This design comes from an exercise in tuning for small area and a short achievable clock period on the open sky130 flow, not from production work.
Only simulation tests tie the RTL to the original design; equivalence was not proved.
The series may have gaps, and a smaller design here may also do less where the tests do not look.

===== flow/design.v =====
module two_multipliers_one_adder(
A0,
A1,
B0,
B1,
clk,
sel_x,
sel_y,
sel_pair,
P
);
input [17:0] A0;
input [17:0] A1;
input [17:0] B0;
input [17:0] B1;
input clk;
input sel_x;
input sel_y;
input sel_pair;
output [71:0] P;
reg [17:0] A0_registered;
reg [17:0] A1_registered;
reg [8:0] B0_one, B0_two, B0_neg, B1_one, B1_two, B1_neg;
reg B0_b17, B1_b17;
wire [8:0] b0_one, b0_two, b0_neg, b1_one, b1_two, b1_neg;
wire b0_b17, b1_b17;
booth18 e0(.b(B0), .one(b0_one), .two(b0_two), .neg(b0_neg), .b17(b0_b17));
booth18 e1(.b(B1), .one(b1_one), .two(b1_two), .neg(b1_neg), .b17(b1_b17));
wire [36:0] xs_w, xc_w, ys_w, yc_w;
reg [36:0] xs, xc, ys, yc;
mul18cs mx(.a(A0_registered), .one(B0_one), .two(B0_two), .neg(B0_neg), .b17(B0_b17),
           .s(xs_w), .c(xc_w));
mul18cs my(.a(A1_registered), .one(B1_one), .two(B1_two), .neg(B1_neg), .b17(B1_b17),
           .s(ys_w), .c(yc_w));
always @(posedge clk) begin
    A0_registered <= A0;
    A1_registered <= A1;
    B0_one <= b0_one; B0_two <= b0_two; B0_neg <= b0_neg; B0_b17 <= b0_b17;
    B1_one <= b1_one; B1_two <= b1_two; B1_neg <= b1_neg; B1_b17 <= b1_b17;
    xs <= xs_w;
    xc <= xc_w;
    ys <= ys_w;
    yc <= yc_w;
end
wire [36:0] q0 = xs & {37{sel_x}};
wire [36:0] q1 = xc & {37{sel_x}};
wire [36:0] q2 = ys & {37{sel_y}};
wire [36:0] q3 = yc & {37{sel_y}};
wire [36:0] t1s = q0 ^ q1 ^ q2;
wire [36:0] t1c = (q0 & q1) | (q0 & q2) | (q1 & q2);
wire [36:0] t1cs = {t1c[35:0], 1'b0};
wire [36:0] t2s = t1s ^ t1cs ^ q3;
wire [36:0] t2c = (t1s & t1cs) | (t1s & q3) | (t1cs & q3);
wire [36:0] lo = t2s + {t2c[35:0], 1'b0};
wire [35:0] A0xB0 = xs[35:0] + xc[35:0];
assign P[71:37] = {35{sel_pair}} & A0xB0[35:1];
assign P[36]    = (sel_pair & A0xB0[0]) | lo[36];
assign P[35:0]  = lo[35:0];
endmodule
module booth18(b, one, two, neg, b17);
  input [17:0] b;
  output [8:0] one;
  output [8:0] two;
  output [8:0] neg;
  output b17;
  wire [18:0] bx = {b, 1'b0};
  genvar k;
  generate for (k = 0; k < 9; k = k + 1) begin : dig
    wire b2 = bx[2*k+2], b1 = bx[2*k+1], b0 = bx[2*k];
    assign one[k] = b1 ^ b0;
    assign two[k] = (b2 & ~b1 & ~b0) | (~b2 & b1 & b0);
    assign neg[k] = b2;
  end endgenerate
  assign b17 = b[17];
endmodule
module mul18cs(a, one, two, neg, b17, s, c);
  input [17:0] a;
  input [8:0] one;
  input [8:0] two;
  input [8:0] neg;
  input b17;
  output [36:0] s;
  output [36:0] c;
  wire v0_0 = ((one[0] & a[0])) ^ neg[0];
  wire v0_1 = ((one[0] & a[1]) | (two[0] & a[0])) ^ neg[0];
  wire v0_2 = ((one[0] & a[2]) | (two[0] & a[1])) ^ neg[0];
  wire v0_3 = ((one[0] & a[3]) | (two[0] & a[2])) ^ neg[0];
  wire v0_4 = ((one[0] & a[4]) | (two[0] & a[3])) ^ neg[0];
  wire v0_5 = ((one[0] & a[5]) | (two[0] & a[4])) ^ neg[0];
  wire v0_6 = ((one[0] & a[6]) | (two[0] & a[5])) ^ neg[0];
  wire v0_7 = ((one[0] & a[7]) | (two[0] & a[6])) ^ neg[0];
  wire v0_8 = ((one[0] & a[8]) | (two[0] & a[7])) ^ neg[0];
  wire v0_9 = ((one[0] & a[9]) | (two[0] & a[8])) ^ neg[0];
  wire v0_10 = ((one[0] & a[10]) | (two[0] & a[9])) ^ neg[0];
  wire v0_11 = ((one[0] & a[11]) | (two[0] & a[10])) ^ neg[0];
  wire v0_12 = ((one[0] & a[12]) | (two[0] & a[11])) ^ neg[0];
  wire v0_13 = ((one[0] & a[13]) | (two[0] & a[12])) ^ neg[0];
  wire v0_14 = ((one[0] & a[14]) | (two[0] & a[13])) ^ neg[0];
  wire v0_15 = ((one[0] & a[15]) | (two[0] & a[14])) ^ neg[0];
  wire v0_16 = ((one[0] & a[16]) | (two[0] & a[15])) ^ neg[0];
  wire v0_17 = ((one[0] & a[17]) | (two[0] & a[16])) ^ neg[0];
  wire v0_18 = ((two[0] & a[17])) ^ neg[0];
  wire ns0 = ~neg[0];
  wire v1_0 = ((one[1] & a[0])) ^ neg[1];
  wire v1_1 = ((one[1] & a[1]) | (two[1] & a[0])) ^ neg[1];
  wire v1_2 = ((one[1] & a[2]) | (two[1] & a[1])) ^ neg[1];
  wire v1_3 = ((one[1] & a[3]) | (two[1] & a[2])) ^ neg[1];
  wire v1_4 = ((one[1] & a[4]) | (two[1] & a[3])) ^ neg[1];
  wire v1_5 = ((one[1] & a[5]) | (two[1] & a[4])) ^ neg[1];
  wire v1_6 = ((one[1] & a[6]) | (two[1] & a[5])) ^ neg[1];
  wire v1_7 = ((one[1] & a[7]) | (two[1] & a[6])) ^ neg[1];
  wire v1_8 = ((one[1] & a[8]) | (two[1] & a[7])) ^ neg[1];
  wire v1_9 = ((one[1] & a[9]) | (two[1] & a[8])) ^ neg[1];
  wire v1_10 = ((one[1] & a[10]) | (two[1] & a[9])) ^ neg[1];
  wire v1_11 = ((one[1] & a[11]) | (two[1] & a[10])) ^ neg[1];
  wire v1_12 = ((one[1] & a[12]) | (two[1] & a[11])) ^ neg[1];
  wire v1_13 = ((one[1] & a[13]) | (two[1] & a[12])) ^ neg[1];
  wire v1_14 = ((one[1] & a[14]) | (two[1] & a[13])) ^ neg[1];
  wire v1_15 = ((one[1] & a[15]) | (two[1] & a[14])) ^ neg[1];
  wire v1_16 = ((one[1] & a[16]) | (two[1] & a[15])) ^ neg[1];
  wire v1_17 = ((one[1] & a[17]) | (two[1] & a[16])) ^ neg[1];
  wire v1_18 = ((two[1] & a[17])) ^ neg[1];
  wire ns1 = ~neg[1];
  wire v2_0 = ((one[2] & a[0])) ^ neg[2];
  wire v2_1 = ((one[2] & a[1]) | (two[2] & a[0])) ^ neg[2];
  wire v2_2 = ((one[2] & a[2]) | (two[2] & a[1])) ^ neg[2];
  wire v2_3 = ((one[2] & a[3]) | (two[2] & a[2])) ^ neg[2];
  wire v2_4 = ((one[2] & a[4]) | (two[2] & a[3])) ^ neg[2];
  wire v2_5 = ((one[2] & a[5]) | (two[2] & a[4])) ^ neg[2];
  wire v2_6 = ((one[2] & a[6]) | (two[2] & a[5])) ^ neg[2];
  wire v2_7 = ((one[2] & a[7]) | (two[2] & a[6])) ^ neg[2];
  wire v2_8 = ((one[2] & a[8]) | (two[2] & a[7])) ^ neg[2];
  wire v2_9 = ((one[2] & a[9]) | (two[2] & a[8])) ^ neg[2];
  wire v2_10 = ((one[2] & a[10]) | (two[2] & a[9])) ^ neg[2];
  wire v2_11 = ((one[2] & a[11]) | (two[2] & a[10])) ^ neg[2];
  wire v2_12 = ((one[2] & a[12]) | (two[2] & a[11])) ^ neg[2];
  wire v2_13 = ((one[2] & a[13]) | (two[2] & a[12])) ^ neg[2];
  wire v2_14 = ((one[2] & a[14]) | (two[2] & a[13])) ^ neg[2];
  wire v2_15 = ((one[2] & a[15]) | (two[2] & a[14])) ^ neg[2];
  wire v2_16 = ((one[2] & a[16]) | (two[2] & a[15])) ^ neg[2];
  wire v2_17 = ((one[2] & a[17]) | (two[2] & a[16])) ^ neg[2];
  wire v2_18 = ((two[2] & a[17])) ^ neg[2];
  wire ns2 = ~neg[2];
  wire v3_0 = ((one[3] & a[0])) ^ neg[3];
  wire v3_1 = ((one[3] & a[1]) | (two[3] & a[0])) ^ neg[3];
  wire v3_2 = ((one[3] & a[2]) | (two[3] & a[1])) ^ neg[3];
  wire v3_3 = ((one[3] & a[3]) | (two[3] & a[2])) ^ neg[3];
  wire v3_4 = ((one[3] & a[4]) | (two[3] & a[3])) ^ neg[3];
  wire v3_5 = ((one[3] & a[5]) | (two[3] & a[4])) ^ neg[3];
  wire v3_6 = ((one[3] & a[6]) | (two[3] & a[5])) ^ neg[3];
  wire v3_7 = ((one[3] & a[7]) | (two[3] & a[6])) ^ neg[3];
  wire v3_8 = ((one[3] & a[8]) | (two[3] & a[7])) ^ neg[3];
  wire v3_9 = ((one[3] & a[9]) | (two[3] & a[8])) ^ neg[3];
  wire v3_10 = ((one[3] & a[10]) | (two[3] & a[9])) ^ neg[3];
  wire v3_11 = ((one[3] & a[11]) | (two[3] & a[10])) ^ neg[3];
  wire v3_12 = ((one[3] & a[12]) | (two[3] & a[11])) ^ neg[3];
  wire v3_13 = ((one[3] & a[13]) | (two[3] & a[12])) ^ neg[3];
  wire v3_14 = ((one[3] & a[14]) | (two[3] & a[13])) ^ neg[3];
  wire v3_15 = ((one[3] & a[15]) | (two[3] & a[14])) ^ neg[3];
  wire v3_16 = ((one[3] & a[16]) | (two[3] & a[15])) ^ neg[3];
  wire v3_17 = ((one[3] & a[17]) | (two[3] & a[16])) ^ neg[3];
  wire v3_18 = ((two[3] & a[17])) ^ neg[3];
  wire ns3 = ~neg[3];
  wire v4_0 = ((one[4] & a[0])) ^ neg[4];
  wire v4_1 = ((one[4] & a[1]) | (two[4] & a[0])) ^ neg[4];
  wire v4_2 = ((one[4] & a[2]) | (two[4] & a[1])) ^ neg[4];
  wire v4_3 = ((one[4] & a[3]) | (two[4] & a[2])) ^ neg[4];
  wire v4_4 = ((one[4] & a[4]) | (two[4] & a[3])) ^ neg[4];
  wire v4_5 = ((one[4] & a[5]) | (two[4] & a[4])) ^ neg[4];
  wire v4_6 = ((one[4] & a[6]) | (two[4] & a[5])) ^ neg[4];
  wire v4_7 = ((one[4] & a[7]) | (two[4] & a[6])) ^ neg[4];
  wire v4_8 = ((one[4] & a[8]) | (two[4] & a[7])) ^ neg[4];
  wire v4_9 = ((one[4] & a[9]) | (two[4] & a[8])) ^ neg[4];
  wire v4_10 = ((one[4] & a[10]) | (two[4] & a[9])) ^ neg[4];
  wire v4_11 = ((one[4] & a[11]) | (two[4] & a[10])) ^ neg[4];
  wire v4_12 = ((one[4] & a[12]) | (two[4] & a[11])) ^ neg[4];
  wire v4_13 = ((one[4] & a[13]) | (two[4] & a[12])) ^ neg[4];
  wire v4_14 = ((one[4] & a[14]) | (two[4] & a[13])) ^ neg[4];
  wire v4_15 = ((one[4] & a[15]) | (two[4] & a[14])) ^ neg[4];
  wire v4_16 = ((one[4] & a[16]) | (two[4] & a[15])) ^ neg[4];
  wire v4_17 = ((one[4] & a[17]) | (two[4] & a[16])) ^ neg[4];
  wire v4_18 = ((two[4] & a[17])) ^ neg[4];
  wire ns4 = ~neg[4];
  wire v5_0 = ((one[5] & a[0])) ^ neg[5];
  wire v5_1 = ((one[5] & a[1]) | (two[5] & a[0])) ^ neg[5];
  wire v5_2 = ((one[5] & a[2]) | (two[5] & a[1])) ^ neg[5];
  wire v5_3 = ((one[5] & a[3]) | (two[5] & a[2])) ^ neg[5];
  wire v5_4 = ((one[5] & a[4]) | (two[5] & a[3])) ^ neg[5];
  wire v5_5 = ((one[5] & a[5]) | (two[5] & a[4])) ^ neg[5];
  wire v5_6 = ((one[5] & a[6]) | (two[5] & a[5])) ^ neg[5];
  wire v5_7 = ((one[5] & a[7]) | (two[5] & a[6])) ^ neg[5];
  wire v5_8 = ((one[5] & a[8]) | (two[5] & a[7])) ^ neg[5];
  wire v5_9 = ((one[5] & a[9]) | (two[5] & a[8])) ^ neg[5];
  wire v5_10 = ((one[5] & a[10]) | (two[5] & a[9])) ^ neg[5];
  wire v5_11 = ((one[5] & a[11]) | (two[5] & a[10])) ^ neg[5];
  wire v5_12 = ((one[5] & a[12]) | (two[5] & a[11])) ^ neg[5];
  wire v5_13 = ((one[5] & a[13]) | (two[5] & a[12])) ^ neg[5];
  wire v5_14 = ((one[5] & a[14]) | (two[5] & a[13])) ^ neg[5];
  wire v5_15 = ((one[5] & a[15]) | (two[5] & a[14])) ^ neg[5];
  wire v5_16 = ((one[5] & a[16]) | (two[5] & a[15])) ^ neg[5];
  wire v5_17 = ((one[5] & a[17]) | (two[5] & a[16])) ^ neg[5];
  wire v5_18 = ((two[5] & a[17])) ^ neg[5];
  wire ns5 = ~neg[5];
  wire v6_0 = ((one[6] & a[0])) ^ neg[6];
  wire v6_1 = ((one[6] & a[1]) | (two[6] & a[0])) ^ neg[6];
  wire v6_2 = ((one[6] & a[2]) | (two[6] & a[1])) ^ neg[6];
  wire v6_3 = ((one[6] & a[3]) | (two[6] & a[2])) ^ neg[6];
  wire v6_4 = ((one[6] & a[4]) | (two[6] & a[3])) ^ neg[6];
  wire v6_5 = ((one[6] & a[5]) | (two[6] & a[4])) ^ neg[6];
  wire v6_6 = ((one[6] & a[6]) | (two[6] & a[5])) ^ neg[6];
  wire v6_7 = ((one[6] & a[7]) | (two[6] & a[6])) ^ neg[6];
  wire v6_8 = ((one[6] & a[8]) | (two[6] & a[7])) ^ neg[6];
  wire v6_9 = ((one[6] & a[9]) | (two[6] & a[8])) ^ neg[6];
  wire v6_10 = ((one[6] & a[10]) | (two[6] & a[9])) ^ neg[6];
  wire v6_11 = ((one[6] & a[11]) | (two[6] & a[10])) ^ neg[6];
  wire v6_12 = ((one[6] & a[12]) | (two[6] & a[11])) ^ neg[6];
  wire v6_13 = ((one[6] & a[13]) | (two[6] & a[12])) ^ neg[6];
  wire v6_14 = ((one[6] & a[14]) | (two[6] & a[13])) ^ neg[6];
  wire v6_15 = ((one[6] & a[15]) | (two[6] & a[14])) ^ neg[6];
  wire v6_16 = ((one[6] & a[16]) | (two[6] & a[15])) ^ neg[6];
  wire v6_17 = ((one[6] & a[17]) | (two[6] & a[16])) ^ neg[6];
  wire v6_18 = ((two[6] & a[17])) ^ neg[6];
  wire ns6 = ~neg[6];
  wire v7_0 = ((one[7] & a[0])) ^ neg[7];
  wire v7_1 = ((one[7] & a[1]) | (two[7] & a[0])) ^ neg[7];
  wire v7_2 = ((one[7] & a[2]) | (two[7] & a[1])) ^ neg[7];
  wire v7_3 = ((one[7] & a[3]) | (two[7] & a[2])) ^ neg[7];
  wire v7_4 = ((one[7] & a[4]) | (two[7] & a[3])) ^ neg[7];
  wire v7_5 = ((one[7] & a[5]) | (two[7] & a[4])) ^ neg[7];
  wire v7_6 = ((one[7] & a[6]) | (two[7] & a[5])) ^ neg[7];
  wire v7_7 = ((one[7] & a[7]) | (two[7] & a[6])) ^ neg[7];
  wire v7_8 = ((one[7] & a[8]) | (two[7] & a[7])) ^ neg[7];
  wire v7_9 = ((one[7] & a[9]) | (two[7] & a[8])) ^ neg[7];
  wire v7_10 = ((one[7] & a[10]) | (two[7] & a[9])) ^ neg[7];
  wire v7_11 = ((one[7] & a[11]) | (two[7] & a[10])) ^ neg[7];
  wire v7_12 = ((one[7] & a[12]) | (two[7] & a[11])) ^ neg[7];
  wire v7_13 = ((one[7] & a[13]) | (two[7] & a[12])) ^ neg[7];
  wire v7_14 = ((one[7] & a[14]) | (two[7] & a[13])) ^ neg[7];
  wire v7_15 = ((one[7] & a[15]) | (two[7] & a[14])) ^ neg[7];
  wire v7_16 = ((one[7] & a[16]) | (two[7] & a[15])) ^ neg[7];
  wire v7_17 = ((one[7] & a[17]) | (two[7] & a[16])) ^ neg[7];
  wire v7_18 = ((two[7] & a[17])) ^ neg[7];
  wire ns7 = ~neg[7];
  wire v8_0 = ((one[8] & a[0])) ^ neg[8];
  wire v8_1 = ((one[8] & a[1]) | (two[8] & a[0])) ^ neg[8];
  wire v8_2 = ((one[8] & a[2]) | (two[8] & a[1])) ^ neg[8];
  wire v8_3 = ((one[8] & a[3]) | (two[8] & a[2])) ^ neg[8];
  wire v8_4 = ((one[8] & a[4]) | (two[8] & a[3])) ^ neg[8];
  wire v8_5 = ((one[8] & a[5]) | (two[8] & a[4])) ^ neg[8];
  wire v8_6 = ((one[8] & a[6]) | (two[8] & a[5])) ^ neg[8];
  wire v8_7 = ((one[8] & a[7]) | (two[8] & a[6])) ^ neg[8];
  wire v8_8 = ((one[8] & a[8]) | (two[8] & a[7])) ^ neg[8];
  wire v8_9 = ((one[8] & a[9]) | (two[8] & a[8])) ^ neg[8];
  wire v8_10 = ((one[8] & a[10]) | (two[8] & a[9])) ^ neg[8];
  wire v8_11 = ((one[8] & a[11]) | (two[8] & a[10])) ^ neg[8];
  wire v8_12 = ((one[8] & a[12]) | (two[8] & a[11])) ^ neg[8];
  wire v8_13 = ((one[8] & a[13]) | (two[8] & a[12])) ^ neg[8];
  wire v8_14 = ((one[8] & a[14]) | (two[8] & a[13])) ^ neg[8];
  wire v8_15 = ((one[8] & a[15]) | (two[8] & a[14])) ^ neg[8];
  wire v8_16 = ((one[8] & a[16]) | (two[8] & a[15])) ^ neg[8];
  wire v8_17 = ((one[8] & a[17]) | (two[8] & a[16])) ^ neg[8];
  wire v8_18 = ((two[8] & a[17])) ^ neg[8];
  wire ns8 = ~neg[8];
  wire r9_0 = b17 & a[0];
  wire r9_1 = b17 & a[1];
  wire r9_2 = b17 & a[2];
  wire r9_3 = b17 & a[3];
  wire r9_4 = b17 & a[4];
  wire r9_5 = b17 & a[5];
  wire r9_6 = b17 & a[6];
  wire r9_7 = b17 & a[7];
  wire r9_8 = b17 & a[8];
  wire r9_9 = b17 & a[9];
  wire r9_10 = b17 & a[10];
  wire r9_11 = b17 & a[11];
  wire r9_12 = b17 & a[12];
  wire r9_13 = b17 & a[13];
  wire r9_14 = b17 & a[14];
  wire r9_15 = b17 & a[15];
  wire r9_16 = b17 & a[16];
  wire r9_17 = b17 & a[17];
  wire hs0 = v0_16 ^ v1_14;
  wire hc0 = v0_16 & v1_14;
  wire hs1 = v0_17 ^ v1_15;
  wire hc1 = v0_17 & v1_15;
  wire fs0 = v0_18 ^ v1_16 ^ v2_14;
  wire fc0 = (v0_18 & v1_16) | (v0_18 & v2_14) | (v1_16 & v2_14);
  wire fs1 = ns0 ^ v1_17 ^ v2_15;
  wire fc1 = (ns0 & v1_17) | (ns0 & v2_15) | (v1_17 & v2_15);
  wire hs2 = v3_13 ^ v4_11;
  wire hc2 = v3_13 & v4_11;
  wire fs2 = v1_18 ^ v2_16 ^ v3_14;
  wire fc2 = (v1_18 & v2_16) | (v1_18 & v3_14) | (v2_16 & v3_14);
  wire hs3 = v4_12 ^ v5_10;
  wire hc3 = v4_12 & v5_10;
  wire fs3 = ns1 ^ v2_17 ^ v3_15;
  wire fc3 = (ns1 & v2_17) | (ns1 & v3_15) | (v2_17 & v3_15);
  wire hs4 = v2_18 ^ v3_16;
  wire hc4 = v2_18 & v3_16;
  wire hs5 = v0_10 ^ v1_8;
  wire hc5 = v0_10 & v1_8;
  wire hs6 = v0_11 ^ v1_9;
  wire hc6 = v0_11 & v1_9;
  wire fs4 = v0_12 ^ v1_10 ^ v2_8;
  wire fc4 = (v0_12 & v1_10) | (v0_12 & v2_8) | (v1_10 & v2_8);
  wire hs7 = v3_6 ^ v4_4;
  wire hc7 = v3_6 & v4_4;
  wire fs5 = v0_13 ^ v1_11 ^ v2_9;
  wire fc5 = (v0_13 & v1_11) | (v0_13 & v2_9) | (v1_11 & v2_9);
  wire hs8 = v3_7 ^ v4_5;
  wire hc8 = v3_7 & v4_5;
  wire fs6 = v0_14 ^ v1_12 ^ v2_10;
  wire fc6 = (v0_14 & v1_12) | (v0_14 & v2_10) | (v1_12 & v2_10);
  wire fs7 = v3_8 ^ v4_6 ^ v5_4;
  wire fc7 = (v3_8 & v4_6) | (v3_8 & v5_4) | (v4_6 & v5_4);
  wire hs9 = v6_2 ^ v7_0;
  wire hc9 = v6_2 & v7_0;
  wire fs8 = v0_15 ^ v1_13 ^ v2_11;
  wire fc8 = (v0_15 & v1_13) | (v0_15 & v2_11) | (v1_13 & v2_11);
  wire fs9 = v3_9 ^ v4_7 ^ v5_5;
  wire fc9 = (v3_9 & v4_7) | (v3_9 & v5_5) | (v4_7 & v5_5);
  wire hs10 = v6_3 ^ v7_1;
  wire hc10 = v6_3 & v7_1;
  wire fs10 = v2_12 ^ v3_10 ^ v4_8;
  wire fc10 = (v2_12 & v3_10) | (v2_12 & v4_8) | (v3_10 & v4_8);
  wire fs11 = v5_6 ^ v6_4 ^ v7_2;
  wire fc11 = (v5_6 & v6_4) | (v5_6 & v7_2) | (v6_4 & v7_2);
  wire fs12 = v8_0 ^ neg[8] ^ hs0;
  wire fc12 = (v8_0 & neg[8]) | (v8_0 & hs0) | (neg[8] & hs0);
  wire fs13 = v2_13 ^ v3_11 ^ v4_9;
  wire fc13 = (v2_13 & v3_11) | (v2_13 & v4_9) | (v3_11 & v4_9);
  wire fs14 = v5_7 ^ v6_5 ^ v7_3;
  wire fc14 = (v5_7 & v6_5) | (v5_7 & v7_3) | (v6_5 & v7_3);
  wire fs15 = v8_1 ^ hc0 ^ hs1;
  wire fc15 = (v8_1 & hc0) | (v8_1 & hs1) | (hc0 & hs1);
  wire fs16 = v3_12 ^ v4_10 ^ v5_8;
  wire fc16 = (v3_12 & v4_10) | (v3_12 & v5_8) | (v4_10 & v5_8);
  wire fs17 = v6_6 ^ v7_4 ^ v8_2;
  wire fc17 = (v6_6 & v7_4) | (v6_6 & v8_2) | (v7_4 & v8_2);
  wire fs18 = r9_0 ^ hc1 ^ fs0;
  wire fc18 = (r9_0 & hc1) | (r9_0 & fs0) | (hc1 & fs0);
  wire fs19 = v5_9 ^ v6_7 ^ v7_5;
  wire fc19 = (v5_9 & v6_7) | (v5_9 & v7_5) | (v6_7 & v7_5);
  wire fs20 = v8_3 ^ r9_1 ^ 1'b1;
  wire fc20 = (v8_3 & r9_1) | (v8_3 & 1'b1) | (r9_1 & 1'b1);
  wire fs21 = fc0 ^ fs1 ^ hs2;
  wire fc21 = (fc0 & fs1) | (fc0 & hs2) | (fs1 & hs2);
  wire fs22 = v6_8 ^ v7_6 ^ v8_4;
  wire fc22 = (v6_8 & v7_6) | (v6_8 & v8_4) | (v7_6 & v8_4);
  wire fs23 = r9_2 ^ 1'b1 ^ fc1;
  wire fc23 = (r9_2 & 1'b1) | (r9_2 & fc1) | (1'b1 & fc1);
  wire fs24 = hc2 ^ fs2 ^ hs3;
  wire fc24 = (hc2 & fs2) | (hc2 & hs3) | (fs2 & hs3);
  wire fs25 = v4_13 ^ v5_11 ^ v6_9;
  wire fc25 = (v4_13 & v5_11) | (v4_13 & v6_9) | (v5_11 & v6_9);
  wire fs26 = v7_7 ^ v8_5 ^ r9_3;
  wire fc26 = (v7_7 & v8_5) | (v7_7 & r9_3) | (v8_5 & r9_3);
  wire fs27 = fc2 ^ hc3 ^ fs3;
  wire fc27 = (fc2 & hc3) | (fc2 & fs3) | (hc3 & fs3);
  wire fs28 = v4_14 ^ v5_12 ^ v6_10;
  wire fc28 = (v4_14 & v5_12) | (v4_14 & v6_10) | (v5_12 & v6_10);
  wire fs29 = v7_8 ^ v8_6 ^ r9_4;
  wire fc29 = (v7_8 & v8_6) | (v7_8 & r9_4) | (v8_6 & r9_4);
  wire fs30 = 1'b1 ^ fc3 ^ hs4;
  wire fc30 = (1'b1 & fc3) | (1'b1 & hs4) | (fc3 & hs4);
  wire fs31 = ns2 ^ v3_17 ^ v4_15;
  wire fc31 = (ns2 & v3_17) | (ns2 & v4_15) | (v3_17 & v4_15);
  wire fs32 = v5_13 ^ v6_11 ^ v7_9;
  wire fc32 = (v5_13 & v6_11) | (v5_13 & v7_9) | (v6_11 & v7_9);
  wire fs33 = v8_7 ^ r9_5 ^ hc4;
  wire fc33 = (v8_7 & r9_5) | (v8_7 & hc4) | (r9_5 & hc4);
  wire fs34 = v3_18 ^ v4_16 ^ v5_14;
  wire fc34 = (v3_18 & v4_16) | (v3_18 & v5_14) | (v4_16 & v5_14);
  wire fs35 = v6_12 ^ v7_10 ^ v8_8;
  wire fc35 = (v6_12 & v7_10) | (v6_12 & v8_8) | (v7_10 & v8_8);
  wire hs11 = r9_6 ^ 1'b1;
  wire hc11 = r9_6 & 1'b1;
  wire fs36 = ns3 ^ v4_17 ^ v5_15;
  wire fc36 = (ns3 & v4_17) | (ns3 & v5_15) | (v4_17 & v5_15);
  wire fs37 = v6_13 ^ v7_11 ^ v8_9;
  wire fc37 = (v6_13 & v7_11) | (v6_13 & v8_9) | (v7_11 & v8_9);
  wire fs38 = v4_18 ^ v5_16 ^ v6_14;
  wire fc38 = (v4_18 & v5_16) | (v4_18 & v6_14) | (v5_16 & v6_14);
  wire hs12 = v7_12 ^ v8_10;
  wire hc12 = v7_12 & v8_10;
  wire fs39 = ns4 ^ v5_17 ^ v6_15;
  wire fc39 = (ns4 & v5_17) | (ns4 & v6_15) | (v5_17 & v6_15);
  wire hs13 = v5_18 ^ v6_16;
  wire hc13 = v5_18 & v6_16;
  wire hs14 = v0_6 ^ v1_4;
  wire hc14 = v0_6 & v1_4;
  wire hs15 = v0_7 ^ v1_5;
  wire hc15 = v0_7 & v1_5;
  wire fs40 = v0_8 ^ v1_6 ^ v2_4;
  wire fc40 = (v0_8 & v1_6) | (v0_8 & v2_4) | (v1_6 & v2_4);
  wire hs16 = v3_2 ^ v4_0;
  wire hc16 = v3_2 & v4_0;
  wire fs41 = v0_9 ^ v1_7 ^ v2_5;
  wire fc41 = (v0_9 & v1_7) | (v0_9 & v2_5) | (v1_7 & v2_5);
  wire hs17 = v3_3 ^ v4_1;
  wire hc17 = v3_3 & v4_1;
  wire fs42 = v2_6 ^ v3_4 ^ v4_2;
  wire fc42 = (v2_6 & v3_4) | (v2_6 & v4_2) | (v3_4 & v4_2);
  wire fs43 = v5_0 ^ neg[5] ^ hs5;
  wire fc43 = (v5_0 & neg[5]) | (v5_0 & hs5) | (neg[5] & hs5);
  wire fs44 = v2_7 ^ v3_5 ^ v4_3;
  wire fc44 = (v2_7 & v3_5) | (v2_7 & v4_3) | (v3_5 & v4_3);
  wire fs45 = v5_1 ^ hc5 ^ hs6;
  wire fc45 = (v5_1 & hc5) | (v5_1 & hs6) | (hc5 & hs6);
  wire fs46 = v5_2 ^ v6_0 ^ neg[6];
  wire fc46 = (v5_2 & v6_0) | (v5_2 & neg[6]) | (v6_0 & neg[6]);
  wire fs47 = hc6 ^ fs4 ^ hs7;
  wire fc47 = (hc6 & fs4) | (hc6 & hs7) | (fs4 & hs7);
  wire fs48 = v5_3 ^ v6_1 ^ fc4;
  wire fc48 = (v5_3 & v6_1) | (v5_3 & fc4) | (v6_1 & fc4);
  wire fs49 = hc7 ^ fs5 ^ hs8;
  wire fc49 = (hc7 & fs5) | (hc7 & hs8) | (fs5 & hs8);
  wire fs50 = neg[7] ^ fc5 ^ hc8;
  wire fc50 = (neg[7] & fc5) | (neg[7] & hc8) | (fc5 & hc8);
  wire fs51 = fs6 ^ fs7 ^ hs9;
  wire fc51 = (fs6 & fs7) | (fs6 & hs9) | (fs7 & hs9);
  wire fs52 = fc6 ^ fc7 ^ hc9;
  wire fc52 = (fc6 & fc7) | (fc6 & hc9) | (fc7 & hc9);
  wire fs53 = fs8 ^ fs9 ^ hs10;
  wire fc53 = (fs8 & fs9) | (fs8 & hs10) | (fs9 & hs10);
  wire fs54 = fc8 ^ fc9 ^ hc10;
  wire fc54 = (fc8 & fc9) | (fc8 & hc10) | (fc9 & hc10);
  wire fs55 = fs10 ^ fs11 ^ fs12;
  wire fc55 = (fs10 & fs11) | (fs10 & fs12) | (fs11 & fs12);
  wire fs56 = fc10 ^ fc11 ^ fc12;
  wire fc56 = (fc10 & fc11) | (fc10 & fc12) | (fc11 & fc12);
  wire fs57 = fs13 ^ fs14 ^ fs15;
  wire fc57 = (fs13 & fs14) | (fs13 & fs15) | (fs14 & fs15);
  wire fs58 = fc13 ^ fc14 ^ fc15;
  wire fc58 = (fc13 & fc14) | (fc13 & fc15) | (fc14 & fc15);
  wire fs59 = fs16 ^ fs17 ^ fs18;
  wire fc59 = (fs16 & fs17) | (fs16 & fs18) | (fs17 & fs18);
  wire fs60 = fc16 ^ fc17 ^ fc18;
  wire fc60 = (fc16 & fc17) | (fc16 & fc18) | (fc17 & fc18);
  wire fs61 = fs19 ^ fs20 ^ fs21;
  wire fc61 = (fs19 & fs20) | (fs19 & fs21) | (fs20 & fs21);
  wire fs62 = fc19 ^ fc20 ^ fc21;
  wire fc62 = (fc19 & fc20) | (fc19 & fc21) | (fc20 & fc21);
  wire fs63 = fs22 ^ fs23 ^ fs24;
  wire fc63 = (fs22 & fs23) | (fs22 & fs24) | (fs23 & fs24);
  wire fs64 = fc22 ^ fc23 ^ fc24;
  wire fc64 = (fc22 & fc23) | (fc22 & fc24) | (fc23 & fc24);
  wire fs65 = fs25 ^ fs26 ^ fs27;
  wire fc65 = (fs25 & fs26) | (fs25 & fs27) | (fs26 & fs27);
  wire fs66 = fc25 ^ fc26 ^ fc27;
  wire fc66 = (fc25 & fc26) | (fc25 & fc27) | (fc26 & fc27);
  wire fs67 = fs28 ^ fs29 ^ fs30;
  wire fc67 = (fs28 & fs29) | (fs28 & fs30) | (fs29 & fs30);
  wire fs68 = fc28 ^ fc29 ^ fc30;
  wire fc68 = (fc28 & fc29) | (fc28 & fc30) | (fc29 & fc30);
  wire fs69 = fs31 ^ fs32 ^ fs33;
  wire fc69 = (fs31 & fs32) | (fs31 & fs33) | (fs32 & fs33);
  wire fs70 = fc31 ^ fc32 ^ fc33;
  wire fc70 = (fc31 & fc32) | (fc31 & fc33) | (fc32 & fc33);
  wire fs71 = fs34 ^ fs35 ^ hs11;
  wire fc71 = (fs34 & fs35) | (fs34 & hs11) | (fs35 & hs11);
  wire fs72 = r9_7 ^ fc34 ^ fc35;
  wire fc72 = (r9_7 & fc34) | (r9_7 & fc35) | (fc34 & fc35);
  wire fs73 = hc11 ^ fs36 ^ fs37;
  wire fc73 = (hc11 & fs36) | (hc11 & fs37) | (fs36 & fs37);
  wire fs74 = r9_8 ^ 1'b1 ^ fc36;
  wire fc74 = (r9_8 & 1'b1) | (r9_8 & fc36) | (1'b1 & fc36);
  wire fs75 = fc37 ^ fs38 ^ hs12;
  wire fc75 = (fc37 & fs38) | (fc37 & hs12) | (fs38 & hs12);
  wire fs76 = v7_13 ^ v8_11 ^ r9_9;
  wire fc76 = (v7_13 & v8_11) | (v7_13 & r9_9) | (v8_11 & r9_9);
  wire fs77 = fc38 ^ hc12 ^ fs39;
  wire fc77 = (fc38 & hc12) | (fc38 & fs39) | (hc12 & fs39);
  wire fs78 = v7_14 ^ v8_12 ^ r9_10;
  wire fc78 = (v7_14 & v8_12) | (v7_14 & r9_10) | (v8_12 & r9_10);
  wire fs79 = 1'b1 ^ fc39 ^ hs13;
  wire fc79 = (1'b1 & fc39) | (1'b1 & hs13) | (fc39 & hs13);
  wire fs80 = ns5 ^ v6_17 ^ v7_15;
  wire fc80 = (ns5 & v6_17) | (ns5 & v7_15) | (v6_17 & v7_15);
  wire fs81 = v8_13 ^ r9_11 ^ hc13;
  wire fc81 = (v8_13 & r9_11) | (v8_13 & hc13) | (r9_11 & hc13);
  wire fs82 = v6_18 ^ v7_16 ^ v8_14;
  wire fc82 = (v6_18 & v7_16) | (v6_18 & v8_14) | (v7_16 & v8_14);
  wire hs18 = r9_12 ^ 1'b1;
  wire hc18 = r9_12 & 1'b1;
  wire fs83 = ns6 ^ v7_17 ^ v8_15;
  wire fc83 = (ns6 & v7_17) | (ns6 & v8_15) | (v7_17 & v8_15);
  wire hs19 = v7_18 ^ v8_16;
  wire hc19 = v7_18 & v8_16;
  wire hs20 = v0_4 ^ v1_2;
  wire hc20 = v0_4 & v1_2;
  wire hs21 = v0_5 ^ v1_3;
  wire hc21 = v0_5 & v1_3;
  wire fs84 = v2_2 ^ v3_0 ^ neg[3];
  wire fc84 = (v2_2 & v3_0) | (v2_2 & neg[3]) | (v3_0 & neg[3]);
  wire fs85 = v2_3 ^ v3_1 ^ hc14;
  wire fc85 = (v2_3 & v3_1) | (v2_3 & hc14) | (v3_1 & hc14);
  wire fs86 = neg[4] ^ hc15 ^ fs40;
  wire fc86 = (neg[4] & hc15) | (neg[4] & fs40) | (hc15 & fs40);
  wire fs87 = fc40 ^ hc16 ^ fs41;
  wire fc87 = (fc40 & hc16) | (fc40 & fs41) | (hc16 & fs41);
  wire fs88 = fc41 ^ hc17 ^ fs42;
  wire fc88 = (fc41 & hc17) | (fc41 & fs42) | (hc17 & fs42);
  wire fs89 = fc42 ^ fc43 ^ fs44;
  wire fc89 = (fc42 & fc43) | (fc42 & fs44) | (fc43 & fs44);
  wire fs90 = fc44 ^ fc45 ^ fs46;
  wire fc90 = (fc44 & fc45) | (fc44 & fs46) | (fc45 & fs46);
  wire fs91 = fc46 ^ fc47 ^ fs48;
  wire fc91 = (fc46 & fc47) | (fc46 & fs48) | (fc47 & fs48);
  wire fs92 = fc48 ^ fc49 ^ fs50;
  wire fc92 = (fc48 & fc49) | (fc48 & fs50) | (fc49 & fs50);
  wire fs93 = fc50 ^ fc51 ^ fs52;
  wire fc93 = (fc50 & fc51) | (fc50 & fs52) | (fc51 & fs52);
  wire fs94 = fc52 ^ fc53 ^ fs54;
  wire fc94 = (fc52 & fc53) | (fc52 & fs54) | (fc53 & fs54);
  wire fs95 = fc54 ^ fc55 ^ fs56;
  wire fc95 = (fc54 & fc55) | (fc54 & fs56) | (fc55 & fs56);
  wire fs96 = fc56 ^ fc57 ^ fs58;
  wire fc96 = (fc56 & fc57) | (fc56 & fs58) | (fc57 & fs58);
  wire fs97 = fc58 ^ fc59 ^ fs60;
  wire fc97 = (fc58 & fc59) | (fc58 & fs60) | (fc59 & fs60);
  wire fs98 = fc60 ^ fc61 ^ fs62;
  wire fc98 = (fc60 & fc61) | (fc60 & fs62) | (fc61 & fs62);
  wire fs99 = fc62 ^ fc63 ^ fs64;
  wire fc99 = (fc62 & fc63) | (fc62 & fs64) | (fc63 & fs64);
  wire fs100 = fc64 ^ fc65 ^ fs66;
  wire fc100 = (fc64 & fc65) | (fc64 & fs66) | (fc65 & fs66);
  wire fs101 = fc66 ^ fc67 ^ fs68;
  wire fc101 = (fc66 & fc67) | (fc66 & fs68) | (fc67 & fs68);
  wire fs102 = fc68 ^ fc69 ^ fs70;
  wire fc102 = (fc68 & fc69) | (fc68 & fs70) | (fc69 & fs70);
  wire fs103 = fc70 ^ fc71 ^ fs72;
  wire fc103 = (fc70 & fc71) | (fc70 & fs72) | (fc71 & fs72);
  wire fs104 = fc72 ^ fc73 ^ fs74;
  wire fc104 = (fc72 & fc73) | (fc72 & fs74) | (fc73 & fs74);
  wire fs105 = fc74 ^ fc75 ^ fs76;
  wire fc105 = (fc74 & fc75) | (fc74 & fs76) | (fc75 & fs76);
  wire fs106 = fc76 ^ fc77 ^ fs78;
  wire fc106 = (fc76 & fc77) | (fc76 & fs78) | (fc77 & fs78);
  wire fs107 = fc78 ^ fc79 ^ fs80;
  wire fc107 = (fc78 & fc79) | (fc78 & fs80) | (fc79 & fs80);
  wire fs108 = fc80 ^ fc81 ^ fs82;
  wire fc108 = (fc80 & fc81) | (fc80 & fs82) | (fc81 & fs82);
  wire fs109 = r9_13 ^ fc82 ^ hc18;
  wire fc109 = (r9_13 & fc82) | (r9_13 & hc18) | (fc82 & hc18);
  wire fs110 = r9_14 ^ 1'b1 ^ fc83;
  wire fc110 = (r9_14 & 1'b1) | (r9_14 & fc83) | (1'b1 & fc83);
  wire fs111 = ns7 ^ v8_17 ^ r9_15;
  wire fc111 = (ns7 & v8_17) | (ns7 & r9_15) | (v8_17 & r9_15);
  wire hs22 = v8_18 ^ r9_16;
  wire hc22 = v8_18 & r9_16;
  wire hs23 = v0_2 ^ v1_0;
  wire hc23 = v0_2 & v1_0;
  wire hs24 = v0_3 ^ v1_1;
  wire hc24 = v0_3 & v1_1;
  wire fs112 = v2_0 ^ neg[2] ^ hs20;
  wire fc112 = (v2_0 & neg[2]) | (v2_0 & hs20) | (neg[2] & hs20);
  wire fs113 = v2_1 ^ hc20 ^ hs21;
  wire fc113 = (v2_1 & hc20) | (v2_1 & hs21) | (hc20 & hs21);
  wire fs114 = hs14 ^ hc21 ^ fs84;
  wire fc114 = (hs14 & hc21) | (hs14 & fs84) | (hc21 & fs84);
  wire fs115 = hs15 ^ fc84 ^ fs85;
  wire fc115 = (hs15 & fc84) | (hs15 & fs85) | (fc84 & fs85);
  wire fs116 = hs16 ^ fc85 ^ fs86;
  wire fc116 = (hs16 & fc85) | (hs16 & fs86) | (fc85 & fs86);
  wire fs117 = hs17 ^ fc86 ^ fs87;
  wire fc117 = (hs17 & fc86) | (hs17 & fs87) | (fc86 & fs87);
  wire fs118 = fs43 ^ fc87 ^ fs88;
  wire fc118 = (fs43 & fc87) | (fs43 & fs88) | (fc87 & fs88);
  wire fs119 = fs45 ^ fc88 ^ fs89;
  wire fc119 = (fs45 & fc88) | (fs45 & fs89) | (fc88 & fs89);
  wire fs120 = fs47 ^ fc89 ^ fs90;
  wire fc120 = (fs47 & fc89) | (fs47 & fs90) | (fc89 & fs90);
  wire fs121 = fs49 ^ fc90 ^ fs91;
  wire fc121 = (fs49 & fc90) | (fs49 & fs91) | (fc90 & fs91);
  wire fs122 = fs51 ^ fc91 ^ fs92;
  wire fc122 = (fs51 & fc91) | (fs51 & fs92) | (fc91 & fs92);
  wire fs123 = fs53 ^ fc92 ^ fs93;
  wire fc123 = (fs53 & fc92) | (fs53 & fs93) | (fc92 & fs93);
  wire fs124 = fs55 ^ fc93 ^ fs94;
  wire fc124 = (fs55 & fc93) | (fs55 & fs94) | (fc93 & fs94);
  wire fs125 = fs57 ^ fc94 ^ fs95;
  wire fc125 = (fs57 & fc94) | (fs57 & fs95) | (fc94 & fs95);
  wire fs126 = fs59 ^ fc95 ^ fs96;
  wire fc126 = (fs59 & fc95) | (fs59 & fs96) | (fc95 & fs96);
  wire fs127 = fs61 ^ fc96 ^ fs97;
  wire fc127 = (fs61 & fc96) | (fs61 & fs97) | (fc96 & fs97);
  wire fs128 = fs63 ^ fc97 ^ fs98;
  wire fc128 = (fs63 & fc97) | (fs63 & fs98) | (fc97 & fs98);
  wire fs129 = fs65 ^ fc98 ^ fs99;
  wire fc129 = (fs65 & fc98) | (fs65 & fs99) | (fc98 & fs99);
  wire fs130 = fs67 ^ fc99 ^ fs100;
  wire fc130 = (fs67 & fc99) | (fs67 & fs100) | (fc99 & fs100);
  wire fs131 = fs69 ^ fc100 ^ fs101;
  wire fc131 = (fs69 & fc100) | (fs69 & fs101) | (fc100 & fs101);
  wire fs132 = fs71 ^ fc101 ^ fs102;
  wire fc132 = (fs71 & fc101) | (fs71 & fs102) | (fc101 & fs102);
  wire fs133 = fs73 ^ fc102 ^ fs103;
  wire fc133 = (fs73 & fc102) | (fs73 & fs103) | (fc102 & fs103);
  wire fs134 = fs75 ^ fc103 ^ fs104;
  wire fc134 = (fs75 & fc103) | (fs75 & fs104) | (fc103 & fs104);
  wire fs135 = fs77 ^ fc104 ^ fs105;
  wire fc135 = (fs77 & fc104) | (fs77 & fs105) | (fc104 & fs105);
  wire fs136 = fs79 ^ fc105 ^ fs106;
  wire fc136 = (fs79 & fc105) | (fs79 & fs106) | (fc105 & fs106);
  wire fs137 = fs81 ^ fc106 ^ fs107;
  wire fc137 = (fs81 & fc106) | (fs81 & fs107) | (fc106 & fs107);
  wire fs138 = hs18 ^ fc107 ^ fs108;
  wire fc138 = (hs18 & fc107) | (hs18 & fs108) | (fc107 & fs108);
  wire fs139 = fs83 ^ fc108 ^ fs109;
  wire fc139 = (fs83 & fc108) | (fs83 & fs109) | (fc108 & fs109);
  wire fs140 = hs19 ^ fc109 ^ fs110;
  wire fc140 = (hs19 & fc109) | (hs19 & fs110) | (fc109 & fs110);
  wire fs141 = hc19 ^ fc110 ^ fs111;
  wire fc141 = (hc19 & fc110) | (hc19 & fs111) | (fc110 & fs111);
  wire fs142 = 1'b1 ^ fc111 ^ hs22;
  wire fc142 = (1'b1 & fc111) | (1'b1 & hs22) | (fc111 & hs22);
  wire fs143 = ns8 ^ r9_17 ^ hc22;
  wire fc143 = (ns8 & r9_17) | (ns8 & hc22) | (r9_17 & hc22);
  assign s[0] = v0_0;
  assign c[0] = neg[0];
  assign s[1] = v0_1;
  assign c[1] = 1'b0;
  assign s[2] = neg[1];
  assign c[2] = hs23;
  assign s[3] = hc23;
  assign c[3] = hs24;
  assign s[4] = hc24;
  assign c[4] = fs112;
  assign s[5] = fc112;
  assign c[5] = fs113;
  assign s[6] = fc113;
  assign c[6] = fs114;
  assign s[7] = fc114;
  assign c[7] = fs115;
  assign s[8] = fc115;
  assign c[8] = fs116;
  assign s[9] = fc116;
  assign c[9] = fs117;
  assign s[10] = fc117;
  assign c[10] = fs118;
  assign s[11] = fc118;
  assign c[11] = fs119;
  assign s[12] = fc119;
  assign c[12] = fs120;
  assign s[13] = fc120;
  assign c[13] = fs121;
  assign s[14] = fc121;
  assign c[14] = fs122;
  assign s[15] = fc122;
  assign c[15] = fs123;
  assign s[16] = fc123;
  assign c[16] = fs124;
  assign s[17] = fc124;
  assign c[17] = fs125;
  assign s[18] = fc125;
  assign c[18] = fs126;
  assign s[19] = fc126;
  assign c[19] = fs127;
  assign s[20] = fc127;
  assign c[20] = fs128;
  assign s[21] = fc128;
  assign c[21] = fs129;
  assign s[22] = fc129;
  assign c[22] = fs130;
  assign s[23] = fc130;
  assign c[23] = fs131;
  assign s[24] = fc131;
  assign c[24] = fs132;
  assign s[25] = fc132;
  assign c[25] = fs133;
  assign s[26] = fc133;
  assign c[26] = fs134;
  assign s[27] = fc134;
  assign c[27] = fs135;
  assign s[28] = fc135;
  assign c[28] = fs136;
  assign s[29] = fc136;
  assign c[29] = fs137;
  assign s[30] = fc137;
  assign c[30] = fs138;
  assign s[31] = fc138;
  assign c[31] = fs139;
  assign s[32] = fc139;
  assign c[32] = fs140;
  assign s[33] = fc140;
  assign c[33] = fs141;
  assign s[34] = fc141;
  assign c[34] = fs142;
  assign s[35] = fc142;
  assign c[35] = fs143;
  assign s[36] = 1'b1;
  assign c[36] = fc143;
endmodule
module accumulate(
A0,
B0,
C0,
clk,
add_previous,
reset,
mode_0,
reset_d,
S
);
input [71:0] A0;
input [71:0] B0;
input [43:0] C0;
input clk;
input reset;
input add_previous;
input mode_0;
input reset_d;    
output [143:0] S;
reg [35:0] A0_reg;
reg [35:0] B0_reg;
reg [143:0] S_temp;
wire pass = mode_0 & ~reset;
wire acc  = ~mode_0 & ~reset;
wire [35:0] a0 = A0_reg & {36{~reset_d}};
wire [35:0] b0 = B0_reg & {36{~reset_d}};
wire [43:0] x = {8'd0, a0};
wire [43:0] y = {8'd0, b0};
wire [43:0] cs_s = x ^ y ^ C0;
wire [43:0] cs_c = (x & y) | (x & C0) | (y & C0);
wire [43:0] with_prev = cs_s + {cs_c[42:0], 1'b0};
wire [36:0] no_prev = a0 + b0;
wire [43:0] accumulated = add_previous ? with_prev : {7'd0, no_prev};
always @(posedge clk) begin
    A0_reg <= A0[35:0];
    B0_reg <= B0[35:0];
    S_temp[143:100] <= ({44{pass}} & {A0[71:28]}) | ({44{acc}} & accumulated);
    S_temp[99:72]   <= {28{pass}} & A0[27:0];
    S_temp[71:0]    <= {72{pass}} & B0;
end
assign S = S_temp;
endmodule
module half_dsp (
A0, A1, B0, B1, C0, C1, D0, D1,
sel_x, sel_y, sel_pair, reset_d, mode_0,
from_previous, add_previous, clk, reset,
result
);
input [17:0] A0;
input [17:0] A1;
input [17:0] B0;
input [17:0] B1;
input [17:0] C0;
input [17:0] C1;
input [17:0] D0;
input [17:0] D1;
input sel_x;
input sel_y;
input sel_pair;
input reset_d;
input mode_0;
input [43:0] from_previous;
input add_previous;
input clk;
input reset;
output [143:0] result;
wire [71:0] p0;
wire [71:0] p1;
two_multipliers_one_adder m0(
.A0 (A0), .A1 (A1), .B0 (B0), .B1 (B1),
.clk (clk),
.sel_x (sel_x), .sel_y (sel_y), .sel_pair (sel_pair),
.P (p0)
);
two_multipliers_one_adder m1(
.A0 (C0), .A1 (C1), .B0 (D0), .B1 (D1),
.clk (clk),
.sel_x (sel_x), .sel_y (sel_y), .sel_pair (sel_pair),
.P (p1)
);
accumulate m2(
.A0 (p0),
.B0 (p1),
.C0 (from_previous),
.add_previous (add_previous),
.S (result),
.clk (clk),
.mode_0 (mode_0),
.reset (reset),
.reset_d (reset_d)
);
endmodule
module dsp (
A0, A1, B0, B1, C0, C1, D0, D1,
E0, E1, F0, F1, G0, G1, H0, H1,
from_previous, add_previous, clk, mode_0, mode_1, reset,
result0, result1
);
input [17:0] A0;
input [17:0] A1;
input [17:0] B0;
input [17:0] B1;
input [17:0] C0;
input [17:0] C1;
input [17:0] D0;
input [17:0] D1;
input [17:0] E0;
input [17:0] E1;
input [17:0] F0;
input [17:0] F1;
input [17:0] G0;
input [17:0] G1;
input [17:0] H0;
input [17:0] H1;
input [43:0] from_previous;
input clk;
input reset;
input mode_0;
input mode_1;
input add_previous;
output [143:0] result0;
output [143:0] result1;
reg reset_d;
reg sel_x;      
reg sel_y;      
reg sel_pair;   
always @(posedge clk) begin
    reset_d  <= reset;
    sel_x    <= ~reset & ~reset_d & (mode_1 | ~mode_0);
    sel_y    <= ~reset & ~reset_d & ~mode_1;
    sel_pair <= ~reset & ~reset_d &  mode_0 & ~mode_1;
end
wire [143:0] the_output0;
wire [143:0] the_output1;
half_dsp m0(
.A0 (A0), .A1 (A1), .B0 (B0), .B1 (B1),
.C0 (C0), .C1 (C1), .D0 (D0), .D1 (D1),
.sel_x (sel_x), .sel_y (sel_y), .sel_pair (sel_pair), .reset_d (reset_d),
.mode_0 (mode_0),
.from_previous (from_previous),
.add_previous (add_previous),
.clk (clk),
.reset (reset),
.result (the_output0)
);
half_dsp m1(
.A0 (E0), .A1 (E1), .B0 (F0), .B1 (F1),
.C0 (G0), .C1 (G1), .D0 (H0), .D1 (H1),
.sel_x (sel_x), .sel_y (sel_y), .sel_pair (sel_pair), .reset_d (reset_d),
.mode_0 (mode_0),
.from_previous (the_output0[71:28]),
.add_previous (add_previous),
.clk (clk),
.reset (reset),
.result (the_output1)
);
assign result0 = the_output0;
assign result1 = the_output1;
endmodule

===== flow/flow/run.sh =====
#!/bin/bash
# Standard layout with two changes:
# 1. One netlist step between synthesis and floorplan: flow/polarity.py
#    rebuilds full adders on complemented signals where that removes
#    inverters between them (a full adder is self-dual), and swaps xor2/xnor2
#    cells where that removes an inverter. Registers are untouched.
# 2. Every input and output port still gets a buffer, but a buf_1 instead of
#    the clkdlybuf4s50_1 that buffer_ports picks by default.
set -euo pipefail
R=orfs/results/${FLOW_PLATFORM}/dsp/base
bash standard.sh synth > synth.log 2>&1
cp $R/1_2_yosys.v yosys_std.v
python3 flow/polarity.py yosys_std.v polarity.v > polarity.log 2>&1
cp polarity.v $R/1_2_yosys.v
rm -f $R/1_synth.odb $R/1_synth.sdc
bash standard.sh "BUFFER_PORTS_ARGS=-buffer_cell sky130_fd_sc_hd__buf_1" finish > layout.log 2>&1

===== flow/flow/polarity.py =====
#!/usr/bin/env python3
"""Removes inverters between full-adder cells in a flat sky130hd netlist.

A full adder is self-dual: FA(~a, ~b, ~c) == (~cout, ~sum). Synthesis leaves
many full adders whose inputs or outputs pass through inverters. This picks,
for every fa cell, whether to build it on complemented signals (so that its
outputs carry the complement of what they carried before) to minimise the
number of inverters needed, then rewrites the netlist: every inverter is
removed and one inverter is placed per signal whose complement some pin
needs. The logic function of every register input and output port is
unchanged; register cells and their names are untouched.

usage: polarity.py IN.v OUT.v
"""
import re
import sys
from collections import defaultdict

XSWAP = {"sky130_fd_sc_hd__xor2_1": "sky130_fd_sc_hd__xnor2_1",
         "sky130_fd_sc_hd__xnor2_1": "sky130_fd_sc_hd__xor2_1"}
OUT_PINS = {"X", "Y", "Q", "Q_N", "SUM", "COUT", "HI", "LO"}
CELL_RE = re.compile(r"^(\s*)(sky130_fd_sc_hd__\w+)\s+(\S+)\s*\((.*?)\);", re.S | re.M)
PIN_RE = re.compile(r"\.(\w+)\(\s*((?:\\\S+\s)|[^()]*?)\s*\)")


def norm(e):
    return e.strip()


def main():
    src, dst = sys.argv[1], sys.argv[2]
    text = open(src).read()
    m_mod = re.search(r"^module\s+\w+\s*\((.*?)\);", text, re.S | re.M)
    ports = set(re.findall(r"[\w\\.\[\]$]+", m_mod.group(1)))
    # port base names (outputs/inputs) are never rewritten as drivers
    port_bases = set(p.split("[")[0] for p in ports)
    # nets named in assign statements are treated like ports
    for a in re.findall(r"^\s*assign\s+(.*?);", text, re.S | re.M):
        for n in re.findall(r"\\\S+|[A-Za-z_][\w$]*", a):
            port_bases.add(n.lstrip("\\").split("[")[0])

    cells = []
    for m in CELL_RE.finditer(text):
        typ, name, body = m.group(2), m.group(3), m.group(4)
        pins = [(p, norm(e)) for p, e in PIN_RE.findall(body)]
        cells.append(dict(typ=typ, name=name, pins=pins, span=m.span()))

    def base(net):
        n = net.lstrip("\\").split("[")[0].strip()
        return n

    def is_port(net):
        return base(net) in port_bases

    drv = {}
    for i, c in enumerate(cells):
        for p, e in c["pins"]:
            if p in OUT_PINS:
                drv[e] = (i, p)

    def is_inv(c):
        return re.match(r"sky130_fd_sc_hd__(clk)?inv_\d+$", c["typ"]) is not None

    def is_fa(c):
        return re.match(r"sky130_fd_sc_hd__fa_\d+$", c["typ"]) is not None

    # inverters we may remove: output net internal (not a port)
    removable = set()
    for i, c in enumerate(cells):
        if is_inv(c):
            y = dict(c["pins"])["Y"]
            if not is_port(y):
                removable.add(i)

    lit_cache = {}

    def lit(net):
        if net in lit_cache:
            return lit_cache[net]
        d = drv.get(net)
        if d is not None and d[0] in removable:
            a = dict(cells[d[0]]["pins"])["A"]
            r, p = lit(a)
            res = (r, p ^ 1)
        else:
            res = (net, 0)
        lit_cache[net] = res
        return res

    # load pins: every input pin of every kept cell
    loads = []  # (cell index, pin, root, pol)
    for i, c in enumerate(cells):
        if i in removable:
            continue
        for p, e in c["pins"]:
            if p in OUT_PINS:
                continue
            if not (e.startswith("\\") or re.match(r"[A-Za-z_]", e)):
                continue  # constant
            r, pol = lit(e)
            loads.append([i, p, r, pol])

    def is_x2(c):
        return c["typ"] in ("sky130_fd_sc_hd__xor2_1", "sky130_fd_sc_hd__xnor2_1")

    fa_idx = [i for i, c in enumerate(cells) if is_fa(c) or is_x2(c)]
    root_of_fa_out = {}  # root net -> fa cell index
    for i in fa_idx:
        for p, e in cells[i]["pins"]:
            if p in OUT_PINS:
                if is_port(e):
                    continue
                root_of_fa_out[e] = i
    flippable = set(i for i in fa_idx
                    if all(not (p in OUT_PINS and is_port(e)) for p, e in cells[i]["pins"]))

    flip = defaultdict(int)
    root_loads = defaultdict(list)
    for k, (i, p, r, pol) in enumerate(loads):
        root_loads[r].append(k)
    fa_in_loads = defaultdict(list)
    for k, (i, p, r, pol) in enumerate(loads):
        if i in flippable and is_fa(cells[i]):
            fa_in_loads[i].append(k)

    def eff(k):
        i, p, r, pol = loads[k]
        v = pol
        d = root_of_fa_out.get(r)
        if d is not None:
            v ^= flip[d]
        if i in flippable and is_fa(cells[i]):
            v ^= flip[i]
        return v

    n1 = defaultdict(int)
    for k in range(len(loads)):
        if eff(k):
            n1[loads[k][2]] += 1

    def cost_roots(roots):
        return sum(1 for r in roots if n1[r] > 0)

    def do_flip(i):
        touched = []
        for p, e in cells[i]["pins"]:
            if p in OUT_PINS and e in root_loads:
                touched.extend(root_loads[e])
        touched.extend(fa_in_loads[i])
        touched = list(set(touched))
        for k in touched:
            if eff(k):
                n1[loads[k][2]] -= 1
        flip[i] ^= 1
        for k in touched:
            if eff(k):
                n1[loads[k][2]] += 1

    def affected_roots(i):
        rs = set()
        for p, e in cells[i]["pins"]:
            if p in OUT_PINS:
                rs.add(e)
        for k in fa_in_loads[i]:
            rs.add(loads[k][2])
        return rs

    start = sum(1 for r in n1 if n1[r] > 0)
    improved = True
    rounds = 0
    while improved and rounds < 50:
        improved = False
        rounds += 1
        for i in fa_idx:
            if i not in flippable:
                continue
            rs = affected_roots(i)
            before = cost_roots(rs)
            do_flip(i)
            after = cost_roots(rs)
            if after < before:
                improved = True
            else:
                do_flip(i)
    import random
    rnd = random.Random(1)
    cand = [i for i in fa_idx if i in flippable]
    best = sum(1 for r in n1 if n1[r] > 0)
    best_flip = dict(flip)
    for it in range(30):
        for i in rnd.sample(cand, max(1, len(cand) // 20)):
            do_flip(i)
        improved = True
        while improved:
            improved = False
            for i in cand:
                rs = affected_roots(i)
                before = cost_roots(rs)
                do_flip(i)
                after = cost_roots(rs)
                if after < before:
                    improved = True
                elif after > before:
                    do_flip(i)
                else:
                    do_flip(i)
        cur = sum(1 for r in n1 if n1[r] > 0)
        if cur < best:
            best = cur
            best_flip = dict(flip)
        else:
            for i in cand:
                if flip[i] != best_flip.get(i, 0):
                    do_flip(i)
    end = sum(1 for r in n1 if n1[r] > 0)
    print(f"polarity: {len(fa_idx)} full adders, {sum(flip.values())} flipped, "
          f"inverters {sum(1 for i in removable)} -> {end} (start {start}), {rounds} rounds",
          file=sys.stderr)

    # rewrite
    newnets = []
    invname = {}
    counter = [0]

    def fresh(prefix):
        counter[0] += 1
        return f"_{prefix}{counter[0]}_"

    # flipped FA outputs drive fresh nets carrying the complement
    newroot = {}
    for i in fa_idx:
        if flip[i]:
            for p, e in cells[i]["pins"]:
                if p in OUT_PINS:
                    nn = fresh("polc")
                    newroot[e] = nn
                    newnets.append(nn)

    def root_net(r):
        return newroot.get(r, r)

    new_pin = {}  # (cell index, pin) -> expr
    for k, (i, p, r, pol) in enumerate(loads):
        v = eff(k)
        rn = root_net(r)
        if v:
            if rn not in invname:
                nn = fresh("poln")
                invname[rn] = nn
                newnets.append(nn)
            new_pin[(i, p)] = invname[rn]
        else:
            new_pin[(i, p)] = rn
    for i in fa_idx:
        if flip[i]:
            for p, e in cells[i]["pins"]:
                if p in OUT_PINS:
                    new_pin[(i, p)] = newroot[e]

    out = []
    pos = 0
    for i, c in enumerate(cells):
        s, e = c["span"]
        out.append(text[pos:s])
        pos = e
        if i in removable:
            continue
        indent = re.match(r"\s*", text[s:e]).group(0)
        pins = []
        typ = c["typ"]
        if is_x2(c) and flip[i]:
            typ = XSWAP[typ]
        for p, ex in c["pins"]:
            ex2 = new_pin.get((i, p), ex)
            if ex2.startswith("\\") and not ex2.endswith(" "):
                ex2 = ex2 + " "
            if is_x2(c) and flip[i] and p in OUT_PINS:
                p = "Y" if p == "X" else "X"
            pins.append(f"    .{p}({ex2})")
        out.append(f"{indent}{typ} {c['name']} (\n" + ",\n".join(pins) + "\n  );")
    rest = text[pos:]
    endi = rest.rindex("endmodule")
    extra = []
    for rn, nn in invname.items():
        a = rn if not rn.startswith("\\") or rn.endswith(" ") else rn + " "
        extra.append(f"  sky130_fd_sc_hd__inv_1 {fresh('polinv')} (\n    .A({a}),\n    .Y({nn})\n  );")
    body = "".join(out) + rest[:endi] + "\n".join(extra) + "\n" + rest[endi:]
    # declare new nets after the module header
    hdr_end = m_mod.end()
    decl = "".join(f"\n  wire {n};" for n in newnets)
    body = body[:hdr_end] + decl + body[hdr_end:]
    # drop declarations of scalar internal wires no longer referenced
    used = set(re.findall(r"\.\w+\(\s*(\\\S+|[\w$]+)", body))
    def keep_decl(m):
        n = m.group(1)
        if n in used or is_port(n):
            return m.group(0)
        return ""
    body = re.sub(r"\n  wire (_\w+_);", lambda m: keep_decl(m) and m.group(0), body)
    open(dst, "w").write(body)


if __name__ == "__main__":
    main()

===== flow/standard.sh =====
#!/bin/bash
# synth_recipe.tcl (not shown) runs the flow's synth.tcl, then flattens the netlist and writes it again
# the make line also repeats each setting of config.mk as NAME=value (left out here)
make -C /OpenROAD-flow-scripts/flow DESIGN_CONFIG=/design/flow/config.mk WORK_HOME=/design/flow/orfs CLKGATE_MAP_FILE= SYNTH_SCRIPT=/design/flow/synth_recipe.tcl "${@:-finish}"

===== flow/config.mk =====
export PLATFORM = sky130hd
export DESIGN_NAME = dsp
export DESIGN_NICKNAME = dsp
export VERILOG_FILES = /design/flow/design.v
export SDC_FILE = /design/flow/constraint.sdc
export NUM_CORES = 4
export LEC_CHECK = 0
export CAP_MARGIN = 20
export CORE_MARGIN = 2
export CORE_UTILIZATION = 55
export SETUP_SLACK_MARGIN = 4.0
export SLEW_MARGIN = 20

===== flow/constraint.sdc =====
create_clock -name core_clock -period 8.5 [get_ports {clk}]
set_input_delay 1.7000 -clock core_clock [delete_from_list [all_inputs] [get_ports {clk}]]
set_output_delay 1.7000 -clock core_clock [all_outputs]
set_load 0.01 [all_outputs]

Fig. 1: run 1, path with the least slack
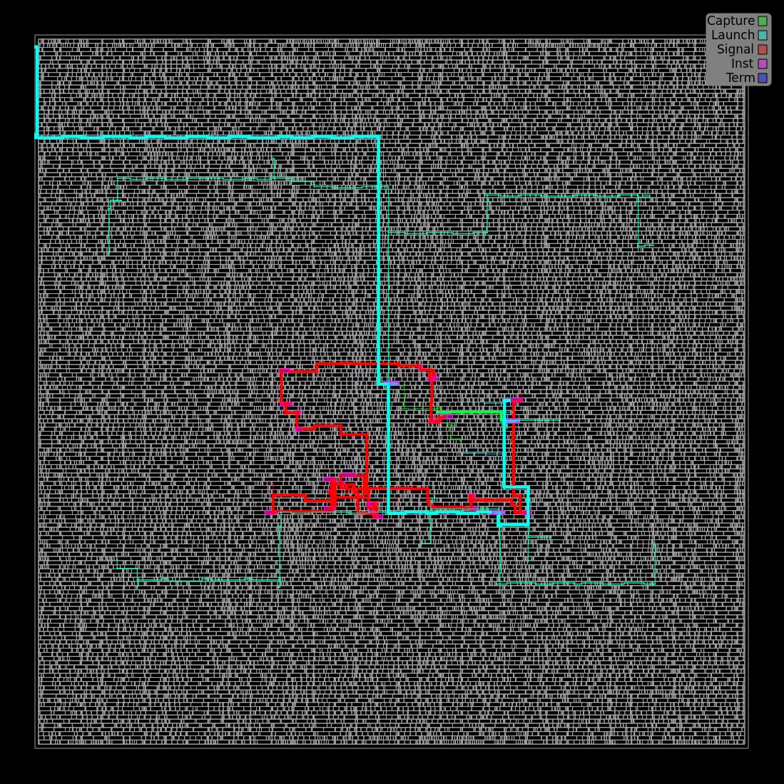
Worst Setup Slack, final: 3.838 ns
final core occ: 61.28%
Setup TNS: 0 ns
non-filler cells, final: 15152

Fig. 2: run 1, clock distribution
(1 px per µm)
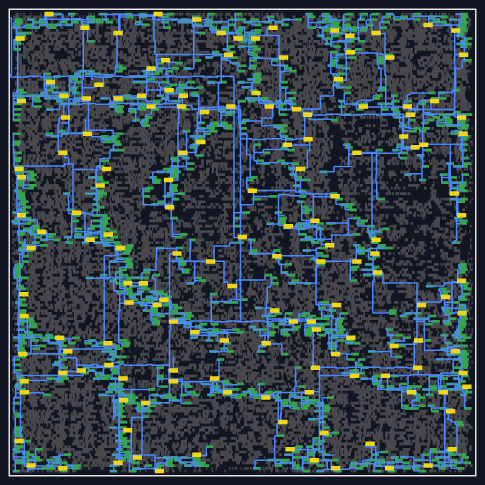
[flip-flops] green | count: 1372
[cells driving clock nets] yellow | count: 157
[clock wires] blue | length: 19200 µm
routed clock nets: 158
flops lie: all over the die

Fig. 3: run 1, cells coloured by class
(1.5 px per µm)
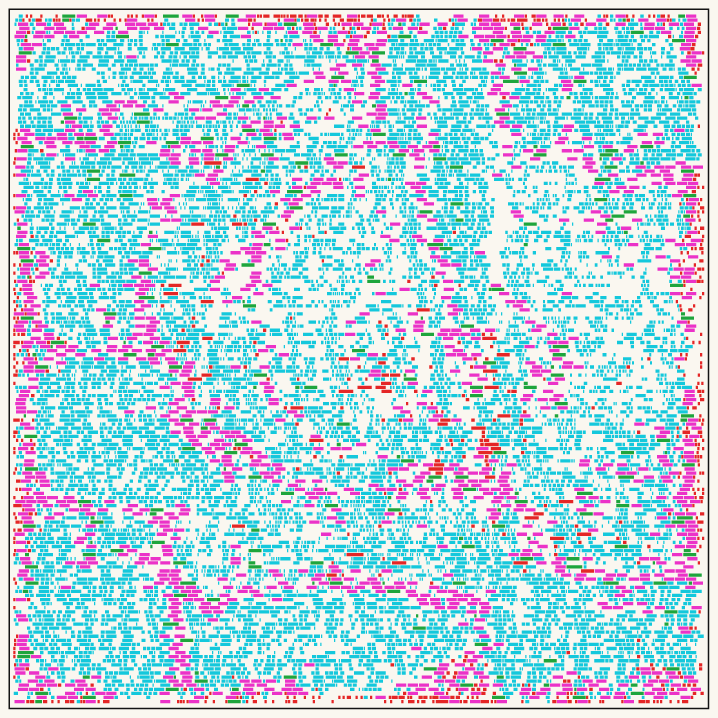
[clock drivers and dummy loads] green | cells: 280
[other buffers and delay cells] red | cells: 880
[flip-flops] magenta | cells: 1372
[all other logic] cyan | cells: 9777

==> key figures, run 1 <==
Die
  – I/O pins: 625
  – Core box area: 211700 µm²
  – Die X: 465.1 µm
  – Starting Density: 55.25%
  – Die Y: 465.1 µm
  – Die ar.: 216300 µm²
  – Row Count: 169

Setup path
  – Worst R2R Path Depth: 21
  – Critical path class: reg -> reg
  – Crit end category: register
  – Required time of the critical path: 9.22 ns
  – Crit-path max FO: 6
  – Worst setup SP type: register
  – CP arrival: 5.39 ns

STA
  – Clock Skews: 0.03334 ns
  – Tcrit/Tclk final: 54.85%
  – Fmax: 0.2145 GHz
  – Slew @ Worst Pin: 1.246 ns
  – RSZ-0062 raised after global routing: yes
  – Hold slack: 0.6438 ns
  – Setup violators final: 0
  – Max_slew headroom: 16.07%
  – Slew Viols, Final: 0
  – Tmin final: 4.662 ns
  – Count of final hold-check violations: 0

Final layout
  – Filler cell count: 18130
  – Fin nets: 14605
  – Area Growth Syn to Fin: 10.91%
  – Fraction of layout cells with a size suffix above 1: 7.393%
  – Commonest non-fill, non-tap cell in the layout: fa_1
  – Cell area after layout: 129700 µm²
  – Regs by FF count: m0.m2.S_temp (144), m1.m2.S_temp (144)
  – Most frequent cells in the layout: fa_1 (1387), dfxtp_1 (1366), a22oi_1 (1243), xnor2_1 (1157), inv_1 (954)

GRT
  – GRT Util Overall: 39.98%
  – First-pass GRT wire length: 642.8 mm
  – Initial antenna violation count: 26
  – Vias in the first global route: 94705
  – Grt ovf: 0
  – Pin count of the biggest net entering global routing: 68

Clock network
  – CTS sink cnt: 1372
  – Num CTS Buffers: 157
  – Worst-path clk slew: 0.06 ns
  – CTS root buf: clkbuf_16
  – TritonCTS clock tree: yes
  – Max Root-Sink Buffers: 3
  – Worst-Skew Late Latency: 0.84 ns
  – Max H-tree Level: 4

Yosys
  – Syn Inst Count: 12066
  – Warnings from Yosys: 3
  – Syn_nets: 14483
  – Post-Syn Area per Cell: 9.692 µm²
  – Mapped cell area: 116900 µm²

Placed design
  – IO Port Bufs: 624
  – Final HPWL DP: 333.7 mm
  – Pre-CTS setup slack: 2.774 ns
  – Post-DP Area: 120300 µm²
  – Placer Congestion: 1.059
  – Placed instance count: 14703

Route
  – Vias: 94832
  – Routed len/inst: 29.19 µm
  – Final antenna-violating net count: 0
  – DRC viols: 0
  – DR iter-0 viols: 11095
  – Drt first pass iters: 7
  – Drt total wl: 442.3 mm
  – Vias/cell: 6.259

Hold path
  – HP Class: reg -> reg
  – Worst hold path depth: 2

Outcome
  – Outcome: no timing/DRC/antenna violations

Flow run
  – # Max-Cap Violations: 0
run 1: path summary, 6_finish.rpt:
check | slack, ns | endpoint | start
worst min-delay path | 0.64 | m0.m2.A0_reg[0]$_DFF_P_ | m0.m0.yc[0]$_DFF_P_
worst max register to register | 3.84 | m1.m2.S_temp[108]$_DFF_P_ | sel_y$_DFF_P_
worst max-delay path | 3.84 | m1.m2.S_temp[108]$_DFF_P_ | sel_y$_DFF_P_
worst min register to register | 0.64 | m0.m2.A0_reg[0]$_DFF_P_ | m0.m0.yc[0]$_DFF_P_
run 1: metal layers:
layer	vias up	track usage, %	wire length (µm)
met3	1027	6.752	41030
met1	47535	52.85	171900
met2	5719	62.02	197400
met4	12	23.17	31800
met5	-	0	213
li1	40539	-	-
run 1: area by class of cell:
type	instances	area [µm²]	share of cell area, %
Tap cell	2821	3530	2.721
Antenna cell	22	55.05	0.04244
Multi-Input combinational cell	8812	84470	65.13
Sequential cell	1372	27480	21.19
Clock inverter	75	975.9	0.7524
Clock buffer	205	4414	3.403
Timing Repair Buffer	880	5142	3.965
Inverter	965	3632	2.800
run 1: worst max-delay path: stages, from the launching register on:
cell      delay (ns)
dfxtp_4         0.39
buf_12          0.13
buf_6           0.09
buf_8           0.11
buf_16          0.13
nand2_8         0.05
fa_1            0.50
inv_2           0.04
fa_1            0.49
ha_4            0.20
or4_4           0.52
o21ai_4         0.09
a21oi_4         0.07
a211oi_2        0.24
buf_4           0.16
o31ai_4         0.07
a211oi_4        0.38
buf_4           0.18
o21ai_2         0.06
a31o_4          0.25
a211o_1         0.26
o211a_1         0.12
run 1: repair_timing:
item	in CTS	in global routing
setup buffers	51	73
pin swaps	53	121
hold buffers	0	0
gates resized for setup	185	281
endpoints found under the setup margin	262	156
gates cloned	10	13
==> inputs of run 2 (changes only) <==
--- a/flow/config.mk
+++ b/flow/config.mk
@@ -7,6 +7,6 @@
 export LEC_CHECK = 0
 export CAP_MARGIN = 20
 export CORE_MARGIN = 2
-export CORE_UTILIZATION = 55
+export CORE_UTILIZATION = 65
 export SETUP_SLACK_MARGIN = 4.0
 export SLEW_MARGIN = 20
==> run 2 against run 1 <==
Compared with the run above:
- sequential share of layout area is 0.21 points higher
- die area fell by 15%
- synthesized cell count unchanged
- clock skew decreased by 0.0018 ns
- hold slack gained 0.0038 ns
- worst setup slack gained 0.024 ns
- non-clock buffer count shrank 37
- first-iteration DRC count grew 12%
- area after synthesis unchanged
==> key figures, run 2 <==
Route
  – DR iter-0 viols: 12470
  – Routed len/inst: 28.93 µm
  – Drt first pass iters: 9
  – DRC viols: 0
  – Vias/cell: 6.569
  – Final antenna-violating net count: 0

Yosys
  – Syn Inst Count: 12066
  – Syn_nets: 14483
  – Warnings from Yosys: 3
  – Post-Syn Area per Cell: 9.692 µm²
  – Mapped cell area: 116900 µm²

Die
  – Starting Density: 65.47%
  – Die ar.: 183300 µm²
  – Row Count: 155
  – Core box area: 178600 µm²

Final layout
  – Multi-input gate area: 84000 µm²
  – Fin nets: 14566
  – Regs by FF count: m0.m2.S_temp (144), m1.m2.S_temp (144)
  – Reg area: 27480 µm²
  – Filler cell count: 13298
  – Most frequent cells in the layout: fa_1 (1395), dfxtp_1 (1364), a22oi_1 (1243), xnor2_1 (1164), inv_1 (958)

STA
  – Slew Viols, Final: 0
  – Tcrit/Tclk final: 54.57%
  – Count of final hold-check violations: 0
  – Setup TNS: 0 ns
  – Max_slew headroom: 20.91%
  – Slew @ Worst Pin: 1.186 ns
  – Setup violators final: 0
  – RSZ-0062 raised after global routing: yes

Setup path
  – RR Startpoint: sel_x$_DFF_P_
  – Worst R2R Path Depth: 16
  – Critical path class: reg -> reg
  – Crit end category: register
  – Worst setup SP type: register
  – Crit-path max FO: 10

Hold path
  – Worst hold path startpoint: m0.m2.S_temp[70]$_DFF_P_
  – HP Class: reg -> reg
  – Worst hold path depth: 2

Clock network
  – Num CTS Buffers: 155
  – TritonCTS clock tree: yes
  – Cts hold-fix bufs: 0
  – Worst-path clk slew: 0.07 ns
  – Worst-Skew Late Latency: 0.83 ns
  – CTS sink cnt: 1372
  – Max Root-Sink Buffers: 3
  – CTS root buf: clkbuf_16

GRT
  – Pin count of the biggest net entering global routing: 73
  – Grt ovf: 0
  – GRT Util Overall: 45.26%

Placed design
  – Final HPWL DP: 315.2 mm
  – Placer Congestion: 1.077

Outcome
  – Outcome: no timing/DRC/antenna violations

Flow run
  – # Max-Cap Violations: 0
-- run 2: worst max path at each step --
stage / start / end / slack, ns / cells past startpoint
final: sel_x$_DFF_P_ / m0.m2.S_temp[107]$_DFF_P_ / 3.86 / 16
after floorplan: from_previous[2] / m0.m2.S_temp[136]$_DFF_P_ / 3.85 / 12
after global routing: sel_x$_DFF_P_ / m1.m2.S_temp[35]$_DFF_P_ / 3.68 / 19
after global placement: sel_x$_DFF_P_ / m1.m2.S_temp[103]$_DFF_P_ / 2.90 / 15
after detailed placement: sel_x$_DFF_P_ / m1.m2.S_temp[103]$_DFF_P_ / 2.73 / 15
after CTS: sel_y$_DFF_P_ / m0.m2.S_temp[107]$_DFF_P_ / 3.91 / 16
-- run 2: timing repair --
action / 4_1_cts / 5_1_grt
gates resized for setup: 109 / 253
pin swaps: 26 / 90
cloned: 11 / 15
setup endpoints to repair: 246 / 128
buffers inserted: 38 / 67
endpoints found under the hold margin: 0 / 0
-- run 2: final cells by class --
cell class	instances	share of cell area [%]
multi-input combinational	8812	65.40
sequential	1372	21.40
timing repair buffer	843	3.748
clock buffer	185	3.332
inverter	965	2.826
tap	2355	2.294
clock inverter	98	0.9575
antenna	24	0.04676
-- run 2: through the flow --
stage               hold WS [ns]  std cells
global placement          0.5737      14214
CTS                       0.6384      14546
floorplan                 0.3628      12066
finish                    0.6476      14654
detailed placement        0.6315      14214
global route              0.6451      14635
-- run 2: critical path, stage by stage (launching register included) --
cell	delay (ns)
dfxtp_4	0.47
buf_8	0.17
buf_12	0.16
nand2_1	0.09
fa_1	0.46
fa_1	0.49
inv_1	0.04
ha_1	0.36
a21oi_4	0.09
o21a_1	0.23
or3_4	0.43
a211oi_4	0.25
o31a_1	0.27
a21oi_4	0.10
o311a_1	0.38
xnor2_1	0.16
a221o_1	0.36
-- run 2: routing by layer --
metal | share of wire, % | global-route usage (%)
met1 | 35 | 54.86
met2 | 43 | 67.86
met3 | 11 | 10.56
met4 | 11 | 39.56
met5 | 0.031 | 0
Fig. 4: run 2, close-up of the layout
Region (82, 82) to (132, 132) µm. Cells in grey, sequential cells in the stronger grey; small squares are vias.
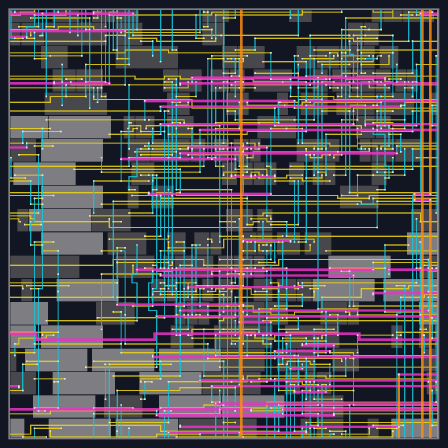
[met2] cyan
[met1] yellow
[met3] magenta
[met4] orange
most frequent: dfxtp_1 (24), ha_1 (15)
netlist names of flops here include: m0.m1.xc (10), m0.m1.xs (10), m0.m2.S_temp (3)
cells with their middle in the window: 159
sequential cells in the window: 24

Fig. 5: run 2, path with the least slack
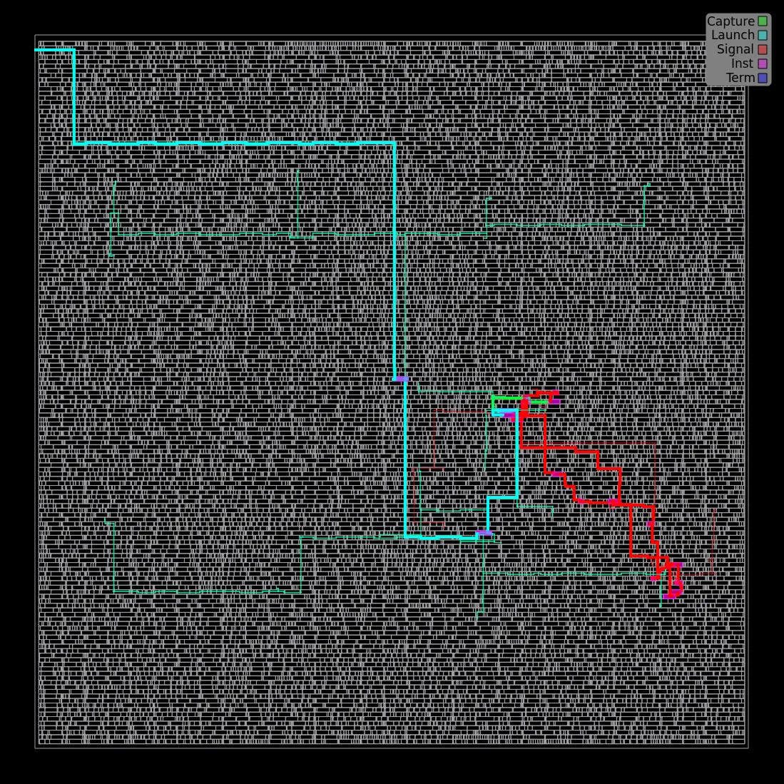
non-filler cells, final: 14654
Tmin final: 4.638 ns
Worst Setup Slack, final: 3.862 ns
final core occ: 71.91%

Fig. 6: run 2, clock distribution
(1 px per µm)
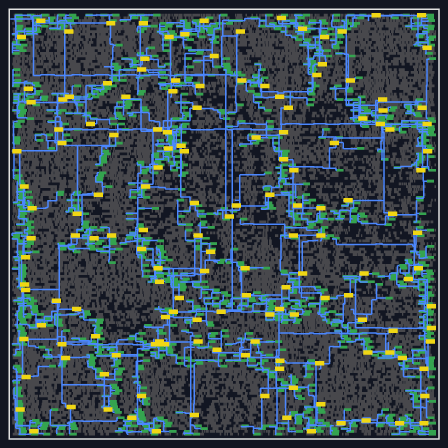
[clock wires] blue | length: 18100 µm
[cells driving clock nets] yellow | count: 155
[flip-flops] green | count: 1372
flops lie: all over the die

Fig. 7: run 2, finished layout with every layer on
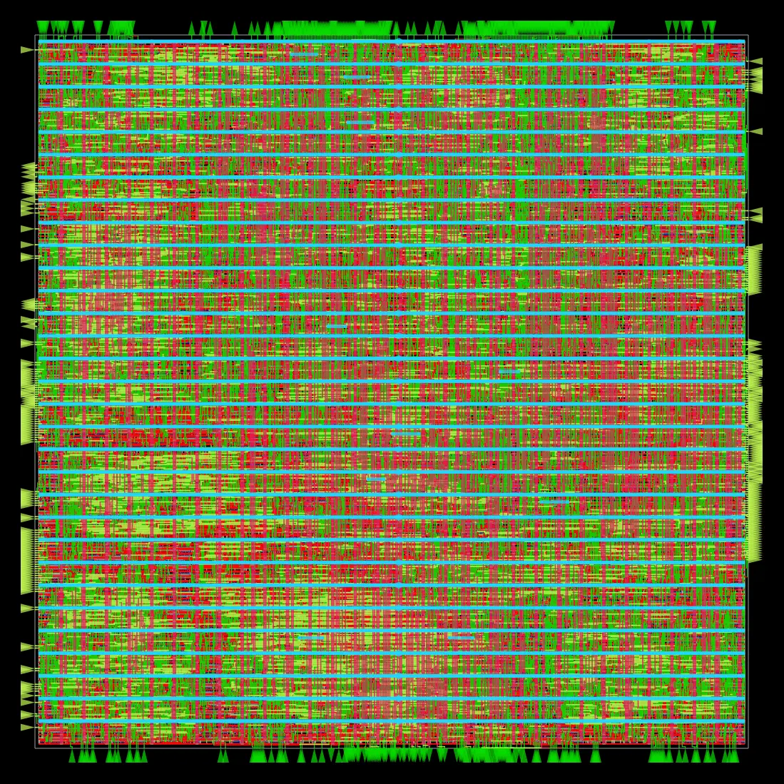
Die X: 428.2 µm
Die Y: 428.2 µm
drt total wl: 423.9 mm

==> inputs of run 3 (changes only) <==
--- a/flow/config.mk
+++ b/flow/config.mk
@@ -7,6 +7,6 @@
 export LEC_CHECK = 0
 export CAP_MARGIN = 20
 export CORE_MARGIN = 2
-export CORE_UTILIZATION = 65
+export CORE_UTILIZATION = 72
 export SETUP_SLACK_MARGIN = 4.0
 export SLEW_MARGIN = 20
==> run 3 against run 2 <==
Compared with the run above:
- highest routed layer unchanged
- area after synthesis stayed put
- synthesized cell count unchanged
- clock skew grew 0.0034 ns
- final area fell by 0.30%
- global-route usage grew 7.0 points
- utilization increased by 7.7 points
- hold slack worse by 0.013 ns
- non-clock buffer count decreased by 10
- largest cell class unchanged
- via count increased by 4.7%
- worst setup slack got worse by 0.12 ns
==> key figures, run 3 <==
STA
  – Setup TNS: 0 ns
  – Clock Skews: 0.03497 ns
  – Setup violators final: 0
  – Fmax: 0.2103 GHz
  – Count of final hold-check violations: 0
  – Tcrit/Tclk final: 55.93%
  – Slew Viols, Final: 0
  – Max_slew headroom: 18.97%
  – Slew @ Worst Pin: 1.207 ns
  – RSZ-0062 raised after global routing: yes

Setup path
  – Critical path class: reg -> reg
  – Worst Path Buf+Inv: 3
  – Required time of the critical path: 9.21 ns
  – CP dominant cell by count: buf_12
  – Largest stage delay on the critical path: 0.55 ns
  – Worst setup SP type: register
  – Crit-path max FO: 8
  – Top delay family on crit path: compound AO/OA/AOI/OAI gates
  – Crit end category: register
  – Slowest CP cell: fa_1
  – Critical path cell sequence: buf_12 -> buf_12 -> nand2_4 -> fa_1 -> inv_2 -> fa_2 -> ha_4 -> a21o_1 -> a21oi_2 -> o21a_1 -> or3_4 -> a211oi_4 -> o31a_1 -> a21oi_4 -> o311a_1 -> xnor2_2 -> a221o_1
  – CP arrival: 5.47 ns

GRT
  – GRT Util Overall: 52.30%
  – Pin count of the biggest net entering global routing: 71
  – Grt ovf: 0
  – First-pass GRT wire length: 641.8 mm
  – Initial antenna violation count: 49
  – Vias in the first global route: 102021

Clock network
  – Num CTS Buffers: 150
  – TritonCTS clock tree: yes
  – Max Root-Sink Buffers: 3
  – Worst-Skew Late Latency: 0.85 ns
  – Worst-path clk slew: 0.06 ns
  – CTS sink cnt: 1372
  – Max H-tree Level: 4
  – CTS root buf: clkbuf_16

Final layout
  – Fin nets: 14551
  – Area Growth Syn to Fin: 9.509%
  – Fraction of layout cells with a size suffix above 1: 6.462%
  – Multi-input gate area: 83950 µm²
  – Regs by FF count: m0.m2.S_temp (144), m1.m2.S_temp (144)
  – Filler cell count: 9575
  – Reg area: 27490 µm²
  – Most frequent cells in the layout: fa_1 (1398), dfxtp_1 (1356), a22oi_1 (1243), xnor2_1 (1162), inv_1 (956)
  – Commonest non-fill, non-tap cell in the layout: fa_1
  – Cell area after layout: 128100 µm²

Yosys
  – Mapped cell area: 116900 µm²
  – Post-Syn Area per Cell: 9.692 µm²
  – Warnings from Yosys: 3
  – Syn Inst Count: 12066
  – Syn_nets: 14483

Route
  – DR iter-0 viols: 15869
  – Drt total wl: 445.6 mm
  – Vias: 100764
  – Routed len/inst: 30.85 µm
  – Vias/cell: 6.975
  – Final antenna-violating net count: 0
  – Drt first pass iters: 12
  – DRC viols: 0

Outcome
  – Outcome: no timing/DRC/antenna violations

Flow run
  – # Max-Cap Violations: 0

Die
  – Starting Density: 72.66%
  – Row Count: 147
  – I/O pins: 625
  – Core box area: 160900 µm²

Placed design
  – IO Port Bufs: 624
  – Placer Congestion: 1.084
  – Final HPWL DP: 316.4 mm
  – Post-DP Area: 119300 µm²

Hold path
  – HP Class: reg -> reg
[run 3: area by class of cell]
cell class	count	share of cell area (%)
multi-input combinational	8812	65.55
sequential	1372	21.47
timing repair buffer	833	3.788
clock buffer	185	3.224
inverter	965	2.833
tap	2160	2.110
clock inverter	90	0.9633
antenna	30	0.05862
[run 3: layer usage]
metal  vias up  global-route usage [%]  routed length, µm
li1      40452                       -                  -
met5         -                       0                280
met2      9302                   76.74             186200
met1     48063                   61.50             142000
met4        38                   45.46              51480
met3      2909                   17.44              65650
[run 3: through the flow]
stage	worst slack, ns	hold slack (ns)	cells
after floorplan	3.848	0.3628	12066
after global placement	2.915	0.5897	14016
after detailed placement	2.549	0.6178	14018
after CTS	3.938	0.6363	14346
after global routing	3.722	0.6559	14423
final	3.746	0.6350	14447
[run 3: what timing repair did]
item	CTS	global route
resized for setup	131	234
buffers inserted	42	57
gates cloned	11	14
hold buffers	0	0
setup endpoints to repair	241	142
pin swaps	50	117
[run 3: worst min-delay path: stages (launching register included)]
cell and delay, ns:
dfxtp_1 0.40, xor2_1 0.09, o22ai_1 0.11
[run 3: path summary, 6_finish.rpt]
check	startpoint	end	slack, ns	cells past startpoint
worst max-delay path	sel_x$_DFF_P_	m0.m2.S_temp[107]$_DFF_P_	3.75	17
worst min-delay path	m0.m2.S_temp[66]$_DFF_P_	m1.m2.S_temp[138]$_DFF_P_	0.63	2
worst max register to register	sel_x$_DFF_P_	m0.m2.S_temp[107]$_DFF_P_	3.75	17
worst min register to register	m0.m2.S_temp[66]$_DFF_P_	m1.m2.S_temp[138]$_DFF_P_	0.63	2
Fig. 8: run 3, clock distribution
(1 px per µm)
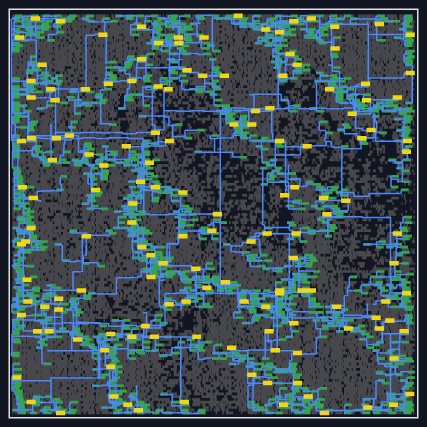
[clock wires] blue | length: 17800 µm
[cells driving clock nets] yellow | count: 150
[flip-flops] green | count: 1372
flops lie: all over the die
routed clock nets: 151

Fig. 9: run 3, close-up of the layout
Region (77, 77) to (127, 127) µm. Cells in grey, sequential cells in the stronger grey; small squares are vias.
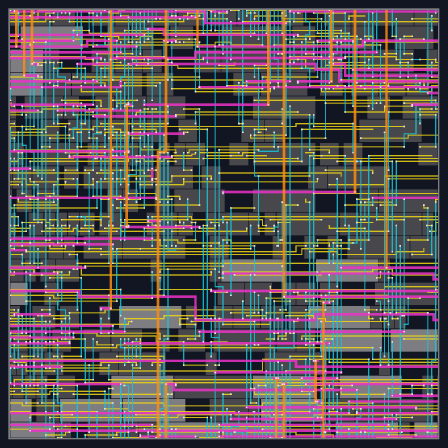
[met3] magenta
[met2] cyan
[met4] orange
[met1] yellow
most frequent: nand2_1 (25), dfxtp_1 (19)
cells with their middle in the window: 200
netlist names of flops here include: m0.m1.ys (7), m0.m1.xc (5), m0.m1.yc (3)
sequential cells in the window: 19

Fig. 10: run 3, path with the least slack
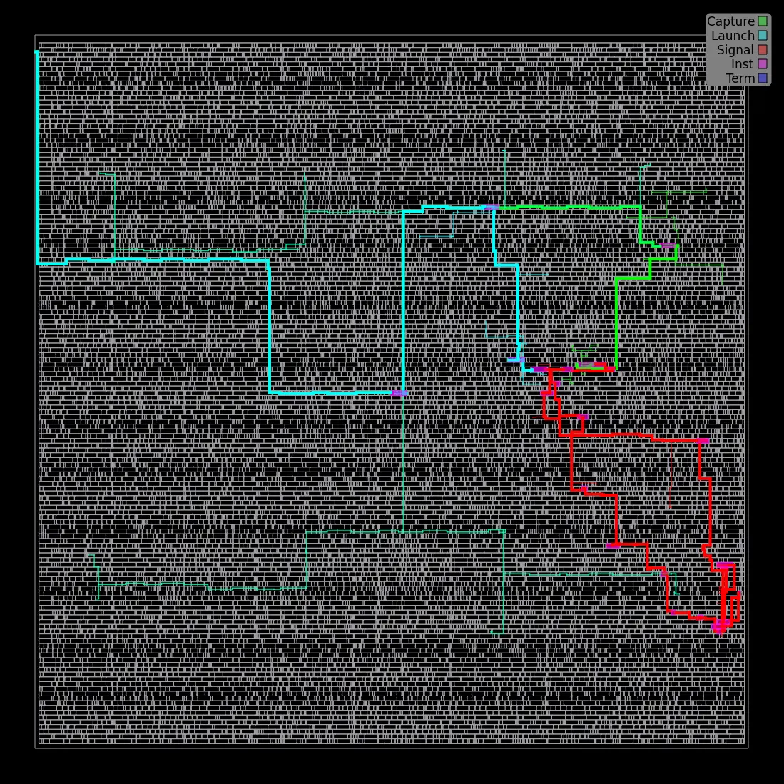
Tmin final: 4.754 ns
non-filler cells, final: 14447
Worst Setup Slack, final: 3.746 ns

Fig. 11: run 3, finished layout with every layer on
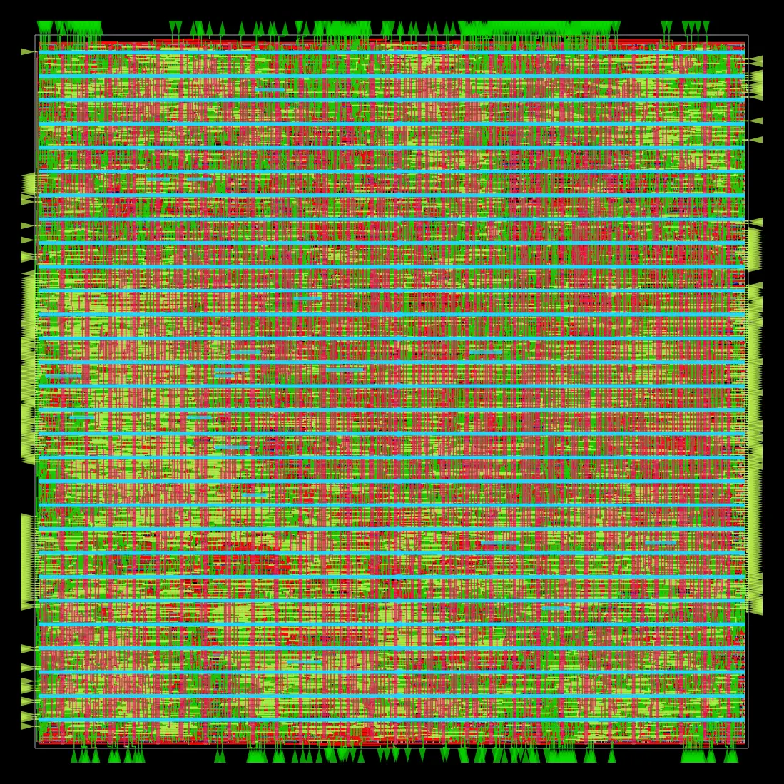
final core occ: 79.57%
Die X: 407.0 µm
Die ar.: 165700 µm²

==> inputs of run 4 (changes only) <==
--- a/flow/config.mk
+++ b/flow/config.mk
@@ -7,6 +7,7 @@
 export LEC_CHECK = 0
 export CAP_MARGIN = 20
 export CORE_MARGIN = 2
-export CORE_UTILIZATION = 72
+export CORE_UTILIZATION = 55
+export CTS_BUF_LIST = sky130_fd_sc_hd__clkbuf_8
 export SETUP_SLACK_MARGIN = 4.0
 export SLEW_MARGIN = 20
==> run 4 against run 3 <==
Compared with the run above:
- still clean on timing, DRC and antenna
- die area grew 31%
- worst setup slack better by 0.092 ns
==> key figures, run 4 <==
Clock network
  – Worst-path clk slew: 0.06 ns
  – CTS root buf: clkbuf_8
  – CTS sink cnt: 1372
  – TritonCTS clock tree: yes
  – Worst-Skew Late Latency: 1.06 ns
  – Max Root-Sink Buffers: 3
  – Num CTS Buffers: 231
  – Cts hold-fix bufs: 0
  – Max H-tree Level: 4

Route
  – DRC viols: 0
  – Drt total wl: 444.4 mm
  – Vias: 95374
  – Drt first pass iters: 9
  – Vias/cell: 6.238
  – Routed len/inst: 29.07 µm
  – DR iter-0 viols: 10990
  – Final antenna-violating net count: 0

Yosys
  – Warnings from Yosys: 3
  – Syn_nets: 14483
  – Mapped cell area: 116900 µm²
  – Syn Inst Count: 12066
  – Post-Syn Area per Cell: 9.692 µm²

GRT
  – GRT Util Overall: 40.10%
  – M1 GR Usage: 52.73%
  – First-pass GRT wire length: 645.0 mm
  – Layer with the highest usage: met2
  – GR Util met3: 6.966%
  – Grt ovf: 0
  – Vias in the first global route: 95470
  – Pin count of the biggest net entering global routing: 71
  – Global routing usage on met2: 62.04%
  – Initial antenna violation count: 22

STA
  – Fmax: 0.2145 GHz
  – Setup violators final: 0
  – RSZ-0062 raised after global routing: yes
  – Setup TNS: 0 ns
  – Clock Skews: 0.05467 ns
  – Tcrit/Tclk final: 54.85%
  – Slew Viols, Final: 0
  – Count of final hold-check violations: 0
  – Slew @ Worst Pin: 1.123 ns
  – Max_slew headroom: 25.06%

Setup path
  – Required time of the critical path: 9.41 ns
  – CP arrival: 5.57 ns
  – Worst setup SP type: register
  – Crit-path max FO: 7
  – Critical path class: reg -> reg
  – Crit end category: register

Final layout
  – Fin nets: 14668
  – Fraction of layout cells with a size suffix above 1: 7.728%
  – Final core occ: 61.09%
  – Area Growth Syn to Fin: 10.58%
  – Regs by FF count: m0.m2.S_temp (144), m1.m2.S_temp (144)
  – Most frequent cells in the layout: fa_1 (1397), dfxtp_1 (1366), a22oi_1 (1243), xnor2_1 (1158), inv_1 (1011)
  – Commonest non-fill, non-tap cell in the layout: fa_1

Die
  – Die X: 465.1 µm
  – Starting Density: 55.25%
  – Core box area: 211700 µm²
  – I/O pins: 625
  – Row Count: 169

Flow run
  – # Max-Cap Violations: 0

Placed design
  – Post-DP Area: 120300 µm²
  – Placer Congestion: 1.059
  – IO Port Bufs: 624
  – Final HPWL DP: 333.7 mm

Outcome
  – Outcome: no timing/DRC/antenna violations

Hold path
  – HP Class: reg -> reg
run 4: cell count changes in the layout (fill, tap and decap cells not counted), moves of 12 or more:
| cell | change |
|---|---|
| buf_4 | +37 |
| clkbuf_1 | -14 |
| clkbuf_16 | -153 |
| clkbuf_8 | +261 |
| clkinv_2 | +21 |
| inv_1 | +55 |
| nor2b_1 | -22 |
| nor2b_2 | +12 |
run 4: final timing paths:
kind | from | slack, ns | end | depth (start not counted)
max | sel_x$_DFF_P_ | 3.84 | m0.m2.S_temp[103]$_DFF_P_ | 19
min | m0.m0.yc[0]$_DFF_P_ | 0.61 | m0.m2.A0_reg[0]$_DFF_P_ | 2
max reg2reg | sel_x$_DFF_P_ | 3.84 | m0.m2.S_temp[103]$_DFF_P_ | 19
min reg2reg | m0.m0.yc[0]$_DFF_P_ | 0.61 | m0.m2.A0_reg[0]$_DFF_P_ | 2
run 4: stage by stage:
step | hold WS, ns | worst slack, ns | instances
5_1_grt | 0.6505 | 3.791 | 15278
3_5_place_dp | 0.5962 | 2.774 | 14703
6_report | 0.6136 | 3.838 | 15289
2_1_floorplan | 0.3628 | 3.848 | 12066
3_3_place_gp | 0.6226 | 2.820 | 14703
4_1_cts | 0.6160 | 3.833 | 15194
run 4: what timing repair did:
action / in CTS / in global routing
gates resized for setup: 169 / 221
setup endpoints to repair: 266 / 140
pin swaps: 28 / 109
cloned: 12 / 13
buffers inserted: 48 / 63
run 4: worst max-delay path, cell delays in order (launching register included):
cell	delay, ns
dfxtp_4	0.41
buf_12	0.16
buf_8	0.12
buf_16	0.13
nand2_1	0.07
fa_1	0.52
inv_1	0.05
fa_1	0.49
ha_4	0.30
inv_2	0.05
nor3_4	0.25
nand2_1	0.09
or3_4	0.43
a211oi_4	0.26
o31a_1	0.26
a21oi_4	0.09
buf_4	0.17
o21ba_2	0.23
xnor2_2	0.14
o221a_2	0.28
run 4: final cells by class:
type	instances	area [µm²]
multi-input cells	8812	84130
fillers	18242	82350
flip-flops and latches	1372	27480
repair buffers	869	5104
clock buffers	279	3840
inverters	965	3632
well taps	2821	3530
clock inverters	152	1555
diodes	19	47.55
run 4: routing by layer:
layer  vias up  routed length (µm)
met2      5672              198100
met5         -                  57
met3      1134               40720
met1     47864              172800
met4         6               32740
li1      40698                   -
Fig. 12: run 4, clock distribution
(1 px per µm)
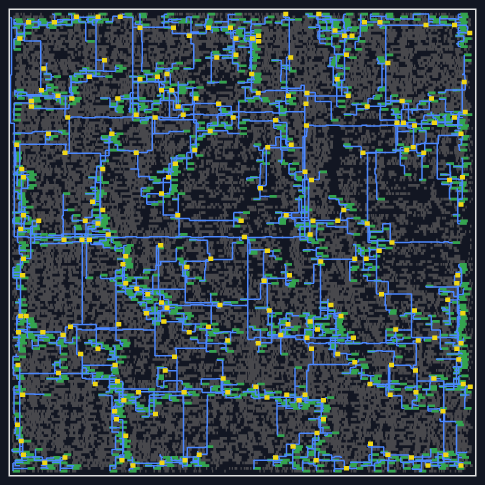
[clock wires] blue | length: 20.2 mm
[flip-flops] green | count: 1372
[cells driving clock nets] yellow | count: 231
flops lie: all over the die
routed clock nets: 232

Fig. 13: run 4, finished layout with every layer on
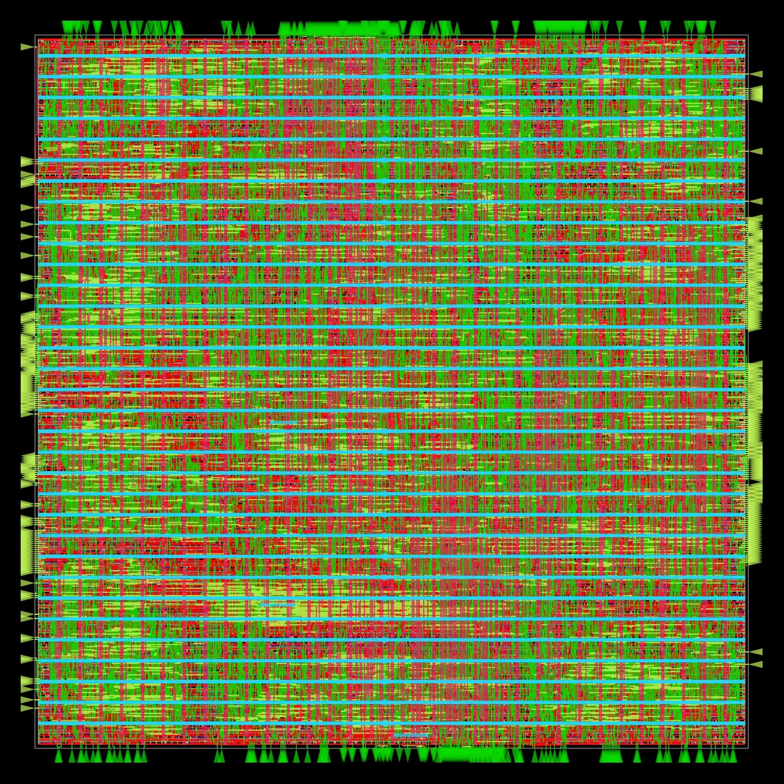
Die Y: 465.1 µm
cell area after layout: 129300 µm²
Die ar.: 216300 µm²

Fig. 14: run 4, path with the least slack
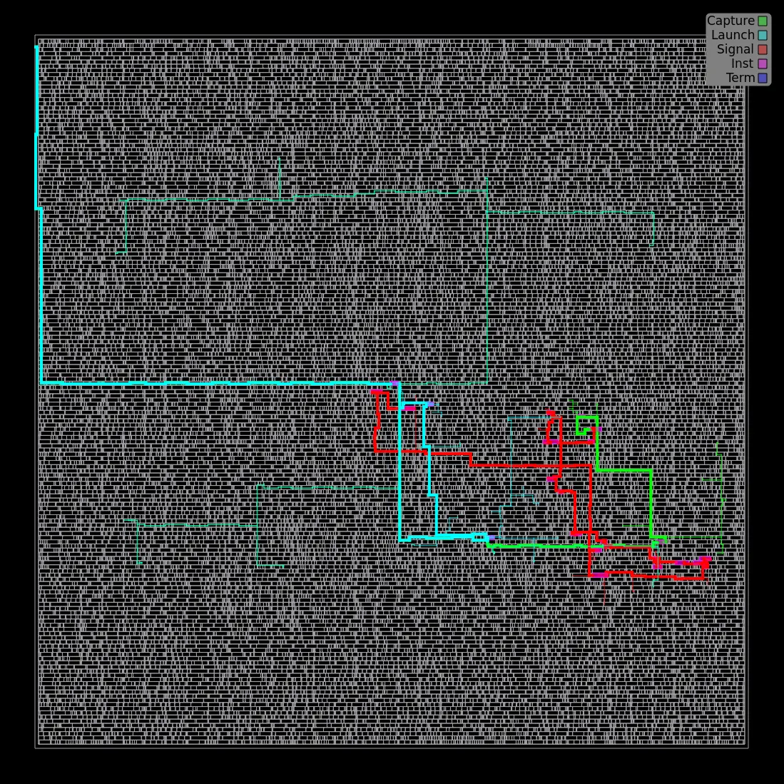
non-filler cells, final: 15289
Tmin final: 4.662 ns

Fig. 15: run 4, cells coloured by class
(1.5 px per µm)
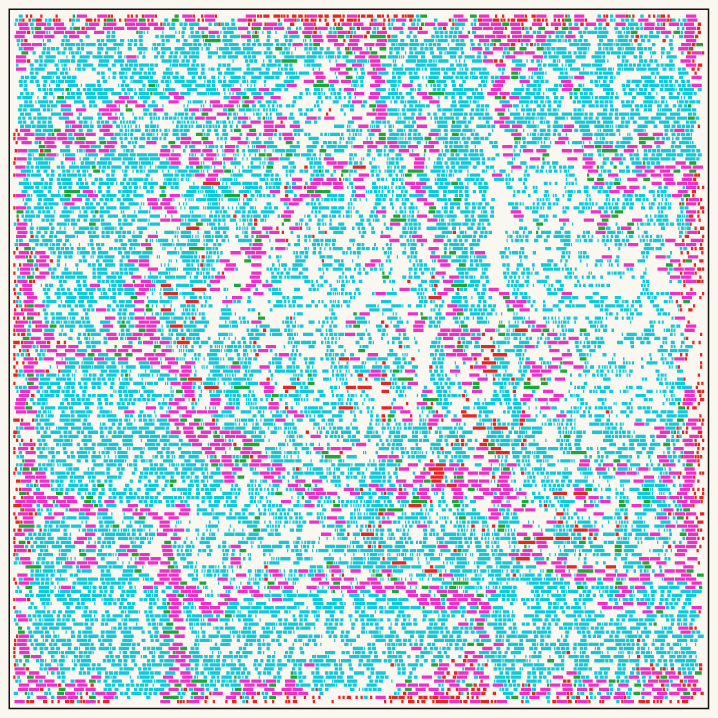
[flip-flops] magenta | cells: 1372
[other buffers and delay cells] red | cells: 869
[all other logic] cyan | cells: 9777
[clock drivers and dummy loads] green | cells: 431

==> inputs of run 5 (changes only) <==
--- a/flow/design.v
+++ b/flow/design.v
@@ -19,24 +19,24 @@
 input sel_pair;
 output [71:0] P;
 reg [17:0] A0_registered;
+reg [17:0] B0_registered;
 reg [17:0] A1_registered;
-reg [8:0] B0_one, B0_two, B0_neg, B1_one, B1_two, B1_neg;
-reg B0_b17, B1_b17;
+reg [17:0] B1_registered;
 wire [8:0] b0_one, b0_two, b0_neg, b1_one, b1_two, b1_neg;
 wire b0_b17, b1_b17;
-booth18 e0(.b(B0), .one(b0_one), .two(b0_two), .neg(b0_neg), .b17(b0_b17));
-booth18 e1(.b(B1), .one(b1_one), .two(b1_two), .neg(b1_neg), .b17(b1_b17));
+booth18 e0(.b(B0_registered), .one(b0_one), .two(b0_two), .neg(b0_neg), .b17(b0_b17));
+booth18 e1(.b(B1_registered), .one(b1_one), .two(b1_two), .neg(b1_neg), .b17(b1_b17));
 wire [36:0] xs_w, xc_w, ys_w, yc_w;
 reg [36:0] xs, xc, ys, yc;
-mul18cs mx(.a(A0_registered), .one(B0_one), .two(B0_two), .neg(B0_neg), .b17(B0_b17),
+mul18cs mx(.a(A0_registered), .one(b0_one), .two(b0_two), .neg(b0_neg), .b17(b0_b17),
            .s(xs_w), .c(xc_w));
-mul18cs my(.a(A1_registered), .one(B1_one), .two(B1_two), .neg(B1_neg), .b17(B1_b17),
+mul18cs my(.a(A1_registered), .one(b1_one), .two(b1_two), .neg(b1_neg), .b17(b1_b17),
            .s(ys_w), .c(yc_w));
 always @(posedge clk) begin
     A0_registered <= A0;
     A1_registered <= A1;
-    B0_one <= b0_one; B0_two <= b0_two; B0_neg <= b0_neg; B0_b17 <= b0_b17;
-    B1_one <= b1_one; B1_two <= b1_two; B1_neg <= b1_neg; B1_b17 <= b1_b17;
+    B0_registered <= B0;
+    B1_registered <= B1;
     xs <= xs_w;
     xc <= xc_w;
     ys <= ys_w;
--- a/flow/config.mk
+++ b/flow/config.mk
@@ -8,6 +8,5 @@
 export CAP_MARGIN = 20
 export CORE_MARGIN = 2
 export CORE_UTILIZATION = 55
-export CTS_BUF_LIST = sky130_fd_sc_hd__clkbuf_8
 export SETUP_SLACK_MARGIN = 4.0
 export SLEW_MARGIN = 20
==> run 5 against run 4 <==
Compared with the run above:
- worst setup slack better by 0.094 ns
- critical path depth is 2 lower
- cell count rose by 38%
- clock skew down 0.0013 ns
- count of clock-buffer cells in the layout is 83 lower
- fmax grew 2.1%
- global-route usage about the same
- final area up 18%
- sequential share of layout area down 4.0 points
==> key figures, run 5 <==
Outcome
  – Outcome: no timing/DRC/antenna violations

Setup path
  – Worst R2R Path Depth: 17
  – Worst reg-to-reg setup slack: 3.93 ns
  – Slowest CP cell: fa_1
  – Largest stage delay on the critical path: 0.53 ns
  – Worst Path Buf+Inv: 3
  – Required time of the critical path: 9.25 ns
  – Top delay family on crit path: compound AO/OA/AOI/OAI gates
  – End of the worst register-to-register path: m0.m2.S_temp[106]$_DFF_P_
  – CP arrival: 5.32 ns
  – Crit-path max FO: 7
  – Critical path cell sequence: buf_8 -> buf_12 -> nand2_4 -> fa_1 -> inv_1 -> fa_1 -> ha_4 -> o21ai_1 -> o21bai_1 -> o21ai_2 -> a41oi_4 -> nand4_1 -> a211o_1 -> a21oi_2 -> a211oi_2 -> xnor2_1 -> a22o_1
  – Critical path class: reg -> reg
  – RR Startpoint: sel_y$_DFF_P_
  – Worst setup SP type: register
  – Crit end category: register
  – CP dominant cell by count: fa_1

Clock network
  – Cts hold-fix bufs: 0
  – Worst-path clk slew: 0.06 ns
  – Max H-tree Level: 4
  – Num CTS Buffers: 160
  – CTS root buf: clkbuf_16
  – TritonCTS clock tree: yes
  – Worst-Skew Late Latency: 0.90 ns
  – Max Root-Sink Buffers: 4
  – CTS sink cnt: 1300

GRT
  – Initial antenna violation count: 52
  – Grt ovf: 0
  – GRT Util Overall: 40.05%
  – First-pass GRT wire length: 787.0 mm
  – Pin count of the biggest net entering global routing: 109
  – Vias in the first global route: 118980

Route
  – Routed len/inst: 25.69 µm
  – Drt first pass iters: 8
  – DR iter-0 viols: 16185
  – Vias: 132478
  – DRC viols: 0
  – Vias/cell: 6.274
  – Final antenna-violating net count: 0

STA
  – Setup violators final: 0
  – Tcrit/Tclk final: 53.75%
  – Setup TNS: 0 ns
  – Fmax: 0.2189 GHz
  – Max_slew headroom: 22.93%
  – Tmin final: 4.568 ns
  – Slew @ Worst Pin: 1.156 ns
  – Worst Setup Slack, final: 3.932 ns
  – Clock Skews: 0.05332 ns
  – Slew Viols, Final: 0
  – Count of final hold-check violations: 0
  – RSZ-0062 raised after global routing: yes

Die
  – Die ar.: 260200 µm²
  – Starting Density: 55.37%
  – Core box area: 254400 µm²
  – I/O pins: 625
  – Die X: 510.1 µm

Final layout
  – Regs by FF count: m0.m2.S_temp (144), m1.m2.S_temp (144)
  – Commonest non-fill, non-tap cell in the layout: nand2_1
  – Area Growth Syn to Fin: 7.994%
  – Filler cell count: 23720
  – Most frequent cells in the layout: nand2_1 (2072), nor2_1 (1593), a21oi_1 (1565), o21ai_0 (1467), fa_1 (1398)
  – Fraction of layout cells with a size suffix above 1: 6.114%
  – Fin nets: 20014

Hold path
  – Worst hold path startpoint: m0.m0.B1_registered[3]$_DFF_P_
  – Worst Hold Path EP: m0.m0.ys[2]$_DFF_P_
  – Worst hold path depth: 0
  – HP Class: reg -> reg

Yosys
  – Mapped cell area: 140900 µm²
  – Warnings from Yosys: 3
  – Syn_nets: 20546
  – Post-Syn Area per Cell: 7.770 µm²
  – Syn Inst Count: 18129

Placed design
  – Pre-CTS setup slack: 3.122 ns
  – Placer Congestion: 1.019
  – Final HPWL DP: 400.7 mm
  – IO Port Bufs: 624

Flow run
  – # Max-Cap Violations: 0
==> run 5: how the worst max path moves through the flow <==
stage                     slack [ns]               from                   endpoint  cells after the start
after floorplan                 4.01   from_previous[1]  m0.m2.S_temp[135]$_DFF_P_                     14
after global placement          3.14  from_previous[15]  m0.m2.S_temp[142]$_DFF_P_                     13
after detailed placement        3.12  from_previous[15]  m0.m2.S_temp[142]$_DFF_P_                     13
after CTS                       3.99      sel_x$_DFF_P_  m1.m2.S_temp[103]$_DFF_P_                     17
after global routing            3.84      sel_y$_DFF_P_  m0.m2.S_temp[106]$_DFF_P_                     17
final                           3.93      sel_y$_DFF_P_  m0.m2.S_temp[106]$_DFF_P_                     17
==> run 5: final cells by class <==
| cell class | instances | area, µm² | area share, % |
|---|---|---|---|
| inverter | 1110 | 4223 | 2.776 |
| tap | 3366 | 4212 | 2.769 |
| clock inverter | 98 | 1319 | 0.8669 |
| multi-input combinational | 13942 | 105000 | 69.01 |
| timing repair inverter | 5 | 25.02 | 0.01645 |
| antenna | 19 | 47.55 | 0.03126 |
| timing repair buffer | 1078 | 6666 | 4.382 |
| sequential | 1300 | 26190 | 17.22 |
| clock buffer | 196 | 4456 | 2.929 |
==> run 5: per-stage QoR <==
step	cell area, µm²	std cells	util [%]	hold slack, ns
floorplan	140900	18129	-	0.3628
global placement	143500	20678	56.41	0.5092
detailed placement	143500	20679	56.42	0.5052
CTS	150100	21007	59.02	0.5192
global route	152100	21103	59.79	0.5305
finish	152100	21114	59.80	0.5200
==> run 5: metal layers <==
metal | up-vias | share of wire (%) | global-route usage, %
met5 | - | 0.019 | 0
met1 | 63228 | 39 | 53.25
li1 | 61244 | - | -
met2 | 6741 | 43 | 60.46
met3 | 1249 | 9.9 | 7.800
met4 | 16 | 7.4 | 23.81
==> run 5: timing repair <==
action | in CTS | in global routing
setup buffers | 24 | 68
cloned | 10 | 19
setup endpoints to repair | 307 | 194
gates resized for setup | 82 | 218
endpoints found under the hold margin | 0 | 0
pin swaps | 4 | 46
Fig. 16: run 5, clock distribution
(1 px per µm)
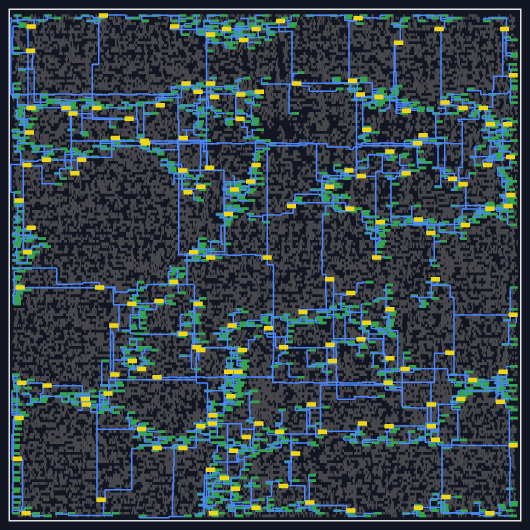
[flip-flops] green | count: 1300
[cells driving clock nets] yellow | count: 160
[clock wires] blue | length: 19900 µm
flops lie: all over the die

Fig. 17: run 5, cells coloured by class
(1 px per µm)
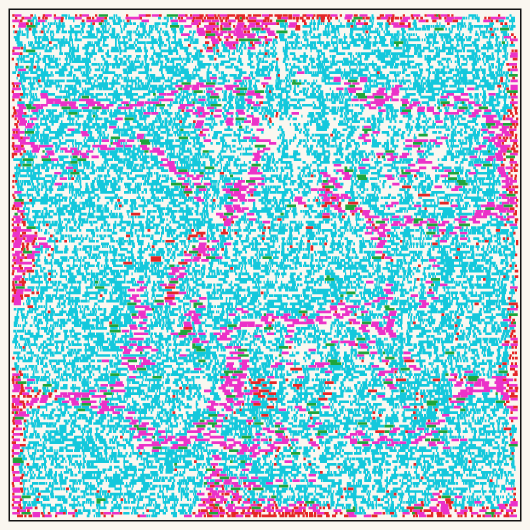
[flip-flops] magenta | cells: 1300
[clock drivers and dummy loads] green | cells: 294
[all other logic] cyan | cells: 15057
[other buffers and delay cells] red | cells: 1078

Fig. 18: run 5, finished layout with every layer on
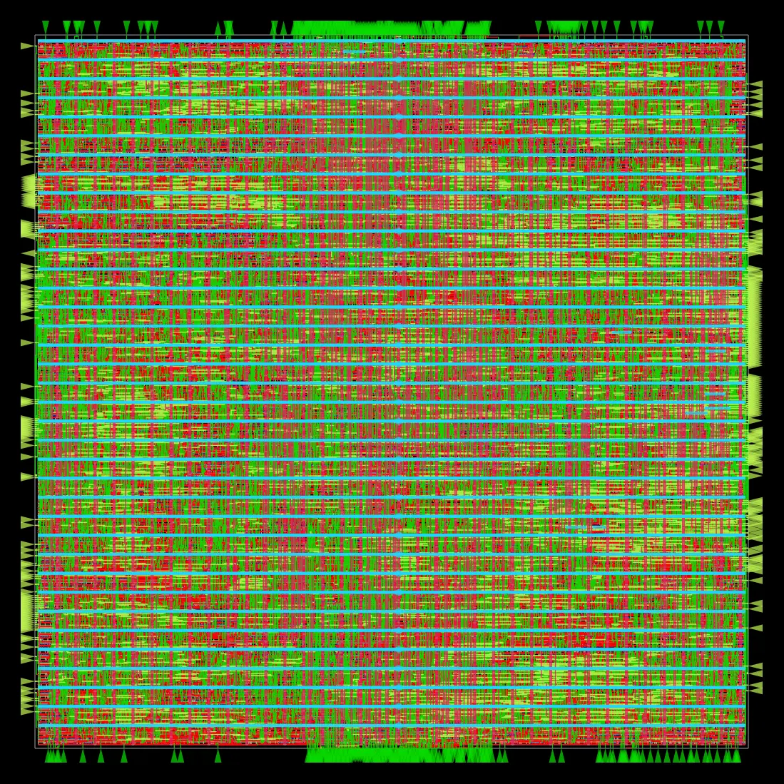
non-filler cells, final: 21114
cell area after layout: 152100 µm²
Row Count: 185
drt total wl: 542.5 mm
Die Y: 510.1 µm

Fig. 19: run 5, close-up of the layout
Region (103, 103) to (153, 153) µm. Cells in grey, sequential cells in the stronger grey; small squares are vias.
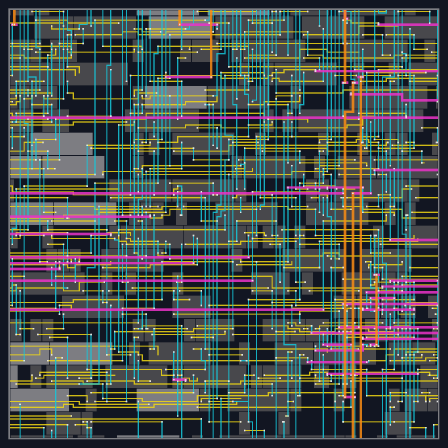

==> inputs of run 6 (changes only) <==
--- a/flow/design.v
+++ b/flow/design.v
@@ -5,7 +5,7 @@
 B1,
 clk,
 sel_x,
-sel_y,
+gate_y,
 sel_pair,
 P
 );
@@ -15,42 +15,39 @@
 input [17:0] B1;
 input clk;
 input sel_x;
-input sel_y;
+input gate_y;    
 input sel_pair;
 output [71:0] P;
 reg [17:0] A0_registered;
-reg [17:0] B0_registered;
 reg [17:0] A1_registered;
-reg [17:0] B1_registered;
+reg [8:0] B0_one, B0_two, B0_neg, B1_one, B1_two, B1_neg;
+reg B0_b17, B1_b17;
 wire [8:0] b0_one, b0_two, b0_neg, b1_one, b1_two, b1_neg;
 wire b0_b17, b1_b17;
-booth18 e0(.b(B0_registered), .one(b0_one), .two(b0_two), .neg(b0_neg), .b17(b0_b17));
-booth18 e1(.b(B1_registered), .one(b1_one), .two(b1_two), .neg(b1_neg), .b17(b1_b17));
+booth18 e0(.b(B0), .one(b0_one), .two(b0_two), .neg(b0_neg), .b17(b0_b17));
+booth18 e1(.b(B1), .one(b1_one), .two(b1_two), .neg(b1_neg), .b17(b1_b17));
 wire [36:0] xs_w, xc_w, ys_w, yc_w;
 reg [36:0] xs, xc, ys, yc;
-mul18cs mx(.a(A0_registered), .one(b0_one), .two(b0_two), .neg(b0_neg), .b17(b0_b17),
+mul18cs mx(.a(A0_registered), .one(B0_one), .two(B0_two), .neg(B0_neg), .b17(B0_b17),
            .s(xs_w), .c(xc_w));
-mul18cs my(.a(A1_registered), .one(b1_one), .two(b1_two), .neg(b1_neg), .b17(b1_b17),
+mul18cs my(.a(A1_registered), .one(B1_one), .two(B1_two), .neg(B1_neg), .b17(B1_b17),
            .s(ys_w), .c(yc_w));
 always @(posedge clk) begin
     A0_registered <= A0;
     A1_registered <= A1;
-    B0_registered <= B0;
-    B1_registered <= B1;
+    B0_one <= b0_one; B0_two <= b0_two; B0_neg <= b0_neg; B0_b17 <= b0_b17;
+    B1_one <= b1_one; B1_two <= b1_two; B1_neg <= b1_neg; B1_b17 <= b1_b17;
     xs <= xs_w;
     xc <= xc_w;
-    ys <= ys_w;
-    yc <= yc_w;
+    ys <= ys_w & {37{gate_y}};
+    yc <= yc_w & {37{gate_y}};
 end
-wire [36:0] q0 = xs & {37{sel_x}};
-wire [36:0] q1 = xc & {37{sel_x}};
-wire [36:0] q2 = ys & {37{sel_y}};
-wire [36:0] q3 = yc & {37{sel_y}};
-wire [36:0] t1s = q0 ^ q1 ^ q2;
-wire [36:0] t1c = (q0 & q1) | (q0 & q2) | (q1 & q2);
-wire [36:0] t1cs = {t1c[35:0], 1'b0};
-wire [36:0] t2s = t1s ^ t1cs ^ q3;
-wire [36:0] t2c = (t1s & t1cs) | (t1s & q3) | (t1cs & q3);
+wire [36:0] f1s = xs ^ xc ^ ys;
+wire [36:0] f1c = (xs & xc) | (xs & ys) | (xc & ys);
+wire [36:0] t1s = sel_x ? f1s : ys;
+wire [36:0] t1cs = {f1c[35:0] & {36{sel_x}}, 1'b0};
+wire [36:0] t2s = t1s ^ t1cs ^ yc;
+wire [36:0] t2c = (t1s & t1cs) | (t1s & yc) | (t1cs & yc);
 wire [36:0] lo = t2s + {t2c[35:0], 1'b0};
 wire [35:0] A0xB0 = xs[35:0] + xc[35:0];
 assign P[71:37] = {35{sel_pair}} & A0xB0[35:1];
@@ -737,7 +734,7 @@
 endmodule
 module half_dsp (
 A0, A1, B0, B1, C0, C1, D0, D1,
-sel_x, sel_y, sel_pair, reset_d, mode_0,
+sel_x, gate_y, sel_pair, reset_d, mode_0,
 from_previous, add_previous, clk, reset,
 result
 );
@@ -750,7 +747,7 @@
 input [17:0] D0;
 input [17:0] D1;
 input sel_x;
-input sel_y;
+input gate_y;
 input sel_pair;
 input reset_d;
 input mode_0;
@@ -764,13 +761,13 @@
 two_multipliers_one_adder m0(
 .A0 (A0), .A1 (A1), .B0 (B0), .B1 (B1),
 .clk (clk),
-.sel_x (sel_x), .sel_y (sel_y), .sel_pair (sel_pair),
+.sel_x (sel_x), .gate_y (gate_y), .sel_pair (sel_pair),
 .P (p0)
 );
 two_multipliers_one_adder m1(
 .A0 (C0), .A1 (C1), .B0 (D0), .B1 (D1),
 .clk (clk),
-.sel_x (sel_x), .sel_y (sel_y), .sel_pair (sel_pair),
+.sel_x (sel_x), .gate_y (gate_y), .sel_pair (sel_pair),
 .P (p1)
 );
 accumulate m2(
@@ -817,12 +814,11 @@
 output [143:0] result1;
 reg reset_d;
 reg sel_x;      
-reg sel_y;      
 reg sel_pair;   
+wire gate_y = ~reset & ~reset_d & ~mode_1;
 always @(posedge clk) begin
     reset_d  <= reset;
     sel_x    <= ~reset & ~reset_d & (mode_1 | ~mode_0);
-    sel_y    <= ~reset & ~reset_d & ~mode_1;
     sel_pair <= ~reset & ~reset_d &  mode_0 & ~mode_1;
 end
 wire [143:0] the_output0;
@@ -830,7 +826,7 @@
 half_dsp m0(
 .A0 (A0), .A1 (A1), .B0 (B0), .B1 (B1),
 .C0 (C0), .C1 (C1), .D0 (D0), .D1 (D1),
-.sel_x (sel_x), .sel_y (sel_y), .sel_pair (sel_pair), .reset_d (reset_d),
+.sel_x (sel_x), .gate_y (gate_y), .sel_pair (sel_pair), .reset_d (reset_d),
 .mode_0 (mode_0),
 .from_previous (from_previous),
 .add_previous (add_previous),
@@ -841,7 +837,7 @@
 half_dsp m1(
 .A0 (E0), .A1 (E1), .B0 (F0), .B1 (F1),
 .C0 (G0), .C1 (G1), .D0 (H0), .D1 (H1),
-.sel_x (sel_x), .sel_y (sel_y), .sel_pair (sel_pair), .reset_d (reset_d),
+.sel_x (sel_x), .gate_y (gate_y), .sel_pair (sel_pair), .reset_d (reset_d),
 .mode_0 (mode_0),
 .from_previous (the_output0[71:28]),
 .add_previous (add_previous),
--- a/flow/config.mk
+++ b/flow/config.mk
@@ -7,6 +7,6 @@
 export LEC_CHECK = 0
 export CAP_MARGIN = 20
 export CORE_MARGIN = 2
-export CORE_UTILIZATION = 55
+export CORE_UTILIZATION = 65
 export SETUP_SLACK_MARGIN = 4.0
 export SLEW_MARGIN = 20
==> run 6 against run 5 <==
Compared with the run above:
- still clean on timing, DRC and antenna
- critical path depth decreased by 1
- utilization increased by 11 points
- flip-flop and latch count increased by 72
- hold slack improved by 0.054 ns
- cell count decreased by 32%
- synthesized cell count decreased by 35%
- routed wire length decreased by 23%
- highest routed layer unchanged
==> key figures, run 6 <==
GRT
  – First-pass GRT wire length: 619.9 mm
  – Pin count of the biggest net entering global routing: 78
  – GRT Util Overall: 45.01%
  – Grt ovf: 0
  – Initial antenna violation count: 40
  – Vias in the first global route: 95300

STA
  – Setup violators final: 0
  – Fmax: 0.2208 GHz
  – Max_slew headroom: 15.18%
  – Setup TNS: 0 ns
  – RSZ-0062 raised after global routing: yes
  – Worst Setup Slack, final: 3.970 ns
  – Clock Skews: 0.05375 ns
  – Slew Viols, Final: 0
  – Tmin final: 4.530 ns
  – Tcrit/Tclk final: 53.29%
  – Count of final hold-check violations: 0
  – Slew @ Worst Pin: 1.259 ns

Clock network
  – TritonCTS clock tree: yes
  – CTS root buf: clkbuf_16
  – Max Root-Sink Buffers: 3
  – CTS sink cnt: 1372
  – Worst-path clk slew: 0.07 ns
  – Cts hold-fix bufs: 0
  – Num CTS Buffers: 156
  – Worst-Skew Late Latency: 0.87 ns
  – Max H-tree Level: 4

Setup path
  – Top delay family on crit path: adder cells
  – Worst reg-to-reg setup slack: 3.97 ns
  – Crit-path max FO: 7
  – Crit end category: register
  – Largest stage delay on the critical path: 0.78 ns
  – Critical path class: reg -> reg
  – RR Startpoint: sel_x$_DFF_P_
  – CP arrival: 5.34 ns
  – Slowest CP cell: xor2_1
  – Required time of the critical path: 9.31 ns
  – Worst setup SP type: register
  – Worst Path Buf+Inv: 3
  – Critical path cell sequence: buf_4 -> buf_6 -> mux2_2 -> ha_1 -> ha_1 -> fa_1 -> a21o_1 -> a21oi_2 -> o21ai_1 -> nor4b_2 -> a211oi_2 -> buf_4 -> a21oi_2 -> nand2b_1 -> xor2_1 -> and2_1
  – Crit path from: sel_x$_DFF_P_

Final layout
  – Non-filler cells, final: 14336
  – Fraction of layout cells with a size suffix above 1: 6.664%
  – Commonest non-fill, non-tap cell in the layout: fa_1
  – Filler cell count: 13397
  – Reg area: 27500 µm²
  – Cell area after layout: 127000 µm²
  – Regs by FF count: m0.m2.S_temp (144), m1.m2.S_temp (144), m0.m0.ys (37)
  – Area Growth Syn to Fin: 8.452%
  – Multi-input gate area: 84120 µm²
  – Fin nets: 14248
  – Most frequent cells in the layout: fa_1 (1399), dfxtp_1 (1351), a22oi_1 (1241), xnor2_1 (1164), inv_1 (769)

Die
  – Starting Density: 65.48%
  – Die ar.: 183500 µm²
  – Core box area: 178800 µm²
  – Row Count: 155

Placed design
  – Post-DP Area: 120000 µm²
  – Placed instance count: 13973
  – Placer Congestion: 1.060
  – Pre-CTS setup slack: 2.579 ns
  – IO Port Bufs: 624
  – Final HPWL DP: 313.6 mm

Route
  – DR iter-0 viols: 12322
  – DRC viols: 0
  – Routed len/inst: 29.24 µm
  – Vias/cell: 6.590
  – Drt total wl: 419.2 mm
  – Final antenna-violating net count: 0
  – Drt first pass iters: 7
  – Vias: 94468

Yosys
  – Syn_nets: 14198
  – Post-Syn Area per Cell: 9.942 µm²
  – Warnings from Yosys: 3
  – Mapped cell area: 117100 µm²
  – Syn Inst Count: 11777

Hold path
  – HP Class: reg -> reg
  – Worst hold path startpoint: m0.m0.yc[0]$_DFF_P_

Outcome
  – Outcome: no timing/DRC/antenna violations

Flow run
  – # Max-Cap Violations: 0
-- run 6: timing repair --
action,in CTS,in global routing
setup endpoints to repair,234,97
resized for setup,61,116
cloned,3,4
setup buffers,22,22
pin swaps,12,31
-- run 6: path summary, 6_finish.rpt --
check,to,depth (start not counted)
max reg2reg,m1.m2.S_temp[95]$_DFF_P_,16
min,m0.m2.A0_reg[0]$_DFF_P_,1
min reg2reg,m0.m2.A0_reg[0]$_DFF_P_,1
max,m1.m2.S_temp[95]$_DFF_P_,16
-- run 6: routing by layer --
layer  part of all wire (%)  vias up  global-route usage, %
met2                     43     6604                  66.86
met1                     36    46468                  57.24
met4                    9.2       44                  33.15
li1                       -    39765                      -
met3                     12     1587                  11.06
met5                  0.074        -                      0
-- run 6: per-stage QoR --
step	utilization, %	hold WS, ns
after global placement	67.13	0.5443
after CTS	70.56	0.5745
after global routing	70.99	0.5845
final	71.02	0.5738
after floorplan	-	0.3628
after detailed placement	67.13	0.5627
-- run 6: area by class of cell --
type	instances	share of cell area, %
Multi-Input combinational cell	8742	66.24
Clock buffer	205	3.433
Tap cell	2355	2.320
Sequential cell	1372	21.65
Antenna cell	22	0.04335
Clock inverter	85	0.9696
Inverter	771	2.284
Timing Repair Buffer	784	3.053
Fig. 20: run 6, clock distribution
(1 px per µm)
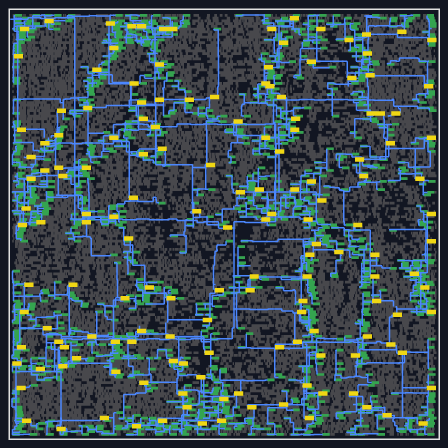
[cells driving clock nets] yellow | count: 156
[clock wires] blue | length: 18500 µm
[flip-flops] green | count: 1372
flops lie: all over the die
routed clock nets: 157

Fig. 21: run 6, finished layout with every layer on
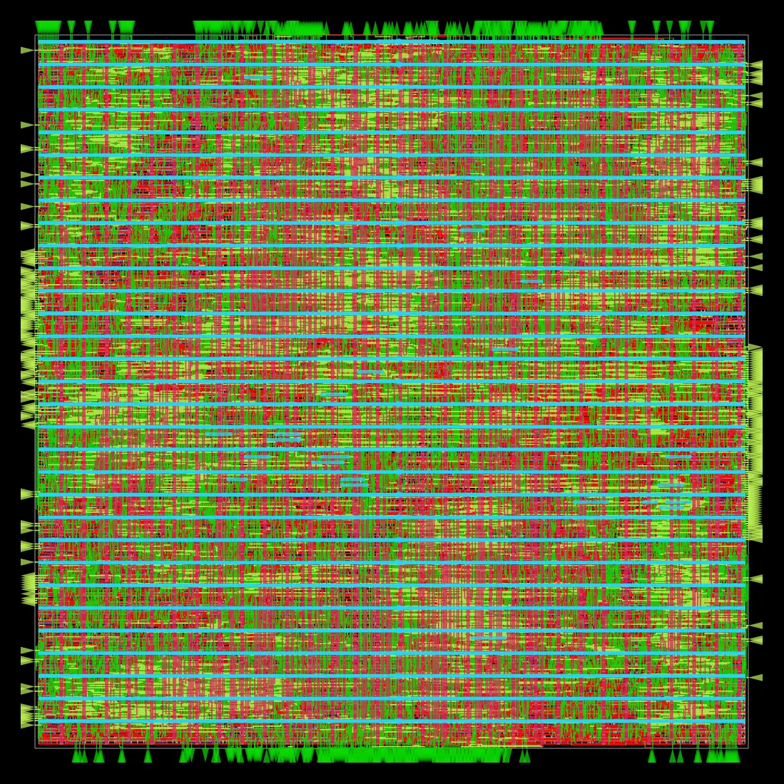
I/O pins: 625
Die X: 428.4 µm
final core occ: 71.02%

Fig. 22: run 6, cells coloured by class
(1.5 px per µm)
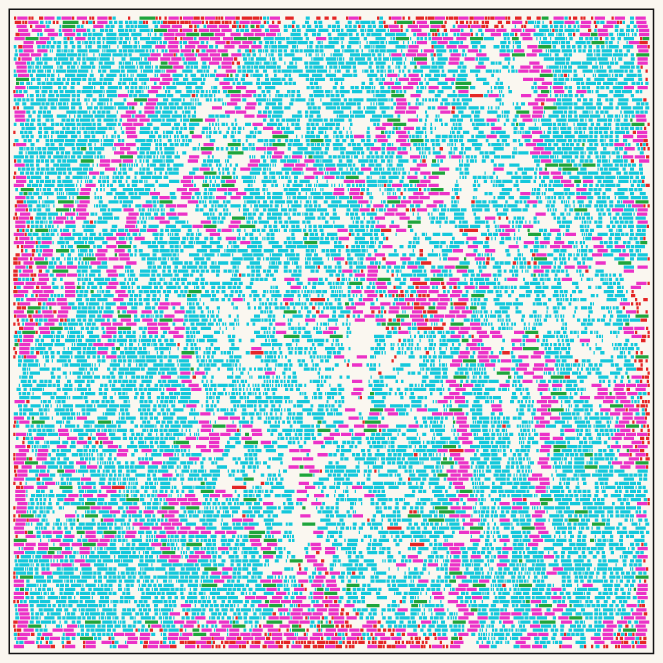
[clock drivers and dummy loads] green | cells: 290
[all other logic] cyan | cells: 9513
[flip-flops] magenta | cells: 1372
[other buffers and delay cells] red | cells: 784

Fig. 23: run 6, close-up of the layout
Region (82, 82) to (132, 132) µm. Cells in grey, sequential cells in the stronger grey; small squares are vias.
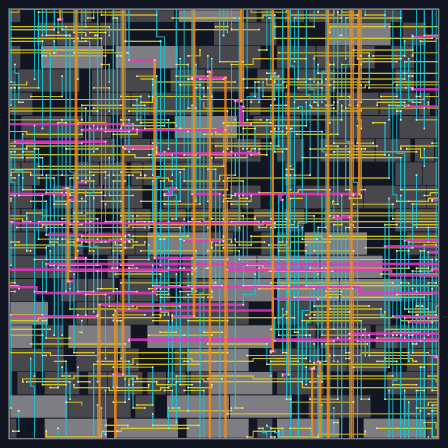

==> inputs of run 7 (changes only) <==
--- a/flow/config.mk
+++ b/flow/config.mk
@@ -8,5 +8,6 @@
 export CAP_MARGIN = 20
 export CORE_MARGIN = 2
 export CORE_UTILIZATION = 65
+export CTS_BUF_LIST = sky130_fd_sc_hd__clkbuf_8
 export SETUP_SLACK_MARGIN = 4.0
 export SLEW_MARGIN = 20
==> run 7 against run 6 <==
Compared with the run above:
- die area unchanged
- flip-flop and latch count is the same
- global-route usage barely moved
- worst setup slack worse by 0.035 ns
- count of clock-buffer cells in the layout increased by 77
- clock skew is 0.047 ns higher
==> key figures, run 7 <==
STA
  – Setup violators final: 0
  – Slew Viols, Final: 0
  – Tcrit/Tclk final: 53.70%
  – Clock Skews: 0.1011 ns
  – Count of final hold-check violations: 0
  – Slew @ Worst Pin: 1.214 ns
  – Setup TNS: 0 ns
  – Fmax: 0.2191 GHz
  – RSZ-0062 raised after global routing: yes
  – Max_slew headroom: 18.96%

Setup path
  – Top delay family on crit path: compound AO/OA/AOI/OAI gates
  – End of the worst register-to-register path: m1.m2.S_temp[35]$_DFF_P_
  – Worst Path Buf+Inv: 2
  – Critical path cell sequence: buf_12 -> buf_16 -> mux2_2 -> fa_1 -> ha_1 -> or2_2 -> a21oi_1 -> a21oi_2 -> a221o_1 -> a21boi_4 -> nor2_4 -> o31a_1 -> o41ai_4 -> o21a_1 -> mux2i_1
  – CP arrival: 5.51 ns
  – Critical path class: reg -> reg
  – Crit end category: register
  – RR Startpoint: sel_x$_DFF_P_
  – Worst R2R Path Depth: 15
  – Largest stage delay on the critical path: 0.45 ns
  – Worst setup SP type: register
  – Required time of the critical path: 9.45 ns
  – Crit-path max FO: 31
  – Slowest CP cell: fa_1
  – Worst reg-to-reg setup slack: 3.94 ns

Hold path
  – Worst Hold Path EP: m1.m2.A0_reg[0]$_DFF_P_
  – HP Class: reg -> reg
  – Worst hold path depth: 1
  – Worst hold path startpoint: m1.m0.yc[0]$_DFF_P_

Yosys
  – Warnings from Yosys: 3
  – Mapped cell area: 117100 µm²
  – Post-Syn Area per Cell: 9.942 µm²
  – Syn Inst Count: 11777
  – Syn_nets: 14198

Placed design
  – IO Port Bufs: 624
  – Final HPWL DP: 313.6 mm
  – Placer Congestion: 1.060
  – Placed instance count: 13973

Final layout
  – Commonest non-fill, non-tap cell in the layout: fa_1
  – Non-filler cells, final: 14476
  – Fin nets: 14321
  – Regs by FF count: m0.m2.S_temp (144), m1.m2.S_temp (144), m0.m0.ys (37)
  – Most frequent cells in the layout: fa_1 (1399), dfxtp_1 (1342), a22oi_1 (1241), xnor2_1 (1163), inv_1 (820)
  – Area Growth Syn to Fin: 8.273%
  – Fraction of layout cells with a size suffix above 1: 7.519%

Clock network
  – CTS sink cnt: 1372
  – Worst-Skew Late Latency: 1.09 ns
  – Worst-path clk slew: 0.07 ns
  – Max Root-Sink Buffers: 3
  – Max H-tree Level: 4
  – TritonCTS clock tree: yes
  – Num CTS Buffers: 231
  – CTS root buf: clkbuf_8

Route
  – Vias/cell: 6.532
  – Vias: 94551
  – Drt first pass iters: 7
  – Final antenna-violating net count: 0
  – DR iter-0 viols: 11976
  – Drt total wl: 419.8 mm
  – Routed len/inst: 29.00 µm
  – DRC viols: 0

Die
  – I/O pins: 625
  – Die ar.: 183500 µm²
  – Die X: 428.4 µm
  – Die Y: 428.4 µm
  – Starting Density: 65.48%
  – Row Count: 155
  – Core box area: 178800 µm²

Outcome
  – Outcome: no timing/DRC/antenna violations

Flow run
  – # Max-Cap Violations: 0

GRT
  – GRT Util Overall: 44.97%
  – First-pass GRT wire length: 618.8 mm
  – Vias in the first global route: 95762
  – Grt ovf: 0
  – Pin count of the biggest net entering global routing: 78
  – Initial antenna violation count: 42
[run 7: cell count changes in the layout (fill, tap and decap cells not counted), sizes merged]
cell,change
clkbuf,+82
clkinv,+13
inv,+36
clkinvlp,+2
bufinv,+5
diode,+9
buf,-7
[run 7: per-stage QoR]
stage,hold WS [ns],worst slack (ns),utilization (%),cell area [µm²]
after floorplan,0.3628,3.812,-,117200
after global placement,0.5443,2.609,67.13,120000
after detailed placement,0.5627,2.579,67.13,120000
after CTS,0.5342,3.984,70.37,125800
after global routing,0.5772,3.846,70.87,126700
final,0.5509,3.936,70.90,126800
[run 7: how the worst max path moves through the flow]
stage | startpoint | to | slack [ns] | cells past startpoint
2_1_floorplan | from_previous[2] | m0.m2.S_temp[140]$_DFF_P_ | 3.81 | 13
3_3_place_gp | from_previous[5] | m0.m2.S_temp[140]$_DFF_P_ | 2.61 | 14
3_5_place_dp | from_previous[5] | m0.m2.S_temp[140]$_DFF_P_ | 2.58 | 14
4_1_cts | sel_x$_DFF_P_ | m0.m2.S_temp[35]$_DFF_P_ | 3.98 | 16
5_1_grt | m1.m1.xc[12]$_DFF_P_ | m1.m2.S_temp[35]$_DFF_P_ | 3.85 | 15
6_report | sel_x$_DFF_P_ | m1.m2.S_temp[35]$_DFF_P_ | 3.94 | 15
[run 7: final cells by class]
class,count,area [µm²]
timing repair buffer,782,3872
fill,13524,52040
multi-input combinational,8742,84180
inverter,771,2900
sequential,1372,27510
clock buffer,282,3881
antenna,31,77.57
tap,2355,2947
clock inverter,141,1403
[run 7: metal layers]
layer,GRT usage [%],vias up,routed length [µm]
met5,0,-,208
met4,33.48,32,39200
met3,12.45,1647,50370
met2,66.39,6722,178600
met1,56.45,46196,151400
li1,-,39954,-
[run 7: timing repair]
action                     4_1_cts  5_1_grt
hold buffers                     0        0
pin swaps                        8       44
setup endpoints to repair      233      100
setup buffers                   16       25
resized for setup               47      146
cloned                           3        5
Fig. 24: run 7, cells coloured by class
(1.5 px per µm)
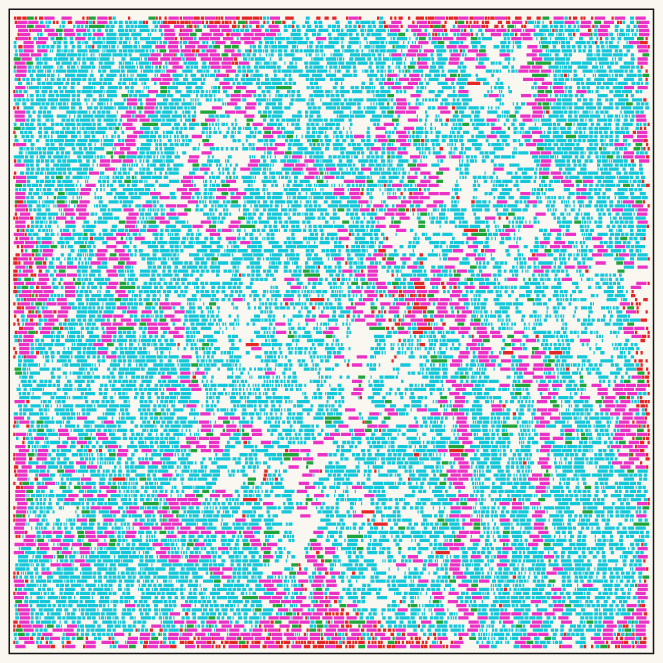
[other buffers and delay cells] red | cells: 782
[all other logic] cyan | cells: 9513
[flip-flops] magenta | cells: 1372
[clock drivers and dummy loads] green | cells: 423

Fig. 25: run 7, path with the least slack
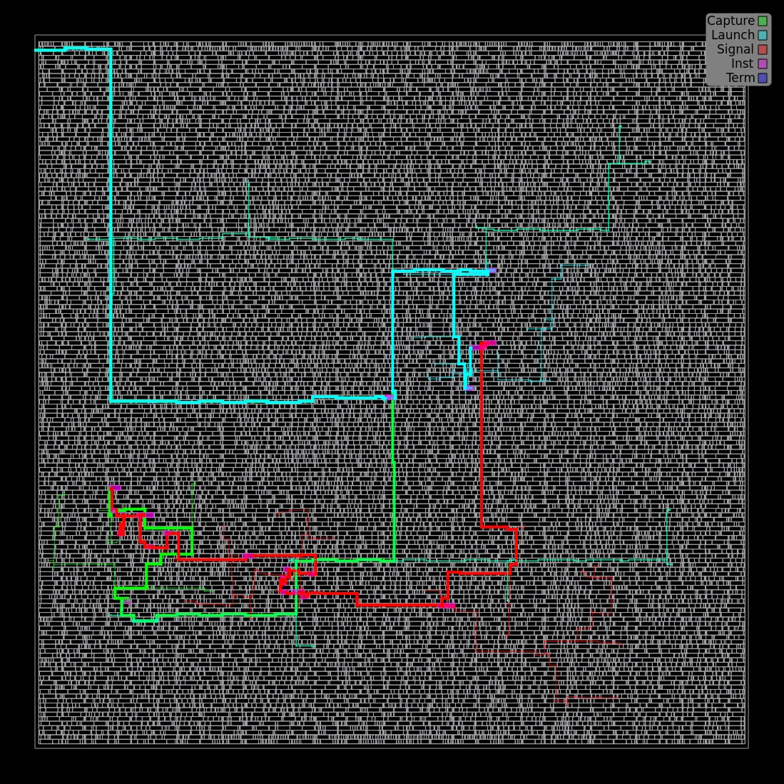
Tmin final: 4.564 ns
Worst Setup Slack, final: 3.936 ns
final core occ: 70.90%

Fig. 26: run 7, close-up of the layout
Region (82, 82) to (132, 132) µm. Cells in grey, sequential cells in the stronger grey; small squares are vias.
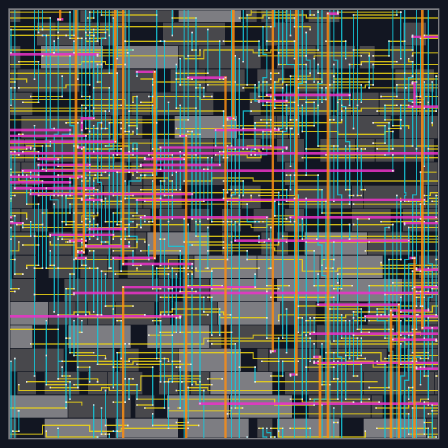
[met4] orange
[met1] yellow
[met3] magenta
[met2] cyan
sequential cells in the window: 26
netlist names of flops here include: m1.m1.ys (12), m1.m1.yc (6), m1.m1.xs (3)
cells with their middle in the window: 179
most frequent: dfxtp_1 (26), and2_1 (21), fa_1 (17)

Fig. 27: run 7, clock distribution
(1 px per µm)
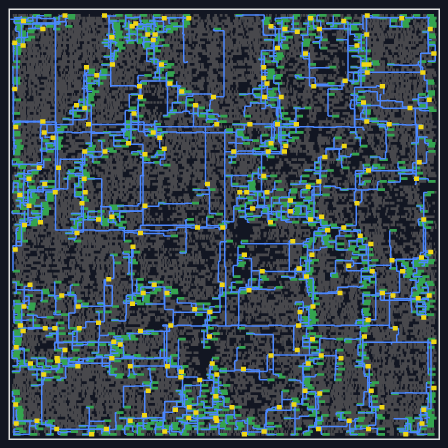
[cells driving clock nets] yellow | count: 231
[flip-flops] green | count: 1372
[clock wires] blue | length: 19700 µm
routed clock nets: 232

==> inputs of run 8 (changes only) <==
--- a/flow/config.mk
+++ b/flow/config.mk
@@ -9,5 +9,5 @@
 export CORE_MARGIN = 2
 export CORE_UTILIZATION = 65
 export CTS_BUF_LIST = sky130_fd_sc_hd__clkbuf_8
-export SETUP_SLACK_MARGIN = 4.0
+export SETUP_SLACK_MARGIN = 4.2
 export SLEW_MARGIN = 20
==> run 8 against run 7 <==
Compared with the run above:
- still clean
- non-clock buffer count increased by 49
- flip-flop and latch count unchanged
- register-to-register slack improved by 0.07 ns
- die area stayed put
- utilization is 0.98 points higher
- sequential share of layout area decreased by 0.26 points
- fmax up 1.6%
- worst setup slack improved by 0.071 ns
- largest cell class unchanged
==> key figures, run 8 <==
Setup path
  – Crit end category: register
  – Critical path class: reg -> reg
  – CP arrival: 5.37 ns
  – Worst setup SP type: register
  – Required time of the critical path: 9.38 ns
  – Crit-path max FO: 4
  – Crit path from: m0.m1.xs[8]$_DFF_P_
  – RR Startpoint: m0.m1.xs[8]$_DFF_P_

STA
  – Fmax: 0.2225 GHz
  – Slew @ Worst Pin: 1.256 ns
  – Tcrit/Tclk final: 52.87%
  – Max_slew headroom: 16.26%
  – Slew Viols, Final: 0
  – RSZ-0062 raised after global routing: yes
  – Count of final hold-check violations: 0
  – Clock Skews: 0.06284 ns
  – Setup TNS: 0 ns
  – Setup violators final: 0

GRT
  – Vias in the first global route: 94993
  – Grt ovf: 0
  – Pin count of the biggest net entering global routing: 81
  – Initial antenna violation count: 52
  – First-pass GRT wire length: 619.6 mm
  – GRT Util Overall: 45.05%

Final layout
  – Commonest non-fill, non-tap cell in the layout: fa_1
  – Regs by FF count: m0.m2.S_temp (144), m1.m2.S_temp (144), m0.m0.ys (37)
  – Fraction of layout cells with a size suffix above 1: 9.474%
  – Area Growth Syn to Fin: 9.768%
  – Filler cell count: 13424
  – Fin nets: 14362
  – Most frequent cells in the layout: fa_1 (1395), dfxtp_1 (1308), a22oi_1 (1241), xnor2_1 (1159), inv_1 (818)

Clock network
  – Num CTS Buffers: 223
  – Max H-tree Level: 4
  – CTS sink cnt: 1372
  – Max Root-Sink Buffers: 3
  – Worst-Skew Late Latency: 1.03 ns
  – CTS root buf: clkbuf_8
  – Cts hold-fix bufs: 0
  – Worst-path clk slew: 0.07 ns
  – TritonCTS clock tree: yes

Route
  – Drt first pass iters: 9
  – Routed len/inst: 29.16 µm
  – Final antenna-violating net count: 0
  – Vias/cell: 6.568
  – Vias: 95345
  – DRC viols: 0
  – Drt total wl: 423.3 mm
  – DR iter-0 viols: 12381

Die
  – Starting Density: 65.48%
  – Die ar.: 183500 µm²
  – I/O pins: 625
  – Die X: 428.4 µm

Flow run
  – # Max-Cap Violations: 0

Placed design
  – Final HPWL DP: 314.7 mm
  – Pre-CTS setup slack: 2.682 ns
  – Placer Congestion: 1.074
  – IO Port Bufs: 624

Hold path
  – Worst hold path startpoint: m0.m0.yc[0]$_DFF_P_
  – HP Class: reg -> reg

Yosys
  – Warnings from Yosys: 3
  – Syn_nets: 14198
  – Mapped cell area: 117100 µm²
  – Syn Inst Count: 11777
  – Post-Syn Area per Cell: 9.942 µm²

Outcome
  – Outcome: no timing/DRC/antenna violations
run 8: stage by stage:
step | cells | utilization [%] | cell area (µm²) | hold WS, ns
after floorplan | 11777 | - | 117300 | 0.3628
after global placement | 13946 | 67.03 | 119900 | 0.5659
after detailed placement | 13947 | 67.04 | 119900 | 0.5661
after CTS | 14418 | 70.74 | 126500 | 0.5871
after global routing | 14490 | 71.84 | 128500 | 0.5932
final | 14517 | 71.88 | 128500 | 0.5880
run 8: path summary, 6_finish.rpt:
check                                                 to  slack, ns  depth (start not counted)
worst min-delay path             m0.m2.A0_reg[0]$_DFF_P_       0.59                          1
worst max register to register  m0.m2.S_temp[30]$_DFF_P_       4.01                         15
worst min register to register   m0.m2.A0_reg[0]$_DFF_P_       0.59                          1
worst max-delay path            m0.m2.S_temp[30]$_DFF_P_       4.01                         15
run 8: layout make-up:
cell class	count	area (µm²)	area share, %
Multi-Input combinational cell	8742	85240	66.32
Clock buffer	274	3771	2.934
Inverter	771	2908	2.262
Sequential cell	1372	27560	21.44
Antenna cell	34	85.08	0.06620
Clock inverter	138	1309	1.018
Tap cell	2355	2947	2.293
Timing Repair Buffer	831	4703	3.659
run 8: layer usage:
metal,global-route usage [%],share of wire [%]
met1,57.93,37
met5,0,0.067
met2,65.38,42
met4,33.84,9.4
met3,11.69,12
run 8: repair_timing:
action,in CTS,in global routing
resized for setup,167,287
pin swaps,52,99
endpoints found under the setup margin,260,131
gates cloned,10,12
setup buffers,49,53
run 8: worst max-delay path, stage by stage (launching register included):
cell       delay (ns)
dfxtp_1          0.34
fa_1             0.48
mux2_2           0.28
fa_1             0.49
ha_4             0.20
or3_4            0.37
or4_4            0.44
a21oi_4          0.19
nor3_4           0.08
o31ai_4          0.28
a21oi_2          0.13
a2111oi_2        0.33
o21bai_1         0.18
a31o_1           0.23
xor2_2           0.17
and2_1           0.18
Fig. 28: run 8, clock distribution
(1 px per µm)
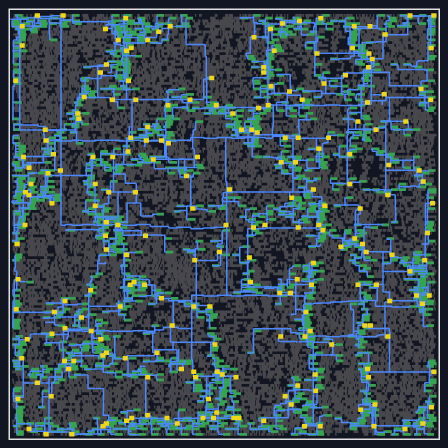
[clock wires] blue | length: 18800 µm
[cells driving clock nets] yellow | count: 223
[flip-flops] green | count: 1372
flops lie: all over the die
routed clock nets: 224

Fig. 29: run 8, path with the least slack
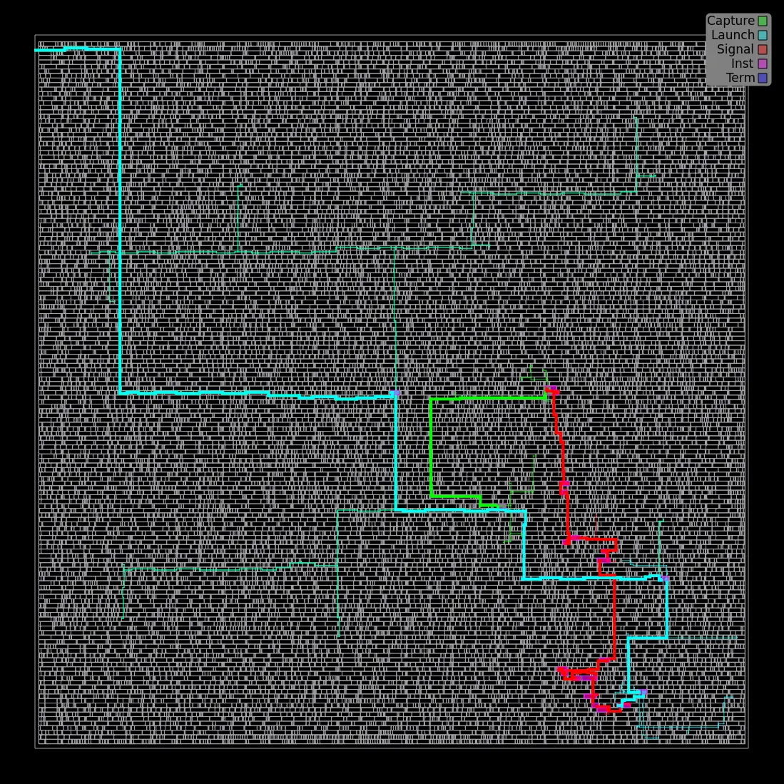
Tmin final: 4.494 ns
Worst Setup Slack, final: 4.006 ns
non-filler cells, final: 14517
final core occ: 71.88%

Fig. 30: run 8, finished layout with every layer on
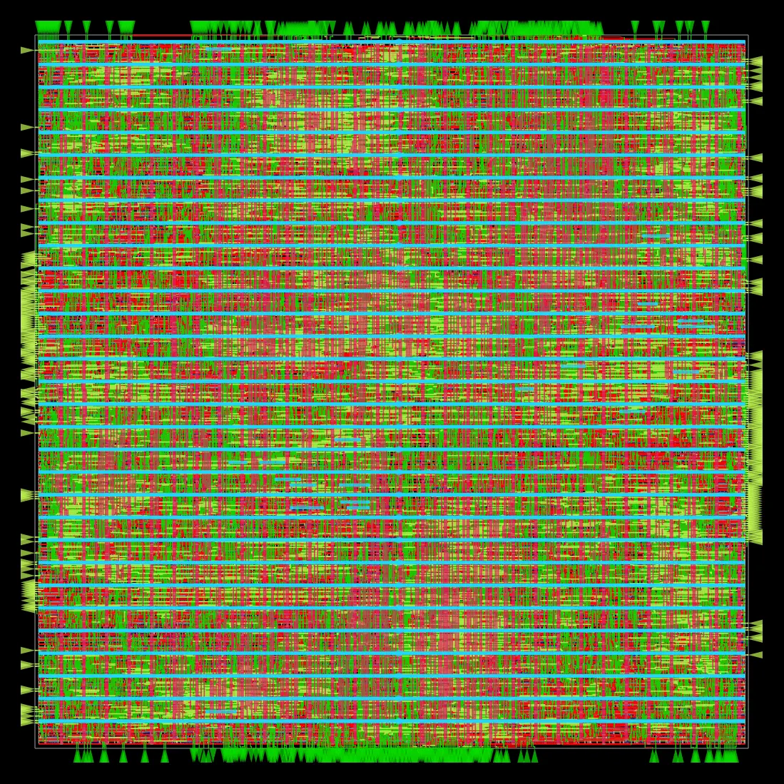
Die Y: 428.4 µm
Row Count: 155

Fig. 31: run 8, cells coloured by class
(1.5 px per µm)
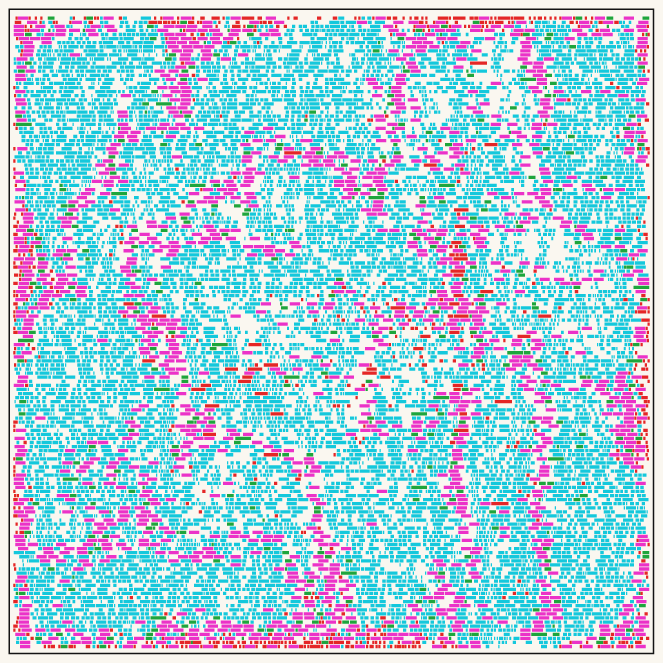
core box area: 178800 µm²
cell area after layout: 128500 µm²
Seq/total area: 21.44%

==> inputs of run 9 (changes only) <==
--- a/flow/design.v
+++ b/flow/design.v
@@ -4,9 +4,9 @@
 B0,
 B1,
 clk,
-sel_x,
-gate_y,
+sel_sum,
 sel_pair,
+sel_x,
 P
 );
 input [17:0] A0;
@@ -14,9 +14,9 @@
 input [17:0] B0;
 input [17:0] B1;
 input clk;
-input sel_x;
-input gate_y;    
+input sel_sum;
 input sel_pair;
+input sel_x;
 output [71:0] P;
 reg [17:0] A0_registered;
 reg [17:0] A1_registered;
@@ -39,20 +39,21 @@
     B1_one <= b1_one; B1_two <= b1_two; B1_neg <= b1_neg; B1_b17 <= b1_b17;
     xs <= xs_w;
     xc <= xc_w;
-    ys <= ys_w & {37{gate_y}};
-    yc <= yc_w & {37{gate_y}};
+    ys <= ys_w;
+    yc <= yc_w;
 end
-wire [36:0] f1s = xs ^ xc ^ ys;
-wire [36:0] f1c = (xs & xc) | (xs & ys) | (xc & ys);
-wire [36:0] t1s = sel_x ? f1s : ys;
-wire [36:0] t1cs = {f1c[35:0] & {36{sel_x}}, 1'b0};
+wire [35:0] A0xB0 = xs[35:0] + xc[35:0];
+wire [35:0] A1xB1 = ys[35:0] + yc[35:0];
+wire [36:0] t1s = xs ^ xc ^ ys;
+wire [36:0] t1c = (xs & xc) | (xs & ys) | (xc & ys);
+wire [36:0] t1cs = {t1c[35:0], 1'b0};
 wire [36:0] t2s = t1s ^ t1cs ^ yc;
 wire [36:0] t2c = (t1s & t1cs) | (t1s & yc) | (t1cs & yc);
-wire [36:0] lo = t2s + {t2c[35:0], 1'b0};
-wire [35:0] A0xB0 = xs[35:0] + xc[35:0];
+wire [36:0] tempsum = t2s + {t2c[35:0], 1'b0};
 assign P[71:37] = {35{sel_pair}} & A0xB0[35:1];
-assign P[36]    = (sel_pair & A0xB0[0]) | lo[36];
-assign P[35:0]  = lo[35:0];
+assign P[36]    = (sel_pair & A0xB0[0]) | (sel_sum & tempsum[36]);
+assign P[35:0]  = ({36{sel_pair}} & A1xB1) | ({36{sel_sum}} & tempsum[35:0])
+                | ({36{sel_x}} & A0xB0);
 endmodule
 module booth18(b, one, two, neg, b17);
   input [17:0] b;
@@ -697,7 +698,6 @@
 add_previous,
 reset,
 mode_0,
-reset_d,
 S
 );
 input [71:0] A0;
@@ -707,21 +707,18 @@
 input reset;
 input add_previous;
 input mode_0;
-input reset_d;    
 output [143:0] S;
 reg [35:0] A0_reg;
 reg [35:0] B0_reg;
 reg [143:0] S_temp;
 wire pass = mode_0 & ~reset;
 wire acc  = ~mode_0 & ~reset;
-wire [35:0] a0 = A0_reg & {36{~reset_d}};
-wire [35:0] b0 = B0_reg & {36{~reset_d}};
-wire [43:0] x = {8'd0, a0};
-wire [43:0] y = {8'd0, b0};
+wire [43:0] x = {8'd0, A0_reg};
+wire [43:0] y = {8'd0, B0_reg};
 wire [43:0] cs_s = x ^ y ^ C0;
 wire [43:0] cs_c = (x & y) | (x & C0) | (y & C0);
 wire [43:0] with_prev = cs_s + {cs_c[42:0], 1'b0};
-wire [36:0] no_prev = a0 + b0;
+wire [36:0] no_prev = A0_reg + B0_reg;
 wire [43:0] accumulated = add_previous ? with_prev : {7'd0, no_prev};
 always @(posedge clk) begin
     A0_reg <= A0[35:0];
@@ -734,7 +731,7 @@
 endmodule
 module half_dsp (
 A0, A1, B0, B1, C0, C1, D0, D1,
-sel_x, gate_y, sel_pair, reset_d, mode_0,
+sel_sum, sel_pair, sel_x, mode_0,
 from_previous, add_previous, clk, reset,
 result
 );
@@ -746,10 +743,9 @@
 input [17:0] C1;
 input [17:0] D0;
 input [17:0] D1;
-input sel_x;
-input gate_y;
+input sel_sum;
 input sel_pair;
-input reset_d;
+input sel_x;
 input mode_0;
 input [43:0] from_previous;
 input add_previous;
@@ -761,13 +757,13 @@
 two_multipliers_one_adder m0(
 .A0 (A0), .A1 (A1), .B0 (B0), .B1 (B1),
 .clk (clk),
-.sel_x (sel_x), .gate_y (gate_y), .sel_pair (sel_pair),
+.sel_sum (sel_sum), .sel_pair (sel_pair), .sel_x (sel_x),
 .P (p0)
 );
 two_multipliers_one_adder m1(
 .A0 (C0), .A1 (C1), .B0 (D0), .B1 (D1),
 .clk (clk),
-.sel_x (sel_x), .gate_y (gate_y), .sel_pair (sel_pair),
+.sel_sum (sel_sum), .sel_pair (sel_pair), .sel_x (sel_x),
 .P (p1)
 );
 accumulate m2(
@@ -778,8 +774,7 @@
 .S (result),
 .clk (clk),
 .mode_0 (mode_0),
-.reset (reset),
-.reset_d (reset_d)
+.reset (reset)
 );
 endmodule
 module dsp (
@@ -813,20 +808,24 @@
 output [143:0] result0;
 output [143:0] result1;
 reg reset_d;
-reg sel_x;      
+reg sel_sum;    
 reg sel_pair;   
-wire gate_y = ~reset & ~reset_d & ~mode_1;
+reg sel_x;      
 always @(posedge clk) begin
     reset_d  <= reset;
-    sel_x    <= ~reset & ~reset_d & (mode_1 | ~mode_0);
+    sel_sum  <= ~reset & ~reset_d & ~mode_0 & ~mode_1;
     sel_pair <= ~reset & ~reset_d &  mode_0 & ~mode_1;
+    sel_x    <= ~reset & ~reset_d &  mode_1;
 end
+wire sel_sum_e  = sel_sum & ~reset;
+wire sel_pair_e = sel_pair & ~reset;
+wire sel_x_e    = sel_x & ~reset;
 wire [143:0] the_output0;
 wire [143:0] the_output1;
 half_dsp m0(
 .A0 (A0), .A1 (A1), .B0 (B0), .B1 (B1),
 .C0 (C0), .C1 (C1), .D0 (D0), .D1 (D1),
-.sel_x (sel_x), .gate_y (gate_y), .sel_pair (sel_pair), .reset_d (reset_d),
+.sel_sum (sel_sum_e), .sel_pair (sel_pair_e), .sel_x (sel_x_e),
 .mode_0 (mode_0),
 .from_previous (from_previous),
 .add_previous (add_previous),
@@ -837,7 +836,7 @@
 half_dsp m1(
 .A0 (E0), .A1 (E1), .B0 (F0), .B1 (F1),
 .C0 (G0), .C1 (G1), .D0 (H0), .D1 (H1),
-.sel_x (sel_x), .gate_y (gate_y), .sel_pair (sel_pair), .reset_d (reset_d),
+.sel_sum (sel_sum_e), .sel_pair (sel_pair_e), .sel_x (sel_x_e),
 .mode_0 (mode_0),
 .from_previous (the_output0[71:28]),
 .add_previous (add_previous),
==> flow/flow/run.sh (replaced) <==
#!/bin/bash
# Standard layout, with one netlist step between synthesis and floorplan:
# flow/polarity.py rebuilds full adders on complemented signals where that
# removes inverters between them (a full adder is self-dual), and swaps
# xor2/xnor2 cells where that removes an inverter. Registers are untouched.
set -euo pipefail
R=orfs/results/${FLOW_PLATFORM}/dsp/base
bash standard.sh synth > synth.log 2>&1
cp $R/1_2_yosys.v yosys_std.v
python3 flow/polarity.py yosys_std.v polarity.v > polarity.log 2>&1
cp polarity.v $R/1_2_yosys.v
rm -f $R/1_synth.odb $R/1_synth.sdc
bash standard.sh > layout.log 2>&1
--- a/flow/config.mk
+++ b/flow/config.mk
@@ -7,7 +7,6 @@
 export LEC_CHECK = 0
 export CAP_MARGIN = 20
 export CORE_MARGIN = 2
-export CORE_UTILIZATION = 65
-export CTS_BUF_LIST = sky130_fd_sc_hd__clkbuf_8
-export SETUP_SLACK_MARGIN = 4.2
+export CORE_UTILIZATION = 40
+export SETUP_SLACK_MARGIN = 4.0
 export SLEW_MARGIN = 20
==> run 9 against run 8 <==
Compared with the run above:
- global-route usage is 16 points lower
- non-clock buffer count is 2 lower
- worst setup slack worse by 0.19 ns
- flip-flop and latch count stayed put
- largest cell class unchanged
- critical path depth is 3 higher
- critical path type unchanged
- count of clock-buffer cells in the layout is 57 lower
- fmax is 4.0% lower
==> key figures, run 9 <==
Setup path
  – Critical Path Stages: 18
  – Crit-path max FO: 4
  – CP arrival: 5.40 ns
  – Critical path cell sequence: fa_1 -> fa_1 -> fa_2 -> inv_2 -> nor2b_4 -> o31ai_4 -> a211oi_2 -> or4_4 -> o31a_1 -> a311o_2 -> buf_6 -> a31oi_4 -> buf_4 -> buf_6 -> xnor2_1 -> a222oi_1 -> buf_4 -> nor2_1
  – Largest stage delay on the critical path: 0.56 ns
  – Critical path class: reg -> reg
  – Crit end category: register
  – Worst R2R Path Depth: 18
  – Crit path from: m1.m1.xs[2]$_DFF_P_
  – RR Startpoint: m1.m1.xs[2]$_DFF_P_
  – Worst setup path end: m1.m2.S_temp[27]$_DFF_P_
  – Required time of the critical path: 9.22 ns
  – Worst reg-to-reg setup slack: 3.82 ns
  – Top delay family on crit path: compound AO/OA/AOI/OAI gates
  – Worst Path Buf+Inv: 5
  – Slowest CP cell: fa_1
  – Worst setup SP type: register
  – End of the worst register-to-register path: m1.m2.S_temp[27]$_DFF_P_

Clock network
  – Num CTS Buffers: 170
  – TritonCTS clock tree: yes
  – Max H-tree Level: 4
  – Cts hold-fix bufs: 0
  – CTS sink cnt: 1372
  – Worst-Skew Late Latency: 0.86 ns
  – Max Root-Sink Buffers: 4
  – Worst-path clk slew: 0.07 ns
  – CTS root buf: clkbuf_16

GRT
  – First-pass GRT wire length: 664.7 mm
  – GRT Util Overall: 29.00%
  – Grt ovf: 0
  – Vias in the first global route: 96148
  – Pin count of the biggest net entering global routing: 60
  – Initial antenna violation count: 33

Route
  – Final antenna-violating net count: 0
  – Drt first pass iters: 6
  – Met2 routed WL: 204.7 mm
  – Routed len/inst: 27.41 µm
  – Top layer in use: met5
  – Vias: 96322
  – Drt total wl: 456.2 mm
  – Vias/cell: 5.787
  – WL met3: 35.58 mm
  – DR iter-0 viols: 9406
  – WL met1: 185.3 mm
  – DRC viols: 0

Final layout
  – Filler cell count: 28919
  – Regs by FF count: m0.m2.S_temp (144), m1.m2.S_temp (144)
  – Commonest non-fill, non-tap cell in the layout: fa_1
  – Cell area after layout: 137700 µm²
  – Fin nets: 15071
  – Fraction of layout cells with a size suffix above 1: 5.536%
  – Area Growth Syn to Fin: 13.23%
  – Most frequent cells in the layout: fa_1 (1398), dfxtp_1 (1364), a22oi_1 (1277), xnor2_1 (1276), ha_1 (802)

Placed design
  – IO Port Bufs: 624
  – Final HPWL DP: 353.2 mm
  – Post-DP Area: 130500 µm²
  – Placer Congestion: 0.9857
  – Placed instance count: 16252

STA
  – Max_slew headroom: 20.15%
  – Fmax: 0.2136 GHz
  – Count of final hold-check violations: 0
  – RSZ-0062 raised after global routing: yes
  – Clock Skews: 0.05093 ns
  – Slew Viols, Final: 0
  – Setup TNS: 0 ns
  – Tmin final: 4.681 ns
  – Slew @ Worst Pin: 1.189 ns
  – Setup violators final: 0
  – Tcrit/Tclk final: 55.07%

Die
  – Core box area: 302500 µm²
  – Starting Density: 40.19%
  – I/O pins: 625
  – Die ar.: 308400 µm²
  – Die X: 555.3 µm

Yosys
  – Mapped cell area: 121600 µm²
  – Warnings from Yosys: 3
  – Post-Syn Area per Cell: 9.766 µm²
  – Syn Inst Count: 12449
  – Syn_nets: 15010

Outcome
  – Outcome: no timing/DRC/antenna violations

Hold path
  – HP Class: reg -> reg

Flow run
  – # Max-Cap Violations: 0
## run 9: per-layer routing
metal	up-vias	global-route usage, %
met5	-	0
met3	820	4.780
met1	47977	38.01
met2	4406	45.20
li1	43115	-
met4	4	16.70
## run 9: area by class of cell
type,instances,area [µm²],area share (%)
Multi-Input combinational cell,9443,88760,64.48
Inverter,694,2616,1.901
Timing Repair Buffer,829,7809,5.673
Antenna cell,22,55.05,0.03999
Clock buffer,217,4733,3.438
Tap cell,3978,4977,3.616
Clock inverter,90,1226,0.8908
Sequential cell,1372,27480,19.96
## run 9: worst min path at each step
stage | startpoint | endpoint | slack, ns | cells after the start
floorplan | m0.m0.B0_neg[1]$_DFF_P_ | m0.m0.xs[2]$_DFF_P_ | 0.35 | 0
global placement | reset_d$_DFF_P_ | sel_x$_DFF_P_ | 0.43 | 1
detailed placement | reset_d$_DFF_P_ | sel_x$_DFF_P_ | 0.44 | 1
CTS | reset_d$_DFF_P_ | sel_x$_DFF_P_ | 0.45 | 1
global route | reset_d$_DFF_P_ | sel_sum$_DFF_P_ | 0.49 | 1
finish | reset_d$_DFF_P_ | sel_x$_DFF_P_ | 0.45 | 1
## run 9: worst register-to-register path, stage by stage (launching register included)
cell	delay, ns
dfxtp_2	0.33
fa_1	0.56
fa_1	0.47
fa_2	0.38
inv_2	0.08
nor2b_4	0.05
o31ai_4	0.26
a211oi_2	0.12
or4_4	0.44
o31a_1	0.28
a311o_2	0.44
buf_6	0.15
a31oi_4	0.20
buf_4	0.15
buf_6	0.08
xnor2_1	0.05
a222oi_1	0.25
buf_4	0.19
nor2_1	0.04
## run 9: per-stage QoR
stage | setup WS, ns | hold WS, ns
global route | 3.719 | 0.4942
global placement | 2.884 | 0.4339
CTS | 3.801 | 0.4451
detailed placement | 2.867 | 0.4373
finish | 3.819 | 0.4485
floorplan | 3.825 | 0.3492
## run 9: timing repair
action / CTS / global route
setup buffers: 34 / 30
gates resized for setup: 52 / 99
endpoints found under the setup margin: 71 / 121
endpoints found under the hold margin: 0 / 0
cloned: 0 / 0
pin swaps: 29 / 51
Fig. 32: run 9, cells coloured by class
(1 px per µm)
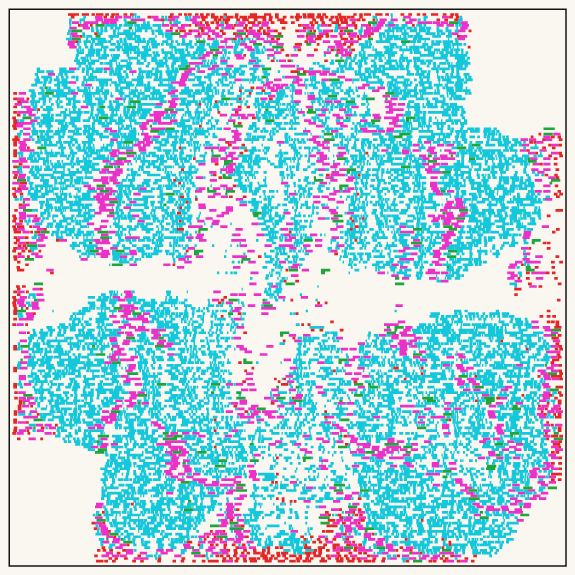
[other buffers and delay cells] red | cells: 829
[all other logic] cyan | cells: 10137
[clock drivers and dummy loads] green | cells: 307
[flip-flops] magenta | cells: 1372

Fig. 33: run 9, clock distribution
(1 px per µm)
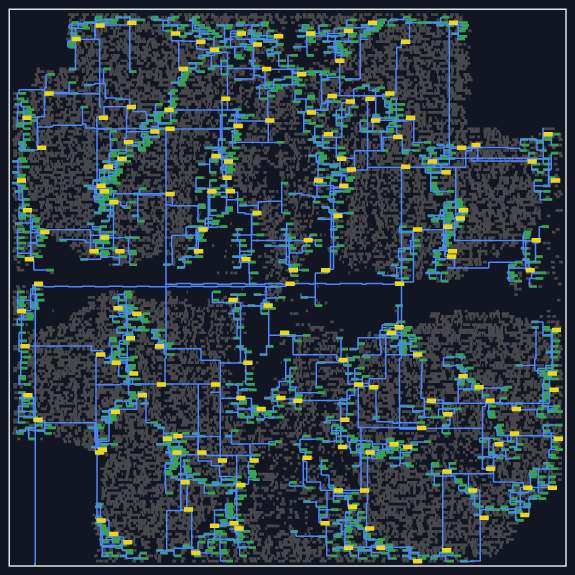
[clock wires] blue | length: 21.4 mm
[cells driving clock nets] yellow | count: 170
[flip-flops] green | count: 1372
flops lie: all over the die
routed clock nets: 171

Fig. 34: run 9, close-up of the layout
Region (114, 114) to (164, 164) µm. Cells in grey, sequential cells in the stronger grey; small squares are vias.
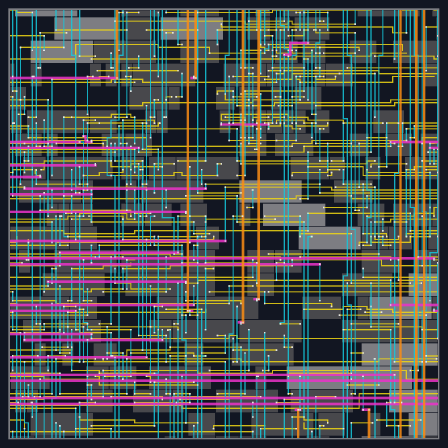
[met3] magenta
[met2] cyan
[met4] orange
[met1] yellow
cells with their middle in the window: 141
netlist names of flops here include: m0.m1.yc (4), m0.m1.ys (4), m0.m1.xc (2)
most frequent: fa_1 (23), xnor2_1 (20), inv_1 (19)
sequential cells in the window: 11

Fig. 35: run 9, finished layout with every layer on
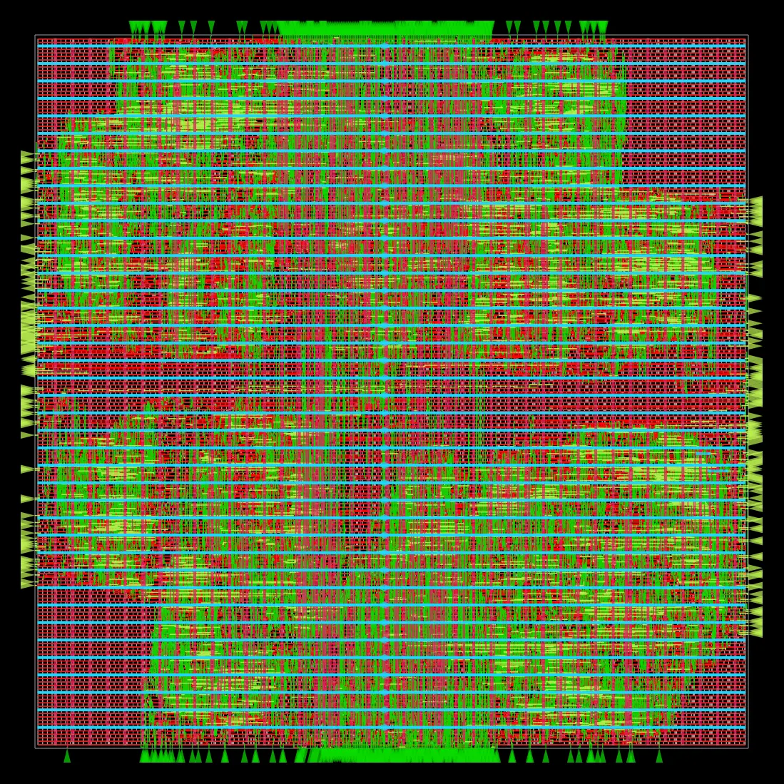
non-filler cells, final: 16645
Row Count: 202
final core occ: 45.50%
Die Y: 555.3 µm

==> run 10: too many edits to list; what changed since run 9 <==
flow/design.v: 849 -> 1148 lines; modules unchanged: 2
  two_multipliers_one_adder: edited, 57 -> 46 lines
  mul18cs: edited, 619 -> 946 lines
  accumulate: edited, 39 -> 38 lines
  removed: booth18
==> module two_multipliers_one_adder as of run 10 <==
module two_multipliers_one_adder(
A0,
A1,
B0,
B1,
clk,
sel_sum,
sel_pair,
sel_x,
P
);
input [17:0] A0;
input [17:0] A1;
input [17:0] B0;
input [17:0] B1;
input clk;
input sel_sum;
input sel_pair;
input sel_x;
output [71:0] P;
reg [17:0] A0_registered;
reg [17:0] B0_registered;
reg [17:0] A1_registered;
reg [17:0] B1_registered;
wire [35:0] xs_w, xc_w, ys_w, yc_w;
reg [35:0] xs, xc, ys, yc;
mul18cs mx(.a(A0_registered), .b(B0_registered), .s(xs_w), .c(xc_w));
mul18cs my(.a(A1_registered), .b(B1_registered), .s(ys_w), .c(yc_w));
always @(posedge clk) begin
    A0_registered <= A0;
    A1_registered <= A1;
    B0_registered <= B0;
    B1_registered <= B1;
    xs <= xs_w;
    xc <= xc_w;
    ys <= ys_w;
    yc <= yc_w;
end
wire [35:0] A0xB0 = xs + xc;
wire [35:0] A1xB1 = ys + yc;
wire [36:0] tempsum = A0xB0 + A1xB1;
assign P[71:37] = {35{sel_pair}} & A0xB0[35:1];
assign P[36]    = (sel_pair & A0xB0[0]) | (sel_sum & tempsum[36]);
assign P[35:0]  = ({36{sel_pair}} & A1xB1) | ({36{sel_sum}} & tempsum[35:0])
                | ({36{sel_x}} & A0xB0);
endmodule
==> module accumulate as of run 10 <==
module accumulate(
A0,
B0,
C0,
clk,
add_previous,
reset,
mode_0,
S
);
input [71:0] A0;
input [71:0] B0;
input [43:0] C0;
input clk;
input reset;
input add_previous;
input mode_0;
output [143:0] S;
reg [35:0] A0_reg;
reg [35:0] B0_reg;
reg [143:0] S_temp;
wire pass = mode_0 & ~reset;
wire acc  = ~mode_0 & ~reset;
wire [43:0] c_in = add_previous ? C0 : 44'd0;
wire [43:0] x = {8'd0, A0_reg};
wire [43:0] y = {8'd0, B0_reg};
wire [43:0] cs_s = x ^ y ^ c_in;
wire [43:0] cs_c = (x & y) | (x & c_in) | (y & c_in);
wire [43:0] accumulated = cs_s + {cs_c[42:0], 1'b0};
always @(posedge clk) begin
    A0_reg <= A0[35:0];
    B0_reg <= B0[35:0];
    S_temp[143:100] <= ({44{pass}} & {A0[71:28]}) | ({44{acc}} & accumulated);
    S_temp[99:72]   <= {28{pass}} & A0[27:0];
    S_temp[71:0]    <= {72{pass}} & B0;
end
assign S = S_temp;
endmodule
==> flow/run.sh (new file) <==
#!/bin/bash
# synth_recipe.tcl (not shown) runs the flow's synth.tcl, then flattens the netlist and writes it again
# the make line also repeats each setting of config.mk as NAME=value (left out here)
make -C /OpenROAD-flow-scripts/flow DESIGN_CONFIG=/design/flow/config.mk WORK_HOME=/design/flow/orfs CLKGATE_MAP_FILE= SYNTH_SCRIPT=/design/flow/synth_recipe.tcl finish
--- a/flow/config.mk
+++ b/flow/config.mk
@@ -9,4 +9,3 @@
 export CORE_MARGIN = 2
 export CORE_UTILIZATION = 40
-export SETUP_SLACK_MARGIN = 4.0
 export SLEW_MARGIN = 20
removed: flow/flow/run.sh
removed: flow/flow/polarity.py
removed: flow/standard.sh
==> run 10 against run 9 <==
Compared with the run above:
- clock skew grew 0.0059 ns
- sequential share of layout area shrank 1.4 points
- largest cell class unchanged
- hold slack better by 0.022 ns
- final area down 0.25%
- still clean on timing, DRC and antenna
- first-iteration DRC count is 30% lower
- cell count grew 2.5%
- global-route usage shrank 1.2 points
==> key figures, run 10 <==
Die
  – I/O pins: 625
  – Starting Density: 40.09%
  – Core box area: 302000 µm²
  – Die ar.: 307100 µm²
  – Row Count: 202

Final layout
  – Fin nets: 16024
  – Fraction of layout cells with a size suffix above 1: 3.376%
  – Area Growth Syn to Fin: 13.42%
  – Filler cell count: 28903
  – Regs by FF count: m0.m2.S_temp (144), m1.m2.S_temp (144)
  – Reg area: 25540 µm²
  – Multi-input gate area: 86090 µm²
  – Cell area after layout: 137300 µm²
  – Most frequent cells in the layout: and2_1 (2287), fa_1 (2126), inv_1 (2103), dfxtp_1 (1276), nand2_1 (888)
  – Commonest non-fill, non-tap cell in the layout: and2_1

GRT
  – Grt ovf: 0
  – Pin count of the biggest net entering global routing: 93
  – Vias in the first global route: 93407
  – GRT Util Overall: 27.77%
  – Initial antenna violation count: 42
  – First-pass GRT wire length: 628.0 mm

Clock network
  – CTS resizes: 0
  – CTS root buf: clkbuf_16
  – Max H-tree Level: 4
  – CTS sink cnt: 1276
  – Setup Fix Bufs, Post-CTS: 0
  – Cts hold-fix bufs: 0
  – Worst-path clk slew: 0.06 ns
  – Num CTS Buffers: 160
  – Max Root-Sink Buffers: 4

Route
  – Vias/cell: 5.181
  – Vias: 88437
  – Routed len/inst: 24.77 µm
  – Final antenna-violating net count: 0
  – DR iter-0 viols: 6562
  – DRC viols: 0
  – Drt first pass iters: 6

Setup path
  – RR Startpoint: m0.m0.ys[1]$_DFF_P_
  – Crit-path max FO: 5
  – End of the worst register-to-register path: m0.m2.S_temp[102]$_DFF_P_
  – Worst reg-to-reg setup slack: 2.09 ns
  – Required time of the critical path: 9.24 ns
  – Crit end category: register
  – Worst R2R Path Depth: 25
  – Worst setup SP type: register
  – CP arrival: 7.16 ns
  – Critical path class: reg -> reg

STA
  – Tcrit/Tclk final: 75.45%
  – Slew @ Worst Pin: 1.309 ns
  – Setup violators final: 0
  – Setup TNS: 0 ns
  – Count of final hold-check violations: 0
  – RSZ-0062 raised after global routing: no
  – Max_slew headroom: 12.08%
  – Fmax: 0.1559 GHz
  – Slew Viols, Final: 0

Placed design
  – Final HPWL DP: 328.0 mm
  – Placer Congestion: 0.9584
  – Post-DP Area: 131700 µm²
  – IO Port Bufs: 624

Yosys
  – Post-synth ARST share: 0%
  – Synth Area in Compound Gates: 8.729%
  – Largest area contributor in the netlist: fa_1
  – Mapped cell area: 121100 µm²
  – Post-Syn Area per Cell: 9.720 µm²
  – Share of the synthesized area in the top cell type: 35.15%
  – Syn_nets: 15543
  – Synth Area in Adders: 41.60%
  – Syn Inst Count: 12456
  – Sequential share of the synthesized area: 21.10%
  – Warnings from Yosys: 3

Hold path
  – Worst Hold Path EP: sel_x$_DFF_P_
  – Worst hold path depth: 1
  – Worst hold path startpoint: reset_d$_DFF_P_

Flow run
  – # Max-Cap Violations: 0

Outcome
  – Outcome: no timing/DRC/antenna violations
==> run 10: area by class of cell <==
type                            instances  share of cell area, %
Sequential cell                      1276                  18.60
Antenna cell                           28                0.05103
Inverter                             2105                  5.754
Clock inverter                         81                 0.8128
Tap cell                             3978                  3.625
Timing Repair Buffer                  740                  5.206
Multi-Input combinational cell       8654                  62.70
Clock buffer                          206                  3.253
==> run 10: how the worst max path moves through the flow <==
| stage | start | end | cells past startpoint |
|---|---|---|---|
| final | m0.m0.ys[1]$_DFF_P_ | m0.m2.S_temp[102]$_DFF_P_ | 25 |
| after floorplan | add_previous | m0.m2.S_temp[135]$_DFF_P_ | 18 |
| after global placement | from_previous[0] | m0.m2.S_temp[139]$_DFF_P_ | 18 |
| after detailed placement | from_previous[0] | m0.m2.S_temp[143]$_DFF_P_ | 18 |
| after global routing | m1.m1.xs[1]$_DFF_P_ | m1.m2.S_temp[34]$_DFF_P_ | 24 |
| after CTS | m0.m0.ys[1]$_DFF_P_ | m0.m2.S_temp[102]$_DFF_P_ | 25 |
==> run 10: worst max-delay path, cell delays in order (launching register included) <==
cell and delay (ns):
dfxtp_1 0.30, ha_1 0.22, fa_1 0.41, a21o_1 0.17, a21oi_1 0.31, o31ai_1 0.18, a211oi_1 0.38, or2_2 0.20
nand2_1 0.05, a21oi_1 0.21, o21bai_1 0.09, a21oi_1 0.17, xnor2_1 0.30, ha_1 0.38, a21o_1 0.18, a21o_1 0.17
a21oi_1 0.17, o21ai_0 0.13, a221o_1 0.37, a221oi_1 0.39, o21ai_0 0.18, a211oi_1 0.54, xor2_1 0.19, nor2_1 0.05
a221o_1 0.35, a22o_1 0.20
==> run 10: metal layers <==
layer	share of wire [%]	up-vias	track usage, %
met3	6.9	877	5.331
met4	8.1	14	19.30
met1	39	44891	34.04
met5	0.021	-	0
li1	-	39478	-
met2	46	3177	44.14
==> run 10: metrics by stage <==
step / worst slack [ns] / hold WS [ns] / utilization (%) / cells
4_1_cts: 2.120 / 0.4558 / 45.44 / 17040
2_1_floorplan: 2.414 / 0.4208 / - / 12456
3_5_place_dp: 1.312 / 0.4369 / 43.59 / 16753
5_1_grt: 1.635 / 0.4742 / 45.45 / 17052
6_report: 2.087 / 0.4707 / 45.47 / 17068
3_3_place_gp: 1.321 / 0.4375 / 43.59 / 16753
==> run 10: kinds of logic (layout without fill, tap and decap cells) <==
| group | count (synthesis) | after routing |
|---|---|---|
| adder cells (fa/ha/maj) | 2750 | 2750 |
| other | 0 | 28 |
| multiplexers | 10 | 10 |
| buffers and inverters | 2526 | 3132 |
| flip-flops | 1276 | 1276 |
| XOR/XNOR | 437 | 437 |
| AO/OA/AOI/OAI | 1596 | 1596 |
| AND/OR/NAND/NOR | 3861 | 3861 |
Fig. 36: run 10, close-up of the layout
Region (114, 114) to (164, 164) µm. Cells in grey, sequential cells in the stronger grey; small squares are vias.
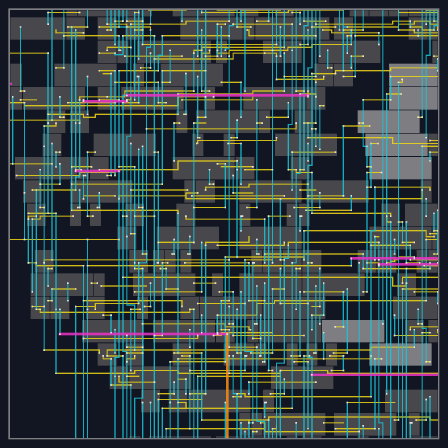
[met3] magenta
[met4] orange
[met1] yellow
[met2] cyan
netlist names of flops here include: m1.m1.ys (4), m1.m1.yc (3)
cells with their middle in the window: 134
most frequent: and2_1 (50), fa_1 (38), inv_1 (31)
sequential cells in the window: 7

Fig. 37: run 10, clock distribution
(1 px per µm)
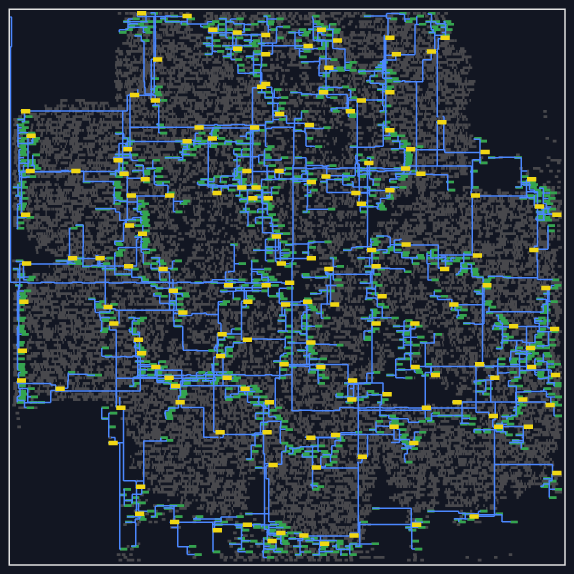
Clock Skews: 0.05679 ns
Worst-Skew Late Latency: 0.89 ns

Fig. 38: run 10, finished layout with every layer on
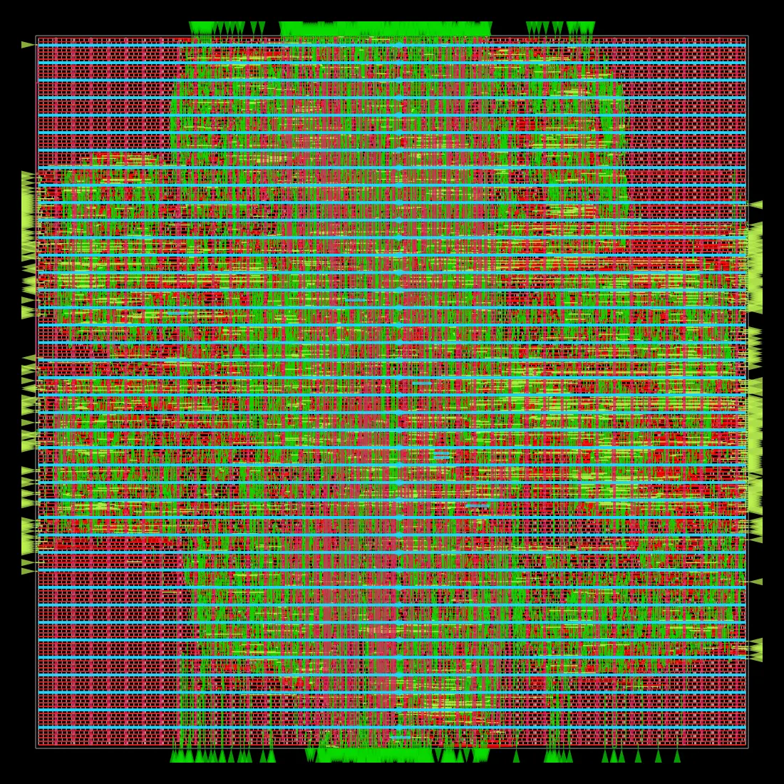
drt total wl: 422.8 mm
Die Y: 554.2 µm
Die X: 554.2 µm
final core occ: 45.47%

Fig. 39: run 10, path with the least slack
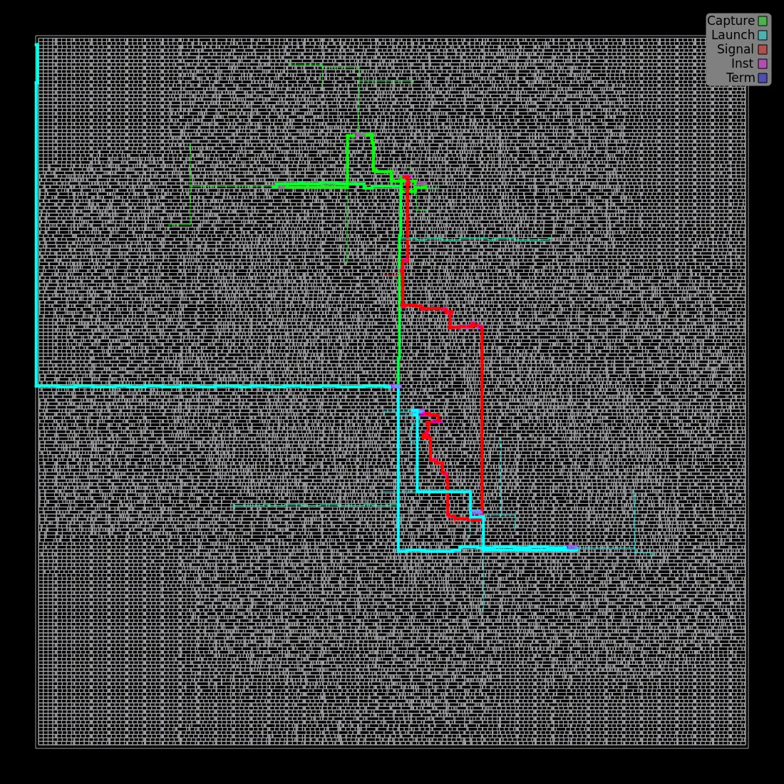
non-filler cells, final: 17068
Tmin final: 6.413 ns
Worst Setup Slack, final: 2.087 ns


## Gallery

Cells coloured by class.
picture 1
(1 px per µm)
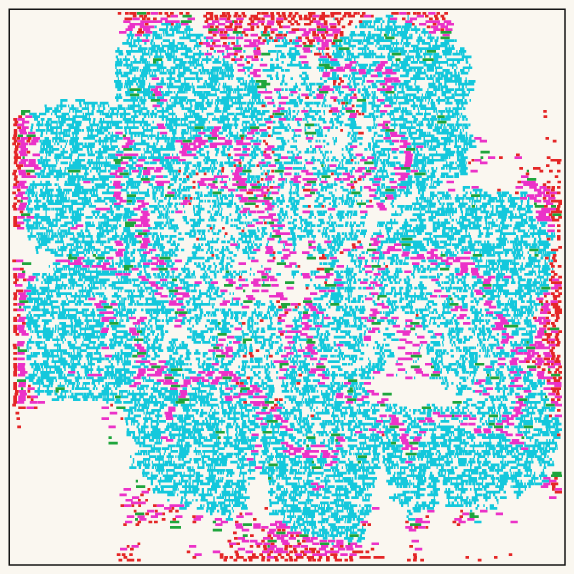
picture 2
(1.5 px per µm)
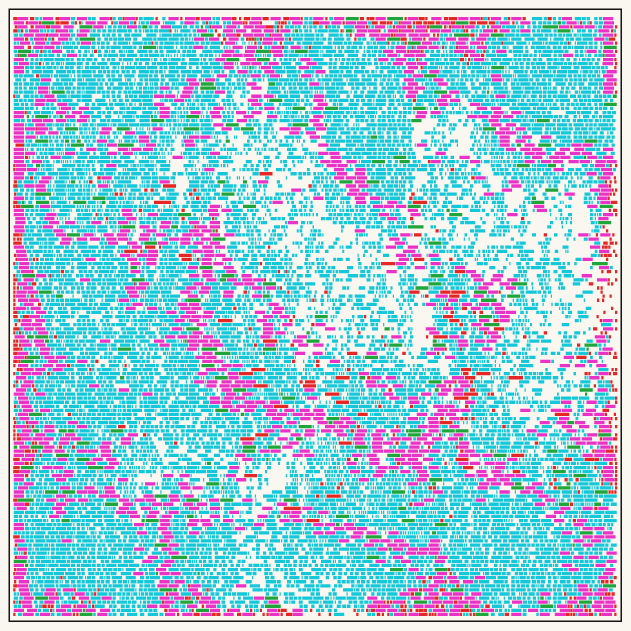
picture 3
(1.5 px per µm)
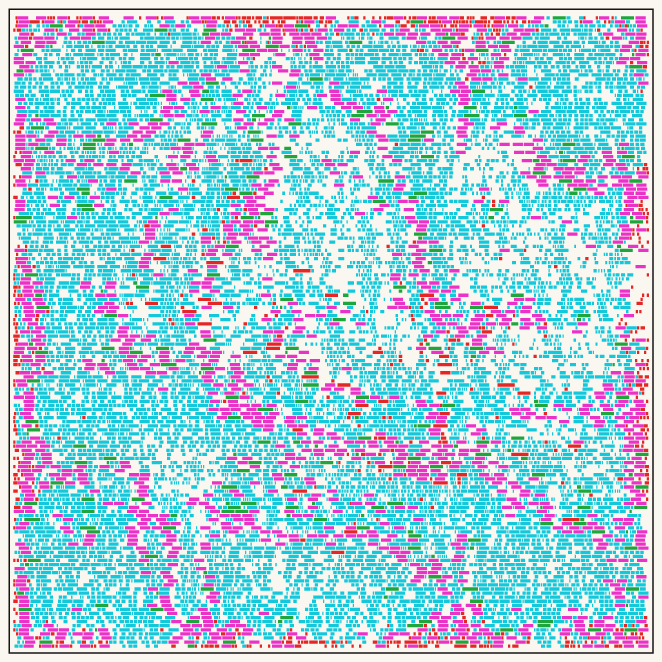
Of these, largest die: picture 1
Picture 3 comes from run 2.
Picture 2 comes from run 3.
Picture 1 comes from run 10.

## afterwards: timing with drivers on the ports
The results above use ideal ports. As a check the final layouts listed here were re-extracted and re-timed, cells and wires unchanged.
Step 1: set_driving_cell puts a clkbuf_16 on clk and a buf_2 on each other input, an assumption about the parent block.
Step 2 moves the port delays by t, midway between the first and last clock arrival at a register: inputs arrive t later, outputs are due t later. That takes back most of the time a late clock gives input paths.
a / b / c = no drivers / after step 1 / after step 2; a / b = the first two.
run | shift t [ns] | setup slack, ns | pins driven straight from the clock port
run 1 | 0.927 | 3.838 / 3.838 / 3.123 | 1
run 2 | 0.915 | 3.862 / 3.862 / 3.183 | 1
run 3 | 0.935 | 3.746 / 3.746 / 3.155 | 1
run 4 | 1.135 | 3.838 / 3.838 / 3.099 | 1
run 5 | 0.980 | 3.932 / 3.932 / 3.208 | 1
run 6 | 0.942 | 3.970 / 3.970 / 3.107 | 1
run 7 | 1.141 | 3.936 / 3.936 / 2.882 | 1
run 8 | 1.098 | 4.006 / 4.006 / 3.142 | 1
run 9 | 0.941 | 3.819 / 3.819 / 3.159 | 1
run 10 | 0.960 | 2.087 / 2.087 / 1.212 | 1
After both steps every run listed still meets setup and hold. The setup slack of run 7, which loses most, moves by 0.000 ns with the drivers and by -1.054 ns with both steps.
